This is an optimization exercise on Yosys and OpenROAD, whose aim is a short achievable clock period and few clock cycles, not a production implementation.
Where RTL was checked, it was by simulation tests only, not by an equivalence proof against the original.
Not every run is shown, and edits may drop behaviour that the tests do not exercise.
No functional check of the RTL was part of run 2.
No activity file was given, so power comes from the tool's default toggle rates.

Run 1, routing view:
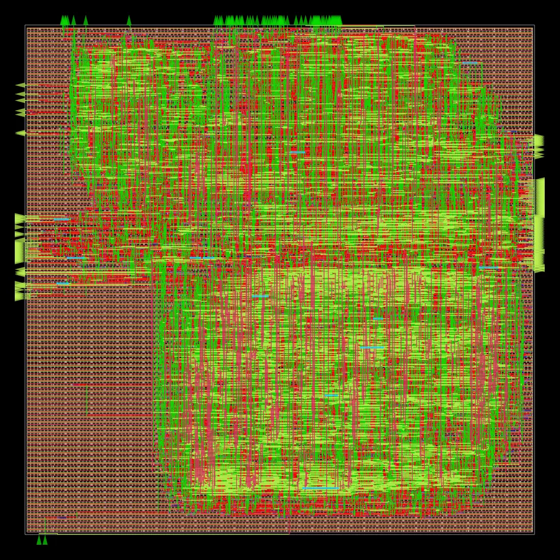
Run 1, flops by top-level scope:
Drawn at 1 px/um. Other sequential cells in the stronger grey, the rest of the logic in the fainter grey.
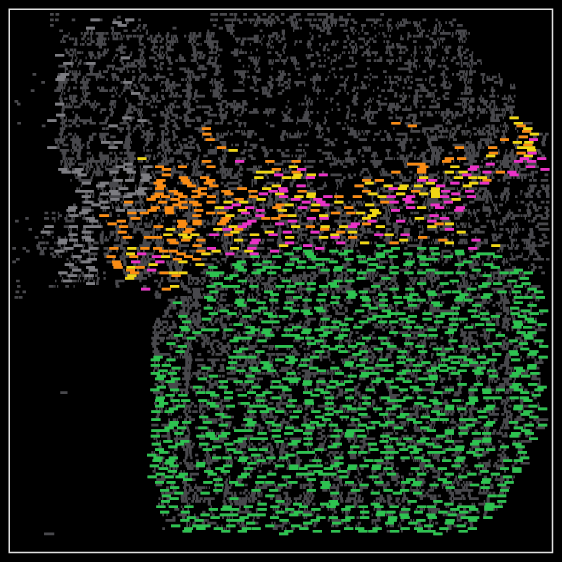
Run 1, full-chip view from the flow's report step:
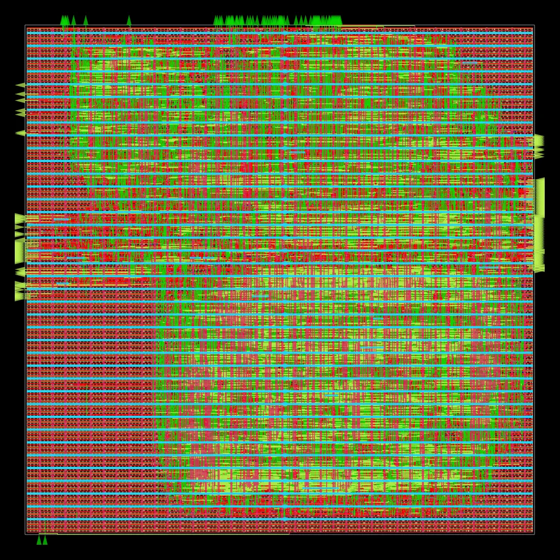
Run 1, clock distribution:
Drawn at 1 px/um.
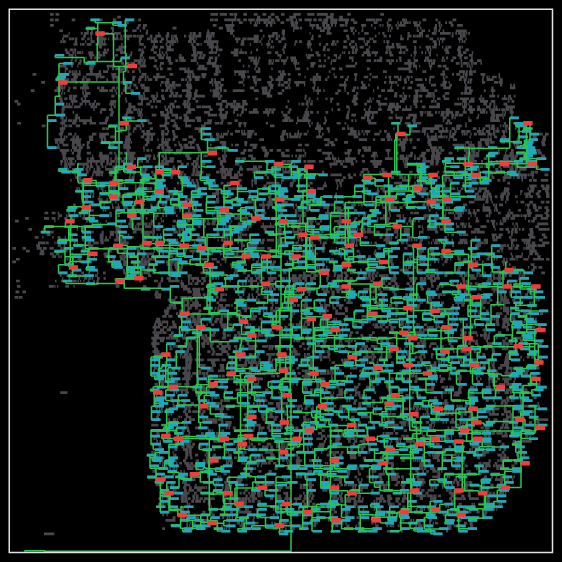
<file path="config.mk">
export PLATFORM = sky130hd
export DESIGN_NAME = PipeLineCPU
export DESIGN_NICKNAME = PipeLineCPU
export VERILOG_FILES = /design/flow/design.v
export SDC_FILE = /design/flow/constraint.sdc
export NUM_CORES = 4
export LEC_CHECK = 0
export CAP_MARGIN = 20
export CORE_MARGIN = 2
export CORE_UTILIZATION = 30
export PLACE_DENSITY = 0.5
export SLEW_MARGIN = 20
</file>
<file path="constraint.sdc">
create_clock -name core_clock -period 11.0 [get_ports {clk}]
set_input_delay 2.2000 -clock core_clock [delete_from_list [all_inputs] [get_ports {clk}]]
set_output_delay 2.2000 -clock core_clock [all_outputs]
set_load 0.01 [all_outputs]
</file>
<file path="design.v">
module ALU_PLUS(
    input  [ 3:0]    ex_op,
    input        ex_branch,
    input  [31:0]     ex_a,
    input  [31:0]     ex_b,
    output    ex_if_branch,
    output [31:0]   ex_cal
    );
    reg [31:0] result;
    assign                      ex_cal = result;
    assign ex_if_branch = result[0] & ex_branch;
    always@(*)
    begin
        case(ex_op)
            4'b0000 :result = ex_a + ex_b;
            4'b0001 :result = ex_a - ex_b;
            4'b0010 :result = ex_a & ex_b;
            4'b0011 :result = ex_a | ex_b;
            4'b0100 :result = ex_a ^ ex_b;
            4'b0101 :result = ex_a << ex_b[4:0];
            4'b0110 :result = ex_a >> ex_b[4:0];
            4'b0111 :result = $signed(ex_a) >>> ex_b[4:0];
            4'b1000 :result = $signed(ex_a) < $signed(ex_b) ?  1 : 0;
            4'b1001 :result = ex_a < ex_b ?  1 : 0;
            4'b1010 :result = ex_a == ex_b ?  1 : 0;
            4'b1011 :result = ex_a != ex_b ?  1 : 0;
            4'b1100 :result = $signed(ex_a) >= $signed(ex_b) ?  1 : 0;
            4'b1101 :result = ex_a >= ex_b ?  1 : 0;
            4'b1110 :result = ex_b;  
            default:result = 32'b0;
        endcase
    end
endmodule
module BUS_PLUS(
    input                     clk,
    input                   rst_n,
    input               mem_write,  
    input  [31:0]   mem_writedata,  
	input  [31:0]     mem_address,  
	output [31:0]    mem_readdata,  
    output [15:0]       dram_addr,
    output                dram_we,
    output [31:0]      dram_wdata,
    input  [31:0]      dram_rdata
    );
    wire bus_en_0;  
    wire bus_en_1;
    wire bus_en_2;
    wire bus_en_3;
    wire bus_en_4;
    wire bus_en_5;
    wire dram_write;
    wire [31:0] dram_address;
    wire [31:0] dram_readdata;
    assign bus_en_0 = mem_address <= 32'h005F_FFFF ? 1 : 0 ;
    assign bus_en_1 = ( mem_address >= 32'hFFFF_F000 && mem_address <= 32'hFFFF_F00E) ? 1 : 0 ;
    assign bus_en_2 = ( mem_address >= 32'hFFFF_F010 && mem_address <= 32'hFFFF_F05E) ? 1 : 0 ;
    assign bus_en_3 = ( mem_address >= 32'hFFFF_F060 && mem_address <= 32'hFFFF_F06E) ? 1 : 0 ;
    assign bus_en_4 = ( mem_address >= 32'hFFFF_F070 && mem_address <= 32'hFFFF_F077) ? 1 : 0 ;
    assign bus_en_5 = mem_address >= 32'hFFFF_F078 ? 1 : 0 ;
    assign mem_readdata = bus_en_0 ? dram_readdata : 
                                                 0 ;
    assign dram_write = bus_en_0 & mem_write;
    assign dram_address = mem_address; 
    assign dram_addr = dram_address[17:2];
    assign dram_we = dram_write;
    assign dram_wdata = mem_writedata;
    assign dram_readdata = dram_rdata;
endmodule
module CTRL_PLUS(
    input  [6:0]   id_opcode,
    input  [6:0]   id_funct7,
    input  [2:0]   id_funct3,
    output [2:0]  id_sext_op,
    output      id_alu_a_sel,
    output      id_alu_b_sel,
    output [3:0]   id_alu_op,
    output [1:0]   id_wd_sel,
    output          id_rf_we,
    output [1:0] id_store_op,
    output         id_bus_we,
    output         id_branch,
    output [1:0]   id_npc_op,
    output [2:0]  id_load_op
    );
    reg [2:0]  SEXT_OP;
    reg      ALU_A_SEL;
    reg      ALU_B_SEL;
    reg [3:0]   ALU_OP;
    reg [1:0]   WD_SEL;
    reg          RF_WE;
    reg [1:0] STORE_OP;
    reg        BUS_WE;
    reg         BRANCH;
    reg [1:0]   NPC_OP;
    reg [2:0]  LOAD_OP;
    assign id_sext_op = SEXT_OP;
    assign id_alu_a_sel = ALU_A_SEL;
    assign id_alu_b_sel = ALU_B_SEL;
    assign id_alu_op = ALU_OP;
    assign id_wd_sel = WD_SEL;
    assign id_rf_we = RF_WE;
    assign id_store_op = STORE_OP;
    assign id_bus_we = BUS_WE;
    assign id_branch = BRANCH;
    assign id_npc_op = NPC_OP;
    assign id_load_op = LOAD_OP;
    always@(*)
    begin
        SEXT_OP = 3'b000;
        ALU_A_SEL = 1'b0;
        ALU_B_SEL = 1'b0;
        ALU_OP = 4'b0000;
        WD_SEL = 2'b11;
        RF_WE = 1'b0;
        STORE_OP = 2'b00;
        BUS_WE = 1'b0;
        BRANCH = 1'b0;
        NPC_OP = 2'b00;
        LOAD_OP = 3'b000;
        case(id_opcode)
            7'b0110011:
            begin
                ALU_A_SEL = 1'b0;
                ALU_B_SEL = 1'b0;
                WD_SEL = 2'b00;
                RF_WE = 1'b1;
                BUS_WE = 1'b0;
                BRANCH = 1'b0;
                NPC_OP = 2'b00;
                case(id_funct3)
                    3'b111:ALU_OP = 4'b0010;
                    3'b110:ALU_OP = 4'b0011;
                    3'b100:ALU_OP = 4'b0100;
                    3'b001:ALU_OP = 4'b0101;
                    3'b010:ALU_OP = 4'b1000;
                    3'b011:ALU_OP = 4'b1001;
                    3'b000:
                    begin
                        if(id_funct7 == 7'b0000000)    ALU_OP = 4'b0000;
                        else if(id_funct7 == 7'b0100000)    ALU_OP = 4'b0001;
                    end
                    3'b101:
                    begin
                        if(id_funct7 == 7'b0000000)    ALU_OP = 4'b0110;
                        else if(id_funct7 == 7'b0100000)    ALU_OP = 4'b0111;
                    end
                    default:;
                endcase
            end
            7'b0010011:
            begin
                ALU_A_SEL = 1'b0;
                ALU_B_SEL = 1'b1;
                WD_SEL = 2'b00;
                RF_WE = 1'b1;
                BUS_WE = 1'b0;
                BRANCH = 1'b0;
                NPC_OP = 2'b00;
                case(id_funct3)
                    3'b000:
                    begin
                        SEXT_OP = 3'b000;
                        ALU_OP = 4'b0000;
                    end
                    3'b111:
                    begin
                        SEXT_OP = 3'b000;
                        ALU_OP = 4'b0010;
                    end
                    3'b110:
                    begin
                        SEXT_OP = 3'b000;
                        ALU_OP = 4'b0011;
                    end
                    3'b100:
                    begin
                        SEXT_OP = 3'b000;
                        ALU_OP = 4'b0100;
                    end
                    3'b010:
                    begin
                        SEXT_OP = 3'b000;
                        ALU_OP = 4'b1000;
                    end
                    3'b011:
                    begin
                        SEXT_OP = 3'b000;
                        ALU_OP = 4'b1001;
                    end
                    3'b001:
                    begin
                        SEXT_OP = 3'b001;
                        ALU_OP = 4'b0101;
                    end
                    3'b101:
                    begin
                        SEXT_OP = 3'b001;
                        if(id_funct7 == 7'b0000000)    ALU_OP = 4'b0110;
                        else if(id_funct7 == 7'b0100000)    ALU_OP = 4'b0111;
                    end
                    default:;
                endcase
            end
            7'b0000011:
            begin
                SEXT_OP = 3'b000;
                ALU_A_SEL = 1'b0;
                ALU_B_SEL = 1'b1;
                ALU_OP = 4'b0000;
                WD_SEL = 2'b01;
                RF_WE = 1'b1;
                BUS_WE = 1'b0;
                BRANCH = 1'b0;
                NPC_OP = 2'b00;
                case(id_funct3)
                    3'b000:LOAD_OP = 3'b000;
                    3'b100:LOAD_OP = 3'b001;
                    3'b001:LOAD_OP = 3'b010;
                    3'b101:LOAD_OP = 3'b011;
                    3'b010:LOAD_OP = 3'b100;
                    default:;
                endcase
            end
            7'b0100011:
            begin
                SEXT_OP = 3'b010;
                ALU_A_SEL = 1'b0;
                ALU_B_SEL = 1'b1;
                ALU_OP = 4'b0000;
                RF_WE = 1'b0;
                case(id_funct3)
                    3'b000:STORE_OP = 2'b00;
                    3'b001:STORE_OP= 2'b01;
                    3'b010:STORE_OP = 2'b10;
                    default:;
                endcase
                BUS_WE = 1'b1;
                BRANCH = 1'b0;
                NPC_OP = 2'b00;
            end
            7'b1100011:
            begin
                SEXT_OP = 3'b011;
                ALU_A_SEL = 1'b0;
                ALU_B_SEL = 1'b0;
                RF_WE = 1'b0;
                BUS_WE = 1'b0;
                BRANCH = 1'b1;
                NPC_OP = 2'b10;
                case(id_funct3)
                    3'b000:ALU_OP = 4'b1010;
                    3'b001:ALU_OP = 4'b1011;
                    3'b100:ALU_OP = 4'b1000;
                    3'b110:ALU_OP = 4'b1001;
                    3'b101:ALU_OP = 4'b1100;
                    3'b111:ALU_OP = 4'b1101;
                    default:;
                endcase
            end
            7'b1100111:
            begin
                if(id_funct3 == 3'b000)
                begin
                    SEXT_OP = 3'b000;
                    ALU_B_SEL = 1'b1;
                    WD_SEL = 2'b10;
                    RF_WE = 1'b1;
                    BUS_WE = 1'b0;
                    BRANCH = 1'b0;
                    NPC_OP = 2'b01;
                end
            end
            7'b0110111:
            begin
                SEXT_OP = 3'b100;
                ALU_A_SEL = 1'b1;
                ALU_B_SEL = 1'b1;
                ALU_OP = 4'b1110;
                WD_SEL = 2'b00;
                RF_WE = 1'b1;
                BUS_WE = 1'b0;
                BRANCH = 1'b0;
                NPC_OP = 2'b00;
            end
            7'b0010111:
            begin
                SEXT_OP = 3'b100;
                ALU_A_SEL = 1'b1;
                ALU_B_SEL = 1'b1;
                ALU_OP = 4'b0000;
                WD_SEL = 2'b00;
                RF_WE = 1'b1;
                BUS_WE = 1'b0;
                BRANCH = 1'b0;
                NPC_OP = 2'b00;
            end
            7'b1101111:
            begin
                SEXT_OP = 3'b101;
                ALU_A_SEL = 1'b1;
                ALU_B_SEL = 1'b1;
                WD_SEL = 2'b10;
                RF_WE = 1'b1;
                BUS_WE = 1'b0;
                BRANCH = 1'b0;
                NPC_OP = 2'b11;
            end
            default:
            begin
                WD_SEL = 2'b11;
                RF_WE = 1'b0;
                BUS_WE = 1'b0;
                NPC_OP = 2'b00;
            end
        endcase
    end
endmodule
module EX_MEM(
    input                    clk,  
    input                  rst_n,  
    input  [4:0]        ex_rf_wr,
    input  [4:0]       ex_rf_rr2,
    input  [1:0]       ex_wd_sel,
    input               ex_rf_we,
    input  [1:0]     ex_store_op,
    input              ex_bus_we,
    input  [2:0]      ex_load_op,
    input  [31:0]      ex_rf_rd2,
    input  [31:0]     ex_alu_cal,
    input  [31:0]     ex_npc_pc4,
    output reg [4:0]      mem_rf_wr,
    output reg [4:0]     mem_rf_rr2,
    output reg [1:0]     mem_wd_sel,
    output reg            mem_rf_we,
    output reg [1:0]   mem_store_op,
    output reg           mem_bus_we,
    output reg [2:0]    mem_load_op,
    output reg [31:0]    mem_rf_rd2,
    output reg [31:0]   mem_alu_cal,
    output reg [31:0]   mem_npc_pc4
    );
    always @(posedge clk or negedge rst_n) 
    begin
        if (~rst_n) mem_rf_wr <= 0;
        else        mem_rf_wr <= ex_rf_wr;
    end
    always @(posedge clk or negedge rst_n) 
    begin
        if (~rst_n) mem_rf_rr2 <= 0;
        else        mem_rf_rr2 <= ex_rf_rr2;
    end
    always @(posedge clk or negedge rst_n) 
    begin
        if (~rst_n) mem_wd_sel <= 0;
        else        mem_wd_sel <= ex_wd_sel;
    end
    always @(posedge clk or negedge rst_n) 
    begin
        if (~rst_n) mem_rf_we <= 0;
        else        mem_rf_we <= ex_rf_we;
    end
    always @(posedge clk or negedge rst_n) 
    begin
        if (~rst_n) mem_store_op <= 0;
        else        mem_store_op <= ex_store_op;
    end
    always @(posedge clk or negedge rst_n) 
    begin
        if (~rst_n) mem_bus_we <= 0;
        else        mem_bus_we <= ex_bus_we;
    end
    always @(posedge clk or negedge rst_n) 
    begin
        if (~rst_n) mem_load_op <= 0;
        else        mem_load_op <= ex_load_op;
    end
    always @(posedge clk or negedge rst_n) 
    begin
        if (~rst_n) mem_rf_rd2 <= 0;
        else        mem_rf_rd2 <= ex_rf_rd2;
    end
    always @(posedge clk or negedge rst_n) 
    begin
        if (~rst_n) mem_alu_cal <= 0;
        else        mem_alu_cal <= ex_alu_cal;
    end
    always @(posedge clk or negedge rst_n) 
    begin
        if (~rst_n) mem_npc_pc4 <= 0;
        else        mem_npc_pc4 <= ex_npc_pc4;
    end
endmodule
module HAVE_INST (
    input              clk,
    input            rst_n,
    input             stop,
    input   [31:0] if_pc_i,
    input   [31:0] if_pc_o,
    input        ex_branch,
    input  [1:0]   ex_npc_op,
    input ex_alu_if_branch,
    output    id_have_inst,
    output    ex_have_inst,
    output   mem_have_inst,
    output    wb_have_inst,
    output    if_if_branch
    );
    reg                id_have;   
    reg                ex_have;   
    reg               mem_have;   
    reg                wb_have;   
    assign if_if_branch = (if_pc_i != if_pc_o + 32'h4 && !(if_pc_i == if_pc_o && stop)) || (ex_branch && ex_alu_if_branch && ex_have_inst) || (ex_npc_op[0] && ex_have_inst) ? 1 : 0;
    assign id_have_inst = id_have;
    assign ex_have_inst = ex_have;
    assign mem_have_inst = mem_have;
    assign wb_have_inst = wb_have;
    always@ (posedge clk or negedge rst_n)
    begin
        if (~rst_n)
        begin
            id_have <= 0;
            ex_have <= 0;
            mem_have <= 0;
            wb_have <= 0;
        end
        else    
        begin
            if (if_if_branch) 
            begin
                id_have <= 0;
                ex_have <= 0;
            end
            else if (stop)
            begin
                id_have <= id_have;
                ex_have <= 0;
            end
            else
            begin
                id_have <= 1;
                ex_have <= id_have;
            end
            mem_have <= ex_have;
            wb_have <= mem_have;
        end
    end
endmodule
module Hazard(
    input             id_rf_rf1,
    input             id_rf_rf2,
    input  [4:0]      id_rf_rr1,
    input  [4:0]      id_rf_rr2,
    input  [4:0]      ex_rf_rr1,
    input  [4:0]     mem_rf_rr2,
    input  [31:0]        id_rd1,
    input  [31:0]        id_rd2,
    input [31:0]           ex_a,
    input [31:0]        mem_rd2,
    input             id_bus_we,
    input             ex_bus_we,
    input              ex_rf_we,
    input  [4:0]       ex_rf_wr,
    input  [31:0]    ex_alu_cal,
    input            mem_bus_we,
    input             mem_rf_we,
    input  [4:0]      mem_rf_wr,
    input  [31:0]   mem_alu_cal,
    input  [31:0]  mem_load_ext,
    input              wb_rf_we,
    input  [4:0]       wb_rf_wr,
    input  [31:0]      wb_rf_wd,
    input  [1:0]      id_wd_sel,
    input  [1:0]      ex_wd_sel,
    input  [1:0]     mem_wd_sel,
    output [31:0]     id_rf_rd1,
    output [31:0]     id_rf_rd2,
    output [31:0]      ex_alu_a,
    output [31:0] mem_store_rd2,
    output                 stop
    );
    reg [31:0] ID_rd1;
    reg [31:0] ID_rd2;
    reg [31:0] EX_a;
    reg [31:0] MEM_rd2;
    reg  if_stop_1;
    reg  if_stop_2;
    assign id_rf_rd1 = ID_rd1;
    assign id_rf_rd2 = ID_rd2;
    assign ex_alu_a = EX_a;
    assign mem_store_rd2 = MEM_rd2;
    assign stop = if_stop_1 || if_stop_2;
    wire rs1_id_ex_hazard;
    wire rs2_id_ex_hazard;
    assign rs1_id_ex_hazard = (ex_rf_wr == id_rf_rr1) && ex_rf_we && id_rf_rf1 && id_rf_rr1 != 0;
    assign rs2_id_ex_hazard = (ex_rf_wr == id_rf_rr2) && ex_rf_we && id_rf_rf2 && id_rf_rr2 != 0;
    wire rs1_id_mem_hazard;
    wire rs2_id_mem_hazard;
    assign rs1_id_mem_hazard = (mem_rf_wr == id_rf_rr1) && mem_rf_we && id_rf_rf1 && id_rf_rr1 != 0;
    assign rs2_id_mem_hazard = (mem_rf_wr == id_rf_rr2) && mem_rf_we && (id_rf_rf2 || (id_bus_we && mem_rf_wr == id_rf_rr2)) && id_rf_rr2 != 0;
    wire rs1_id_wb_hazard;
    wire rs2_id_wb_hazard;
    assign rs1_id_wb_hazard = (wb_rf_wr == id_rf_rr1) && wb_rf_we && id_rf_rf1 && id_rf_rr1 != 0;
    assign rs2_id_wb_hazard = (wb_rf_wr == id_rf_rr2) && wb_rf_we && (id_rf_rf2 || (id_bus_we && wb_rf_wr == id_rf_rr2)) && id_rf_rr2 != 0;
    wire rs1_ex_mem_hazard;
    assign rs1_ex_mem_hazard = (mem_rf_wr == ex_rf_rr1) && mem_rf_we && ex_bus_we && ex_rf_rr1 != 0;
    wire rs2_mem_wb_hazard;
    assign rs2_mem_wb_hazard = (wb_rf_wr == mem_rf_rr2) && wb_rf_we && mem_bus_we && mem_rf_rr2 != 0;
    always@(*)
    begin
        if (rs1_id_ex_hazard)
        begin
            if (ex_wd_sel == 2'b01)
            begin
                ID_rd1 = ex_alu_cal;
                if_stop_1 = 1;
            end
            else
            begin
                ID_rd1 = ex_alu_cal;
                if_stop_1 = 0;
            end
        end   
        else if (rs1_id_mem_hazard)
        begin
            if (mem_wd_sel == 2'b01)
            begin
                ID_rd1 = mem_load_ext;
                if_stop_1 = 0;
            end
            else
            begin
                ID_rd1 = mem_alu_cal;
                if_stop_1 = 0;
            end
        end
        else if (rs1_id_wb_hazard)
        begin
            ID_rd1 = wb_rf_wd;
            if_stop_1 = 0;
        end
        else            
        begin
            ID_rd1 = id_rd1;
            if_stop_1 = 0;
        end
    end
    always@(*)
    begin
        if (rs2_id_ex_hazard)
        begin
            if (ex_wd_sel == 2'b01)
            begin
                ID_rd2 = ex_alu_cal;
                if_stop_2 = 1;
            end
            else
            begin
                ID_rd2 = ex_alu_cal;
                if_stop_2 = 0;
            end
        end   
        else if (rs2_id_mem_hazard)
        begin
            if (mem_wd_sel == 2'b01)
            begin
                ID_rd2 = mem_load_ext;
                if_stop_2 = 0;
            end
            else
            begin
                ID_rd2 = mem_alu_cal;
                if_stop_2 = 0;
            end
        end
        else if (rs2_id_wb_hazard)
        begin
            ID_rd2 = wb_rf_wd;
            if_stop_2 = 0;
        end
        else            
        begin
            ID_rd2 = id_rd2;
            if_stop_2 = 0;
        end
    end
    always@(*)
    begin   
        if(rs1_ex_mem_hazard) 
            EX_a = mem_alu_cal;
        else 
            EX_a = ex_a;
    end
    always@(*)
    begin   
        if(rs2_mem_wb_hazard) 
            MEM_rd2 = wb_rf_wd;
        else 
            MEM_rd2 = mem_rd2;
    end
endmodule
module ID_EX(
    input                    clk,  
    input                  rst_n,  
    input                  flush,  
    input                   stop,  
    input           id_alu_a_sel,
    input           id_alu_b_sel,
    input  [3:0]       id_alu_op,
    input  [4:0]        id_rf_wr,
    input  [1:0]       id_wd_sel,
    input               id_rf_we,
    input  [1:0]     id_store_op,
    input              id_bus_we,
    input  [2:0]      id_load_op,
    input              id_branch,
    input  [1:0]       id_npc_op,
    input  [31:0]        id_pc_o,
    input  [31:0]    id_sext_ext,
    input  [4:0]       id_rf_rr1,
    input  [4:0]       id_rf_rr2,
    input  [31:0]      id_rf_rd1,
    input  [31:0]      id_rf_rd2,
    output reg          ex_alu_a_sel,
    output reg          ex_alu_b_sel,
    output reg [3:0]       ex_alu_op,
    output reg [4:0]        ex_rf_wr,
    output reg [1:0]       ex_wd_sel,
    output reg              ex_rf_we,
    output reg [1:0]     ex_store_op,
    output reg             ex_bus_we,
    output reg [2:0]      ex_load_op,
    output reg             ex_branch,
    output reg [1:0]       ex_npc_op,
    output reg [31:0]        ex_pc_o,
    output reg [31:0]    ex_sext_ext,
    output reg [4:0]       ex_rf_rr1,
    output reg [4:0]       ex_rf_rr2,
    output reg [31:0]      ex_rf_rd1,
    output reg [31:0]      ex_rf_rd2
    );
    always @(posedge clk or negedge rst_n) 
    begin
        if (~rst_n)     ex_alu_a_sel <= 0;
        else if (flush) ex_alu_a_sel <= 0;
        else if (stop)  ex_alu_a_sel <= 0;
        else            ex_alu_a_sel <= id_alu_a_sel;
    end
    always @(posedge clk or negedge rst_n) 
    begin
        if (~rst_n)     ex_alu_b_sel <= 0;
        else if (flush) ex_alu_b_sel <= 0;
        else if (stop)  ex_alu_b_sel <= 0;
        else            ex_alu_b_sel <= id_alu_b_sel;
    end
    always @(posedge clk or negedge rst_n) 
    begin
        if (~rst_n)     ex_alu_op <= 0;
        else if (flush) ex_alu_op <= 0;
        else if (stop)  ex_alu_op <= 0;
        else            ex_alu_op <= id_alu_op;
    end
    always @(posedge clk or negedge rst_n) 
    begin
        if (~rst_n)     ex_wd_sel <= 0;
        else if (flush) ex_wd_sel <= 0;
        else if (stop)  ex_wd_sel <= 0;
        else            ex_wd_sel <= id_wd_sel;
    end
    always @(posedge clk or negedge rst_n) 
    begin
        if (~rst_n)     ex_rf_wr <= 0;
        else if (flush) ex_rf_wr <= 0;
        else if (stop)  ex_rf_wr <= 0;
        else            ex_rf_wr <= id_rf_wr;
    end
    always @(posedge clk or negedge rst_n) 
    begin
        if (~rst_n)     ex_rf_we <= 0;
        else if (flush) ex_rf_we <= 0;
        else if (stop)  ex_rf_we <= 0;
        else            ex_rf_we <= id_rf_we;
    end
    always @(posedge clk or negedge rst_n) 
    begin
        if (~rst_n)     ex_store_op <= 0;
        else if (flush) ex_store_op <= 0;
        else if (stop)  ex_store_op <= 0;
        else            ex_store_op <= id_store_op;
    end
    always @(posedge clk or negedge rst_n) 
    begin
        if (~rst_n)     ex_bus_we <= 0;
        else if (flush) ex_bus_we <= 0;
        else if (stop)  ex_bus_we <= 0;
        else            ex_bus_we <= id_bus_we;
    end
    always @(posedge clk or negedge rst_n) 
    begin
        if (~rst_n)     ex_load_op <= 0;
        else if (flush) ex_load_op <= 0;
        else if (stop)  ex_load_op <= 0;
        else            ex_load_op <= id_load_op;
    end
    always @(posedge clk or negedge rst_n) 
    begin
        if (~rst_n)     ex_branch <= 0;
        else if (flush) ex_branch <= 0;
        else if (stop)  ex_branch <= 0;
        else            ex_branch <= id_branch;
    end
    always @(posedge clk or negedge rst_n) 
    begin
        if (~rst_n)     ex_npc_op <= 0;
        else if (flush) ex_npc_op <= 0;
        else if (stop)  ex_npc_op <= 0;
        else            ex_npc_op <= id_npc_op;
    end
    always @(posedge clk or negedge rst_n) 
    begin
        if (~rst_n)     ex_pc_o <= 0;
        else if (flush) ex_pc_o <= 0;
        else if (stop)  ex_pc_o <= 0;
        else            ex_pc_o <= id_pc_o;
    end
    always @(posedge clk or negedge rst_n) 
    begin
        if (~rst_n)     ex_sext_ext <= 0;
        else if (flush) ex_sext_ext <= 0;
        else if (stop)  ex_sext_ext <= 0;
        else            ex_sext_ext <= id_sext_ext;
    end
    always @(posedge clk or negedge rst_n) 
    begin
        if (~rst_n)     ex_rf_rr1 <= 0;
        else if (flush) ex_rf_rr1 <= 0;
        else if (stop)  ex_rf_rr1 <= 0;
        else            ex_rf_rr1 <= id_rf_rr1;
    end
    always @(posedge clk or negedge rst_n) 
    begin
        if (~rst_n)     ex_rf_rr2 <= 0;
        else if (flush) ex_rf_rr2 <= 0;
        else if (stop)  ex_rf_rr2 <= 0;
        else            ex_rf_rr2 <= id_rf_rr2;
    end
    always @(posedge clk or negedge rst_n) 
    begin
        if (~rst_n)     ex_rf_rd1 <= 0;
        else if (flush) ex_rf_rd1 <= 0;
        else if (stop)  ex_rf_rd1 <= 0;
        else            ex_rf_rd1 <= id_rf_rd1;
    end
    always @(posedge clk or negedge rst_n) 
    begin
        if (~rst_n)     ex_rf_rd2 <= 0;
        else if (flush) ex_rf_rd2 <= 0;
        else if (stop)  ex_rf_rd2 <= 0;
        else            ex_rf_rd2 <= id_rf_rd2;
    end
endmodule
module IF_ID(
    input                    clk,  
    input                  rst_n,  
    input                  flush,  
    input                   stop,  
    input  [31:0]          if_pc,
    input  [31:0] if_instruction,
    output reg [31:0]          id_pc,
    output reg [31:0] id_instruction
    );
    always @(posedge clk or negedge rst_n) 
    begin
        if (~rst_n)     id_pc <= 0;
        else if (flush) id_pc <= 0;
        else if (stop)  id_pc <= id_pc;
        else            id_pc <= if_pc;
    end
    always @(posedge clk or negedge rst_n) 
    begin
        if (~rst_n)     id_instruction <= 0;
        else if (flush) id_instruction <= 0;
        else if (stop)  id_instruction <= id_instruction;
        else            id_instruction <= if_instruction;
    end
endmodule
module LOAD_PLUS (
    input  [ 2:0]   mem_op,
    input  [ 1:0] mem_bite,
    input  [31:0]  mem_din,
    output [31:0]  mem_ext
    );
    reg [31:0] result;
    assign mem_ext = result;
    always@(*)
    begin
        result = 32'b0;
        case(mem_op)
            3'b000:
            begin
                case(mem_bite)
                    2'b00:result = $signed(mem_din[7:0]);
                    2'b01:result = $signed(mem_din[15:8]);
                    2'b10:result = $signed(mem_din[23:16]);
                    2'b11:result = $signed(mem_din[31:24]);
                    default:;
                endcase
            end
            3'b001:
            begin
                case(mem_bite)
                    2'b00:result = mem_din[7:0];
                    2'b01:result = mem_din[15:8];
                    2'b10:result = mem_din[23:16];
                    2'b11:result = mem_din[31:24];
                    default:;
                endcase
            end
            3'b010:
            begin
                case(mem_bite[1])
                    1'b0:result = $signed(mem_din[15:0]);
                    1'b1:result = $signed(mem_din[31:16]);
                    default:;
                endcase
            end
            3'b011:
            begin
                case(mem_bite[1])
                    1'b0:result = mem_din[15:0];
                    1'b1:result = mem_din[31:16];
                    default:;
                endcase
            end
            3'b100:result = mem_din[31:0];
            default:;
        endcase
    end
endmodule
module MEM_WB(
    input                    clk,  
    input                  rst_n,  
    input  [1:0]      mem_wd_sel,
    input              mem_rf_we,
    input  [31:0]    mem_alu_cal,
    input  [31:0]   mem_load_ext,
    input  [31:0]    mem_npc_pc4,
    input  [4:0]       mem_rf_wr,
    output reg [1:0]       wb_wd_sel,
    output reg              wb_rf_we,
    output reg [31:0]     wb_alu_cal,
    output reg [31:0]    wb_load_ext,
    output reg [31:0]     wb_npc_pc4,
    output reg [4:0]        wb_rf_wr
    );
    always @(posedge clk or negedge rst_n) 
    begin
        if (~rst_n) wb_wd_sel <= 0;
        else        wb_wd_sel <= mem_wd_sel;
    end
    always @(posedge clk or negedge rst_n) 
    begin
        if (~rst_n) wb_rf_we <= 0;
        else        wb_rf_we <= mem_rf_we;
    end
    always @(posedge clk or negedge rst_n) 
    begin
        if (~rst_n) wb_alu_cal <= 0;
        else        wb_alu_cal <= mem_alu_cal;
    end
    always @(posedge clk or negedge rst_n) 
    begin
        if (~rst_n) wb_load_ext <= 0;
        else        wb_load_ext <= mem_load_ext;
    end
    always @(posedge clk or negedge rst_n) 
    begin
        if (~rst_n) wb_npc_pc4 <= 0;
        else        wb_npc_pc4 <= mem_npc_pc4;
    end
    always @(posedge clk or negedge rst_n) 
    begin
        if (~rst_n) wb_rf_wr <= 0;
        else        wb_rf_wr <= mem_rf_wr;
    end
endmodule
module NPC_PLUS(
    input           stop,
    input  [1:0]   ex_op,
    input   ex_if_branch,
    input  [31:0]  if_pc,
    input  [31:0]  ex_pc,
    input  [31:0]  ex_ra,
    input  [31:0] ex_imm,
    output [31:0] if_npc,
    output [31:0] ex_pc4
    );
    reg [31:0] result;
    assign if_npc = result;
    assign ex_pc4 = ex_pc + 32'd4;
    always@(*)
    begin
        case(ex_op)
            2'b00 : 
            begin
                if (stop) result = if_pc;
                else      result = if_pc + 32'd4;
            end
            2'b01 : result = ex_ra + ex_imm;
            2'b10 : result = ex_if_branch ? ex_pc + ex_imm : if_pc + 32'd4;
            2'b11 : result = ex_pc + ex_imm;
            default : result = if_pc + 32'd4;
        endcase
    end
endmodule
module PC_PLUS(
    input             rst_n,  
    input               clk,  
    input  [31:0] address_i,
    output [31:0] address_o
    );
    reg [31:0] addr;
    assign address_o = addr;
    always @(posedge clk or negedge rst_n)        
    begin
        if (~rst_n)
        begin
            addr <= 0;
        end
        else
            addr <=  address_i;  
    end  
endmodule
module RegFile_PLUS(
    input                 clk,    
    input               rst_n,
    input               wb_we,    
    input  [ 4:0]      id_rR1,    
    input  [ 4:0]      id_rR2,    
    input  [ 4:0]       wb_wR,    
    input  [31:0]       wb_wD,    
    output [31:0]      id_rD1,    
    output [31:0]      id_rD2   
    );
    reg [31:0] regFile [31:0];  
    assign id_rD1 = regFile[id_rR1];   
    assign id_rD2 = regFile[id_rR2];  
    always@(posedge clk or negedge rst_n) 
    begin
        if(~rst_n)
        begin
            regFile[0] <= 32'b0;
            regFile[1] <= 32'b0;
            regFile[2] <= 32'b0;
            regFile[3] <= 32'b0;
            regFile[4] <= 32'b0;
            regFile[5] <= 32'b0;
            regFile[6] <= 32'b0;
            regFile[7] <= 32'b0;
            regFile[8] <= 32'b0;
            regFile[9] <= 32'b0;
            regFile[10] <= 32'b0;
            regFile[11] <= 32'b0;
            regFile[12] <= 32'b0;
            regFile[13] <= 32'b0;
            regFile[14] <= 32'b0;
            regFile[15] <= 32'b0;
            regFile[16] <= 32'b0;
            regFile[17] <= 32'b0;
            regFile[18] <= 32'b0;
            regFile[19] <= 32'b0;
            regFile[20] <= 32'b0;
            regFile[21] <= 32'b0;
            regFile[22] <= 32'b0;
            regFile[23] <= 32'b0;
            regFile[24] <= 32'b0;
            regFile[25] <= 32'b0;
            regFile[26] <= 32'b0;
            regFile[27] <= 32'b0;
            regFile[28] <= 32'b0;
            regFile[29] <= 32'b0;
            regFile[30] <= 32'b0;
            regFile[31] <= 32'b0;
        end
        else if (wb_we == 1'b1 && wb_wR != 5'b00000) 
            regFile[wb_wR] <= wb_wD;
    end
endmodule
module SEXT_PLUS(
    input  [ 2:0]      id_op,
    input  [24:0]     id_din, 
    output [31:0]     id_ext
    );
    reg [31:0] result;
    assign id_ext = result;
    always@(*)
    begin
        case(id_op)
            3'b000:result = $signed(id_din[24:13]);
            3'b001:result = $unsigned(id_din[17:13]);
            3'b010:result = $signed({id_din[24:18],id_din[4:0]});
            3'b011:result = $signed({id_din[24],id_din[0],id_din[23:18],id_din[4:1],1'b0});
            3'b100:result = $signed({id_din[24:5],{(12){1'b0}}});
            3'b101:result = $signed({id_din[24],id_din[12:5],id_din[13],id_din[23:14],1'b0});
            default:result = 32'b0;
        endcase
    end
endmodule
module STORE_PLUS(
    input  [ 1:0]      mem_op,
    input  [ 1:0]    mem_bite,  
    input  [31:0]     mem_din,  
    input  [31:0]      mem_rd,  
    output [31:0]     mem_ext
    );
    reg [31:0] result;
    assign mem_ext = result;
    always@(*)
    begin
        result = 32'b0;
        case(mem_op)
            2'b00:
            begin
                case(mem_bite)
                    2'b00:result = {mem_rd[31:8],mem_din[7:0]};
                    2'b01:result = {mem_rd[31:16],mem_din[7:0],mem_rd[7:0]};
                    2'b10:result = {mem_rd[31:24],mem_din[7:0],mem_rd[15:0]};
                    2'b11:result = {mem_din[7:0],mem_rd[23:0]};
                    default:;
                endcase
            end
            2'b01:
            begin
                case(mem_bite[1])
                    1'b0:result = {mem_rd[31:16],mem_din[15:0]};
                    1'b1:result = {mem_din[15:0],mem_rd[15:0]};
                    default:;
                endcase
            end
            2'b10:result = mem_din[31:0];
            default:;
        endcase
    end
endmodule
module PipeLineCPU(
    input   clk,
    input rst_n,
    output [15:0] imem_addr,
    input  [31:0] imem_rdata,
    output [15:0] dmem_addr,
    output        dmem_we,
    output [31:0] dmem_wdata,
    input  [31:0] dmem_rdata,
    output        debug_wb_have_inst,    
    output [31:0] debug_wb_pc,           
    output        debug_wb_ena,          
    output [4:0]  debug_wb_reg,          
    output [31:0] debug_wb_value         
    );
    wire [31:0]             if_pc_i;   
    wire [31:0]             if_pc_o;   
    wire               if_if_branch;   
    wire [31:0] if_irom_instruction;   
    wire [31:0]             id_pc_o;   
    wire [31:0] id_irom_instruction;   
    wire [31:0]         id_sext_ext;   
    wire [4:0]             id_rf_wr;   
    wire [31:0]              rf_rd1;   
    wire [31:0]              rf_rd2;   
    wire [31:0]           id_rf_rd1;   
    wire [31:0]           id_rf_rd2;   
    wire [ 2:0]          id_sext_op;   
    wire               id_alu_a_sel;   
    wire               id_alu_b_sel;   
    wire [ 3:0]           id_alu_op;   
    wire [ 1:0]           id_wd_sel;   
    wire                   id_rf_we;   
    wire [ 1:0]         id_store_op;   
    wire                  id_bus_we;   
    wire [ 2:0]          id_load_op;   
    wire                  id_branch;   
    wire [ 1:0]           id_npc_op;   
    wire [31:0]             ex_pc_o;   
    wire [31:0]         ex_sext_ext;   
    wire [4:0]             ex_rf_wr;   
    wire [4:0]            ex_rf_rr1;   
    wire [4:0]            ex_rf_rr2;   
    wire [31:0]           ex_rf_rd1;   
    wire [31:0]           ex_rf_rd2;   
    wire [31:0]            ex_alu_a;   
    wire [31:0]       ex_alu_a_plus;   
    wire [31:0]            ex_alu_b;   
    wire [31:0]          ex_alu_cal;   
    wire           ex_alu_if_branch;   
    wire [31:0]          ex_npc_pc4;   
    wire               ex_alu_a_sel;   
    wire               ex_alu_b_sel;   
    wire [ 3:0]           ex_alu_op;   
    wire [ 1:0]           ex_wd_sel;   
    wire                   ex_rf_we;   
    wire [ 1:0]         ex_store_op;   
    wire                  ex_bus_we;   
    wire [ 2:0]          ex_load_op;   
    wire                  ex_branch;   
    wire [ 1:0]           ex_npc_op;   
    wire [4:0]            mem_rf_wr;   
    wire [4:0]           mem_rf_rr2;   
    wire [31:0]          mem_rf_rd2;   
    wire [31:0]         mem_alu_cal;   
    wire [31:0]        mem_bus_wdin;   
    wire [31:0]          mem_bus_rd;   
    wire [31:0]       mem_store_rd2;   
    wire [31:0]        mem_load_ext;   
    wire [31:0]         mem_npc_pc4;   
    wire [ 1:0]          mem_wd_sel;   
    wire                  mem_rf_we;   
    wire [ 1:0]        mem_store_op;   
    wire                 mem_bus_we;   
    wire [ 2:0]         mem_load_op;   
    wire [31:0]          wb_alu_cal;   
    wire [31:0]         wb_load_ext;   
    wire [31:0]          wb_npc_pc4;   
    wire [ 4:0]            wb_rf_wr;   
    wire [31:0]            wb_rf_wd;   
    wire [ 1:0]           wb_wd_sel;    
    wire                   wb_rf_we;    
    wire stop;
    wire id_have_inst;
    wire ex_have_inst;
    wire mem_have_inst;
    wire wb_have_inst;
    HAVE_INST have_inst (
        .clk                              (clk),     
        .rst_n                          (rst_n),     
        .stop                            (stop),     
        .if_pc_i                      (if_pc_i),     
        .if_pc_o                      (if_pc_o),     
        .ex_branch                  (ex_branch),     
        .ex_npc_op                  (ex_npc_op),
        .ex_alu_if_branch    (ex_alu_if_branch),     
        .id_have_inst            (id_have_inst),     
        .ex_have_inst            (ex_have_inst),     
        .mem_have_inst          (mem_have_inst),     
        .wb_have_inst            (wb_have_inst),     
        .if_if_branch            (if_if_branch)      
    );
    assign debug_wb_have_inst = wb_have_inst;
    assign debug_wb_pc = wb_npc_pc4 - 32'h4;
    assign debug_wb_ena = wb_rf_we;
    assign debug_wb_reg = wb_rf_wr;
    assign debug_wb_value = wb_rf_wd;
    Hazard cpu_hazard(
        .id_rf_rf1              (~id_alu_a_sel),     
        .id_rf_rf2              (~id_alu_b_sel),     
        .id_rf_rr1 (id_irom_instruction[19:15]),     
        .id_rf_rr2 (id_irom_instruction[24:20]),     
        .ex_rf_rr1                  (ex_rf_rr1),     
        .mem_rf_rr2                (mem_rf_rr2),     
        .id_rd1                        (rf_rd1),     
        .id_rd2                        (rf_rd2),     
        .ex_a                        (ex_alu_a),     
        .mem_rd2                   (mem_rf_rd2),     
        .id_bus_we                  (id_bus_we),     
        .ex_bus_we                  (ex_bus_we),     
        .ex_rf_we                    (ex_rf_we),     
        .ex_rf_wr                    (ex_rf_wr),     
        .ex_alu_cal                (ex_alu_cal),     
        .mem_bus_we                (mem_bus_we),     
        .mem_rf_we                  (mem_rf_we),     
        .mem_rf_wr                  (mem_rf_wr),     
        .mem_alu_cal              (mem_alu_cal),     
        .mem_load_ext            (mem_load_ext),     
        .wb_rf_we                    (wb_rf_we),     
        .wb_rf_wr                    (wb_rf_wr),     
        .wb_rf_wd                    (wb_rf_wd),     
        .id_wd_sel                  (id_wd_sel),     
        .ex_wd_sel                  (ex_wd_sel),     
        .mem_wd_sel                (mem_wd_sel),     
        .id_rf_rd1                  (id_rf_rd1),     
        .id_rf_rd2                  (id_rf_rd2),     
        .ex_alu_a               (ex_alu_a_plus),     
        .mem_store_rd2          (mem_store_rd2),     
        .stop                            (stop)      
    );
    PC_PLUS cpu_pc (
        .clk                              (clk),     
        .rst_n                          (rst_n),     
        .address_i                    (if_pc_i),     
        .address_o                    (if_pc_o)      
    );
    NPC_PLUS cpu_npc (
        .stop                            (stop),     
        .ex_op                      (ex_npc_op),     
        .ex_if_branch        (ex_alu_if_branch),     
        .if_pc                        (if_pc_o),     
        .ex_pc                        (ex_pc_o),     
        .ex_ra                      (ex_rf_rd1),     
        .ex_imm                   (ex_sext_ext),     
        .if_npc                       (if_pc_i),     
        .ex_pc4                    (ex_npc_pc4)      
    ); 
    assign imem_addr = if_pc_o[17:2];
    assign if_irom_instruction = imem_rdata;
    IF_ID cpu_if_id (
        .clk                              (clk),     
        .rst_n                          (rst_n),     
        .flush                   (if_if_branch),     
        .stop                            (stop),     
        .if_pc                        (if_pc_o),     
        .if_instruction   (if_irom_instruction),     
        .id_pc                        (id_pc_o),     
        .id_instruction   (id_irom_instruction)      
    );
    CTRL_PLUS cpu_ctrl (
        .id_opcode   (id_irom_instruction[6:0]),     
        .id_funct3 (id_irom_instruction[14:12]),     
        .id_funct7 (id_irom_instruction[31:25]),     
        .id_sext_op                (id_sext_op),     
        .id_alu_a_sel            (id_alu_a_sel),     
        .id_alu_b_sel            (id_alu_b_sel),     
        .id_alu_op                  (id_alu_op),     
        .id_wd_sel                  (id_wd_sel),     
        .id_rf_we                    (id_rf_we),     
        .id_store_op              (id_store_op),     
        .id_bus_we                  (id_bus_we),     
        .id_load_op                (id_load_op),     
        .id_branch                  (id_branch),     
        .id_npc_op                  (id_npc_op)      
    );
    SEXT_PLUS cpu_sext (
        .id_op                     (id_sext_op),     
        .id_din     (id_irom_instruction[31:7]),     
        .id_ext                   (id_sext_ext)      
    );
    assign id_rf_wr = id_irom_instruction[11:7];
    assign wb_rf_wd = (wb_wd_sel == 2'b00) ?  wb_alu_cal:
                      (wb_wd_sel == 2'b01) ? wb_load_ext:
                      (wb_wd_sel == 2'b10) ?  wb_npc_pc4:
                                                       0;
    RegFile_PLUS cpu_regfile (
        .clk                              (clk),     
        .rst_n                          (rst_n),     
        .wb_we                       (wb_rf_we),     
        .id_rR1    (id_irom_instruction[19:15]),     
        .id_rR2    (id_irom_instruction[24:20]),     
        .wb_wR                       (wb_rf_wr),     
        .wb_wD                       (wb_rf_wd),     
        .id_rD1                        (rf_rd1),     
        .id_rD2                        (rf_rd2)      
     );
     ID_EX cpu_id_ex (
        .clk                              (clk),     
        .rst_n                          (rst_n),     
        .flush                   (if_if_branch),     
        .stop                            (stop),     
        .id_alu_a_sel            (id_alu_a_sel),     
        .id_alu_b_sel            (id_alu_b_sel),     
        .id_alu_op                  (id_alu_op),     
        .id_rf_wr                    (id_rf_wr),     
        .id_wd_sel                  (id_wd_sel),     
        .id_rf_we                    (id_rf_we),     
        .id_store_op              (id_store_op),     
        .id_bus_we                  (id_bus_we),     
        .id_load_op                (id_load_op),     
        .id_branch                  (id_branch),     
        .id_npc_op                  (id_npc_op),     
        .id_pc_o                      (id_pc_o),     
        .id_sext_ext              (id_sext_ext),     
        .id_rf_rr1 (id_irom_instruction[19:15]),     
        .id_rf_rr2 (id_irom_instruction[24:20]),     
        .id_rf_rd1                  (id_rf_rd1),     
        .id_rf_rd2                  (id_rf_rd2),     
        .ex_alu_a_sel            (ex_alu_a_sel),     
        .ex_alu_b_sel            (ex_alu_b_sel),     
        .ex_alu_op                  (ex_alu_op),     
        .ex_rf_wr                    (ex_rf_wr),     
        .ex_wd_sel                  (ex_wd_sel),     
        .ex_rf_we                    (ex_rf_we),     
        .ex_store_op              (ex_store_op),     
        .ex_bus_we                  (ex_bus_we),     
        .ex_load_op                (ex_load_op),     
        .ex_branch                  (ex_branch),     
        .ex_npc_op                  (ex_npc_op),     
        .ex_pc_o                      (ex_pc_o),     
        .ex_sext_ext              (ex_sext_ext),     
        .ex_rf_rr1                  (ex_rf_rr1),     
        .ex_rf_rr2                  (ex_rf_rr2),     
        .ex_rf_rd1                  (ex_rf_rd1),     
        .ex_rf_rd2                  (ex_rf_rd2)      
     );
     assign ex_alu_a = (ex_alu_a_sel) ? ex_pc_o : ex_rf_rd1;
     assign ex_alu_b = (ex_alu_b_sel) ? ex_sext_ext : ex_rf_rd2;
    ALU_PLUS cpu_alu (
        .ex_op                      (ex_alu_op),     
        .ex_branch                  (ex_branch),     
        .ex_a                   (ex_alu_a_plus),     
        .ex_b                        (ex_alu_b),     
        .ex_if_branch        (ex_alu_if_branch),     
        .ex_cal                    (ex_alu_cal)      
    );
    EX_MEM cpu_ex_mem (
        .clk                              (clk),     
        .rst_n                          (rst_n),     
        .ex_rf_wr                    (ex_rf_wr),     
        .ex_rf_rr2                  (ex_rf_rr2),     
        .ex_wd_sel                  (ex_wd_sel),     
        .ex_rf_we                    (ex_rf_we),     
        .ex_store_op              (ex_store_op),     
        .ex_bus_we                  (ex_bus_we),     
        .ex_load_op                (ex_load_op),     
        .ex_rf_rd2                  (ex_rf_rd2),     
        .ex_alu_cal                (ex_alu_cal),     
        .ex_npc_pc4                (ex_npc_pc4),     
        .mem_rf_wr                  (mem_rf_wr),     
        .mem_rf_rr2                (mem_rf_rr2),     
        .mem_wd_sel                (mem_wd_sel),     
        .mem_rf_we                  (mem_rf_we),     
        .mem_store_op            (mem_store_op),     
        .mem_bus_we                (mem_bus_we),     
        .mem_load_op              (mem_load_op),     
        .mem_rf_rd2                (mem_rf_rd2),     
        .mem_alu_cal              (mem_alu_cal),     
        .mem_npc_pc4              (mem_npc_pc4)      
    );
    STORE_PLUS cpu_store (
        .mem_op                  (mem_store_op),     
        .mem_bite            (mem_alu_cal[1:0]),     
        .mem_din                (mem_store_rd2),     
        .mem_rd                    (mem_bus_rd),     
        .mem_ext                 (mem_bus_wdin)      
    );  
    BUS_PLUS cpu_bus(
        .clk                              (clk),     
        .rst_n                          (rst_n),     
        .mem_write                 (mem_bus_we),     
        .mem_writedata           (mem_bus_wdin),     
        .mem_address              (mem_alu_cal),     
        .mem_readdata              (mem_bus_rd),     
        .dram_addr                  (dmem_addr),
        .dram_we                      (dmem_we),
        .dram_wdata                (dmem_wdata),
        .dram_rdata                (dmem_rdata)
    );
    LOAD_PLUS cpu_load (
        .mem_op                    (mem_load_op),     
        .mem_bite              (mem_alu_cal[1:0]),     
        .mem_din                     (mem_bus_rd),     
        .mem_ext                   (mem_load_ext)      
    );
    MEM_WB cpu_mem_wb (
        .clk                              (clk),     
        .rst_n                          (rst_n),     
        .mem_wd_sel                (mem_wd_sel),     
        .mem_rf_we                  (mem_rf_we),     
        .mem_alu_cal              (mem_alu_cal),     
        .mem_load_ext            (mem_load_ext),     
        .mem_npc_pc4              (mem_npc_pc4),     
        .mem_rf_wr                  (mem_rf_wr),     
        .wb_wd_sel                  (wb_wd_sel),     
        .wb_rf_we                    (wb_rf_we),     
        .wb_alu_cal                (wb_alu_cal),     
        .wb_load_ext              (wb_load_ext),     
        .wb_npc_pc4                (wb_npc_pc4),     
        .wb_rf_wr                    (wb_rf_wr)      
    );
endmodule
</file>
<file path="run.sh">
#!/bin/bash
# synth_recipe.tcl (not shown) runs the flow's synth.tcl, then flattens the netlist and writes it again
# the make line also repeats each setting of config.mk as NAME=value (left out here)
make -C /OpenROAD-flow-scripts/flow DESIGN_CONFIG=/design/flow/config.mk WORK_HOME=/design/flow/orfs CLKGATE_MAP_FILE= SYNTH_SCRIPT=/design/flow/synth_recipe.tcl finish
</file>
==> impl_metrics.toml, run 1 <==
[place]
dp_cells = 13391
port_buffers = 201
gp_congestion = 1.00
dpl_cell_area_mm2 = 0.0935

[yosys]
synthTopCellsByArea = "dfrtp_1, a21oi_1, nor2_1"
synth_area_leader_cell = "dfrtp_1"
syn_avg_cell_area_um2 = 8.65
synth_ff_type = "dfrtp_1"
synth_warnings = 15
synth-seq-cells = 1504

[layout]
area.sequential_mm2 = 0.0376
area_growth_pct = 15.1
nFlopsAndLatches = 1504
final_area_mm2 = 0.0998
buffers = 533
largest_class = "multi-input gates"
multi_input_gates = 7388
num-nets-final = 10021
multi_input_area_share = 0.458

[setup_path]
critPathMaxFanout = 34
slowest_stage = "a211oi_2"
endpoint_kind = "flip-flop"
r2r_slack_ns = 1.87
r2r_start = "cpu_id_ex.ex_rf_rr1[0]"
critPathMaxStageDelay_ns = 0.62
worstRegToRegCells = 26
worst_ep_required_time_ns = 11.74
criticalPathCategory = "reg -> reg"
startpoint = "cpu_id_ex.ex_rf_rr1[0]"

[run]
drv_cap = 0

[routing]
routedWlPerCell_um = 37.8
ant_nets = 0
m1WireLength_mm = 212

[global_route]
grt_use_met1 = 0.465
grt_pass1_wl_mm = 709
grt_max_degree = 172

[clock_network]
clockBufferDepth = 3
postCtsSetupBuffers = 0
tritoncts = "built"
cts_inserted_buffers = 171
h-tree-depth = 4

[floorplan]
rows = 197
die_area_mm2 = 0.293

[timing]
setup_viol = 0
fin_ws_ns = 1.87
fmax_mhz = 110
rsz0062_at_grt = "false"
relSlewSlack = 0.148
layout_min_cycle_time_ns = 9.13

[pwr]
cellPowerDensity_mw_per_mm2 = 231
irDropWorstVdd_uv = 175
p_seq_mw = 7.07
p_total_mw = 23.1
pwr-share-comb = 0.425
leakagePower_nw = 42.8
p_comb_mw = 9.80

[worst_hold_path]
hold_depth = 0
min_path_type = "reg -> reg"

[status]
status = "no timing/DRC/antenna violations"
Testbench counts for the RTL of run 1, summed over its fixed seeds: cycles 71,062.
About 'routing view':
met2 WL: 205 mm
uppermost layer routed: met5
Post-Route WL: 520 mm
via count: 89507

About 'flops by top-level scope':
Magenta stands for `cpu_mem_wb`, sequential cells 104. Yellow stands for `cpu_ex_mem`, sequential cells 115. Orange stands for `cpu_id_ex`, sequential cells 161. Green stands for `cpu_regfile`, sequential cells 1024.

About 'full-chip view from the flow's report step':
io pins: 202
Cell Count, Final, Fillers Out: 13755
Core Util, Final: 0.347

About 'clock distribution':
Green stands for clock wires, length 21.7 mm. Red stands for clock-net drivers, count 171. Cyan stands for flip-flops, count 1504.
There are 172 routed clock nets.
clock network power share: 0.269
Worst Clk Skew: 0.0997 ns

-- run 1: kinds of logic (layout without fill, tap and decap cells) --
| group | after synthesis | after routing | share of synthesized area |
|---|---|---|---|
| AOI/OAI and AO/OA | 3604 | 3604 | 0.273 |
| DFF | 1504 | 1504 | 0.434 |
| buffers and inverters | 1138 | 1039 | 0.0518 |
| and+or+nand+nor | 3105 | 3105 | 0.157 |
| adders and majority gates | 166 | 166 | 0.0243 |
| other | 0 | 43 | 0 |
| xor gates and xnor gates | 227 | 227 | 0.0231 |
| muxes | 286 | 286 | 0.0362 |
-- run 1: registers in the layout, summed over array words and instances, names as in the netlist, 32 cells and up --
name,count
cpu_mem_wb.wb_npc_pc4,32
cpu_regfile.regFile,1024
cpu_id_ex.ex_pc_o,32
cpu_ex_mem.mem_alu_cal,32
cpu_pc.addr,32
cpu_id_ex.ex_rf_rd1,32
cpu_mem_wb.wb_load_ext,32
cpu_if_id.id_instruction,32
cpu_if_id.id_pc,32
cpu_mem_wb.wb_alu_cal,32
cpu_id_ex.ex_rf_rd2,32
cpu_ex_mem.mem_npc_pc4,32
cpu_ex_mem.mem_rf_rd2,32
cpu_id_ex.ex_sext_ext,32
Run 1, I/O pins on the die edge:
Pins as bars across the die edge, other pins in grey.
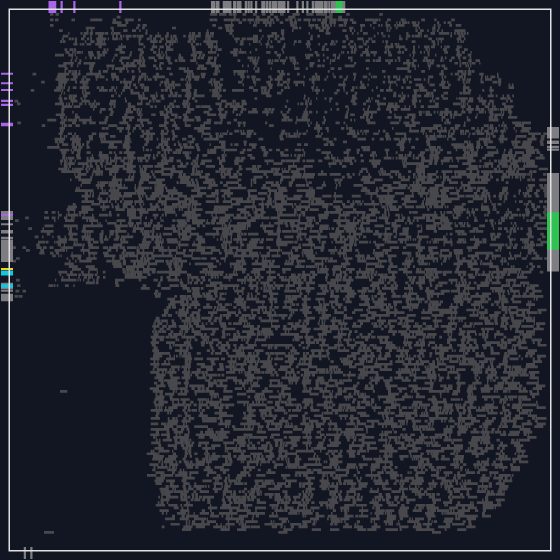

## Run 2: files that changed since run 1, shown whole
==> design.v <==
module PipeLineCPU(
    input         clk,
    input         rst_n,
    output [15:0] imem_addr,
    input  [31:0] imem_rdata,
    output [15:0] dmem_addr,
    output        dmem_we,
    output [31:0] dmem_wdata,
    input  [31:0] dmem_rdata,
    output        debug_wb_have_inst,
    output [31:0] debug_wb_pc,
    output        debug_wb_ena,
    output [4:0]  debug_wb_reg,
    output [31:0] debug_wb_value
    );
    localparam BIB = 4;              
    localparam BN  = 1 << BIB;       
    localparam TW  = 16 - BIB;       
    reg  [31:0] pc;
    reg         btb_v   [0:BN-1];
    reg  [TW-1:0] btb_tag [0:BN-1];
    reg  [31:0] btb_tgt [0:BN-1];
    reg  [1:0]  btb_ctr [0:BN-1];
    reg         d_valid;
    reg  [31:0] d_inst, d_pc, d_pc4, d_ptgt;
    reg         d_pt, d_hit;
    reg  [1:0]  d_ctr;
    reg         x_valid;
    reg  [31:0] x_a, x_b, x_sd, x_imm, x_pc, x_pc4, x_btgt, x_jcmp;
    reg         x_fam, x_faw, x_fbm, x_fbw, x_fsm, x_fsw;
    reg         x_s_add, x_s_sub, x_s_and, x_s_or, x_s_xor, x_s_sll, x_s_sr, x_s_slt, x_s_sltu, x_s_link;
    reg         x_sra;
    reg         x_c_eq, x_c_ne, x_c_lt, x_c_ge, x_c_ltu, x_c_geu, x_c_odd;
    reg  [4:0]  x_rd;
    reg         x_we, x_load, x_store, x_sw, x_br, x_jal, x_jalr;
    reg  [2:0]  x_f3;
    reg         x_pt, x_tgt_ok, x_hit, x_fhit;
    reg  [1:0]  x_ctr;
    reg         m_valid;
    reg  [31:0] m_res, m_sd, m_pc;
    reg  [1:0]  m_off;
    reg  [4:0]  m_rd;
    reg         m_we, m_load, m_ssub, m_inrange;
    reg  [2:0]  m_f3;
    reg  [15:0] daddr_q;
    reg         dwe_q;
    reg  [31:0] dwdata_q;
    reg         u_en, u_taken, u_br, u_hit, u_inval;
    reg  [1:0]  u_ctr;
    reg  [31:0] u_pc, u_tgt;
    reg         w_valid, w_we;
    reg  [4:0]  w_rd;
    reg  [31:0] w_val, w_pc;
    reg  [31:0] rf [1:31];
    wire [31:0]    pc4   = pc + 32'd4;
    wire [BIB-1:0] f_idx = pc[BIB+1:2];
    wire           f_hit = btb_v[f_idx] && (btb_tag[f_idx] == pc[17:BIB+2]);
    wire [1:0]     f_ctr = btb_ctr[f_idx];
    wire           f_pt  = f_hit && f_ctr[1];
    wire [31:0]    f_ptgt = btb_tgt[f_idx];
    assign imem_addr = pc[17:2];
    wire [6:0] op  = d_inst[6:0];
    wire [2:0] f3  = d_inst[14:12];
    wire [6:0] f7  = d_inst[31:25];
    wire [4:0] rd  = d_inst[11:7];
    wire [4:0] rs1 = d_inst[19:15];
    wire [4:0] rs2 = d_inst[24:20];
    wire is_alur  = op == 7'b0110011;
    wire is_alui  = op == 7'b0010011;
    wire is_load  = op == 7'b0000011;
    wire is_store = op == 7'b0100011;
    wire is_br    = op == 7'b1100011;
    wire is_jalr  = op == 7'b1100111 && f3 == 3'b000;
    wire is_lui   = op == 7'b0110111;
    wire is_auipc = op == 7'b0010111;
    wire is_jal   = op == 7'b1101111;
    wire uses1 = is_alur | is_alui | is_load | is_store | is_br | is_jalr;
    wire uses2 = is_alur | is_store | is_br;
    wire d_we  = is_alur | is_alui | is_load | is_jalr | is_lui | is_auipc | is_jal;
    wire [31:0] imm_i = {{20{d_inst[31]}}, d_inst[31:20]};
    wire [31:0] imm_s = {{20{d_inst[31]}}, d_inst[31:25], d_inst[11:7]};
    wire [31:0] imm_b = {{19{d_inst[31]}}, d_inst[31], d_inst[7], d_inst[30:25], d_inst[11:8], 1'b0};
    wire [31:0] imm_u = {d_inst[31:12], 12'b0};
    wire [31:0] imm_j = {{11{d_inst[31]}}, d_inst[31], d_inst[19:12], d_inst[20], d_inst[30:21], 1'b0};
    wire        shimm = is_alui && (f3 == 3'b001 || f3 == 3'b101);
    wire [31:0] imm_sh = {27'b0, d_inst[24:20]};
    wire [31:0] d_imm = is_store ? imm_s :
                        (is_lui | is_auipc) ? imm_u :
                        shimm ? imm_sh : imm_i;
    wire [31:0] d_btgt = d_pc + (is_jal ? imm_j : imm_b);
    wire        w_wr  = w_valid & w_we;
    wire [31:0] rf1   = (rs1 == 5'd0) ? 32'd0 : rf[rs1];
    wire [31:0] rf2   = (rs2 == 5'd0) ? 32'd0 : rf[rs2];
    wire [31:0] rv1   = (w_wr && w_rd == rs1 && rs1 != 5'd0) ? w_val : rf1;
    wire [31:0] rv2   = (w_wr && w_rd == rs2 && rs2 != 5'd0) ? w_val : rf2;
    wire x_wr = x_valid & x_we;
    wire m_wr = m_valid & m_we;
    wire m1 = x_wr && x_rd == rs1 && rs1 != 5'd0;
    wire m2 = x_wr && x_rd == rs2 && rs2 != 5'd0;
    wire w1 = m_wr && m_rd == rs1 && rs1 != 5'd0;
    wire w2 = m_wr && m_rd == rs2 && rs2 != 5'd0;
    wire a_is_reg = ~(is_lui | is_auipc | is_jal);
    wire b_is_reg = is_alur | is_br;
    wire ld_use   = x_valid & x_load & (x_rd != 5'd0) &
                    ((uses1 && rs1 == x_rd) || (uses2 && rs2 == x_rd));
    wire mem_conf = x_valid & x_store & ~x_sw & (is_load | is_store);
    wire stall    = d_valid & (ld_use | mem_conf);
    reg s_add, s_sub, s_and, s_or, s_xor, s_sll, s_sr, s_sra, s_slt, s_sltu;
    always @(*) begin
        s_add = 1'b0; s_sub = 1'b0; s_and = 1'b0; s_or = 1'b0; s_xor = 1'b0;
        s_sll = 1'b0; s_sr = 1'b0; s_sra = 1'b0; s_slt = 1'b0; s_sltu = 1'b0;
        if (is_alur | is_alui) begin
            case (f3)
                3'b000: if (is_alur && f7 == 7'b0100000) s_sub = 1'b1; else s_add = 1'b1;
                3'b001: s_sll = 1'b1;
                3'b010: s_slt = 1'b1;
                3'b011: s_sltu = 1'b1;
                3'b100: s_xor = 1'b1;
                3'b101: if (f7 == 7'b0000000) s_sr = 1'b1;
                        else if (f7 == 7'b0100000) begin s_sr = 1'b1; s_sra = 1'b1; end
                        else s_add = 1'b1;
                3'b110: s_or = 1'b1;
                default: s_and = 1'b1;
            endcase
        end else if (is_load | is_store | is_lui | is_auipc) begin
            s_add = 1'b1;
        end
    end
    wire s_link = is_jal | is_jalr;
    wire d_nonctl_pt = d_pt & ~(is_br | is_jal | is_jalr);
    wire d_jal_miss  = is_jal & ~d_pt;
    wire d_bwd_miss  = is_br & ~d_hit & d_inst[31];
    wire d_redirect  = d_valid & ~stall & (d_nonctl_pt | d_jal_miss | d_bwd_miss);
    wire [31:0] d_rtgt = d_nonctl_pt ? d_pc4 : d_btgt;
    wire d_pt_eff = (is_jal | is_br) ? (d_pt | d_jal_miss | d_bwd_miss) : (is_jalr & d_pt);
    wire d_tgt_ok = (d_jal_miss | d_bwd_miss) ? 1'b1 : (d_ptgt == d_btgt);
    wire [31:0] A  = x_fam ? m_res : x_faw ? w_val : x_a;
    wire [31:0] B  = x_fbm ? m_res : x_fbw ? w_val : x_b;
    wire [31:0] SD = x_fsm ? m_res : x_fsw ? w_val : x_sd;
    wire [31:0] sum  = A + B;
    wire [32:0] dif  = {1'b0, A} - {1'b0, B};
    wire        ltu  = dif[32];
    wire        lt   = (A[31] ^ B[31]) ? A[31] : dif[31];
    wire        eq   = (A == B);
    wire [31:0] shl  = A << B[4:0];
    wire [31:0] shr  = $signed({x_sra & A[31], A}) >>> B[4:0];
    wire [31:0] agu  = A + x_imm;
    wire [31:0] x_res = ({32{x_s_add}}  & sum)       |
                        ({32{x_s_sub}}  & dif[31:0]) |
                        ({32{x_s_and}}  & (A & B))   |
                        ({32{x_s_or}}   & (A | B))   |
                        ({32{x_s_xor}}  & (A ^ B))   |
                        ({32{x_s_sll}}  & shl)       |
                        ({32{x_s_sr}}   & shr)       |
                        ({32{x_s_slt}}  & {31'b0, lt})  |
                        ({32{x_s_sltu}} & {31'b0, ltu}) |
                        ({32{x_s_link}} & x_pc4);
    wire x_taken = (x_c_eq & eq) | (x_c_ne & ~eq) | (x_c_lt & lt) | (x_c_ge & ~lt) |
                   (x_c_ltu & ltu) | (x_c_geu & ~ltu) | (x_c_odd & (A[0] ^ B[0]));
    wire jalr_ok    = x_pt & (A == x_jcmp);
    wire x_redirect = x_valid & ((x_br & ((x_taken ^ x_pt) | (x_taken & ~x_tgt_ok))) |
                                 (x_jal & ~x_tgt_ok) |
                                 (x_jalr & ~jalr_ok));
    wire [31:0] x_rtgt = x_jalr ? agu : (x_br & ~x_taken) ? x_pc4 : x_btgt;
    wire x_inrange = ~(|agu[31:23]) & ~(agu[22] & agu[21]);
    assign dmem_addr  = daddr_q;
    assign dmem_we    = dwe_q;
    assign dmem_wdata = dwdata_q;
    wire [31:0] rdw = m_inrange ? dmem_rdata : 32'd0;
    wire [7:0]  ld_b = m_off[1] ? (m_off[0] ? rdw[31:24] : rdw[23:16])
                                : (m_off[0] ? rdw[15:8]  : rdw[7:0]);
    wire [15:0] ld_h = m_off[1] ? rdw[31:16] : rdw[15:0];
    reg  [31:0] ld_val;
    always @(*) begin
        case (m_f3)
            3'b100:  ld_val = {24'b0, ld_b};
            3'b001:  ld_val = {{16{ld_h[15]}}, ld_h};
            3'b101:  ld_val = {16'b0, ld_h};
            3'b010:  ld_val = rdw;
            default: ld_val = {{24{ld_b[7]}}, ld_b};
        endcase
    end
    reg [31:0] st_merge;
    always @(*) begin
        st_merge = dmem_rdata;
        if (m_f3 == 3'b001) begin
            if (m_off[1]) st_merge[31:16] = m_sd[15:0];
            else          st_merge[15:0]  = m_sd[15:0];
        end else begin
            case (m_off)
                2'b00: st_merge[7:0]   = m_sd[7:0];
                2'b01: st_merge[15:8]  = m_sd[7:0];
                2'b10: st_merge[23:16] = m_sd[7:0];
                default: st_merge[31:24] = m_sd[7:0];
            endcase
        end
    end
    wire m_rmw = m_valid & m_ssub;
    assign debug_wb_have_inst = w_valid;
    assign debug_wb_pc        = w_pc;
    assign debug_wb_ena       = w_we;
    assign debug_wb_reg       = w_rd;
    assign debug_wb_value     = w_val;
    reg [31:0] pc_n;
    always @(*) begin
        if (x_redirect)      pc_n = x_rtgt;
        else if (stall)      pc_n = pc;
        else if (d_redirect) pc_n = d_rtgt;
        else if (f_pt)       pc_n = f_ptgt;
        else                 pc_n = pc4;
    end
    integer i;
    always @(posedge clk or negedge rst_n) begin
        if (~rst_n) begin
            pc      <= 32'd0;
            d_valid <= 1'b0;
            x_valid <= 1'b0;
            m_valid <= 1'b0;
            w_valid <= 1'b0;
            dwe_q   <= 1'b0;
            u_en    <= 1'b0;
            for (i = 0; i < BN; i = i + 1) btb_v[i] <= 1'b0;
        end else begin
            pc      <= pc_n;
            d_valid <= x_redirect ? 1'b0 : stall ? d_valid : ~d_redirect;
            x_valid <= d_valid & ~stall & ~x_redirect;
            m_valid <= x_valid;
            w_valid <= m_valid;
            dwe_q   <= (x_valid & x_store & x_sw & x_inrange) | (m_rmw & m_inrange);
            u_en    <= x_valid & (x_br | x_jal | x_jalr | x_fhit);
            if (u_en) begin
                if (u_inval) begin
                    if (u_hit) btb_v[u_pc[BIB+1:2]] <= 1'b0;
                end else if (~u_br | u_taken) begin
                    btb_v[u_pc[BIB+1:2]] <= 1'b1;
                end
            end
        end
    end
    always @(posedge clk or negedge rst_n) begin
        if (~rst_n) begin
            for (i = 1; i < 32; i = i + 1) rf[i] <= 32'd0;
        end else if (w_valid & w_we & (w_rd != 5'd0)) begin
            rf[w_rd] <= w_val;
        end
    end
    always @(posedge clk) begin
        if (u_en & ~u_inval & (~u_br | u_taken | u_hit)) begin
            btb_tag[u_pc[BIB+1:2]] <= u_pc[17:BIB+2];
            btb_tgt[u_pc[BIB+1:2]] <= u_taken ? u_tgt : btb_tgt[u_pc[BIB+1:2]];
            btb_ctr[u_pc[BIB+1:2]] <= ~u_br ? 2'b11 :
                                      ~u_hit ? 2'b11 :
                                      u_taken ? (u_ctr == 2'b11 ? 2'b11 : u_ctr + 2'b01) :
                                                (u_ctr == 2'b00 ? 2'b00 : u_ctr - 2'b01);
        end
        if (~stall) begin
            d_inst <= imem_rdata;
            d_pc   <= pc;
            d_pc4  <= pc4;
            d_pt   <= f_pt;
            d_ptgt <= f_ptgt;
            d_hit  <= f_hit;
            d_ctr  <= f_ctr;
        end
        x_a    <= is_auipc | is_jal ? d_pc : is_lui ? 32'd0 : rv1;
        x_b    <= b_is_reg ? rv2 : d_imm;
        x_sd   <= rv2;
        x_imm  <= d_imm;
        x_fam  <= a_is_reg & m1;
        x_faw  <= a_is_reg & ~m1 & w1;
        x_fbm  <= b_is_reg & m2;
        x_fbw  <= b_is_reg & ~m2 & w2;
        x_fsm  <= m2;
        x_fsw  <= ~m2 & w2;
        x_s_add <= s_add; x_s_sub <= s_sub; x_s_and <= s_and; x_s_or <= s_or;
        x_s_xor <= s_xor; x_s_sll <= s_sll; x_s_sr <= s_sr; x_sra <= s_sra;
        x_s_slt <= s_slt; x_s_sltu <= s_sltu; x_s_link <= s_link;
        x_c_eq  <= is_br & (f3 == 3'b000);
        x_c_ne  <= is_br & (f3 == 3'b001);
        x_c_odd <= is_br & (f3[2:1] == 2'b01);
        x_c_lt  <= is_br & (f3 == 3'b100);
        x_c_ge  <= is_br & (f3 == 3'b101);
        x_c_ltu <= is_br & (f3 == 3'b110);
        x_c_geu <= is_br & (f3 == 3'b111);
        x_rd    <= rd;
        x_we    <= d_we;
        x_load  <= is_load;
        x_store <= is_store;
        x_sw    <= f3 == 3'b010;
        x_f3    <= f3;
        x_br    <= is_br;
        x_jal   <= is_jal;
        x_jalr  <= is_jalr;
        x_pc    <= d_pc;
        x_pc4   <= d_pc4;
        x_btgt  <= d_btgt;
        x_jcmp  <= d_ptgt - imm_i;
        x_pt    <= d_pt_eff;
        x_tgt_ok <= d_tgt_ok;
        x_hit   <= d_hit;
        x_fhit  <= d_nonctl_pt;
        x_ctr   <= d_ctr;
        m_res    <= x_res;
        m_sd     <= SD;
        m_pc     <= x_pc;
        m_off    <= agu[1:0];
        m_rd     <= x_rd;
        m_we     <= x_we;
        m_load   <= x_load;
        m_ssub   <= x_store & ~x_sw;
        m_inrange <= x_inrange;
        m_f3     <= x_f3;
        daddr_q  <= m_rmw ? daddr_q : agu[17:2];
        dwdata_q <= m_rmw ? st_merge : SD;
        u_taken <= x_jal | x_jalr | (x_br & x_taken);
        u_br    <= x_br;
        u_inval <= ~(x_br | x_jal | x_jalr);
        u_hit   <= x_hit;
        u_ctr   <= x_ctr;
        u_pc    <= x_pc;
        u_tgt   <= x_jalr ? agu : x_btgt;
        w_we  <= m_we;
        w_rd  <= m_rd;
        w_pc  <= m_pc;
        w_val <= m_load ? ld_val : m_res;
    end
endmodule
Run 2, I/O pins on the die edge:
Pins as bars across the die edge, other pins in grey.
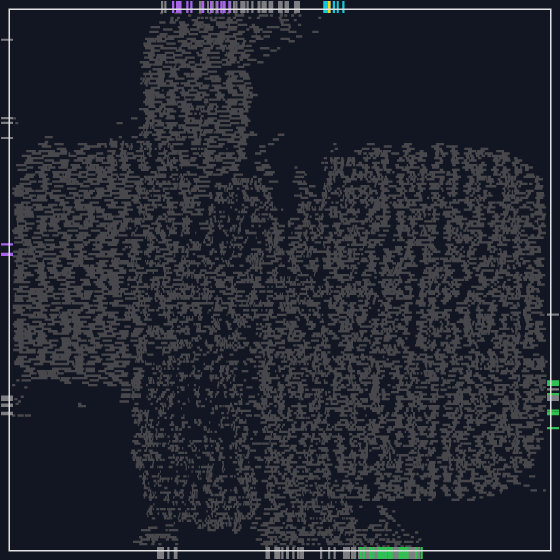
Green stands for `dmem_wdata`, pins 32, direction output, edge 23 bottom, 9 right. Cyan stands for `debug_wb_reg`, pins 5, direction output, edge top. Yellow stands for `debug_wb_ena`, pins 1, direction output, edge top. Purple stands for `imem_addr`, pins 16, direction output, edge 13 top, 3 left.
Die Ht: 628 um
I/O Buffers: 201

Run 2, clock distribution:
Drawn at 1 px/um.
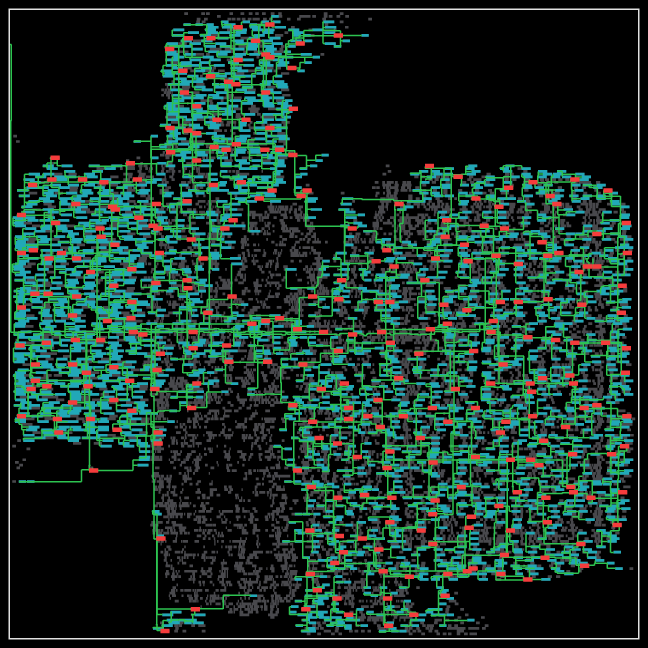
Red stands for clock-net drivers, count 287. Cyan stands for flip-flops, count 2460. Green stands for clock wires, length 33.8 mm.
Position of the flops: spread over the die. There are 288 routed clock nets.

==> run 2 against run 1 <==
Clock-buffer cell count is 165 higher; critical endpoint is now pc[8]; synthesized area is 35% higher; synthesized cell count is 4.2% lower; still clean.
==> impl_metrics.toml, run 2 <==
[yosys]
synthTopCellsByArea = "edfxtp_1, dfrtp_1, mux2_2"
synthAdderAreaFrac = 0.0218
synth-xor-area-share = 0.0172
syn_avg_cell_area_um2 = 12.2
synth_area_leader_cell = "edfxtp_1"
synth-seq-cells = 2460
synth_top_family_by_area = "multiplexers"

[clock_network]
tritoncts = "built"
postCtsSetupBuffers = 0

[routing]
ant_nets = 0
routedWlPerCell_um = 37.1

[global_route]
grt_max_degree = 164

[status]
status = "no timing/DRC/antenna violations"

[pwr]
leakagePower_nw = 54.4

[layout]
area.sequential_mm2 = 0.0633
largest_reg_flops = 992
top_register = "rf"
finish.utilization = 0.349
multi_input_gates = 6155

[timing]
fin_ws_ns = 2.50
fmax_mhz = 118
finClkSkew_ns = 0.117

[setup_path]
criticalPathCategory = "reg -> reg"
endpoint_kind = "flip-flop"

[worst_hold_path]
hold_depth = 0
min_path_type = "reg -> reg"

[place]
dp_cells = 14527
Run 2, register map, names as in the netlist:
Drawn at 1 px/um. Other sequential cells in the stronger grey, the rest of the logic in the fainter grey.
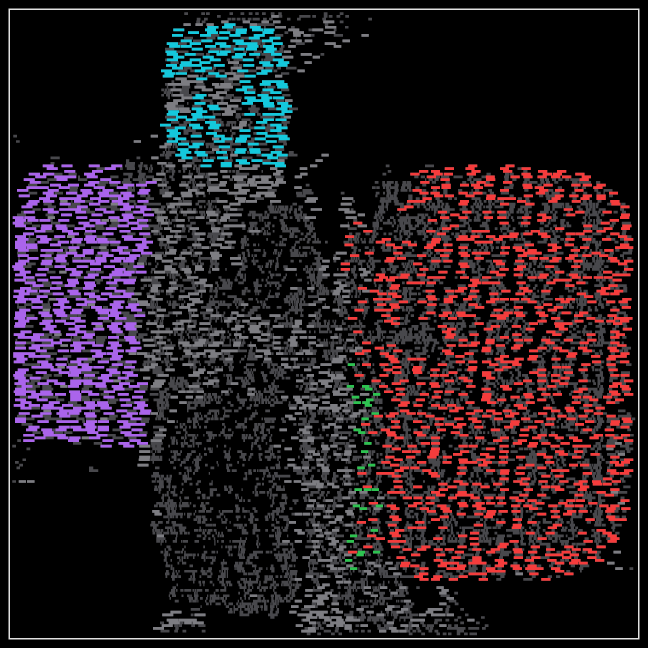
Red stands for `rf`, sequential cells 992. Green stands for `x_sd`, sequential cells 32. Purple stands for `btb_tgt`, sequential cells 512, where left middle. Cyan stands for `btb_tag`, sequential cells 192.

[run 2: changes by cell type after synthesis, sizes merged, moves of 156 or more]
cell    change
a21oi     -727
a22o      -156
a22oi     +247
clkbuf    -200
dfrtp     -458
dfxtp     +532
edfxtp    +882
mux2      +962
mux4      +211
nand2     -504
nor2      -757
o21ai     -355
[run 2: logic make-up (layout without fill, tap and decap cells)]
| kind of cell | count (synthesis) | after routing |
|---|---|---|
| AO/OA/AOI/OAI | 2436 | 2436 |
| XOR/XNOR | 224 | 224 |
| adder cells (fa/ha/maj) | 200 | 200 |
| buffers and inverters | 990 | 1244 |
| flip-flops | 2460 | 2460 |
| multiplexers | 1560 | 1560 |
| other | 0 | 19 |
| AND/OR/NAND/NOR | 1735 | 1735 |
[run 2: per-layer routing]
layer / global-route usage / routed length (um)
met4: 0.185 / 45600
met5: 0.000494 / 216
met1: 0.340 / 213000
met3: 0.0754 / 55800
met2: 0.419 / 244000
[run 2: report_power, final]
group,internal (mW),switching [mW],total [mW],leakage [nW]
clock network,5.81,4.15,9.96,4.78
logic,2.43,3.75,6.18,22.7
registers,10.8,1.67,12.5,27.0
Run 2, full-chip view from the flow's report step:
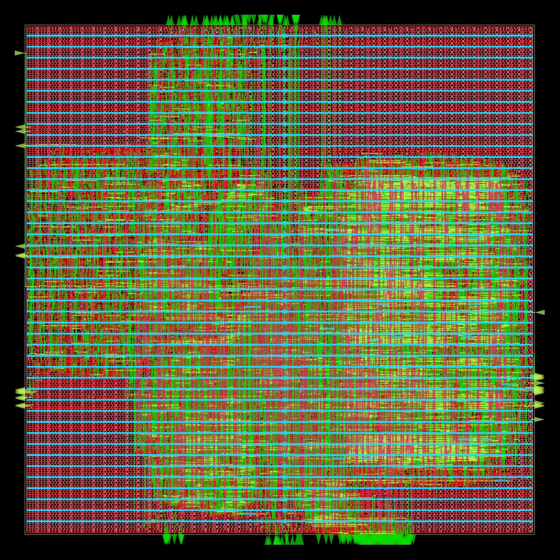

## Run 3: what changed since run 2
--- a/design.v
+++ b/design.v
@@ -29,3 +29,3 @@
     reg  [31:0] x_a, x_b, x_sd, x_imm, x_pc, x_pc4, x_btgt, x_jcmp;
-    reg         x_fam, x_faw, x_fbm, x_fbw, x_fsm, x_fsw;
+    reg         x_fam, x_fbm, x_fsm;
     reg         x_s_add, x_s_sub, x_s_and, x_s_or, x_s_xor, x_s_sll, x_s_sr, x_s_slt, x_s_sltu, x_s_link;
@@ -36,3 +36,4 @@
     reg  [2:0]  x_f3;
-    reg         x_pt, x_tgt_ok, x_hit, x_fhit;
+    reg         x_pt, x_tok, x_hit, x_fhit;
+    reg  [31:0] x_ptgt;
     reg  [1:0]  x_ctr;
@@ -54,2 +55,38 @@
     reg  [31:0] rf [1:31];
+    reg  [31:0] ld_val;
+    function [31:0] ksadd;
+        input [31:0] a;
+        input [31:0] b;
+        input        ci;
+        reg   [31:0] p, gg, pp;
+        integer i, k;
+        begin
+            p  = a ^ b;
+            gg = a & b;
+            pp = p;
+            gg[0] = gg[0] | (p[0] & ci);
+            for (k = 1; k < 32; k = k * 2)
+                for (i = 31; i >= k; i = i - 1) begin
+                    gg[i] = gg[i] | (pp[i] & gg[i-k]);
+                    pp[i] = pp[i] & pp[i-k];
+                end
+            ksadd = p ^ {gg[30:0], ci};
+        end
+    endfunction
+    function ltu_tree;
+        input [31:0] a;
+        input [31:0] b;
+        reg   [31:0] l, e;
+        integer i, k;
+        begin
+            l = ~a & b;
+            e = ~(a ^ b);
+            for (k = 1; k < 32; k = k * 2)
+                for (i = 0; i < 32; i = i + 2 * k) begin
+                    l[i] = l[i+k] | (e[i+k] & l[i]);
+                    e[i] = e[i+k] & e[i];
+                end
+            ltu_tree = l[0];
+        end
+    endfunction
     wire [31:0]    pc4   = pc + 32'd4;
@@ -89,3 +126,5 @@
                         shimm ? imm_sh : imm_i;
-    wire [31:0] d_btgt = d_pc + (is_jal ? imm_j : imm_b);
+    wire [31:0] d_jtgt = ksadd(d_pc, imm_j, 1'b0);
+    wire [31:0] d_bbtgt = ksadd(d_pc, imm_b, 1'b0);
+    wire [31:0] d_btgt = is_jal ? d_jtgt : d_bbtgt;
     wire        w_wr  = w_valid & w_we;
@@ -93,4 +132,4 @@
     wire [31:0] rf2   = (rs2 == 5'd0) ? 32'd0 : rf[rs2];
-    wire [31:0] rv1   = (w_wr && w_rd == rs1 && rs1 != 5'd0) ? w_val : rf1;
-    wire [31:0] rv2   = (w_wr && w_rd == rs2 && rs2 != 5'd0) ? w_val : rf2;
+    wire [31:0] rb1   = (w_wr && w_rd == rs1 && rs1 != 5'd0) ? w_val : rf1;
+    wire [31:0] rb2   = (w_wr && w_rd == rs2 && rs2 != 5'd0) ? w_val : rf2;
     wire x_wr = x_valid & x_we;
@@ -101,2 +140,5 @@
     wire w2 = m_wr && m_rd == rs2 && rs2 != 5'd0;
+    wire [31:0] m_fwd = m_load ? ld_val : m_res;
+    wire [31:0] rv1   = w1 ? m_fwd : rb1;
+    wire [31:0] rv2   = w2 ? m_fwd : rb2;
     wire a_is_reg = ~(is_lui | is_auipc | is_jal);
@@ -135,16 +177,27 @@
     wire d_pt_eff = (is_jal | is_br) ? (d_pt | d_jal_miss | d_bwd_miss) : (is_jalr & d_pt);
-    wire d_tgt_ok = (d_jal_miss | d_bwd_miss) ? 1'b1 : (d_ptgt == d_btgt);
-    wire [31:0] A  = x_fam ? m_res : x_faw ? w_val : x_a;
-    wire [31:0] B  = x_fbm ? m_res : x_fbw ? w_val : x_b;
-    wire [31:0] SD = x_fsm ? m_res : x_fsw ? w_val : x_sd;
-    wire [31:0] sum  = A + B;
-    wire [32:0] dif  = {1'b0, A} - {1'b0, B};
-    wire        ltu  = dif[32];
-    wire        lt   = (A[31] ^ B[31]) ? A[31] : dif[31];
-    wire        eq   = (A == B);
+    wire d_tok    = d_jal_miss | d_bwd_miss;    
+    wire [31:0] A  = x_fam ? m_res : x_a;
+    wire [31:0] B  = x_fbm ? m_res : x_b;
+    wire [31:0] SD = x_fsm ? m_res : x_sd;
+    wire [31:0] sum  = ksadd(A, B, 1'b0);
+    wire [31:0] dif  = ksadd(A, ~B, 1'b1);
+    wire eq_aa  = x_a == x_b;
+    wire eq_ma  = m_res == x_b;
+    wire eq_am  = x_a == m_res;
+    wire ltu_aa = ltu_tree(x_a, x_b);
+    wire ltu_ma = ltu_tree(m_res, x_b);
+    wire ltu_am = ltu_tree(x_a, m_res);
+    wire lts_aa = ltu_tree({~x_a[31], x_a[30:0]}, {~x_b[31], x_b[30:0]});
+    wire lts_ma = ltu_tree({~m_res[31], m_res[30:0]}, {~x_b[31], x_b[30:0]});
+    wire lts_am = ltu_tree({~x_a[31], x_a[30:0]}, {~m_res[31], m_res[30:0]});
+    wire eq  = x_fam ? (x_fbm | eq_ma)  : (x_fbm ? eq_am  : eq_aa);
+    wire ltu = x_fam ? (~x_fbm & ltu_ma) : (x_fbm ? ltu_am : ltu_aa);
+    wire lt  = x_fam ? (~x_fbm & lts_ma) : (x_fbm ? lts_am : lts_aa);
     wire [31:0] shl  = A << B[4:0];
     wire [31:0] shr  = $signed({x_sra & A[31], A}) >>> B[4:0];
-    wire [31:0] agu  = A + x_imm;
+    wire [31:0] agu_a = ksadd(x_a, x_imm, 1'b0);
+    wire [31:0] agu_m = ksadd(m_res, x_imm, 1'b0);
+    wire [31:0] agu   = x_fam ? agu_m : agu_a;
     wire [31:0] x_res = ({32{x_s_add}}  & sum)       |
-                        ({32{x_s_sub}}  & dif[31:0]) |
+                        ({32{x_s_sub}}  & dif)       |
                         ({32{x_s_and}}  & (A & B))   |
@@ -159,8 +212,13 @@
                    (x_c_ltu & ltu) | (x_c_geu & ~ltu) | (x_c_odd & (A[0] ^ B[0]));
-    wire jalr_ok    = x_pt & (A == x_jcmp);
-    wire x_redirect = x_valid & ((x_br & ((x_taken ^ x_pt) | (x_taken & ~x_tgt_ok))) |
-                                 (x_jal & ~x_tgt_ok) |
-                                 (x_jalr & ~jalr_ok));
-    wire [31:0] x_rtgt = x_jalr ? agu : (x_br & ~x_taken) ? x_pc4 : x_btgt;
-    wire x_inrange = ~(|agu[31:23]) & ~(agu[22] & agu[21]);
+    wire x_tgt_ok   = x_tok | (x_ptgt == x_btgt);
+    wire jalr_ok    = x_pt & (x_fam ? (m_res == x_jcmp) : (x_a == x_jcmp));
+    wire jmiss      = (x_jal & ~x_tgt_ok) | (x_jalr & ~jalr_ok);
+    wire redir_t    = x_valid & ((x_br & ~(x_pt & x_tgt_ok)) | jmiss);
+    wire redir_n    = x_valid & ((x_br & x_pt) | jmiss);
+    wire [31:0] tgt_t = x_jalr ? agu : x_btgt;
+    wire [31:0] tgt_n = x_jalr ? agu : x_br ? x_pc4 : x_btgt;
+    wire x_redirect = x_taken ? redir_t : redir_n;
+    wire inr_a = ~(|agu_a[31:23]) & ~(agu_a[22] & agu_a[21]);
+    wire inr_m = ~(|agu_m[31:23]) & ~(agu_m[22] & agu_m[21]);
+    wire x_inrange = x_fam ? inr_m : inr_a;
     assign dmem_addr  = daddr_q;
@@ -172,3 +230,2 @@
     wire [15:0] ld_h = m_off[1] ? rdw[31:16] : rdw[15:0];
-    reg  [31:0] ld_val;
     always @(*) begin
@@ -203,10 +260,12 @@
     assign debug_wb_value     = w_val;
-    reg [31:0] pc_n;
+    reg [31:0] pc_norm;
     always @(*) begin
-        if (x_redirect)      pc_n = x_rtgt;
-        else if (stall)      pc_n = pc;
-        else if (d_redirect) pc_n = d_rtgt;
-        else if (f_pt)       pc_n = f_ptgt;
-        else                 pc_n = pc4;
+        if (stall)           pc_norm = pc;
+        else if (d_redirect) pc_norm = d_rtgt;
+        else if (f_pt)       pc_norm = f_ptgt;
+        else                 pc_norm = pc4;
     end
+    wire [31:0] pc_t = redir_t ? tgt_t : pc_norm;
+    wire [31:0] pc_nt = redir_n ? tgt_n : pc_norm;
+    wire [31:0] pc_n = x_taken ? pc_t : pc_nt;
     integer i;
@@ -269,7 +328,4 @@
         x_fam  <= a_is_reg & m1;
-        x_faw  <= a_is_reg & ~m1 & w1;
         x_fbm  <= b_is_reg & m2;
-        x_fbw  <= b_is_reg & ~m2 & w2;
         x_fsm  <= m2;
-        x_fsw  <= ~m2 & w2;
         x_s_add <= s_add; x_s_sub <= s_sub; x_s_and <= s_and; x_s_or <= s_or;
@@ -298,3 +354,4 @@
         x_pt    <= d_pt_eff;
-        x_tgt_ok <= d_tgt_ok;
+        x_tok   <= d_tok;
+        x_ptgt  <= d_ptgt;
         x_hit   <= d_hit;
@@ -324,3 +381,3 @@
         w_pc  <= m_pc;
-        w_val <= m_load ? ld_val : m_res;
+        w_val <= m_fwd;
     end
--- a/config.mk
+++ b/config.mk
@@ -7,2 +7,3 @@
 export LEC_CHECK = 0
+export ABC_CLOCK_PERIOD_IN_PS = 3000
 export CAP_MARGIN = 20
@@ -11,2 +12,4 @@
 export PLACE_DENSITY = 0.5
+export SETUP_SLACK_MARGIN = 5
 export SLEW_MARGIN = 20
+export TNS_END_PERCENT = 100
Run 3, full-chip view from the flow's report step:
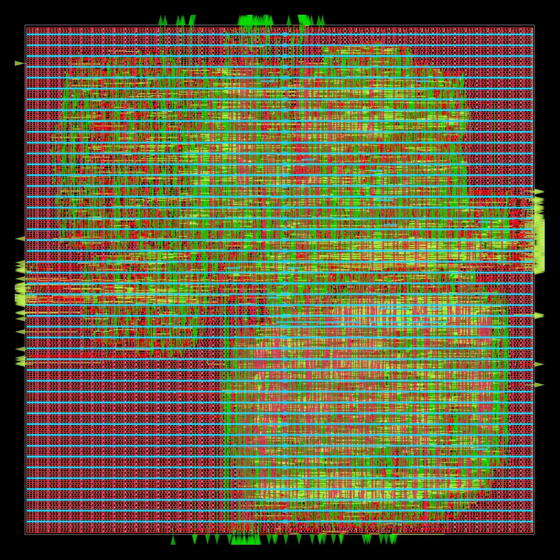
Cell Count, Final, Fillers Out: 15893
die width: 640 um
Die Ht: 640 um
Core Util, Final: 0.348
die area: 0.410 mm2

Run 3, routing view:
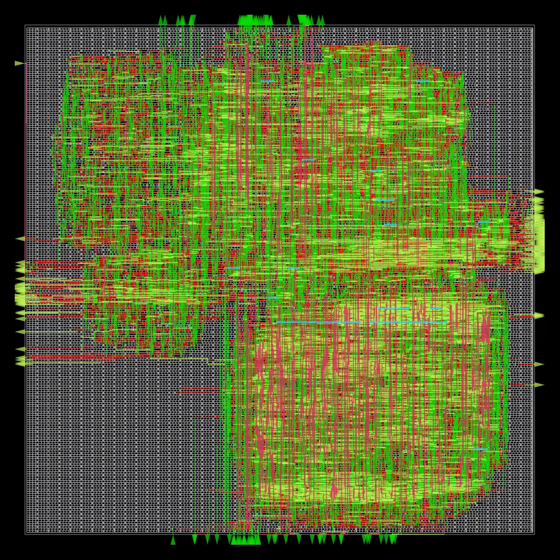
drt wl/cell: 36.5 um
routed length on met3: 64.6 mm

Run 3, I/O pins on the die edge:
Pins as bars across the die edge, other pins in grey.
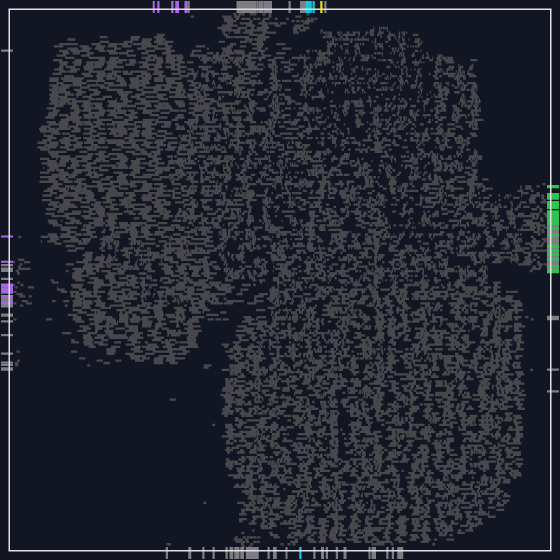
Cyan stands for `debug_wb_reg`, pins 5, direction output, edge 4 top, 1 bottom. Green stands for `dmem_wdata`, pins 32, direction output, edge right. Yellow stands for `debug_wb_ena`, pins 1, direction output, edge top. Purple stands for `imem_addr`, pins 16, direction output, edge 9 left, 7 top.
All pins by edge: 70 right, 53 top, 45 bottom, 34 left.

==> run 3 against run 2 <==
Maximum frequency rose by 44%; hold slack got worse by 0.020 ns; synthesized area rose by 4.0%; design area is 3.3% higher; total power about the same; die area grew 3.9%; largest power group unchanged; final cell count rose by 5.4%; register-to-register slack better by 2.6 ns; still clean on timing, DRC and antenna; via count grew 7.0%; largest cell class unchanged; critical path depth shrank 13; first-iteration DRC count increased by 11%; flip-flop and latch count rose by 29.
==> impl_metrics.toml, run 3 <==
[layout]
num-nets-final = 10637
largest_reg_flops = 992
final_area_mm2 = 0.140
area_growth_pct = 15.4

[worst_hold_path]
hold_depth = 0
min_path_type = "reg -> reg"

[timing]
relSlewSlack = 0.0785
rsz0062_at_grt = "false"
fin_ws_ns = 5.10
setup_viol = 0
fmax_mhz = 170

[global_route]
grt_use_met1 = 0.361
grt_use_met3 = 0.0783
grt_pass1_wl_mm = 787
grtUsageMet2 = 0.394
grt_max_degree = 182

[clock_network]
h-tree-depth = 5
postCtsSetupBuffers = 0
tritoncts = "built"
clockBufferDepth = 4
cts_inserted_buffers = 290

[routing]
wl_met2_mm = 240
routed_wl_mm = 580
topRoutingLayerUsed = "met5"
ant_nets = 0

[setup_path]
startpoint = "x_fam"
worstRegToRegCells = 12
endpoint_kind = "flip-flop"
criticalPathCategory = "reg -> reg"
r2r_start = "x_fam"
critPathMaxStageDelay_ns = 0.90
slowest_stage = "o31ai_2"
worst_ep_required_time_ns = 11.82
critPathMaxFanout = 47

[yosys]
synth_area_leader_cell = "edfxtp_1"
synth_ff_type = "dfrtp_1"
synth-seq-cells = 2489
synthTopCellsByArea = "edfxtp_1, dfrtp_1, mux2_2"
synth_warnings = 3
syn_avg_cell_area_um2 = 11.9

[run]
drv_cap = 0

[place]
gp_congestion = 1.02
port_buffers = 201
dpl_cell_area_mm2 = 0.131

[pwr]
cellPowerDensity_mw_per_mm2 = 204
leakagePower_nw = 56.0

[status]
status = "no timing/DRC/antenna violations"

[floorplan]
io-pin-count = 202
rows = 233
Testbench counts for the RTL of run 3, summed over its fixed seeds: cycles 60,215.
[run 3: cell types whose count changed after synthesis, sizes merged, moves of 51 or more]
cell and change:
mux2i -89, ha +139, inv +73, nor2 +106
clkbuf -51, xnor2 +79, a21oi +193, a22oi -195
a221oi +53, a22o +101, nand2 -58, nor3 +90
[run 3: metrics by stage]
step / util / hold slack [ns]
floorplan: - / 0.310
global placement: 0.324 / 0.311
detailed placement: 0.324 / 0.312
CTS: 0.347 / 0.297
global route: 0.348 / 0.316
finish: 0.348 / 0.299
[run 3: cells by family after synthesis]
kind of cell               after synthesis  synth area share
adders and majority gates              340            0.0355
AOI/OAI and AO/OA                     2680             0.154
xor gates and xnor gates               300            0.0216
and+or+nand+nor                       1883            0.0735
buffers and inverters                 1007            0.0328
DFF                                   2489             0.526
muxes                                 1472             0.156
[run 3: layout make-up]
cell class	instances	area (um2)
diodes	22	55.1
clock buffers	405	8240
clock inverters	122	1110
fillers	39662	263000
inverters	265	1000
multi-input cells	6675	54600
flip-flops and latches	2489	63900
well taps	5405	6760
repair buffers	510	4440
[run 3: where the power goes]
group          switching [mW]  total, mW  internal, mW
logic                    3.89       6.34          2.45
clock network            4.15       9.69          5.54
registers                1.64       12.6          10.9
Run 3, clock distribution:
Drawn at 1 px/um.
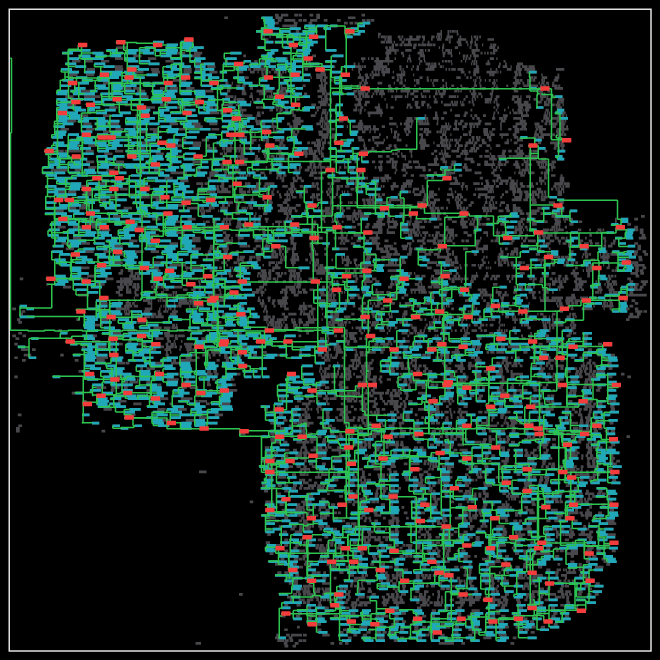

## Run 4: what changed since run 3
==> flow/run.sh (new file) <==
#!/bin/bash
set -euo pipefail
bash standard.sh SETUP_SLACK_MARGIN=8 finish > orfs_make.log 2>&1
==> standard.sh (new file) <==
#!/bin/bash
# synth_recipe.tcl (not shown) runs the flow's synth.tcl, then flattens the netlist and writes it again
# the make line also repeats each setting of config.mk as NAME=value (left out here)
make -C /OpenROAD-flow-scripts/flow DESIGN_CONFIG=/design/flow/config.mk WORK_HOME=/design/flow/orfs CLKGATE_MAP_FILE= SYNTH_SCRIPT=/design/flow/synth_recipe.tcl "${@:-finish}"
removed: run.sh
Run 4, clock distribution:
Drawn at 1 px/um.
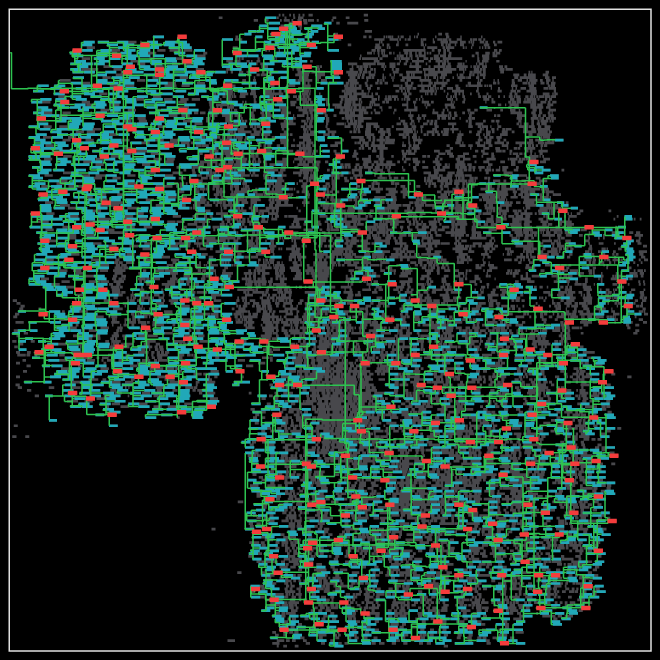
Green stands for clock wires, length 35.5 mm. Red stands for clock-net drivers, count 296. Cyan stands for flip-flops, count 2489.
There are 297 routed clock nets.
Worst Clk Skew: 0.0646 ns
clock network power share: 0.322
worst-skew pair later-pin latency: 0.95 ns
clock distribution power: 10.2 mW

Run 4, register map, names as in the netlist:
Drawn at 1 px/um. Other sequential cells in the stronger grey, the rest of the logic in the fainter grey.
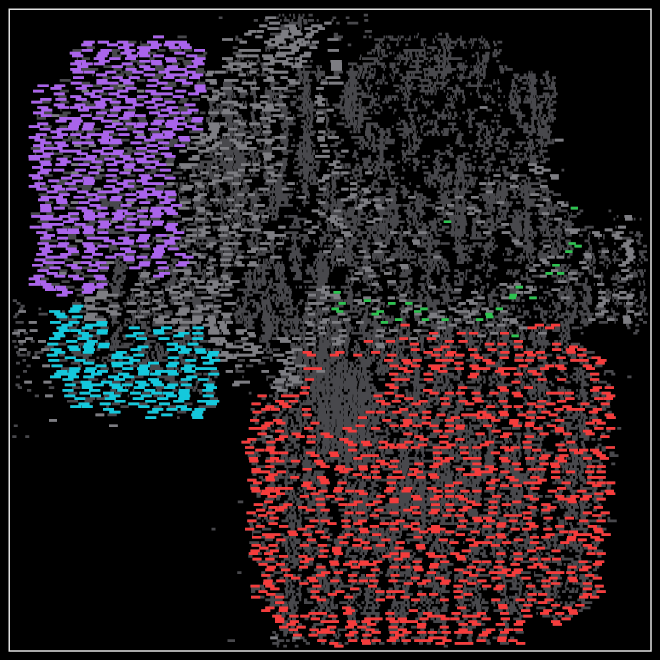
Purple stands for `btb_tgt`, sequential cells 512, where top left. Cyan stands for `btb_tag`, sequential cells 192, where left middle. Red stands for `rf`, sequential cells 992. Green stands for `x_sd`, sequential cells 32.
Another 761 sequential cells are not coloured.
FF+latch area: 0.0643 mm2
Seq power: 12.4 mW
Seq/total area: 0.383
Core Util, Final: 0.416

==> run 4 against run 3 <==
Still clean; combinational power rose by 41%; die area did not move; hold slack improved by 0.025 ns; critical path depth rose by 8; core utilization rose by 6.8 points.
==> impl_metrics.toml, run 4 <==
[status]
status = "no timing/DRC/antenna violations"

[setup_path]
slowest_stage = "dfxtp_4"
critPathMaxStageDelay_ns = 0.38
criticalPathCategory = "reg -> reg"

[clock_network]
clockBufferDepth = 4
tritoncts = "built"
h-tree-depth = 5

[layout]
nonClkBufAreaFrac = 0.131
num_antenna_cells = 45
top_register = "rf"
multi_input_area_share = 0.379
largest_reg_flops = 992
finalNonFillerCells = 17159
n_all_inverters = 272
area_growth_pct = 38.1
multi_input_gates = 6682

[yosys]
synth_compound_area_frac = 0.154
synth-seq-cells = 2489
synthAdderAreaFrac = 0.0355
muxShareOfSynthArea = 0.156
synth_warnings = 3

[timing]
setup_viol = 0
layout_min_cycle_time_ns = 4.20
fin_ws_ns = 6.80
relSlewSlack = 0.0368
rsz0062_at_grt = "true"

[routing]
routedWlPerCell_um = 39.4
routed_wl_mm = 676
ant_nets = 0

[global_route]
grt_pass1_wl_mm = 899

[pwr]
swShare = 0.343
cellPowerDensity_mw_per_mm2 = 188
seq_power_share = 0.394
p_comb_mw = 8.97
pwr-share-comb = 0.284
netSwitchingPower_mw = 10.8

[place]
dpl_cell_area_mm2 = 0.132
dp_cells = 15362
port_buffers = 201

[floorplan]
die_y_um = 640
die_area_mm2 = 0.410

[run]
drv_cap = 0
Run 4, routing view:
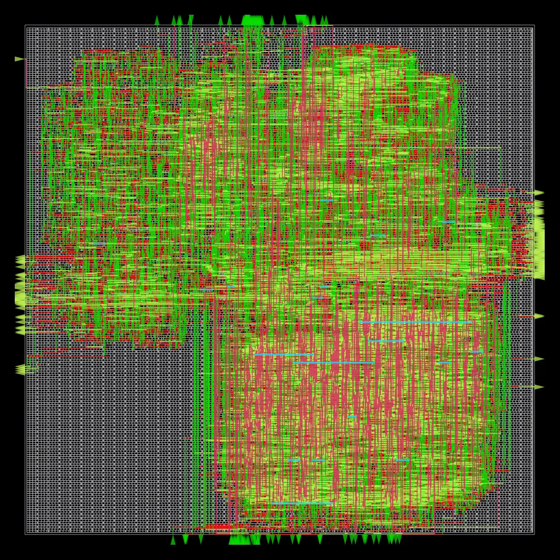
met2 WL: 274 mm
via count: 108143

run 4: changes by cell type in the layout (fill, tap and decap cells not counted), moves of 142 or more:
cell	previous run	this run
buf_4	299	766
a221oi_1	242	100
o21ai_0	372	222
a21oi_2	4	160
dfxtp_1	557	407
a21oi_1	590	404
clkdlybuf4s50_1	200	32
buf_12	6	283
buf_6	2	350
run 4: worst paths after layout:
| check | from | end | slack, ns | cells after the start |
|---|---|---|---|---|
| setup / recovery | x_fbm | pc[24] | 6.80 | 20 |
| hold / removal | m_pc[23] | w_pc[23] | 0.32 | 0 |
| setup reg to reg | x_fbm | pc[24] | 6.80 | 20 |
| hold reg to reg | m_pc[23] | w_pc[23] | 0.32 | 0 |
| max in group asynchronous | rst_n | rf[17][24] | 8.19 | 3 |
| min in group asynchronous | rst_n | rf[25][9] | 1.22 | 1 |
run 4: layer usage:
layer	vias up	share of wire	wire length (um)	track usage
li1	41755	-	-	-
met1	54736	0.37	251000	0.396
met2	8804	0.41	274000	0.451
met3	2809	0.13	90100	0.118
met4	39	0.090	60900	0.219
met5	-	0.00090	609	0.00839
Run 4, I/O pins on the die edge:
Pins as bars across the die edge, other pins in grey.
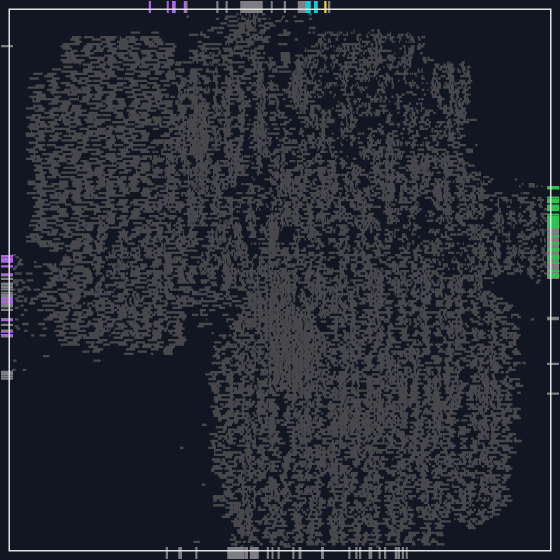

## Run 5: what changed since run 4
--- a/design.v
+++ b/design.v
@@ -22,3 +22,8 @@
     reg  [31:0] btb_tgt [0:BN-1];
-    reg  [1:0]  btb_ctr [0:BN-1];
+    reg         btb_dir [0:BN-1];    
+    reg         btb_ret [0:BN-1];    
+    reg  [2:0]  btb_hist[0:BN-1];    
+    reg  [15:0] btb_ctr [0:BN-1];    
+    reg  [31:0] ras_q;               
+    reg         ras_v;
     reg         d_valid;
@@ -26,6 +31,7 @@
     reg         d_pt, d_hit;
-    reg  [1:0]  d_ctr;
+    reg  [2:0]  d_h;
+    reg  [15:0] d_c;
     reg         x_valid;
     reg  [31:0] x_a, x_b, x_sd, x_imm, x_pc, x_pc4, x_btgt, x_jcmp;
-    reg         x_fam, x_fbm, x_fsm;
+    reg  [31:0] m_fa, m_fb, m_fs;
     reg         x_s_add, x_s_sub, x_s_and, x_s_or, x_s_xor, x_s_sll, x_s_sr, x_s_slt, x_s_sltu, x_s_link;
@@ -36,5 +42,6 @@
     reg  [2:0]  x_f3;
-    reg         x_pt, x_tok, x_hit, x_fhit;
+    reg         x_pt, x_tok, x_fhit, x_rd0, x_hit;
+    reg  [2:0]  x_h;
+    reg  [15:0] x_c;
     reg  [31:0] x_ptgt;
-    reg  [1:0]  x_ctr;
     reg         m_valid;
@@ -48,5 +55,6 @@
     reg  [31:0] dwdata_q;
-    reg         u_en, u_taken, u_br, u_hit, u_inval;
-    reg  [1:0]  u_ctr;
-    reg  [31:0] u_pc, u_tgt;
+    reg         u_en, u_taken, u_br, u_inval, u_jalr, u_rd0, u_hit;
+    reg  [2:0]  u_h;
+    reg  [15:0] u_c;
+    reg  [31:0] u_pc, u_pc4, u_tgt;
     reg         w_valid, w_we;
@@ -92,8 +100,34 @@
     wire [31:0]    pc4   = pc + 32'd4;
-    wire [BIB-1:0] f_idx = pc[BIB+1:2];
-    wire           f_hit = btb_v[f_idx] && (btb_tag[f_idx] == pc[17:BIB+2]);
-    wire [1:0]     f_ctr = btb_ctr[f_idx];
-    wire           f_pt  = f_hit && f_ctr[1];
-    wire [31:0]    f_ptgt = btb_tgt[f_idx];
+    reg  [BN-1:0]  f_oh;
+    reg  [BN-1:0]  f_mt;
+    reg            f_hit, f_pt, f_ret;
+    reg  [15:0]    f_ctr;
+    reg  [2:0]     f_h;
+    reg  [31:0]    f_tgt;
+    integer fi;
+    always @(*) begin
+        f_hit = 1'b0; f_pt = 1'b0; f_ret = 1'b0;
+        f_ctr = 16'd0; f_h = 3'd0; f_tgt = 32'd0;
+        for (fi = 0; fi < BN; fi = fi + 1) begin
+            f_mt[fi] = btb_v[fi] && (btb_tag[fi] == pc[17:BIB+2]);
+            f_hit = f_hit | (f_oh[fi] & f_mt[fi]);
+            f_pt  = f_pt  | (f_oh[fi] & f_mt[fi] & btb_dir[fi]);
+            f_ret = f_ret | (f_oh[fi] & btb_ret[fi]);
+            f_ctr = f_ctr | ({16{f_oh[fi]}} & btb_ctr[fi]);
+            f_h   = f_h   | ({3{f_oh[fi]}} & btb_hist[fi]);
+            f_tgt = f_tgt | ({32{f_oh[fi]}} & btb_tgt[fi]);
+        end
+    end
+    wire [31:0]    f_ptgt = (f_ret && ras_v) ? ras_q : f_tgt;
     assign imem_addr = pc[17:2];
+    wire [BIB-1:0] u_idx = u_pc[BIB+1:2];
+    wire [1:0]     u_co  = u_c[{u_h, 1'b0} +: 2];
+    wire [1:0]     u_cn  = u_taken ? (u_co == 2'b11 ? 2'b11 : u_co + 2'b01)
+                                   : (u_co == 2'b00 ? 2'b00 : u_co - 2'b01);
+    reg  [15:0]    u_cnew;
+    always @(*) begin
+        u_cnew = u_c;
+        u_cnew[{u_h, 1'b0} +: 2] = u_cn;
+    end
+    wire [2:0]     u_hn  = {u_h[1:0], u_taken};
     wire [6:0] op  = d_inst[6:0];
@@ -178,24 +212,13 @@
     wire d_tok    = d_jal_miss | d_bwd_miss;    
-    wire [31:0] A  = x_fam ? m_res : x_a;
-    wire [31:0] B  = x_fbm ? m_res : x_b;
-    wire [31:0] SD = x_fsm ? m_res : x_sd;
+    wire [31:0] A  = x_a  | m_fa;
+    wire [31:0] B  = x_b  | m_fb;
+    wire [31:0] SD = x_sd | m_fs;
     wire [31:0] sum  = ksadd(A, B, 1'b0);
     wire [31:0] dif  = ksadd(A, ~B, 1'b1);
-    wire eq_aa  = x_a == x_b;
-    wire eq_ma  = m_res == x_b;
-    wire eq_am  = x_a == m_res;
-    wire ltu_aa = ltu_tree(x_a, x_b);
-    wire ltu_ma = ltu_tree(m_res, x_b);
-    wire ltu_am = ltu_tree(x_a, m_res);
-    wire lts_aa = ltu_tree({~x_a[31], x_a[30:0]}, {~x_b[31], x_b[30:0]});
-    wire lts_ma = ltu_tree({~m_res[31], m_res[30:0]}, {~x_b[31], x_b[30:0]});
-    wire lts_am = ltu_tree({~x_a[31], x_a[30:0]}, {~m_res[31], m_res[30:0]});
-    wire eq  = x_fam ? (x_fbm | eq_ma)  : (x_fbm ? eq_am  : eq_aa);
-    wire ltu = x_fam ? (~x_fbm & ltu_ma) : (x_fbm ? ltu_am : ltu_aa);
-    wire lt  = x_fam ? (~x_fbm & lts_ma) : (x_fbm ? lts_am : lts_aa);
+    wire eq  = A == B;
+    wire ltu = ltu_tree(A, B);
+    wire lt  = ltu_tree({~A[31], A[30:0]}, {~B[31], B[30:0]});
     wire [31:0] shl  = A << B[4:0];
     wire [31:0] shr  = $signed({x_sra & A[31], A}) >>> B[4:0];
-    wire [31:0] agu_a = ksadd(x_a, x_imm, 1'b0);
-    wire [31:0] agu_m = ksadd(m_res, x_imm, 1'b0);
-    wire [31:0] agu   = x_fam ? agu_m : agu_a;
+    wire [31:0] agu   = ksadd(A, x_imm, 1'b0);
     wire [31:0] x_res = ({32{x_s_add}}  & sum)       |
@@ -213,3 +236,3 @@
     wire x_tgt_ok   = x_tok | (x_ptgt == x_btgt);
-    wire jalr_ok    = x_pt & (x_fam ? (m_res == x_jcmp) : (x_a == x_jcmp));
+    wire jalr_ok    = x_pt & (A == x_jcmp);
     wire jmiss      = (x_jal & ~x_tgt_ok) | (x_jalr & ~jalr_ok);
@@ -220,5 +243,3 @@
     wire x_redirect = x_taken ? redir_t : redir_n;
-    wire inr_a = ~(|agu_a[31:23]) & ~(agu_a[22] & agu_a[21]);
-    wire inr_m = ~(|agu_m[31:23]) & ~(agu_m[22] & agu_m[21]);
-    wire x_inrange = x_fam ? inr_m : inr_a;
+    wire x_inrange = ~(|agu[31:23]) & ~(agu[22] & agu[21]);
     assign dmem_addr  = daddr_q;
@@ -270,2 +291,8 @@
     wire [31:0] pc_n = x_taken ? pc_t : pc_nt;
+    reg  [BN-1:0] oh_n;
+    integer oi;
+    always @(*) begin
+        for (oi = 0; oi < BN; oi = oi + 1)
+            oh_n[oi] = (pc_n[BIB+1:2] == oi);
+    end
     integer i;
@@ -274,2 +301,3 @@
             pc      <= 32'd0;
+            f_oh    <= {{(BN-1){1'b0}}, 1'b1};
             d_valid <= 1'b0;
@@ -280,2 +308,3 @@
             u_en    <= 1'b0;
+            ras_v   <= 1'b0;
             for (i = 0; i < BN; i = i + 1) btb_v[i] <= 1'b0;
@@ -283,2 +312,3 @@
             pc      <= pc_n;
+            f_oh    <= oh_n;
             d_valid <= x_redirect ? 1'b0 : stall ? d_valid : ~d_redirect;
@@ -289,7 +319,11 @@
             u_en    <= x_valid & (x_br | x_jal | x_jalr | x_fhit);
+            if (u_en & ~u_inval & ~u_br) begin
+                if (~u_rd0)     ras_v <= 1'b1;
+                else if (u_jalr) ras_v <= 1'b0;
+            end
             if (u_en) begin
                 if (u_inval) begin
-                    if (u_hit) btb_v[u_pc[BIB+1:2]] <= 1'b0;
+                    if (u_hit) btb_v[u_idx] <= 1'b0;
                 end else if (~u_br | u_taken) begin
-                    btb_v[u_pc[BIB+1:2]] <= 1'b1;
+                    btb_v[u_idx] <= 1'b1;
                 end
@@ -307,9 +341,10 @@
         if (u_en & ~u_inval & (~u_br | u_taken | u_hit)) begin
-            btb_tag[u_pc[BIB+1:2]] <= u_pc[17:BIB+2];
-            btb_tgt[u_pc[BIB+1:2]] <= u_taken ? u_tgt : btb_tgt[u_pc[BIB+1:2]];
-            btb_ctr[u_pc[BIB+1:2]] <= ~u_br ? 2'b11 :
-                                      ~u_hit ? 2'b11 :
-                                      u_taken ? (u_ctr == 2'b11 ? 2'b11 : u_ctr + 2'b01) :
-                                                (u_ctr == 2'b00 ? 2'b00 : u_ctr - 2'b01);
+            btb_tag[u_idx]  <= u_pc[17:BIB+2];
+            if (u_taken) btb_tgt[u_idx] <= u_tgt;
+            btb_dir[u_idx]  <= ~u_br | ~u_hit | u_cnew[{u_hn, 1'b1}];
+            btb_ret[u_idx]  <= u_jalr & u_rd0;
+            btb_hist[u_idx] <= (u_br & u_hit) ? u_hn : 3'b001;
+            btb_ctr[u_idx]  <= (u_br & u_hit) ? u_cnew : 16'haaaa;
         end
+        if (u_en & ~u_inval & ~u_br & ~u_rd0) ras_q <= u_pc4;
         if (~stall) begin
@@ -321,11 +356,12 @@
             d_hit  <= f_hit;
-            d_ctr  <= f_ctr;
+            d_h    <= f_h;
+            d_c    <= f_ctr;
         end
-        x_a    <= is_auipc | is_jal ? d_pc : is_lui ? 32'd0 : rv1;
-        x_b    <= b_is_reg ? rv2 : d_imm;
-        x_sd   <= rv2;
+        x_a    <= (is_auipc | is_jal) ? d_pc : (is_lui | m1) ? 32'd0 : rv1;
+        x_b    <= b_is_reg ? (m2 ? 32'd0 : rv2) : d_imm;
+        x_sd   <= m2 ? 32'd0 : rv2;
         x_imm  <= d_imm;
-        x_fam  <= a_is_reg & m1;
-        x_fbm  <= b_is_reg & m2;
-        x_fsm  <= m2;
+        m_fa   <= (a_is_reg & m1) ? x_res : 32'd0;
+        m_fb   <= (b_is_reg & m2) ? x_res : 32'd0;
+        m_fs   <= m2 ? x_res : 32'd0;
         x_s_add <= s_add; x_s_sub <= s_sub; x_s_and <= s_and; x_s_or <= s_or;
@@ -356,5 +392,7 @@
         x_ptgt  <= d_ptgt;
+        x_rd0   <= rd == 5'd0;
         x_hit   <= d_hit;
+        x_h     <= d_h;
+        x_c     <= d_c;
         x_fhit  <= d_nonctl_pt;
-        x_ctr   <= d_ctr;
         m_res    <= x_res;
@@ -374,5 +412,9 @@
         u_inval <= ~(x_br | x_jal | x_jalr);
+        u_jalr  <= x_jalr;
         u_hit   <= x_hit;
-        u_ctr   <= x_ctr;
+        u_h     <= x_h;
+        u_c     <= x_c;
+        u_rd0   <= x_rd0;
         u_pc    <= x_pc;
+        u_pc4   <= x_pc4;
         u_tgt   <= x_jalr ? agu : x_btgt;
--- a/config.mk
+++ b/config.mk
@@ -7,3 +7,2 @@
 export LEC_CHECK = 0
-export ABC_CLOCK_PERIOD_IN_PS = 3000
 export CAP_MARGIN = 20
Run 5, I/O pins on the die edge:
Pins as bars across the die edge, other pins in grey.
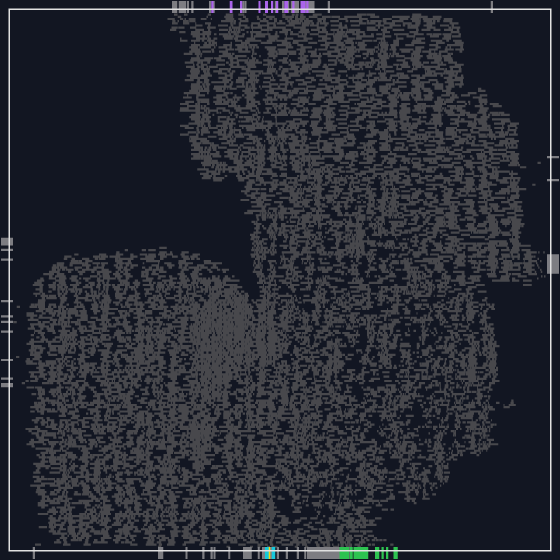
Green stands for `dmem_wdata`, pins 32, direction output, edge bottom. Yellow stands for `debug_wb_ena`, pins 1, direction output, edge bottom. Purple stands for `imem_addr`, pins 16, direction output, edge top. Cyan stands for `debug_wb_reg`, pins 5, direction output, edge bottom.

Run 5, full-chip view from the flow's report step:
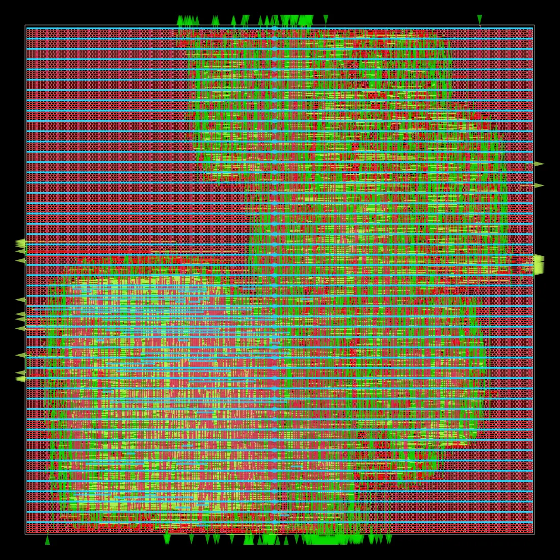
Die Ht: 674 um
# rows: 245

Run 5, routing view:
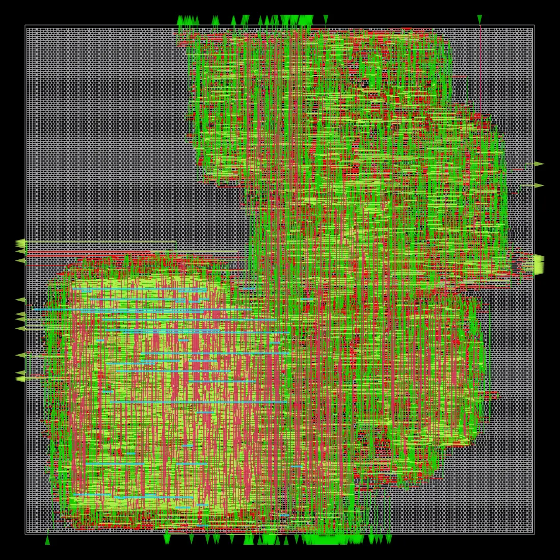
gr usage total: 0.305
via count: 115640

==> run 5 against run 4 <==
Die area rose by 11%; final cell count rose by 7.5%; critical endpoint is now f_oh[3]; highest routed layer unchanged; synthesized area rose by 11%; register-to-register slack improved by 0.15 ns.
==> impl_metrics.toml, run 5 <==
[pwr]
p_clk_frac = 0.322
largestPowerGroup = "sequential cells"
cellPowerDensity_mw_per_mm2 = 199
p_seq_mw = 14.8
p_comb_mw = 9.61
seq_power_share = 0.411
p_total_mw = 36.0
p_clk_mw = 11.6
irDropWorstVdd_uv = 148
swShare = 0.346

[layout]
largest_reg_flops = 992
finish.utilization = 0.406
finalNonFillerCells = 18439
final_area_mm2 = 0.181
top_register = "rf"
area_growth_pct = 34.7

[yosys]
synth-seq-cells = 3019
synth_compound_area_frac = 0.158
synth_warnings = 3
syn_avg_cell_area_um2 = 12.2
synth_ff_type = "edfxtp_1"
synth_top_family_by_area = "compound AO/OA/AOI/OAI gates"

[timing]
timing.hold.ws_ns = 0.313
setup_viol = 0
finClkSkew_ns = 0.118
fmax_mhz = 247
relSlewSlack = 0.125
layout_min_cycle_time_ns = 4.06

[routing]
routed_wl_mm = 728

[worst_hold_path]
hp-start = "x_c[12]"
hold_end = "u_c[12]"
min_path_type = "reg -> reg"
hold_depth = 0

[clock_network]
tritoncts = "built"
cts_inserted_buffers = 332

[floorplan]
io-pin-count = 202

[setup_path]
r2r_slack_ns = 6.94
criticalPathCategory = "reg -> reg"
slowest_stage = "or4_4"

[global_route]
grt_pass1_wl_mm = 961
grt_max_degree = 142

[status]
status = "no timing/DRC/antenna violations"
Testbench counts for the RTL of run 5, summed over its fixed seeds: cycles 58,523.
==> run 5: layout make-up <==
type | instances | area (um2)
clock buffers | 467 | 9530
diodes | 57 | 143
repair inverters | 3 | 27.5
inverters | 234 | 990
flip-flops and latches | 3019 | 78400
fillers | 41096 | 265000
well taps | 5928 | 7420
repair buffers | 1664 | 21100
clock inverters | 147 | 1600
multi-input cells | 6920 | 61900
==> run 5: per-layer routing <==
metal | part of all wire | GRT usage
met1 | 0.37 | 0.378
met2 | 0.41 | 0.433
met3 | 0.13 | 0.116
met4 | 0.089 | 0.215
met5 | 0.0037 | 0.0209
==> run 5: timing repair <==
action                                  in CTS  in global routing
resized for setup                         2793                719
cloned                                     111                 13
buffers inserted                           754                229
endpoints found under the setup margin    1997               1599
pin swaps                                  533                526
==> run 5: how the worst max path moves through the flow <==
stage / startpoint / to / slack (ns) / cells past startpoint
2_1_floorplan: dmem_rdata[29] / x_b[5] / 7.22 / 8
3_3_place_gp: m_fa[26] / pc[18] / 5.19 / 14
3_5_place_dp: m_fa[26] / pc[15] / 5.15 / 13
4_1_cts: pc[10] / imem_addr[8] / 7.01 / 2
5_1_grt: x_b[1] / f_oh[3] / 6.86 / 18
6_report: x_b[1] / f_oh[3] / 6.94 / 18
Run 5, register map, names as in the netlist:
Drawn at 1 px/um. Other sequential cells in the stronger grey, the rest of the logic in the fainter grey.
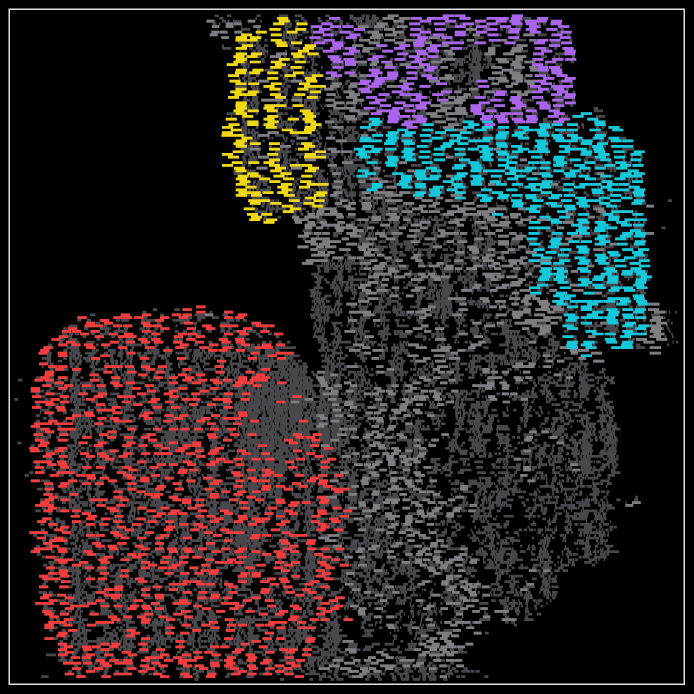

## Run 6: what changed since run 5
--- a/design.v
+++ b/design.v
@@ -15,5 +15,4 @@
     );
-    localparam BIB = 4;              
-    localparam BN  = 1 << BIB;       
-    localparam TW  = 16 - BIB;       
+    localparam BN  = 8;              
+    localparam TW  = 16;             
     reg  [31:0] pc;
@@ -28,2 +27,3 @@
     reg         ras_v;
+    reg  [2:0]  btb_rr;              
     reg         d_valid;
@@ -31,2 +31,3 @@
     reg         d_pt, d_hit;
+    reg  [BN-1:0] d_m;               
     reg  [2:0]  d_h;
@@ -42,3 +43,4 @@
     reg  [2:0]  x_f3;
-    reg         x_pt, x_tok, x_fhit, x_rd0, x_hit;
+    reg         x_pt, x_tok, x_fhit, x_rd0;
+    reg  [BN-1:0] x_m;
     reg  [2:0]  x_h;
@@ -55,3 +57,4 @@
     reg  [31:0] dwdata_q;
-    reg         u_en, u_taken, u_br, u_inval, u_jalr, u_rd0, u_hit;
+    reg         u_en, u_taken, u_br, u_inval, u_jalr, u_rd0;
+    reg  [BN-1:0] u_m;
     reg  [2:0]  u_h;
@@ -100,20 +103,19 @@
     wire [31:0]    pc4   = pc + 32'd4;
-    reg  [BN-1:0]  f_oh;
     reg  [BN-1:0]  f_mt;
     reg            f_hit, f_pt, f_ret;
-    reg  [15:0]    f_ctr;
-    reg  [2:0]     f_h;
     reg  [31:0]    f_tgt;
+    reg  [2:0]     f_h;
+    reg  [15:0]    f_c;
     integer fi;
     always @(*) begin
-        f_hit = 1'b0; f_pt = 1'b0; f_ret = 1'b0;
-        f_ctr = 16'd0; f_h = 3'd0; f_tgt = 32'd0;
+        f_hit = 1'b0; f_pt = 1'b0; f_ret = 1'b0; f_tgt = 32'd0;
+        f_h = 3'd0; f_c = 16'd0;
         for (fi = 0; fi < BN; fi = fi + 1) begin
-            f_mt[fi] = btb_v[fi] && (btb_tag[fi] == pc[17:BIB+2]);
-            f_hit = f_hit | (f_oh[fi] & f_mt[fi]);
-            f_pt  = f_pt  | (f_oh[fi] & f_mt[fi] & btb_dir[fi]);
-            f_ret = f_ret | (f_oh[fi] & btb_ret[fi]);
-            f_ctr = f_ctr | ({16{f_oh[fi]}} & btb_ctr[fi]);
-            f_h   = f_h   | ({3{f_oh[fi]}} & btb_hist[fi]);
-            f_tgt = f_tgt | ({32{f_oh[fi]}} & btb_tgt[fi]);
+            f_mt[fi] = btb_v[fi] && (btb_tag[fi] == pc[17:2]);
+            f_hit = f_hit | f_mt[fi];
+            f_pt  = f_pt  | (f_mt[fi] & btb_dir[fi]);
+            f_ret = f_ret | (f_mt[fi] & btb_ret[fi]);
+            f_tgt = f_tgt | ({32{f_mt[fi]}} & btb_tgt[fi]);
+            f_h   = f_h   | ({3{f_mt[fi]}} & btb_hist[fi]);
+            f_c   = f_c   | ({16{f_mt[fi]}} & btb_ctr[fi]);
         end
@@ -122,3 +124,5 @@
     assign imem_addr = pc[17:2];
-    wire [BIB-1:0] u_idx = u_pc[BIB+1:2];
+    wire           u_hit   = |u_m;
+    wire           u_alloc = u_en & ~u_inval & (~u_br | u_taken) & ~u_hit;
+    wire           u_upd   = u_en & ~u_inval & u_hit;
     wire [1:0]     u_co  = u_c[{u_h, 1'b0} +: 2];
@@ -291,8 +295,2 @@
     wire [31:0] pc_n = x_taken ? pc_t : pc_nt;
-    reg  [BN-1:0] oh_n;
-    integer oi;
-    always @(*) begin
-        for (oi = 0; oi < BN; oi = oi + 1)
-            oh_n[oi] = (pc_n[BIB+1:2] == oi);
-    end
     integer i;
@@ -301,3 +299,3 @@
             pc      <= 32'd0;
-            f_oh    <= {{(BN-1){1'b0}}, 1'b1};
+            btb_rr  <= 3'd0;
             d_valid <= 1'b0;
@@ -312,3 +310,2 @@
             pc      <= pc_n;
-            f_oh    <= oh_n;
             d_valid <= x_redirect ? 1'b0 : stall ? d_valid : ~d_redirect;
@@ -323,9 +320,8 @@
             end
-            if (u_en) begin
-                if (u_inval) begin
-                    if (u_hit) btb_v[u_idx] <= 1'b0;
-                end else if (~u_br | u_taken) begin
-                    btb_v[u_idx] <= 1'b1;
-                end
+            if (u_alloc) begin
+                btb_v[btb_rr] <= 1'b1;
+                btb_rr <= btb_rr + 3'd1;
             end
+            for (i = 0; i < BN; i = i + 1)
+                if (u_en & u_inval & u_m[i]) btb_v[i] <= 1'b0;
         end
@@ -340,10 +336,11 @@
     always @(posedge clk) begin
-        if (u_en & ~u_inval & (~u_br | u_taken | u_hit)) begin
-            btb_tag[u_idx]  <= u_pc[17:BIB+2];
-            if (u_taken) btb_tgt[u_idx] <= u_tgt;
-            btb_dir[u_idx]  <= ~u_br | ~u_hit | u_cnew[{u_hn, 1'b1}];
-            btb_ret[u_idx]  <= u_jalr & u_rd0;
-            btb_hist[u_idx] <= (u_br & u_hit) ? u_hn : 3'b001;
-            btb_ctr[u_idx]  <= (u_br & u_hit) ? u_cnew : 16'haaaa;
-        end
+        for (i = 0; i < BN; i = i + 1)
+            if (u_upd ? u_m[i] : (u_alloc && btb_rr == i)) begin
+                btb_tag[i]  <= u_pc[17:2];
+                if (u_taken) btb_tgt[i] <= u_tgt;
+                btb_dir[i]  <= ~u_br | ~u_hit | u_cnew[{u_hn, 1'b1}];
+                btb_ret[i]  <= u_jalr & u_rd0;
+                btb_hist[i] <= (u_br & u_hit) ? u_hn : 3'b001;
+                btb_ctr[i]  <= (u_br & u_hit) ? u_cnew : 16'haaaa;
+            end
         if (u_en & ~u_inval & ~u_br & ~u_rd0) ras_q <= u_pc4;
@@ -356,4 +353,5 @@
             d_hit  <= f_hit;
+            d_m    <= f_mt;
             d_h    <= f_h;
-            d_c    <= f_ctr;
+            d_c    <= f_c;
         end
@@ -393,3 +391,3 @@
         x_rd0   <= rd == 5'd0;
-        x_hit   <= d_hit;
+        x_m     <= d_m;
         x_h     <= d_h;
@@ -413,3 +411,3 @@
         u_jalr  <= x_jalr;
-        u_hit   <= x_hit;
+        u_m     <= x_m;
         u_h     <= x_h;
Run 6, register map, names as in the netlist:
Drawn at 1 px/um. Other sequential cells in the stronger grey, the rest of the logic in the fainter grey.
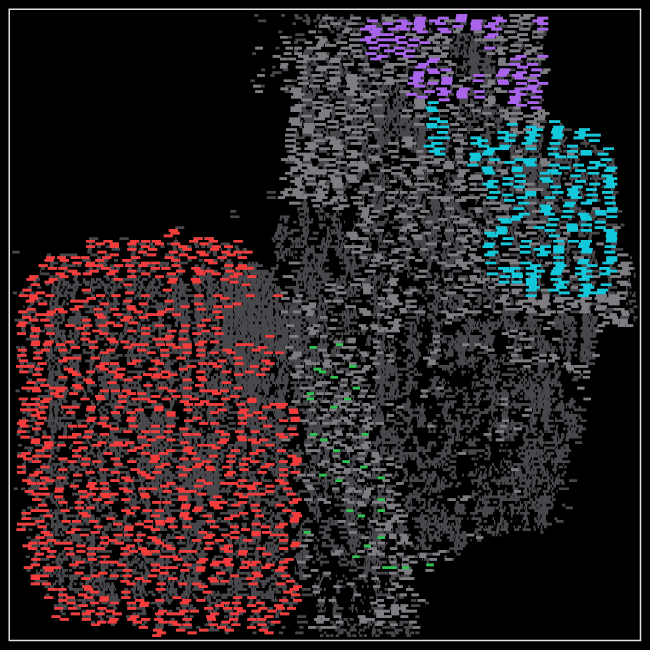
Green stands for `x_sd`, sequential cells 32. Red stands for `rf`, sequential cells 992. Purple stands for `btb_ctr`, sequential cells 128. Cyan stands for `btb_tgt`, sequential cells 256.
Another 1124 sequential cells are not coloured.

Run 6, I/O pins on the die edge:
Pins as bars across the die edge, other pins in grey.
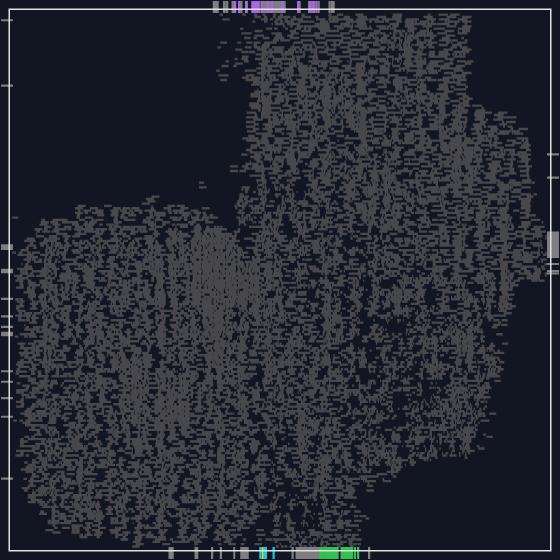
Yellow stands for `debug_wb_ena`, pins 1, direction output, edge bottom. Purple stands for `imem_addr`, pins 16, direction output, edge top. Green stands for `dmem_wdata`, pins 32, direction output, edge bottom. Cyan stands for `debug_wb_reg`, pins 5, direction output, edge bottom.
die width: 630 um
Die Ht: 630 um

==> run 6 against run 5 <==
Synthesized cell count is 7.8% lower; final cell count is 8.1% lower; maximum frequency fell by 6.5%; wire length fell by 5.8%; critical endpoint is now pc[24]; setup slack got worse by 0.28 ns; die area shrank 13%; via count down 5.3%; total power decreased by 22%; non-clock buffer count up 134; first-iteration DRC count grew 6.0%.
==> impl_metrics.toml, run 6 <==
[layout]
finalNonFillerCells = 16948
buffers = 1798
top_register = "rf"
sh_seq_area = 0.386
n_all_inverters = 246

[yosys]
syn_avg_cell_area_um2 = 11.6
yosys.area_share.simple = 0.0832
synth_top_family_by_area = "compound AO/OA/AOI/OAI gates"
muxShareOfSynthArea = 0.114
synth_area_leader_cell = "dfrtp_1"

[routing]
ant_nets = 0
routed_wl_mm = 685

[floorplan]
io-pin-count = 202
tap_cells = 5197

[setup_path]
slowest_stage = "or4_4"
endpoint_kind = "flip-flop"

[pwr]
p_clk_frac = 0.367
irDropWorstVdd_uv = 138
swShare = 0.321

[global_route]
grt_pass1_wl_mm = 888

[timing]
finClkSkew_ns = 0.119
relSlewSlack = 0.144

[status]
status = "no timing/DRC/antenna violations"

[worst_hold_path]
min_path_type = "reg -> reg"

[clock_network]
clockBufferDepth = 4
cts_inserted_buffers = 293
Testbench counts for the RTL of run 6, summed over its fixed seeds: cycles 57,881.
Run 6, routing view:
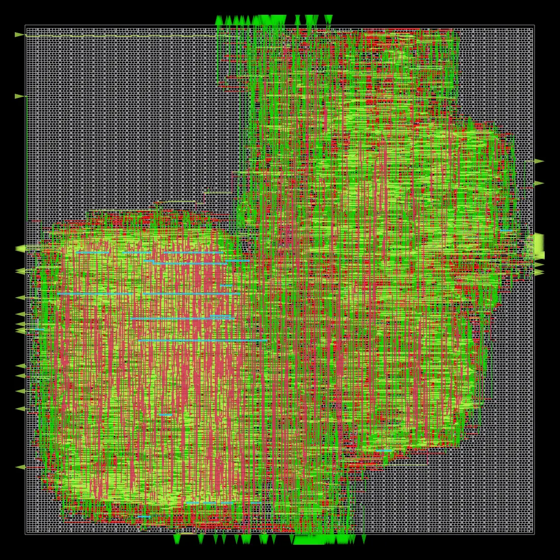
drt wl/cell: 40.4 um
via count: 109460
M1 WL: 250 mm

run 6: repair_timing:
item	CTS	global route
gates resized for setup	2882	894
gates cloned	116	37
pin swaps	542	572
endpoints found under the setup margin	2558	1498
setup buffers	813	352
run 6: stage by stage:
stage                     utilization  setup slack, ns  total power, mW  instance area (um2)
final                           0.425             6.66             28.1               165000
after CTS                       0.403             6.71             27.5               157000
after global routing            0.424             6.65             28.7               165000
after detailed placement        0.326             5.53             15.9               127000
after floorplan                     -             7.25             13.5               119000
after global placement          0.326             5.58             15.9               127000
run 6: path summary, 6_finish.rpt:
| path | to | startpoint | depth (start not counted) | slack (ns) |
|---|---|---|---|---|
| setup / recovery | pc[24] | x_a[27] | 16 | 6.66 |
| hold / removal | u_h[1] | x_h[1] | 0 | 0.26 |
| setup reg to reg | pc[24] | x_a[27] | 16 | 6.66 |
| hold reg to reg | u_h[1] | x_h[1] | 0 | 0.26 |
| max in group asynchronous | rf[19][28] | rst_n | 2 | 8.23 |
| min in group asynchronous | rf[6][14] | rst_n | 1 | 1.16 |
run 6: metal layers:
metal	routed length (um)	track usage
met1	250000	0.401
met2	273000	0.453
met3	96600	0.124
met4	64700	0.230
met5	926	0.0143
Run 6, clock distribution:
Drawn at 1 px/um.
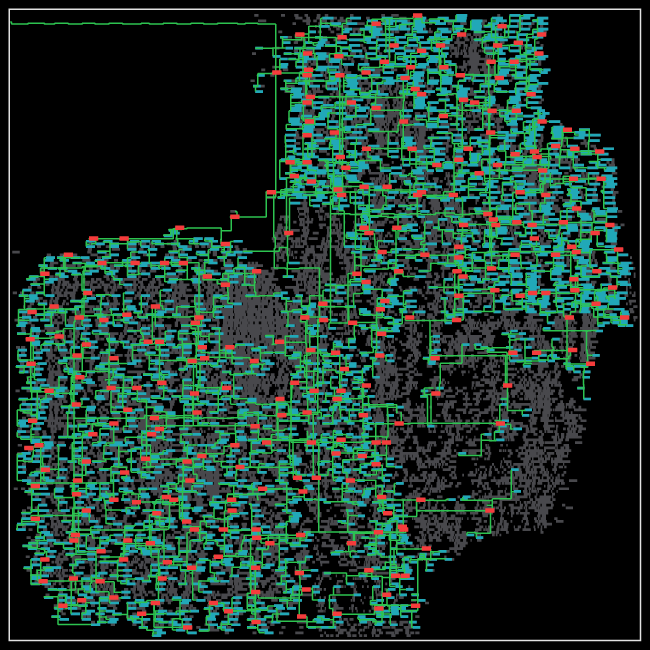

## Run 7: what changed since run 6
--- a/design.v
+++ b/design.v
@@ -39,3 +39,3 @@
     reg         x_sra;
-    reg         x_c_eq, x_c_ne, x_c_lt, x_c_ge, x_c_ltu, x_c_geu, x_c_odd;
+    reg         x_c_eq, x_c_lt, x_c_ltu, x_c_odd, x_c_neg;
     reg  [4:0]  x_rd;
@@ -237,4 +237,4 @@
                         ({32{x_s_link}} & x_pc4);
-    wire x_taken = (x_c_eq & eq) | (x_c_ne & ~eq) | (x_c_lt & lt) | (x_c_ge & ~lt) |
-                   (x_c_ltu & ltu) | (x_c_geu & ~ltu) | (x_c_odd & (A[0] ^ B[0]));
+    wire x_cond  = (x_c_eq & eq) | (x_c_lt & lt) | (x_c_ltu & ltu) | (x_c_odd & (A[0] ^ B[0]));
+    wire x_taken = x_cond ^ x_c_neg;
     wire x_tgt_ok   = x_tok | (x_ptgt == x_btgt);
@@ -246,3 +246,3 @@
     wire [31:0] tgt_n = x_jalr ? agu : x_br ? x_pc4 : x_btgt;
-    wire x_redirect = x_taken ? redir_t : redir_n;
+    wire x_redirect = x_cond ? (x_c_neg ? redir_n : redir_t) : (x_c_neg ? redir_t : redir_n);
     wire x_inrange = ~(|agu[31:23]) & ~(agu[22] & agu[21]);
@@ -294,3 +294,5 @@
     wire [31:0] pc_nt = redir_n ? tgt_n : pc_norm;
-    wire [31:0] pc_n = x_taken ? pc_t : pc_nt;
+    wire [31:0] pc_c1 = x_c_neg ? pc_nt : pc_t;
+    wire [31:0] pc_c0 = x_c_neg ? pc_t : pc_nt;
+    wire [31:0] pc_n = x_cond ? pc_c1 : pc_c0;
     integer i;
@@ -367,9 +369,7 @@
         x_s_slt <= s_slt; x_s_sltu <= s_sltu; x_s_link <= s_link;
-        x_c_eq  <= is_br & (f3 == 3'b000);
-        x_c_ne  <= is_br & (f3 == 3'b001);
+        x_c_eq  <= is_br & (f3[2:1] == 2'b00);
         x_c_odd <= is_br & (f3[2:1] == 2'b01);
-        x_c_lt  <= is_br & (f3 == 3'b100);
-        x_c_ge  <= is_br & (f3 == 3'b101);
-        x_c_ltu <= is_br & (f3 == 3'b110);
-        x_c_geu <= is_br & (f3 == 3'b111);
+        x_c_lt  <= is_br & (f3[2:1] == 2'b10);
+        x_c_ltu <= is_br & (f3[2:1] == 2'b11);
+        x_c_neg <= is_br & f3[0] & (f3[2:1] != 2'b01);
         x_rd    <= rd;
Run 7, clock distribution:
Drawn at 1 px/um.
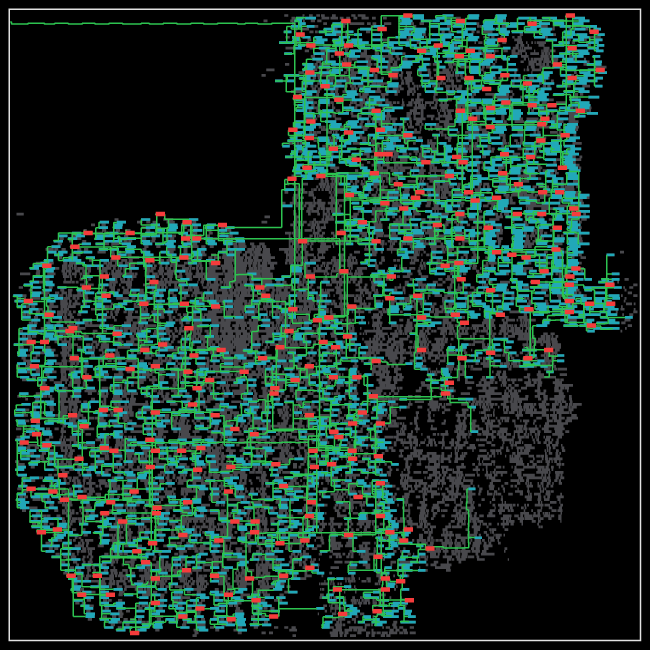
Red stands for clock-net drivers, count 291. Green stands for clock wires, length 34.8 mm. Cyan stands for flip-flops, count 2530.
There are 292 routed clock nets. Position of the flops: spread over the die.
clock distribution power: 10.3 mW
clock network power share: 0.376
Worst Clk Skew: 0.0663 ns

Run 7, full-chip view from the flow's report step:
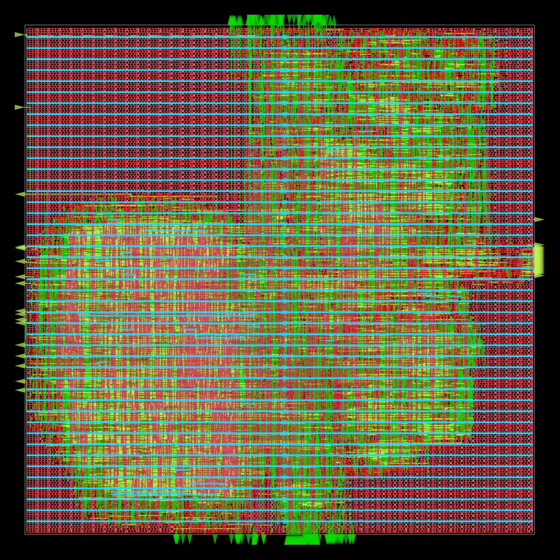
# rows: 229
die width: 630 um
Post-Route WL: 663 mm
Cell Count, Final, Fillers Out: 17053
Core Util, Final: 0.416

==> run 7 against run 6 <==
Synthesized area is essentially flat; flip-flop and latch count shrank 2; sequential power is essentially flat; setup slack gained 0.15 ns; hold slack gained 0.056 ns; critical path type unchanged; largest power group unchanged; highest routed layer unchanged.
==> impl_metrics.toml, run 7 <==
[status]
status = "no timing/DRC/antenna violations"

[timing]
layout_min_cycle_time_ns = 4.19
timing.hold.ws_ns = 0.312

[setup_path]
endpoint_kind = "flip-flop"
regToRegEndpoint = "pc[6]"
slowest_stage = "nor4_4"
path_depth = 17
r2r_start = "x_a[7]"
criticalPathCategory = "reg -> reg"

[layout]
nFillCells = 36148
area.sequential_mm2 = 0.0637
multi_input_area_mm2 = 0.0598

[routing]
wl_met2_mm = 268
wl_met3_mm = 89.1
topRoutingLayerUsed = "met5"

[place]
gp_congestion = 0.977
dp_cells = 15272

[global_route]
grt_max_degree = 177

[yosys]
muxShareOfSynthArea = 0.113
synth_top_family_by_area = "compound AO/OA/AOI/OAI gates"
syn_avg_cell_area_um2 = 11.4
synth_area_leader_cell = "dfrtp_1"

[pwr]
seq_power_share = 0.430
p_comb_mw = 5.32
pwr-share-comb = 0.194
p_seq_mw = 11.8
p_total_mw = 27.5

[clock_network]
cts_inserted_buffers = 291
tritoncts = "built"
clockBufferDepth = 4
clkLatencyLatePin_ns = 0.96

[worst_hold_path]
hold_end = "x_m[0]"
min_path_type = "reg -> reg"
Testbench counts for the RTL of run 7, summed over its fixed seeds: cycles 57,881.
Run 7, routing view:
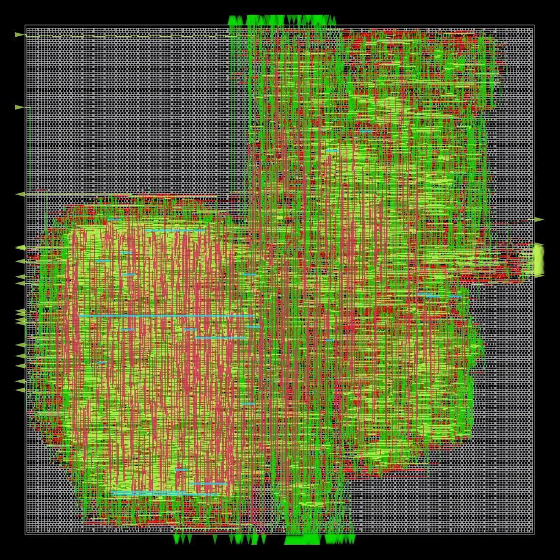
via count: 107617
gr usage total: 0.316

==> run 7: cell count changes after synthesis, moves of 22 or more <==
cell	delta
a31oi_1	-52
a211oi_1	+37
nor2_1	-45
o21ai_0	+72
a221oi_1	-309
nand2_1	+57
o22ai_1	+23
nand4_1	-22
o221ai_1	-41
a21oi_1	+134
a22oi_1	+533
nor3_1	+30
a22o_1	-291
==> run 7: repair_timing <==
action                     in CTS  in global routing
buffers inserted              837                262
setup endpoints to repair    1922               1464
cloned                         90                 15
pin swaps                     495                456
resized for setup            2890                720
==> run 7: layout make-up <==
cell class	instances	area share
flip-flops and latches	2530	0.393
multi-input cells	6788	0.369
repair buffers	1709	0.128
clock buffers	418	0.0531
well taps	5197	0.0402
clock inverters	120	0.00895
inverters	251	0.00645
diodes	38	0.000587
repair inverters	2	0.0000773
==> run 7: cells by family after synthesis <==
group	after synthesis
AOI/OAI and AO/OA	2869
DFF	2530
and+or+nand+nor	2145
muxes	1161
buffers and inverters	1031
xor gates and xnor gates	349
adders and majority gates	249
==> run 7: metal layers <==
layer	up-vias	global-route usage
li1	41615	-
met1	54115	0.389
met2	8945	0.449
met3	2893	0.122
met4	49	0.230
met5	-	0.00169
Run 7, register map, names as in the netlist:
Drawn at 1 px/um. Other sequential cells in the stronger grey, the rest of the logic in the fainter grey.
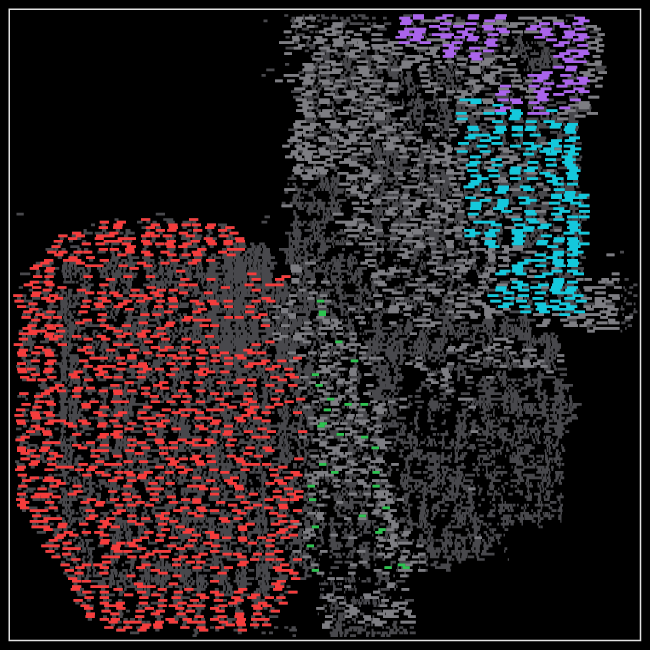

## Run 8: what changed since run 7
--- a/design.v
+++ b/design.v
@@ -227,12 +227,20 @@
     wire [31:0] agu   = ksadd(A, x_imm, 1'b0);
-    wire [31:0] x_res = ({32{x_s_add}}  & sum)       |
-                        ({32{x_s_sub}}  & dif)       |
-                        ({32{x_s_and}}  & (A & B))   |
-                        ({32{x_s_or}}   & (A | B))   |
-                        ({32{x_s_xor}}  & (A ^ B))   |
-                        ({32{x_s_sll}}  & shl)       |
-                        ({32{x_s_sr}}   & shr)       |
-                        ({32{x_s_slt}}  & {31'b0, lt})  |
-                        ({32{x_s_sltu}} & {31'b0, ltu}) |
-                        ({32{x_s_link}} & x_pc4);
+    function [31:0] alu_pick;
+        input [9:0]  s;
+        input [31:0] r_add, r_sub, r_and, r_or, r_xor, r_sll, r_sr, r_link;
+        input        r_slt, r_sltu;
+        alu_pick = ({32{s[0]}} & r_add) | ({32{s[1]}} & r_sub) |
+                   ({32{s[2]}} & r_and) | ({32{s[3]}} & r_or)  |
+                   ({32{s[4]}} & r_xor) | ({32{s[5]}} & r_sll) |
+                   ({32{s[6]}} & r_sr)  | ({32{s[7]}} & {31'b0, r_slt}) |
+                   ({32{s[8]}} & {31'b0, r_sltu}) | ({32{s[9]}} & r_link);
+    endfunction
+    wire [9:0]  x_sel = {x_s_link, x_s_sltu, x_s_slt, x_s_sr, x_s_sll,
+                         x_s_xor, x_s_or, x_s_and, x_s_sub, x_s_add};
+    wire [31:0] x_res = alu_pick(x_sel, sum, dif, A & B, A | B, A ^ B, shl, shr, x_pc4, lt, ltu);
+    wire        g_fa  = a_is_reg & m1;
+    wire        g_fb  = b_is_reg & m2;
+    wire [31:0] res_fa = alu_pick(x_sel & {10{g_fa}}, sum, dif, A & B, A | B, A ^ B, shl, shr, x_pc4, lt, ltu);
+    wire [31:0] res_fb = alu_pick(x_sel & {10{g_fb}}, sum, dif, A & B, A | B, A ^ B, shl, shr, x_pc4, lt, ltu);
+    wire [31:0] res_fs = alu_pick(x_sel & {10{m2}},   sum, dif, A & B, A | B, A ^ B, shl, shr, x_pc4, lt, ltu);
     wire x_cond  = (x_c_eq & eq) | (x_c_lt & lt) | (x_c_ltu & ltu) | (x_c_odd & (A[0] ^ B[0]));
@@ -363,5 +371,5 @@
         x_imm  <= d_imm;
-        m_fa   <= (a_is_reg & m1) ? x_res : 32'd0;
-        m_fb   <= (b_is_reg & m2) ? x_res : 32'd0;
-        m_fs   <= m2 ? x_res : 32'd0;
+        m_fa   <= res_fa;
+        m_fb   <= res_fb;
+        m_fs   <= res_fs;
         x_s_add <= s_add; x_s_sub <= s_sub; x_s_and <= s_and; x_s_or <= s_or;
Run 8, register map, names as in the netlist:
Drawn at 1 px/um. Other sequential cells in the stronger grey, the rest of the logic in the fainter grey.
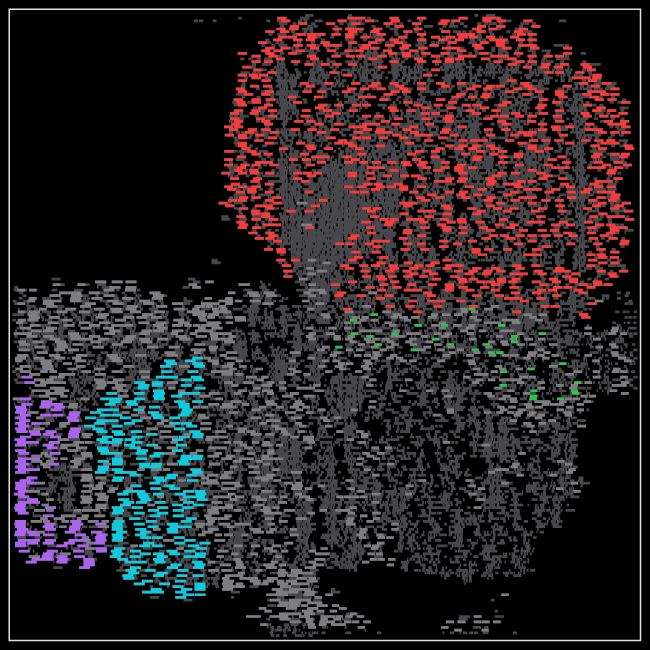
Red stands for `rf`, sequential cells 992. Green stands for `x_sd`, sequential cells 32, where right middle. Cyan stands for `btb_tgt`, sequential cells 256, where bottom left. Purple stands for `btb_ctr`, sequential cells 128, where bottom left.
Another 1122 sequential cells are not coloured.

Run 8, routing view:
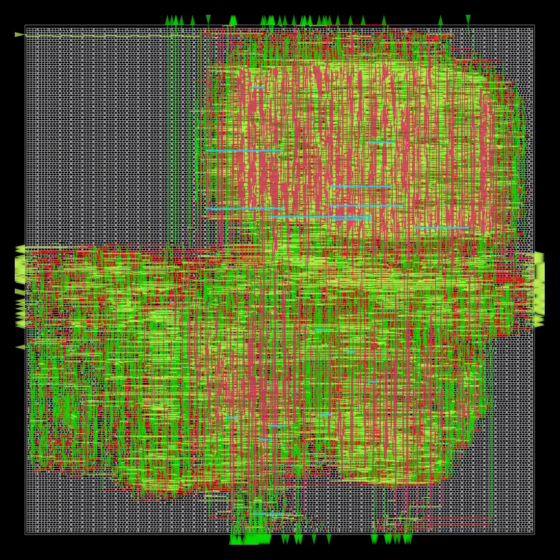
Post-Route WL: 687 mm
met2 WL: 271 mm
gr usage total: 0.328

Run 8, I/O pins on the die edge:
Pins as bars across the die edge, other pins in grey.
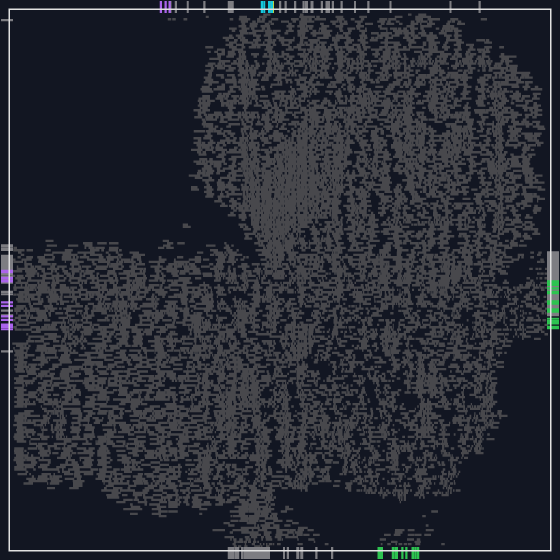
Yellow stands for `debug_wb_ena`, pins 1, direction output, edge top. Purple stands for `imem_addr`, pins 16, direction output, edge 13 left, 3 top. Cyan stands for `debug_wb_reg`, pins 5, direction output, edge top. Green stands for `dmem_wdata`, pins 32, direction output, edge 19 right, 13 bottom.
All pins by edge: 64 bottom, 60 right, 40 left, 38 top.
die width: 630 um
Die Ht: 630 um

==> run 8 against run 7 <==
Still clean; via count increased by 2.4%; die area about the same; combinational power decreased by 4.7%; critical path depth decreased by 1; design area increased by 1.8%; clock-buffer cell count increased by 6; sequential share of layout area decreased by 0.67 points; non-clock buffer count increased by 165; synthesized cell count decreased by 0.90%; critical endpoint is now x_b[14]; highest routed layer unchanged.
==> impl_metrics.toml, run 8 <==
[layout]
area.sequential_mm2 = 0.0637
num-nets-final = 11975
final_area_mm2 = 0.165
multi_input_area_mm2 = 0.0606
top_register = "rf"
largest_reg_flops = 992
nFillCells = 35549
area_growth_pct = 40.4
finalNonFillerCells = 17176

[run]
drv_cap = 0

[floorplan]
rows = 229
die_area_mm2 = 0.396
io-pin-count = 202

[pwr]
irDropWorstVdd_uv = 154
p_total_mw = 27.0
leakagePower_nw = 67.0

[worst_hold_path]
hold_depth = 0
hold_end = "m_pc[20]"
hp-start = "x_pc[20]"

[setup_path]
regToRegEndpoint = "x_b[14]"
endpoint_kind = "flip-flop"
critPathMaxStageDelay_ns = 0.83
worst_ep_required_time_ns = 11.81
r2r_start = "d_inst[23]"
startpoint = "d_inst[23]"
r2r_slack_ns = 6.91
worstRegToRegCells = 16
criticalPathCategory = "reg -> reg"
critPathMaxFanout = 7

[timing]
fin_ws_ns = 6.91
relSlewSlack = 0.0758
setup_viol = 0
layout_min_cycle_time_ns = 4.09
rsz0062_at_grt = "true"
timing.hold.ws_ns = 0.322

[routing]
wl_met3_mm = 95.4
m1WireLength_mm = 252
topRoutingLayerUsed = "met5"
dr_total_vias = 110228

[global_route]
top_usage_layer = "met2"
grt_max_degree = 154
grt_use_met1 = 0.408

[place]
dp_cells = 15200
port_buffers = 201
preCtsSetupSlack_ns = 5.65

[status]
status = "no timing/DRC/antenna violations"

[yosys]
synth_ff_type = "dfrtp_1"
synth_warnings = 9
synth-seq-cells = 2530

[clock_network]
h-tree-depth = 5
clockBufferDepth = 4
cts_inserted_buffers = 295
Testbench counts for the RTL of run 8, summed over its fixed seeds: cycles 57,881.
run 8: logic make-up (layout without fill, tap and decap cells):
kind of cell / count (synthesis) / count (layout) / synth area share
AOI/OAI and AO/OA: 2793 / 2796 / 0.171
DFF: 2530 / 2530 / 0.540
and+or+nand+nor: 2116 / 2136 / 0.0873
muxes: 1164 / 1164 / 0.113
buffers and inverters: 1011 / 2654 / 0.0341
xor gates and xnor gates: 382 / 382 / 0.0285
adders and majority gates: 245 / 245 / 0.0263
other: 0 / 72 / 0
run 8: final cells by class:
class                           count  area share
Clock buffer                      424      0.0518
Antenna cell                       72     0.00109
Clock inverter                    114     0.00849
Tap cell                         5197      0.0394
Inverter                          237     0.00611
Sequential cell                  2530       0.386
Multi-Input combinational cell   6723       0.368
Timing Repair inverter              5    0.000372
Timing Repair Buffer             1874       0.138
run 8: where the power goes:
group | leakage (nW) | internal [mW] | total [mW] | switching (mW)
registers | 27.6 | 10.5 | 11.6 | 1.09
logic | 34.5 | 2.07 | 5.07 | 3.00
clock network | 4.87 | 5.90 | 10.3 | 4.35
run 8: what timing repair did:
item                                    in CTS  in global routing
endpoints found under the setup margin    1927               1165
resized for setup                         2944                732
setup buffers                              922                308
gates cloned                               123                 12
pin swaps                                  613                542
Run 8, clock distribution:
Drawn at 1 px/um.
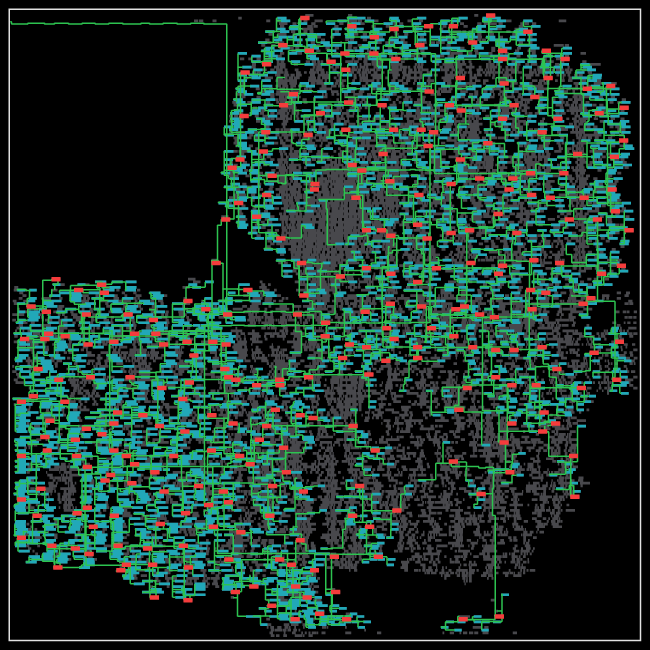

## Run 9: what changed since run 8
--- a/design.v
+++ b/design.v
@@ -168,6 +168,4 @@
     wire        w_wr  = w_valid & w_we;
-    wire [31:0] rf1   = (rs1 == 5'd0) ? 32'd0 : rf[rs1];
-    wire [31:0] rf2   = (rs2 == 5'd0) ? 32'd0 : rf[rs2];
-    wire [31:0] rb1   = (w_wr && w_rd == rs1 && rs1 != 5'd0) ? w_val : rf1;
-    wire [31:0] rb2   = (w_wr && w_rd == rs2 && rs2 != 5'd0) ? w_val : rf2;
+    wire        wb1   = w_wr && w_rd == rs1 && rs1 != 5'd0;
+    wire        wb2   = w_wr && w_rd == rs2 && rs2 != 5'd0;
     wire x_wr = x_valid & x_we;
@@ -179,6 +177,16 @@
     wire [31:0] m_fwd = m_load ? ld_val : m_res;
-    wire [31:0] rv1   = w1 ? m_fwd : rb1;
-    wire [31:0] rv2   = w2 ? m_fwd : rb2;
     wire a_is_reg = ~(is_lui | is_auipc | is_jal);
     wire b_is_reg = is_alur | is_br;
+    wire a_pc = is_auipc | is_jal;
+    wire a_ok = a_is_reg & ~m1;
+    wire a_mf = a_ok & w1;
+    wire a_wv = a_ok & ~w1 & wb1;
+    wire a_rf = a_ok & ~w1 & ~wb1 & (rs1 != 5'd0);
+    wire b_im = ~b_is_reg;
+    wire s_mf = ~m2 & w2;
+    wire s_wv = ~m2 & ~w2 & wb2;
+    wire s_rf = ~m2 & ~w2 & ~wb2 & (rs2 != 5'd0);
+    wire b_mf = b_is_reg & s_mf;
+    wire b_wv = b_is_reg & s_wv;
+    wire b_rf = b_is_reg & s_rf;
     wire ld_use   = x_valid & x_load & (x_rd != 5'd0) &
@@ -367,5 +375,7 @@
         end
-        x_a    <= (is_auipc | is_jal) ? d_pc : (is_lui | m1) ? 32'd0 : rv1;
-        x_b    <= b_is_reg ? (m2 ? 32'd0 : rv2) : d_imm;
-        x_sd   <= m2 ? 32'd0 : rv2;
+        x_a    <= ({32{a_pc}} & d_pc) | ({32{a_mf}} & m_fwd) |
+                  ({32{a_wv}} & w_val) | ({32{a_rf}} & rf[rs1]);
+        x_b    <= ({32{b_im}} & d_imm) | ({32{b_mf}} & m_fwd) |
+                  ({32{b_wv}} & w_val) | ({32{b_rf}} & rf[rs2]);
+        x_sd   <= ({32{s_mf}} & m_fwd) | ({32{s_wv}} & w_val) | ({32{s_rf}} & rf[rs2]);
         x_imm  <= d_imm;
Run 9, clock distribution:
Drawn at 1 px/um.
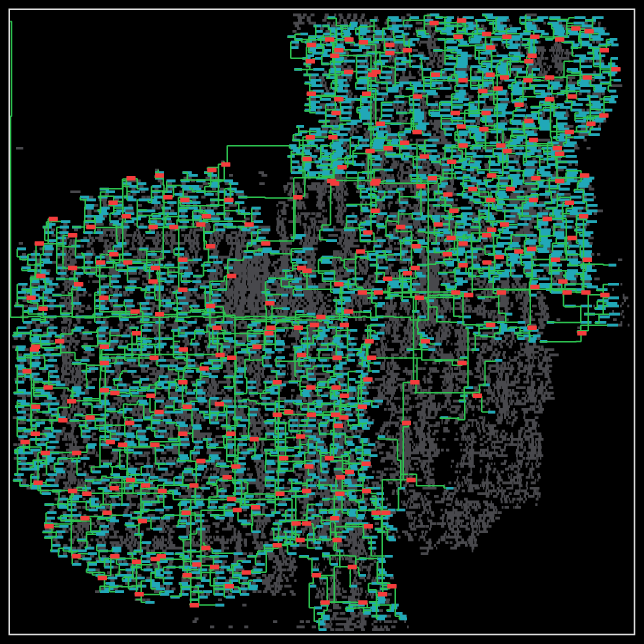
Green stands for clock wires, length 34.2 mm. Cyan stands for flip-flops, count 2530. Red stands for clock-net drivers, count 292.
Position of the flops: spread over the die. There are 293 routed clock nets.

Run 9, register map, names as in the netlist:
Drawn at 1 px/um. Other sequential cells in the stronger grey, the rest of the logic in the fainter grey.
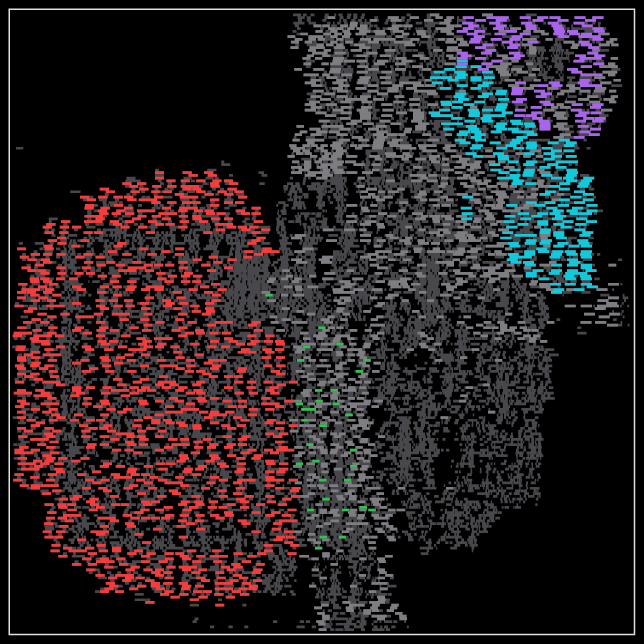
Purple stands for `btb_ctr`, sequential cells 128, where top right. Green stands for `x_sd`, sequential cells 32. Red stands for `rf`, sequential cells 992. Cyan stands for `btb_tgt`, sequential cells 256.
Another 1122 sequential cells are not coloured.
Core Util, Final: 0.408
Seq power: 11.7 mW
FF+latch area: 0.0637 mm2
Seq/total area: 0.408

==> run 9 against run 8 <==
Still clean; first-iteration DRC count decreased by 20%; final cell count decreased by 5.4%; design area decreased by 5.4%; clock-buffer cell count decreased by 5; total power decreased by 1.8%; wire length decreased by 8.5%; global-route usage decreased by 2.1 points; critical path depth increased by 2; clock power about the same; synthesized area decreased by 1.9%; critical path type unchanged.
==> impl_metrics.toml, run 9 <==
[status]
status = "no timing/DRC/antenna violations"

[setup_path]
r2r_slack_ns = 6.96
worst_ep_required_time_ns = 11.81
path_depth = 18
worstRegToRegCells = 18
endpoint_kind = "flip-flop"
regToRegEndpoint = "pc[19]"

[run]
drv_cap = 0

[yosys]
synth-seq-cells = 2530
synth_ff_type = "dfrtp_1"
synth_area_leader_cell = "dfrtp_1"

[place]
dp_cells = 14658
port_buffers = 201

[global_route]
grt.total_usage = 0.307
grt_pass1_wl_mm = 832

[floorplan]
die_area_mm2 = 0.389
die_y_um = 624

[timing]
timing.hold.ws_ns = 0.325
rsz0062_at_grt = "true"

[layout]
num-nets-final = 11257
top_register = "rf"
area_growth_pct = 35.3

[pwr]
p_total_mw = 26.5
p_int_mw = 18.4
cellPowerDensity_mw_per_mm2 = 170
irDropWorstVdd_uv = 186

[routing]
dr_total_vias = 101923

[worst_hold_path]
min_path_type = "reg -> reg"
hp-start = "x_c[5]"

[clock_network]
postCtsSetupBuffers = 671
h-tree-depth = 5
Testbench counts for the RTL of run 9, summed over its fixed seeds: cycles 57,881.
Run 9, routing view:
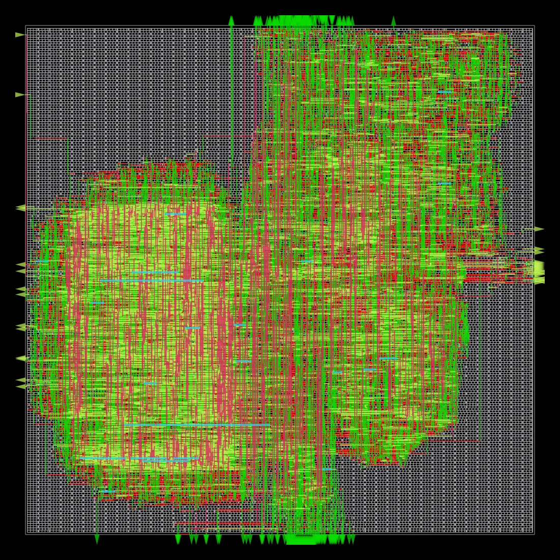
drt wl/cell: 38.7 um
met2 WL: 259 mm

## run 9: cell count changes after synthesis, sizes merged, moves of 23 or more
cell	before	now
a222oi	66	43
a221o	13	53
nor2	607	513
a221oi	266	353
a22oi	788	549
xor2	154	64
buf	221	170
xnor2	228	322
a211oi	98	55
nor4	103	77
a21oi	398	331
o21ai	399	335
a22o	228	308
## run 9: routing by layer
metal  track usage  up-vias  share of wire
met5       0.00728        -         0.0012
met4         0.224       44          0.095
met3         0.108     2574           0.13
met2         0.443     8077           0.41
met1         0.377    51552           0.37
li1              -    39676              -
## run 9: final cells by class
type	instances	area [um2]	area share
Antenna cell	27	67.6	0.000433
Clock buffer	419	8430	0.0541
Clock inverter	114	1340	0.00857
Inverter	251	1170	0.00751
Multi-Input combinational cell	6327	56800	0.364
Sequential cell	2530	63700	0.408
Tap cell	5038	6300	0.0404
Timing Repair Buffer	1539	18100	0.116
Timing Repair inverter	4	31.3	0.000201
## run 9: cell families after synthesis
logic type,count (synthesis)
compound gates,2571
xor+xnor,386
fa+ha+maj,247
flops,2530
buf+inv,979
simple gates,1946
mux,1167
Run 9, I/O pins on the die edge:
Pins as bars across the die edge, other pins in grey.
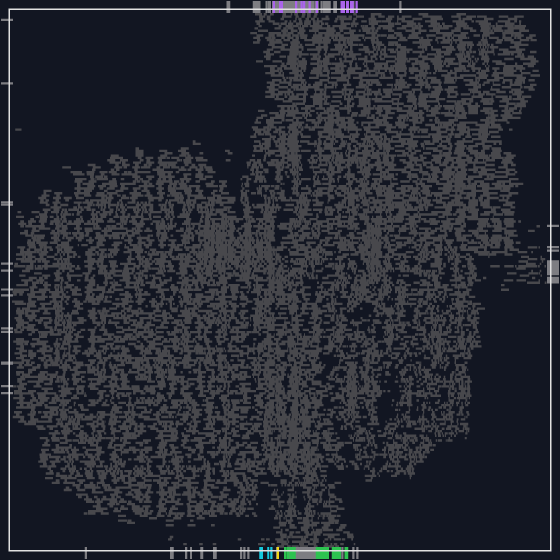

## Run 10: what changed since run 9
--- a/config.mk
+++ b/config.mk
@@ -9,4 +9,4 @@
 export CORE_MARGIN = 2
-export CORE_UTILIZATION = 30
-export PLACE_DENSITY = 0.5
+export CORE_UTILIZATION = 35
+export PLACE_DENSITY = 0.55
 export SETUP_SLACK_MARGIN = 5
Run 10, I/O pins on the die edge:
Pins as bars across the die edge, other pins in grey.
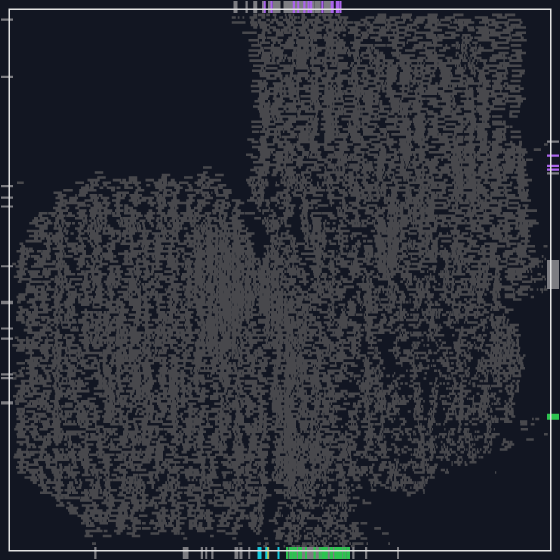
Purple stands for `imem_addr`, pins 16, direction output, edge 13 top, 3 right. Green stands for `dmem_wdata`, pins 32, direction output, edge 28 bottom, 4 right. Cyan stands for `debug_wb_reg`, pins 5, direction output, edge bottom. Yellow stands for `debug_wb_ena`, pins 1, direction output, edge bottom.
All pins by edge: 92 bottom, 65 top, 31 right, 14 left.

Run 10, full-chip view from the flow's report step:
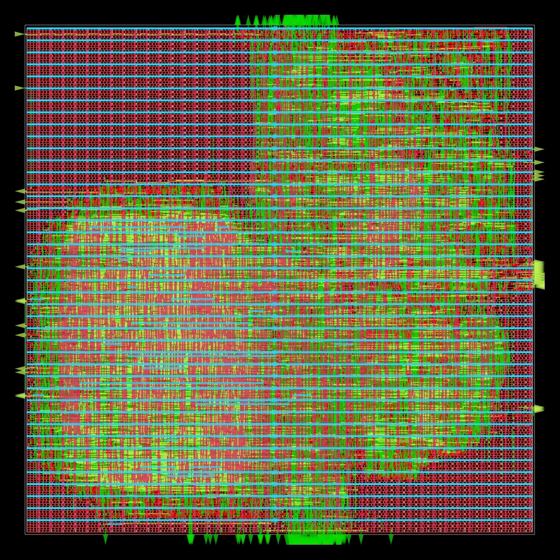
Post-Route WL: 630 mm
post-route cell area: 0.157 mm2

==> run 10 against run 9 <==
Combinational power rose by 4%; die area fell by 14%; synthesized area did not move; sequential share of layout area fell by 0.38 points; maximum frequency fell by 1.4%; clock skew rose by 0.0022 ns; critical path type unchanged; largest power group unchanged.
==> impl_metrics.toml, run 10 <==
[layout]
area.sequential_mm2 = 0.0636
largest_reg_flops = 992
multi_input_area_mm2 = 0.0574
top_register = "rf"
nFillCells = 28607
largest_class = "registers"
multi_input_gates = 6330
buffers = 1630
multi_input_area_share = 0.365
num_antenna_cells = 39
clock_buffers = 386
n_all_inverters = 253

[status]
status = "no timing/DRC/antenna violations"

[clock_network]
clkLatencyLatePin_ns = 0.95
h-tree-depth = 5
tritoncts = "built"
cts_inserted_buffers = 284

[routing]
topRoutingLayerUsed = "met5"
dr_total_vias = 104786
m1WireLength_mm = 224
wl_met2_mm = 252
routedWlPerCell_um = 40.3
wl_met3_mm = 90.9
ant_nets = 0

[pwr]
netSwitchingPower_mw = 8.18
p_seq_mw = 11.7
seq_power_share = 0.439
swShare = 0.307
pwr-share-comb = 0.185
p_clk_frac = 0.376
cellPowerDensity_mw_per_mm2 = 169
p_int_mw = 18.4
p_comb_mw = 4.92

[timing]
finClkSkew_ns = 0.0867
relSlewSlack = 0.147

[global_route]
grt_use_met1 = 0.435
grt_pass1_wl_mm = 825
grt_use_met3 = 0.146
top_usage_layer = "met2"
grt_max_degree = 164
grtUsageMet2 = 0.499

[yosys]
synth_ff_type = "dfrtp_1"
synth-xor-area-share = 0.0293
syn_avg_cell_area_um2 = 11.7
synthAdderAreaFrac = 0.0271
yosys.area_share.simple = 0.0811

[place]
gp_congestion = 1.01
port_buffers = 201
dpl_cell_area_mm2 = 0.124

[floorplan]
die_w_um = 578
rows = 210
tap_cells = 4346
die_area_mm2 = 0.334
die_y_um = 578

[run]
drv_cap = 0

[setup_path]
critPathMaxFanout = 7
criticalPathCategory = "reg -> reg"
critPathMaxStageDelay_ns = 0.36
Run 10, register map, names as in the netlist:
Drawn at 1 px/um. Other sequential cells in the stronger grey, the rest of the logic in the fainter grey.
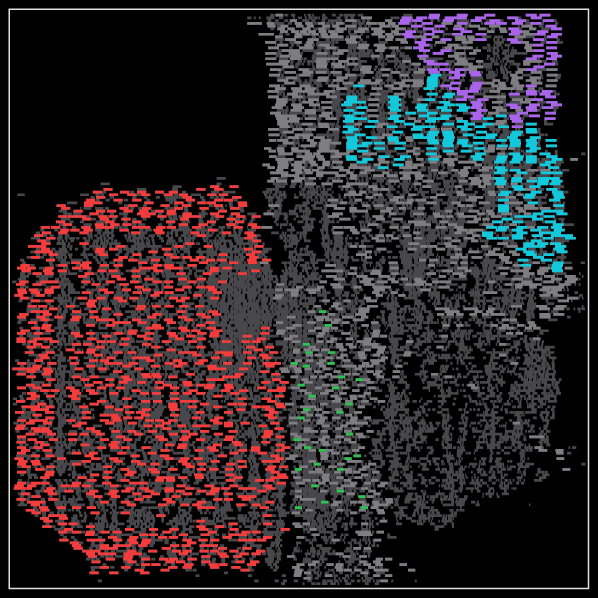
Green stands for `x_sd`, sequential cells 32. Red stands for `rf`, sequential cells 992. Purple stands for `btb_ctr`, sequential cells 128, where top right. Cyan stands for `btb_tgt`, sequential cells 256, where top right.
Core Util, Final: 0.481
Seq/total area: 0.405

## run 10: timing repair
action / CTS / global route
pin swaps: 375 / 460
cloned: 96 / 25
resized for setup: 2664 / 820
setup buffers: 708 / 305
endpoints found under the setup margin: 2025 / 1083
## run 10: worst paths after layout
check | cells past startpoint | slack (ns) | startpoint | to
max | 18 | 6.90 | m_fa[4] | pc[19]
min | 0 | 0.29 | d_m[6] | x_m[6]
max reg2reg | 18 | 6.90 | m_fa[4] | pc[19]
min reg2reg | 0 | 0.29 | d_m[6] | x_m[6]
max in group asynchronous | 2 | 8.14 | rst_n | rf[22][1]
min in group asynchronous | 1 | 1.22 | rst_n | rf[2][17]
## run 10: metrics by stage
stage	instances	util	power, mW	hold slack [ns]	worst slack (ns)
finish	15637	0.481	26.6	0.289	6.90
global route	15607	0.480	27.1	0.301	6.87
CTS	15267	0.458	26.0	0.289	7.04
detailed placement	13954	0.378	15.0	0.312	5.85
global placement	13953	0.378	15.0	0.311	5.81
floorplan	9826	-	13.0	0.310	6.95
Run 10, routing view:
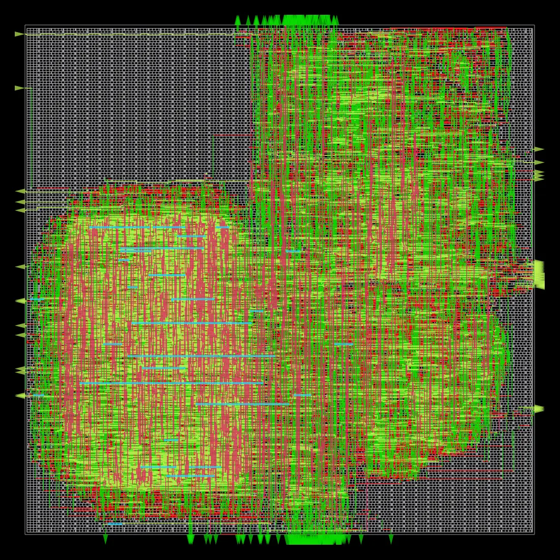

## Run 11: what changed since run 10
--- a/design.v
+++ b/design.v
@@ -15,4 +15,5 @@
     );
-    localparam BN  = 8;              
-    localparam TW  = 16;             
+    localparam BIB = 4;              
+    localparam BN  = 1 << BIB;       
+    localparam TW  = 16 - BIB;       
     reg  [31:0] pc;
@@ -27,3 +28,2 @@
     reg         ras_v;
-    reg  [2:0]  btb_rr;              
     reg         d_valid;
@@ -31,3 +31,2 @@
     reg         d_pt, d_hit;
-    reg  [BN-1:0] d_m;               
     reg  [2:0]  d_h;
@@ -43,4 +42,3 @@
     reg  [2:0]  x_f3;
-    reg         x_pt, x_tok, x_fhit, x_rd0;
-    reg  [BN-1:0] x_m;
+    reg         x_pt, x_tok, x_fhit, x_rd0, x_hit;
     reg  [2:0]  x_h;
@@ -57,4 +55,3 @@
     reg  [31:0] dwdata_q;
-    reg         u_en, u_taken, u_br, u_inval, u_jalr, u_rd0;
-    reg  [BN-1:0] u_m;
+    reg         u_en, u_taken, u_br, u_inval, u_jalr, u_rd0, u_hit;
     reg  [2:0]  u_h;
@@ -103,19 +100,20 @@
     wire [31:0]    pc4   = pc + 32'd4;
+    reg  [BN-1:0]  f_oh;
     reg  [BN-1:0]  f_mt;
     reg            f_hit, f_pt, f_ret;
-    reg  [31:0]    f_tgt;
+    reg  [15:0]    f_ctr;
     reg  [2:0]     f_h;
-    reg  [15:0]    f_c;
+    reg  [31:0]    f_tgt;
     integer fi;
     always @(*) begin
-        f_hit = 1'b0; f_pt = 1'b0; f_ret = 1'b0; f_tgt = 32'd0;
-        f_h = 3'd0; f_c = 16'd0;
+        f_hit = 1'b0; f_pt = 1'b0; f_ret = 1'b0;
+        f_ctr = 16'd0; f_h = 3'd0; f_tgt = 32'd0;
         for (fi = 0; fi < BN; fi = fi + 1) begin
-            f_mt[fi] = btb_v[fi] && (btb_tag[fi] == pc[17:2]);
-            f_hit = f_hit | f_mt[fi];
-            f_pt  = f_pt  | (f_mt[fi] & btb_dir[fi]);
-            f_ret = f_ret | (f_mt[fi] & btb_ret[fi]);
-            f_tgt = f_tgt | ({32{f_mt[fi]}} & btb_tgt[fi]);
-            f_h   = f_h   | ({3{f_mt[fi]}} & btb_hist[fi]);
-            f_c   = f_c   | ({16{f_mt[fi]}} & btb_ctr[fi]);
+            f_mt[fi] = btb_v[fi] && (btb_tag[fi] == pc[17:BIB+2]);
+            f_hit = f_hit | (f_oh[fi] & f_mt[fi]);
+            f_pt  = f_pt  | (f_oh[fi] & f_mt[fi] & btb_dir[fi]);
+            f_ret = f_ret | (f_oh[fi] & btb_ret[fi]);
+            f_ctr = f_ctr | ({16{f_oh[fi]}} & btb_ctr[fi]);
+            f_h   = f_h   | ({3{f_oh[fi]}} & btb_hist[fi]);
+            f_tgt = f_tgt | ({32{f_oh[fi]}} & btb_tgt[fi]);
         end
@@ -124,5 +122,3 @@
     assign imem_addr = pc[17:2];
-    wire           u_hit   = |u_m;
-    wire           u_alloc = u_en & ~u_inval & (~u_br | u_taken) & ~u_hit;
-    wire           u_upd   = u_en & ~u_inval & u_hit;
+    wire [BIB-1:0] u_idx = u_pc[BIB+1:2];
     wire [1:0]     u_co  = u_c[{u_h, 1'b0} +: 2];
@@ -168,4 +164,6 @@
     wire        w_wr  = w_valid & w_we;
-    wire        wb1   = w_wr && w_rd == rs1 && rs1 != 5'd0;
-    wire        wb2   = w_wr && w_rd == rs2 && rs2 != 5'd0;
+    wire [31:0] rf1   = (rs1 == 5'd0) ? 32'd0 : rf[rs1];
+    wire [31:0] rf2   = (rs2 == 5'd0) ? 32'd0 : rf[rs2];
+    wire [31:0] rb1   = (w_wr && w_rd == rs1 && rs1 != 5'd0) ? w_val : rf1;
+    wire [31:0] rb2   = (w_wr && w_rd == rs2 && rs2 != 5'd0) ? w_val : rf2;
     wire x_wr = x_valid & x_we;
@@ -177,16 +175,6 @@
     wire [31:0] m_fwd = m_load ? ld_val : m_res;
+    wire [31:0] rv1   = w1 ? m_fwd : rb1;
+    wire [31:0] rv2   = w2 ? m_fwd : rb2;
     wire a_is_reg = ~(is_lui | is_auipc | is_jal);
     wire b_is_reg = is_alur | is_br;
-    wire a_pc = is_auipc | is_jal;
-    wire a_ok = a_is_reg & ~m1;
-    wire a_mf = a_ok & w1;
-    wire a_wv = a_ok & ~w1 & wb1;
-    wire a_rf = a_ok & ~w1 & ~wb1 & (rs1 != 5'd0);
-    wire b_im = ~b_is_reg;
-    wire s_mf = ~m2 & w2;
-    wire s_wv = ~m2 & ~w2 & wb2;
-    wire s_rf = ~m2 & ~w2 & ~wb2 & (rs2 != 5'd0);
-    wire b_mf = b_is_reg & s_mf;
-    wire b_wv = b_is_reg & s_wv;
-    wire b_rf = b_is_reg & s_rf;
     wire ld_use   = x_valid & x_load & (x_rd != 5'd0) &
@@ -313,2 +301,8 @@
     wire [31:0] pc_n = x_cond ? pc_c1 : pc_c0;
+    reg  [BN-1:0] oh_n;
+    integer oi;
+    always @(*) begin
+        for (oi = 0; oi < BN; oi = oi + 1)
+            oh_n[oi] = (pc_n[BIB+1:2] == oi);
+    end
     integer i;
@@ -317,3 +311,3 @@
             pc      <= 32'd0;
-            btb_rr  <= 3'd0;
+            f_oh    <= {{(BN-1){1'b0}}, 1'b1};
             d_valid <= 1'b0;
@@ -328,2 +322,3 @@
             pc      <= pc_n;
+            f_oh    <= oh_n;
             d_valid <= x_redirect ? 1'b0 : stall ? d_valid : ~d_redirect;
@@ -338,8 +333,9 @@
             end
-            if (u_alloc) begin
-                btb_v[btb_rr] <= 1'b1;
-                btb_rr <= btb_rr + 3'd1;
+            if (u_en) begin
+                if (u_inval) begin
+                    if (u_hit) btb_v[u_idx] <= 1'b0;
+                end else if (~u_br | u_taken) begin
+                    btb_v[u_idx] <= 1'b1;
+                end
             end
-            for (i = 0; i < BN; i = i + 1)
-                if (u_en & u_inval & u_m[i]) btb_v[i] <= 1'b0;
         end
@@ -354,11 +350,10 @@
     always @(posedge clk) begin
-        for (i = 0; i < BN; i = i + 1)
-            if (u_upd ? u_m[i] : (u_alloc && btb_rr == i)) begin
-                btb_tag[i]  <= u_pc[17:2];
-                if (u_taken) btb_tgt[i] <= u_tgt;
-                btb_dir[i]  <= ~u_br | ~u_hit | u_cnew[{u_hn, 1'b1}];
-                btb_ret[i]  <= u_jalr & u_rd0;
-                btb_hist[i] <= (u_br & u_hit) ? u_hn : 3'b001;
-                btb_ctr[i]  <= (u_br & u_hit) ? u_cnew : 16'haaaa;
-            end
+        if (u_en & ~u_inval & (~u_br | u_taken | u_hit)) begin
+            btb_tag[u_idx]  <= u_pc[17:BIB+2];
+            if (u_taken) btb_tgt[u_idx] <= u_tgt;
+            btb_dir[u_idx]  <= ~u_br | ~u_hit | u_cnew[{u_hn, 1'b1}];
+            btb_ret[u_idx]  <= u_jalr & u_rd0;
+            btb_hist[u_idx] <= (u_br & u_hit) ? u_hn : 3'b001;
+            btb_ctr[u_idx]  <= (u_br & u_hit) ? u_cnew : 16'haaaa;
+        end
         if (u_en & ~u_inval & ~u_br & ~u_rd0) ras_q <= u_pc4;
@@ -371,11 +366,8 @@
             d_hit  <= f_hit;
-            d_m    <= f_mt;
             d_h    <= f_h;
-            d_c    <= f_c;
+            d_c    <= f_ctr;
         end
-        x_a    <= ({32{a_pc}} & d_pc) | ({32{a_mf}} & m_fwd) |
-                  ({32{a_wv}} & w_val) | ({32{a_rf}} & rf[rs1]);
-        x_b    <= ({32{b_im}} & d_imm) | ({32{b_mf}} & m_fwd) |
-                  ({32{b_wv}} & w_val) | ({32{b_rf}} & rf[rs2]);
-        x_sd   <= ({32{s_mf}} & m_fwd) | ({32{s_wv}} & w_val) | ({32{s_rf}} & rf[rs2]);
+        x_a    <= (is_auipc | is_jal) ? d_pc : (is_lui | m1) ? 32'd0 : rv1;
+        x_b    <= b_is_reg ? (m2 ? 32'd0 : rv2) : d_imm;
+        x_sd   <= m2 ? 32'd0 : rv2;
         x_imm  <= d_imm;
@@ -409,3 +401,3 @@
         x_rd0   <= rd == 5'd0;
-        x_m     <= d_m;
+        x_hit   <= d_hit;
         x_h     <= d_h;
@@ -429,3 +421,3 @@
         u_jalr  <= x_jalr;
-        u_m     <= x_m;
+        u_hit   <= x_hit;
         u_h     <= x_h;
--- a/config.mk
+++ b/config.mk
@@ -9,4 +9,4 @@
 export CORE_MARGIN = 2
-export CORE_UTILIZATION = 35
-export PLACE_DENSITY = 0.55
+export CORE_UTILIZATION = 30
+export PLACE_DENSITY = 0.5
 export SETUP_SLACK_MARGIN = 5
Run 11, routing view:
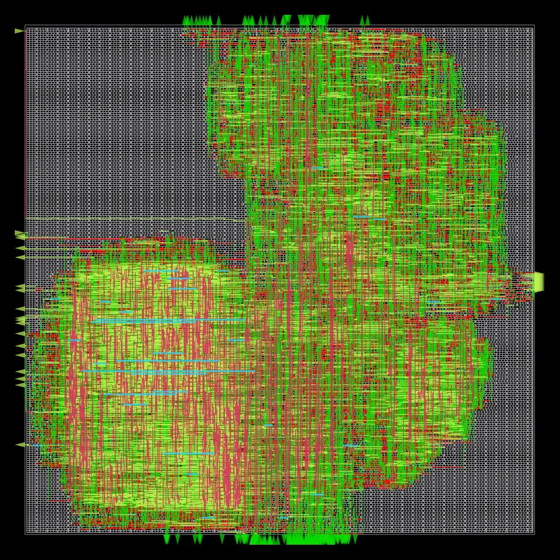
drt wl/cell: 38.6 um
M1 WL: 267 mm
met2 WL: 293 mm
Post-Route WL: 713 mm
gr usage total: 0.298

Run 11, clock distribution:
Drawn at 1 px/um.
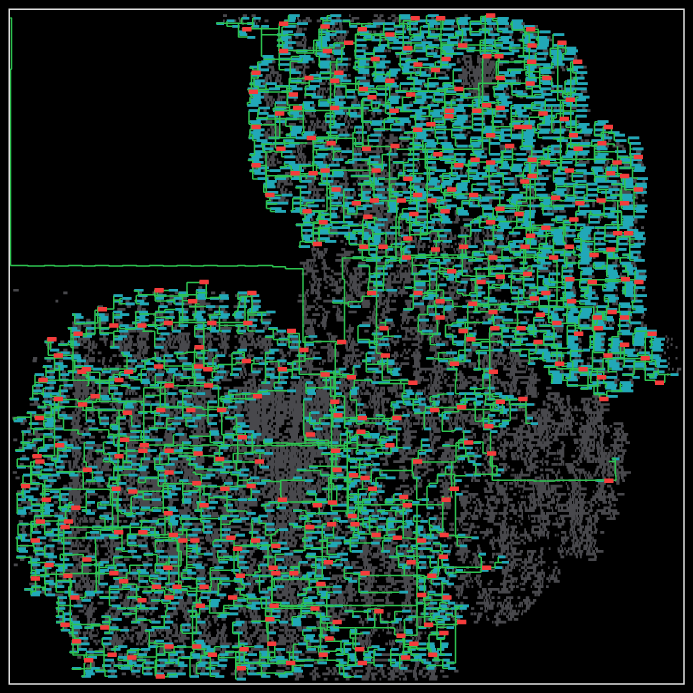
Cyan stands for flip-flops, count 3017. Green stands for clock wires, length 39.8 mm. Red stands for clock-net drivers, count 339.
There are 340 routed clock nets.

Run 11, register map, names as in the netlist:
Drawn at 1 px/um. Other sequential cells in the stronger grey, the rest of the logic in the fainter grey.
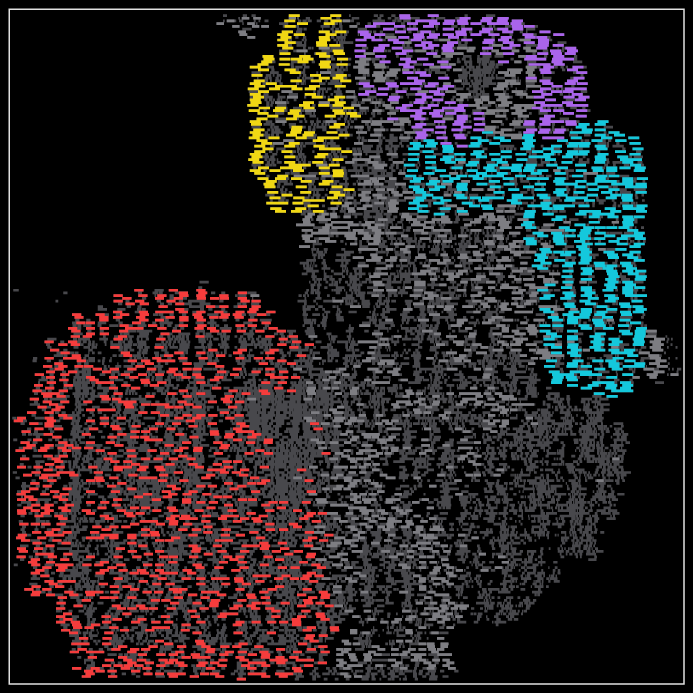
Red stands for `rf`, sequential cells 992. Cyan stands for `btb_tgt`, sequential cells 512. Purple stands for `btb_ctr`, sequential cells 256. Yellow stands for `btb_tag`, sequential cells 192, where top middle.
Seq/total area: 0.434
FF+latch area: 0.0784 mm2
Core Util, Final: 0.405
Seq power: 14.8 mW

==> run 11 against run 10 <==
Clock power grew 19%; total power up 37%; synthesized area grew 17%; largest cell class unchanged; still clean on timing, DRC and antenna; non-clock buffer count increased by 41; die area grew 36%; via count rose by 10%; sequential share of layout area up 2.9 points; critical endpoint is now pc[11]; register-to-register slack got worse by 0.21 ns; hold slack improved by 0.021 ns; first-iteration DRC count decreased by 4.4%; flip-flop and latch count is 487 higher.
==> impl_metrics.toml, run 11 <==
[status]
status = "no timing/DRC/antenna violations"

[pwr]
p_int_mw = 23.8
irDropWorstVdd_uv = 172
p_comb_mw = 9.72
netSwitchingPower_mw = 12.5
leakagePower_nw = 70.8
pwr-share-comb = 0.267

[setup_path]
worst_ep_required_time_ns = 11.85
slowest_stage = "or4_4"
critPathMaxStageDelay_ns = 0.55
criticalPathCategory = "reg -> reg"

[global_route]
grt_pass1_wl_mm = 940

[floorplan]
die_area_mm2 = 0.453
die_w_um = 673
io-pin-count = 202
die_y_um = 673

[yosys]
synthTopCellsByArea = "edfxtp_1, dfrtp_1, dfxtp_1"
synth_top_family_by_area = "compound AO/OA/AOI/OAI gates"
synth_compound_area_frac = 0.158
synth_area_leader_cell = "edfxtp_1"
synthAdderAreaFrac = 0.0234
synth_ff_type = "edfxtp_1"

[timing]
rsz0062_at_grt = "true"
fin_ws_ns = 6.69

[place]
dp_cells = 16696
dpl_cell_area_mm2 = 0.146
port_buffers = 201
gp_congestion = 0.975
preCtsSetupSlack_ns = 5.33

[clock_network]
h-tree-depth = 5
postCtsSetupBuffers = 743
postCtsResizedCells = 2656
cts_inserted_buffers = 339
tritoncts = "built"

[layout]
n_all_inverters = 236
clock_buffers = 467
num-nets-final = 12559
finalNonFillerCells = 18504
area_growth_pct = 34.5
nFillCells = 41430
buffers = 1671
multi_input_area_share = 0.344
clkCellAreaFrac = 0.0641
num_antenna_cells = 43

[worst_hold_path]
min_path_type = "reg -> reg"

[routing]
ant_nets = 0
Testbench counts for the RTL of run 11, summed over its fixed seeds: cycles 58,523.
==> run 11: cell count changes after synthesis, moves of 51 or more <==
cell,before,now
nor3_1,117,168
nand2_1,492,568
nor2_1,513,583
a21oi_1,331,416
a22oi_1,549,697
edfxtp_1,755,1235
o21ai_0,315,379
==> run 11: worst paths after layout <==
check / to / slack, ns / cells past startpoint / startpoint
max in group asynchronous: rf[8][15] / 8.20 / 3 / rst_n
hold / removal: m_pc[18] / 0.31 / 0 / x_pc[18]
min in group asynchronous: rf[7][1] / 1.16 / 1 / rst_n
hold reg to reg: m_pc[18] / 0.31 / 0 / x_pc[18]
setup / recovery: pc[11] / 6.69 / 17 / x_b[12]
setup reg to reg: pc[11] / 6.69 / 17 / x_b[12]
==> run 11: per-layer routing <==
| layer | global-route usage | up-vias | wire, um |
|---|---|---|---|
| met1 | 0.370 | 58594 | 267000 |
| li1 | - | 44642 | - |
| met5 | 0.00957 | - | 1420 |
| met4 | 0.193 | 66 | 59200 |
| met3 | 0.119 | 2763 | 93300 |
| met2 | 0.426 | 9149 | 293000 |

==> screenshots <==
Full-chip view from the flow's report step.
(a)
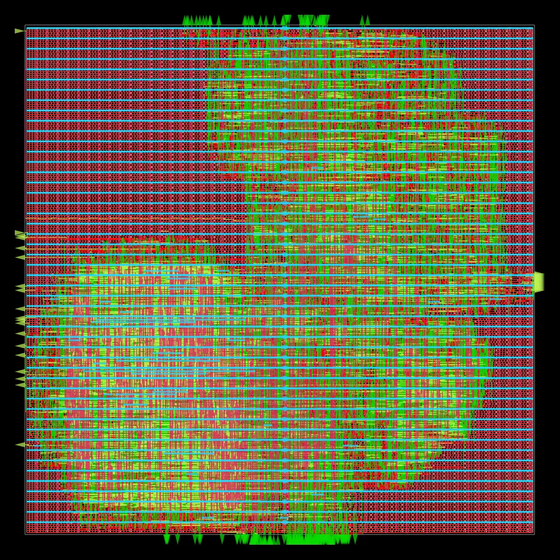
(b)
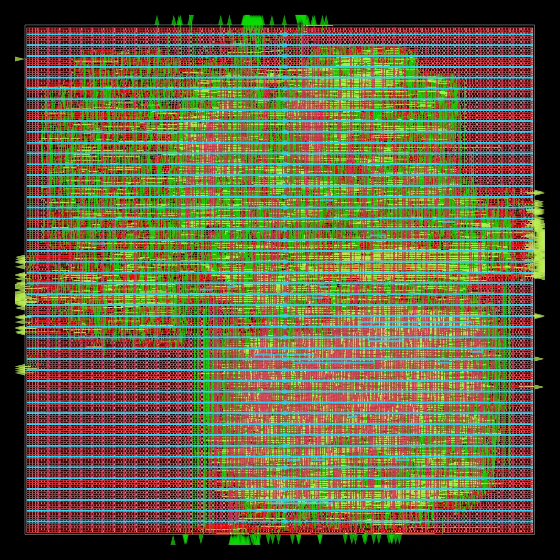
(a) comes from run 11.
(b) comes from run 4.

[afterwards: timing with drivers on the ports]
How much do the figures lean on ideal ports? The routed layouts below were timed once more, with nothing changed but the port constraints.
Step 1 (the two cells are an assumption about what drives the block):
set clk [get_ports {clk}]
set_driving_cell -lib_cell sky130_fd_sc_hd__clkbuf_16 $clk
set_driving_cell -lib_cell sky130_fd_sc_hd__buf_2 [delete_from_list [all_inputs] $clk]
Step 2 adds t to the input delays and takes it off the output delays; t is the mean of the earliest and latest rising clock arrival at the registers after step 1. Input paths then give back, and output paths get back, about the clock's delay inside the block.
Slacks: no drivers / after step 1 / after step 2; pairs: no drivers / after step 1.
run | t, ns | slack for setup (ns) | cell pins on the clock port's net
run 1 | 0.936 | 1.872 / 1.872 / 1.872 | 1
run 2 | 1.050 | 2.496 / 2.496 / 2.496 | 1
run 3 | 1.026 | 5.103 / 5.103 / 5.103 | 1
run 4 | 1.044 | 6.795 / 6.795 / 6.670 | 1
run 5 | 1.105 | 6.944 / 6.924 / 6.608 | 1
run 6 | 1.034 | 6.662 / 6.662 / 6.662 | 1
run 7 | 1.031 | 6.813 / 6.813 / 6.663 | 1
run 8 | 1.063 | 6.912 / 6.912 / 6.650 | 1
run 9 | 1.026 | 6.955 / 6.955 / 6.269 | 1
run 10 | 1.017 | 6.898 / 6.898 / 6.384 | 1
run 11 | 1.077 | 6.686 / 6.686 / 6.637 | 1
After both steps every run listed still meets setup and hold. For run 9, which loses most, drivers alone change the setup slack by 0.000 ns; drivers and shift together by -0.686 ns.
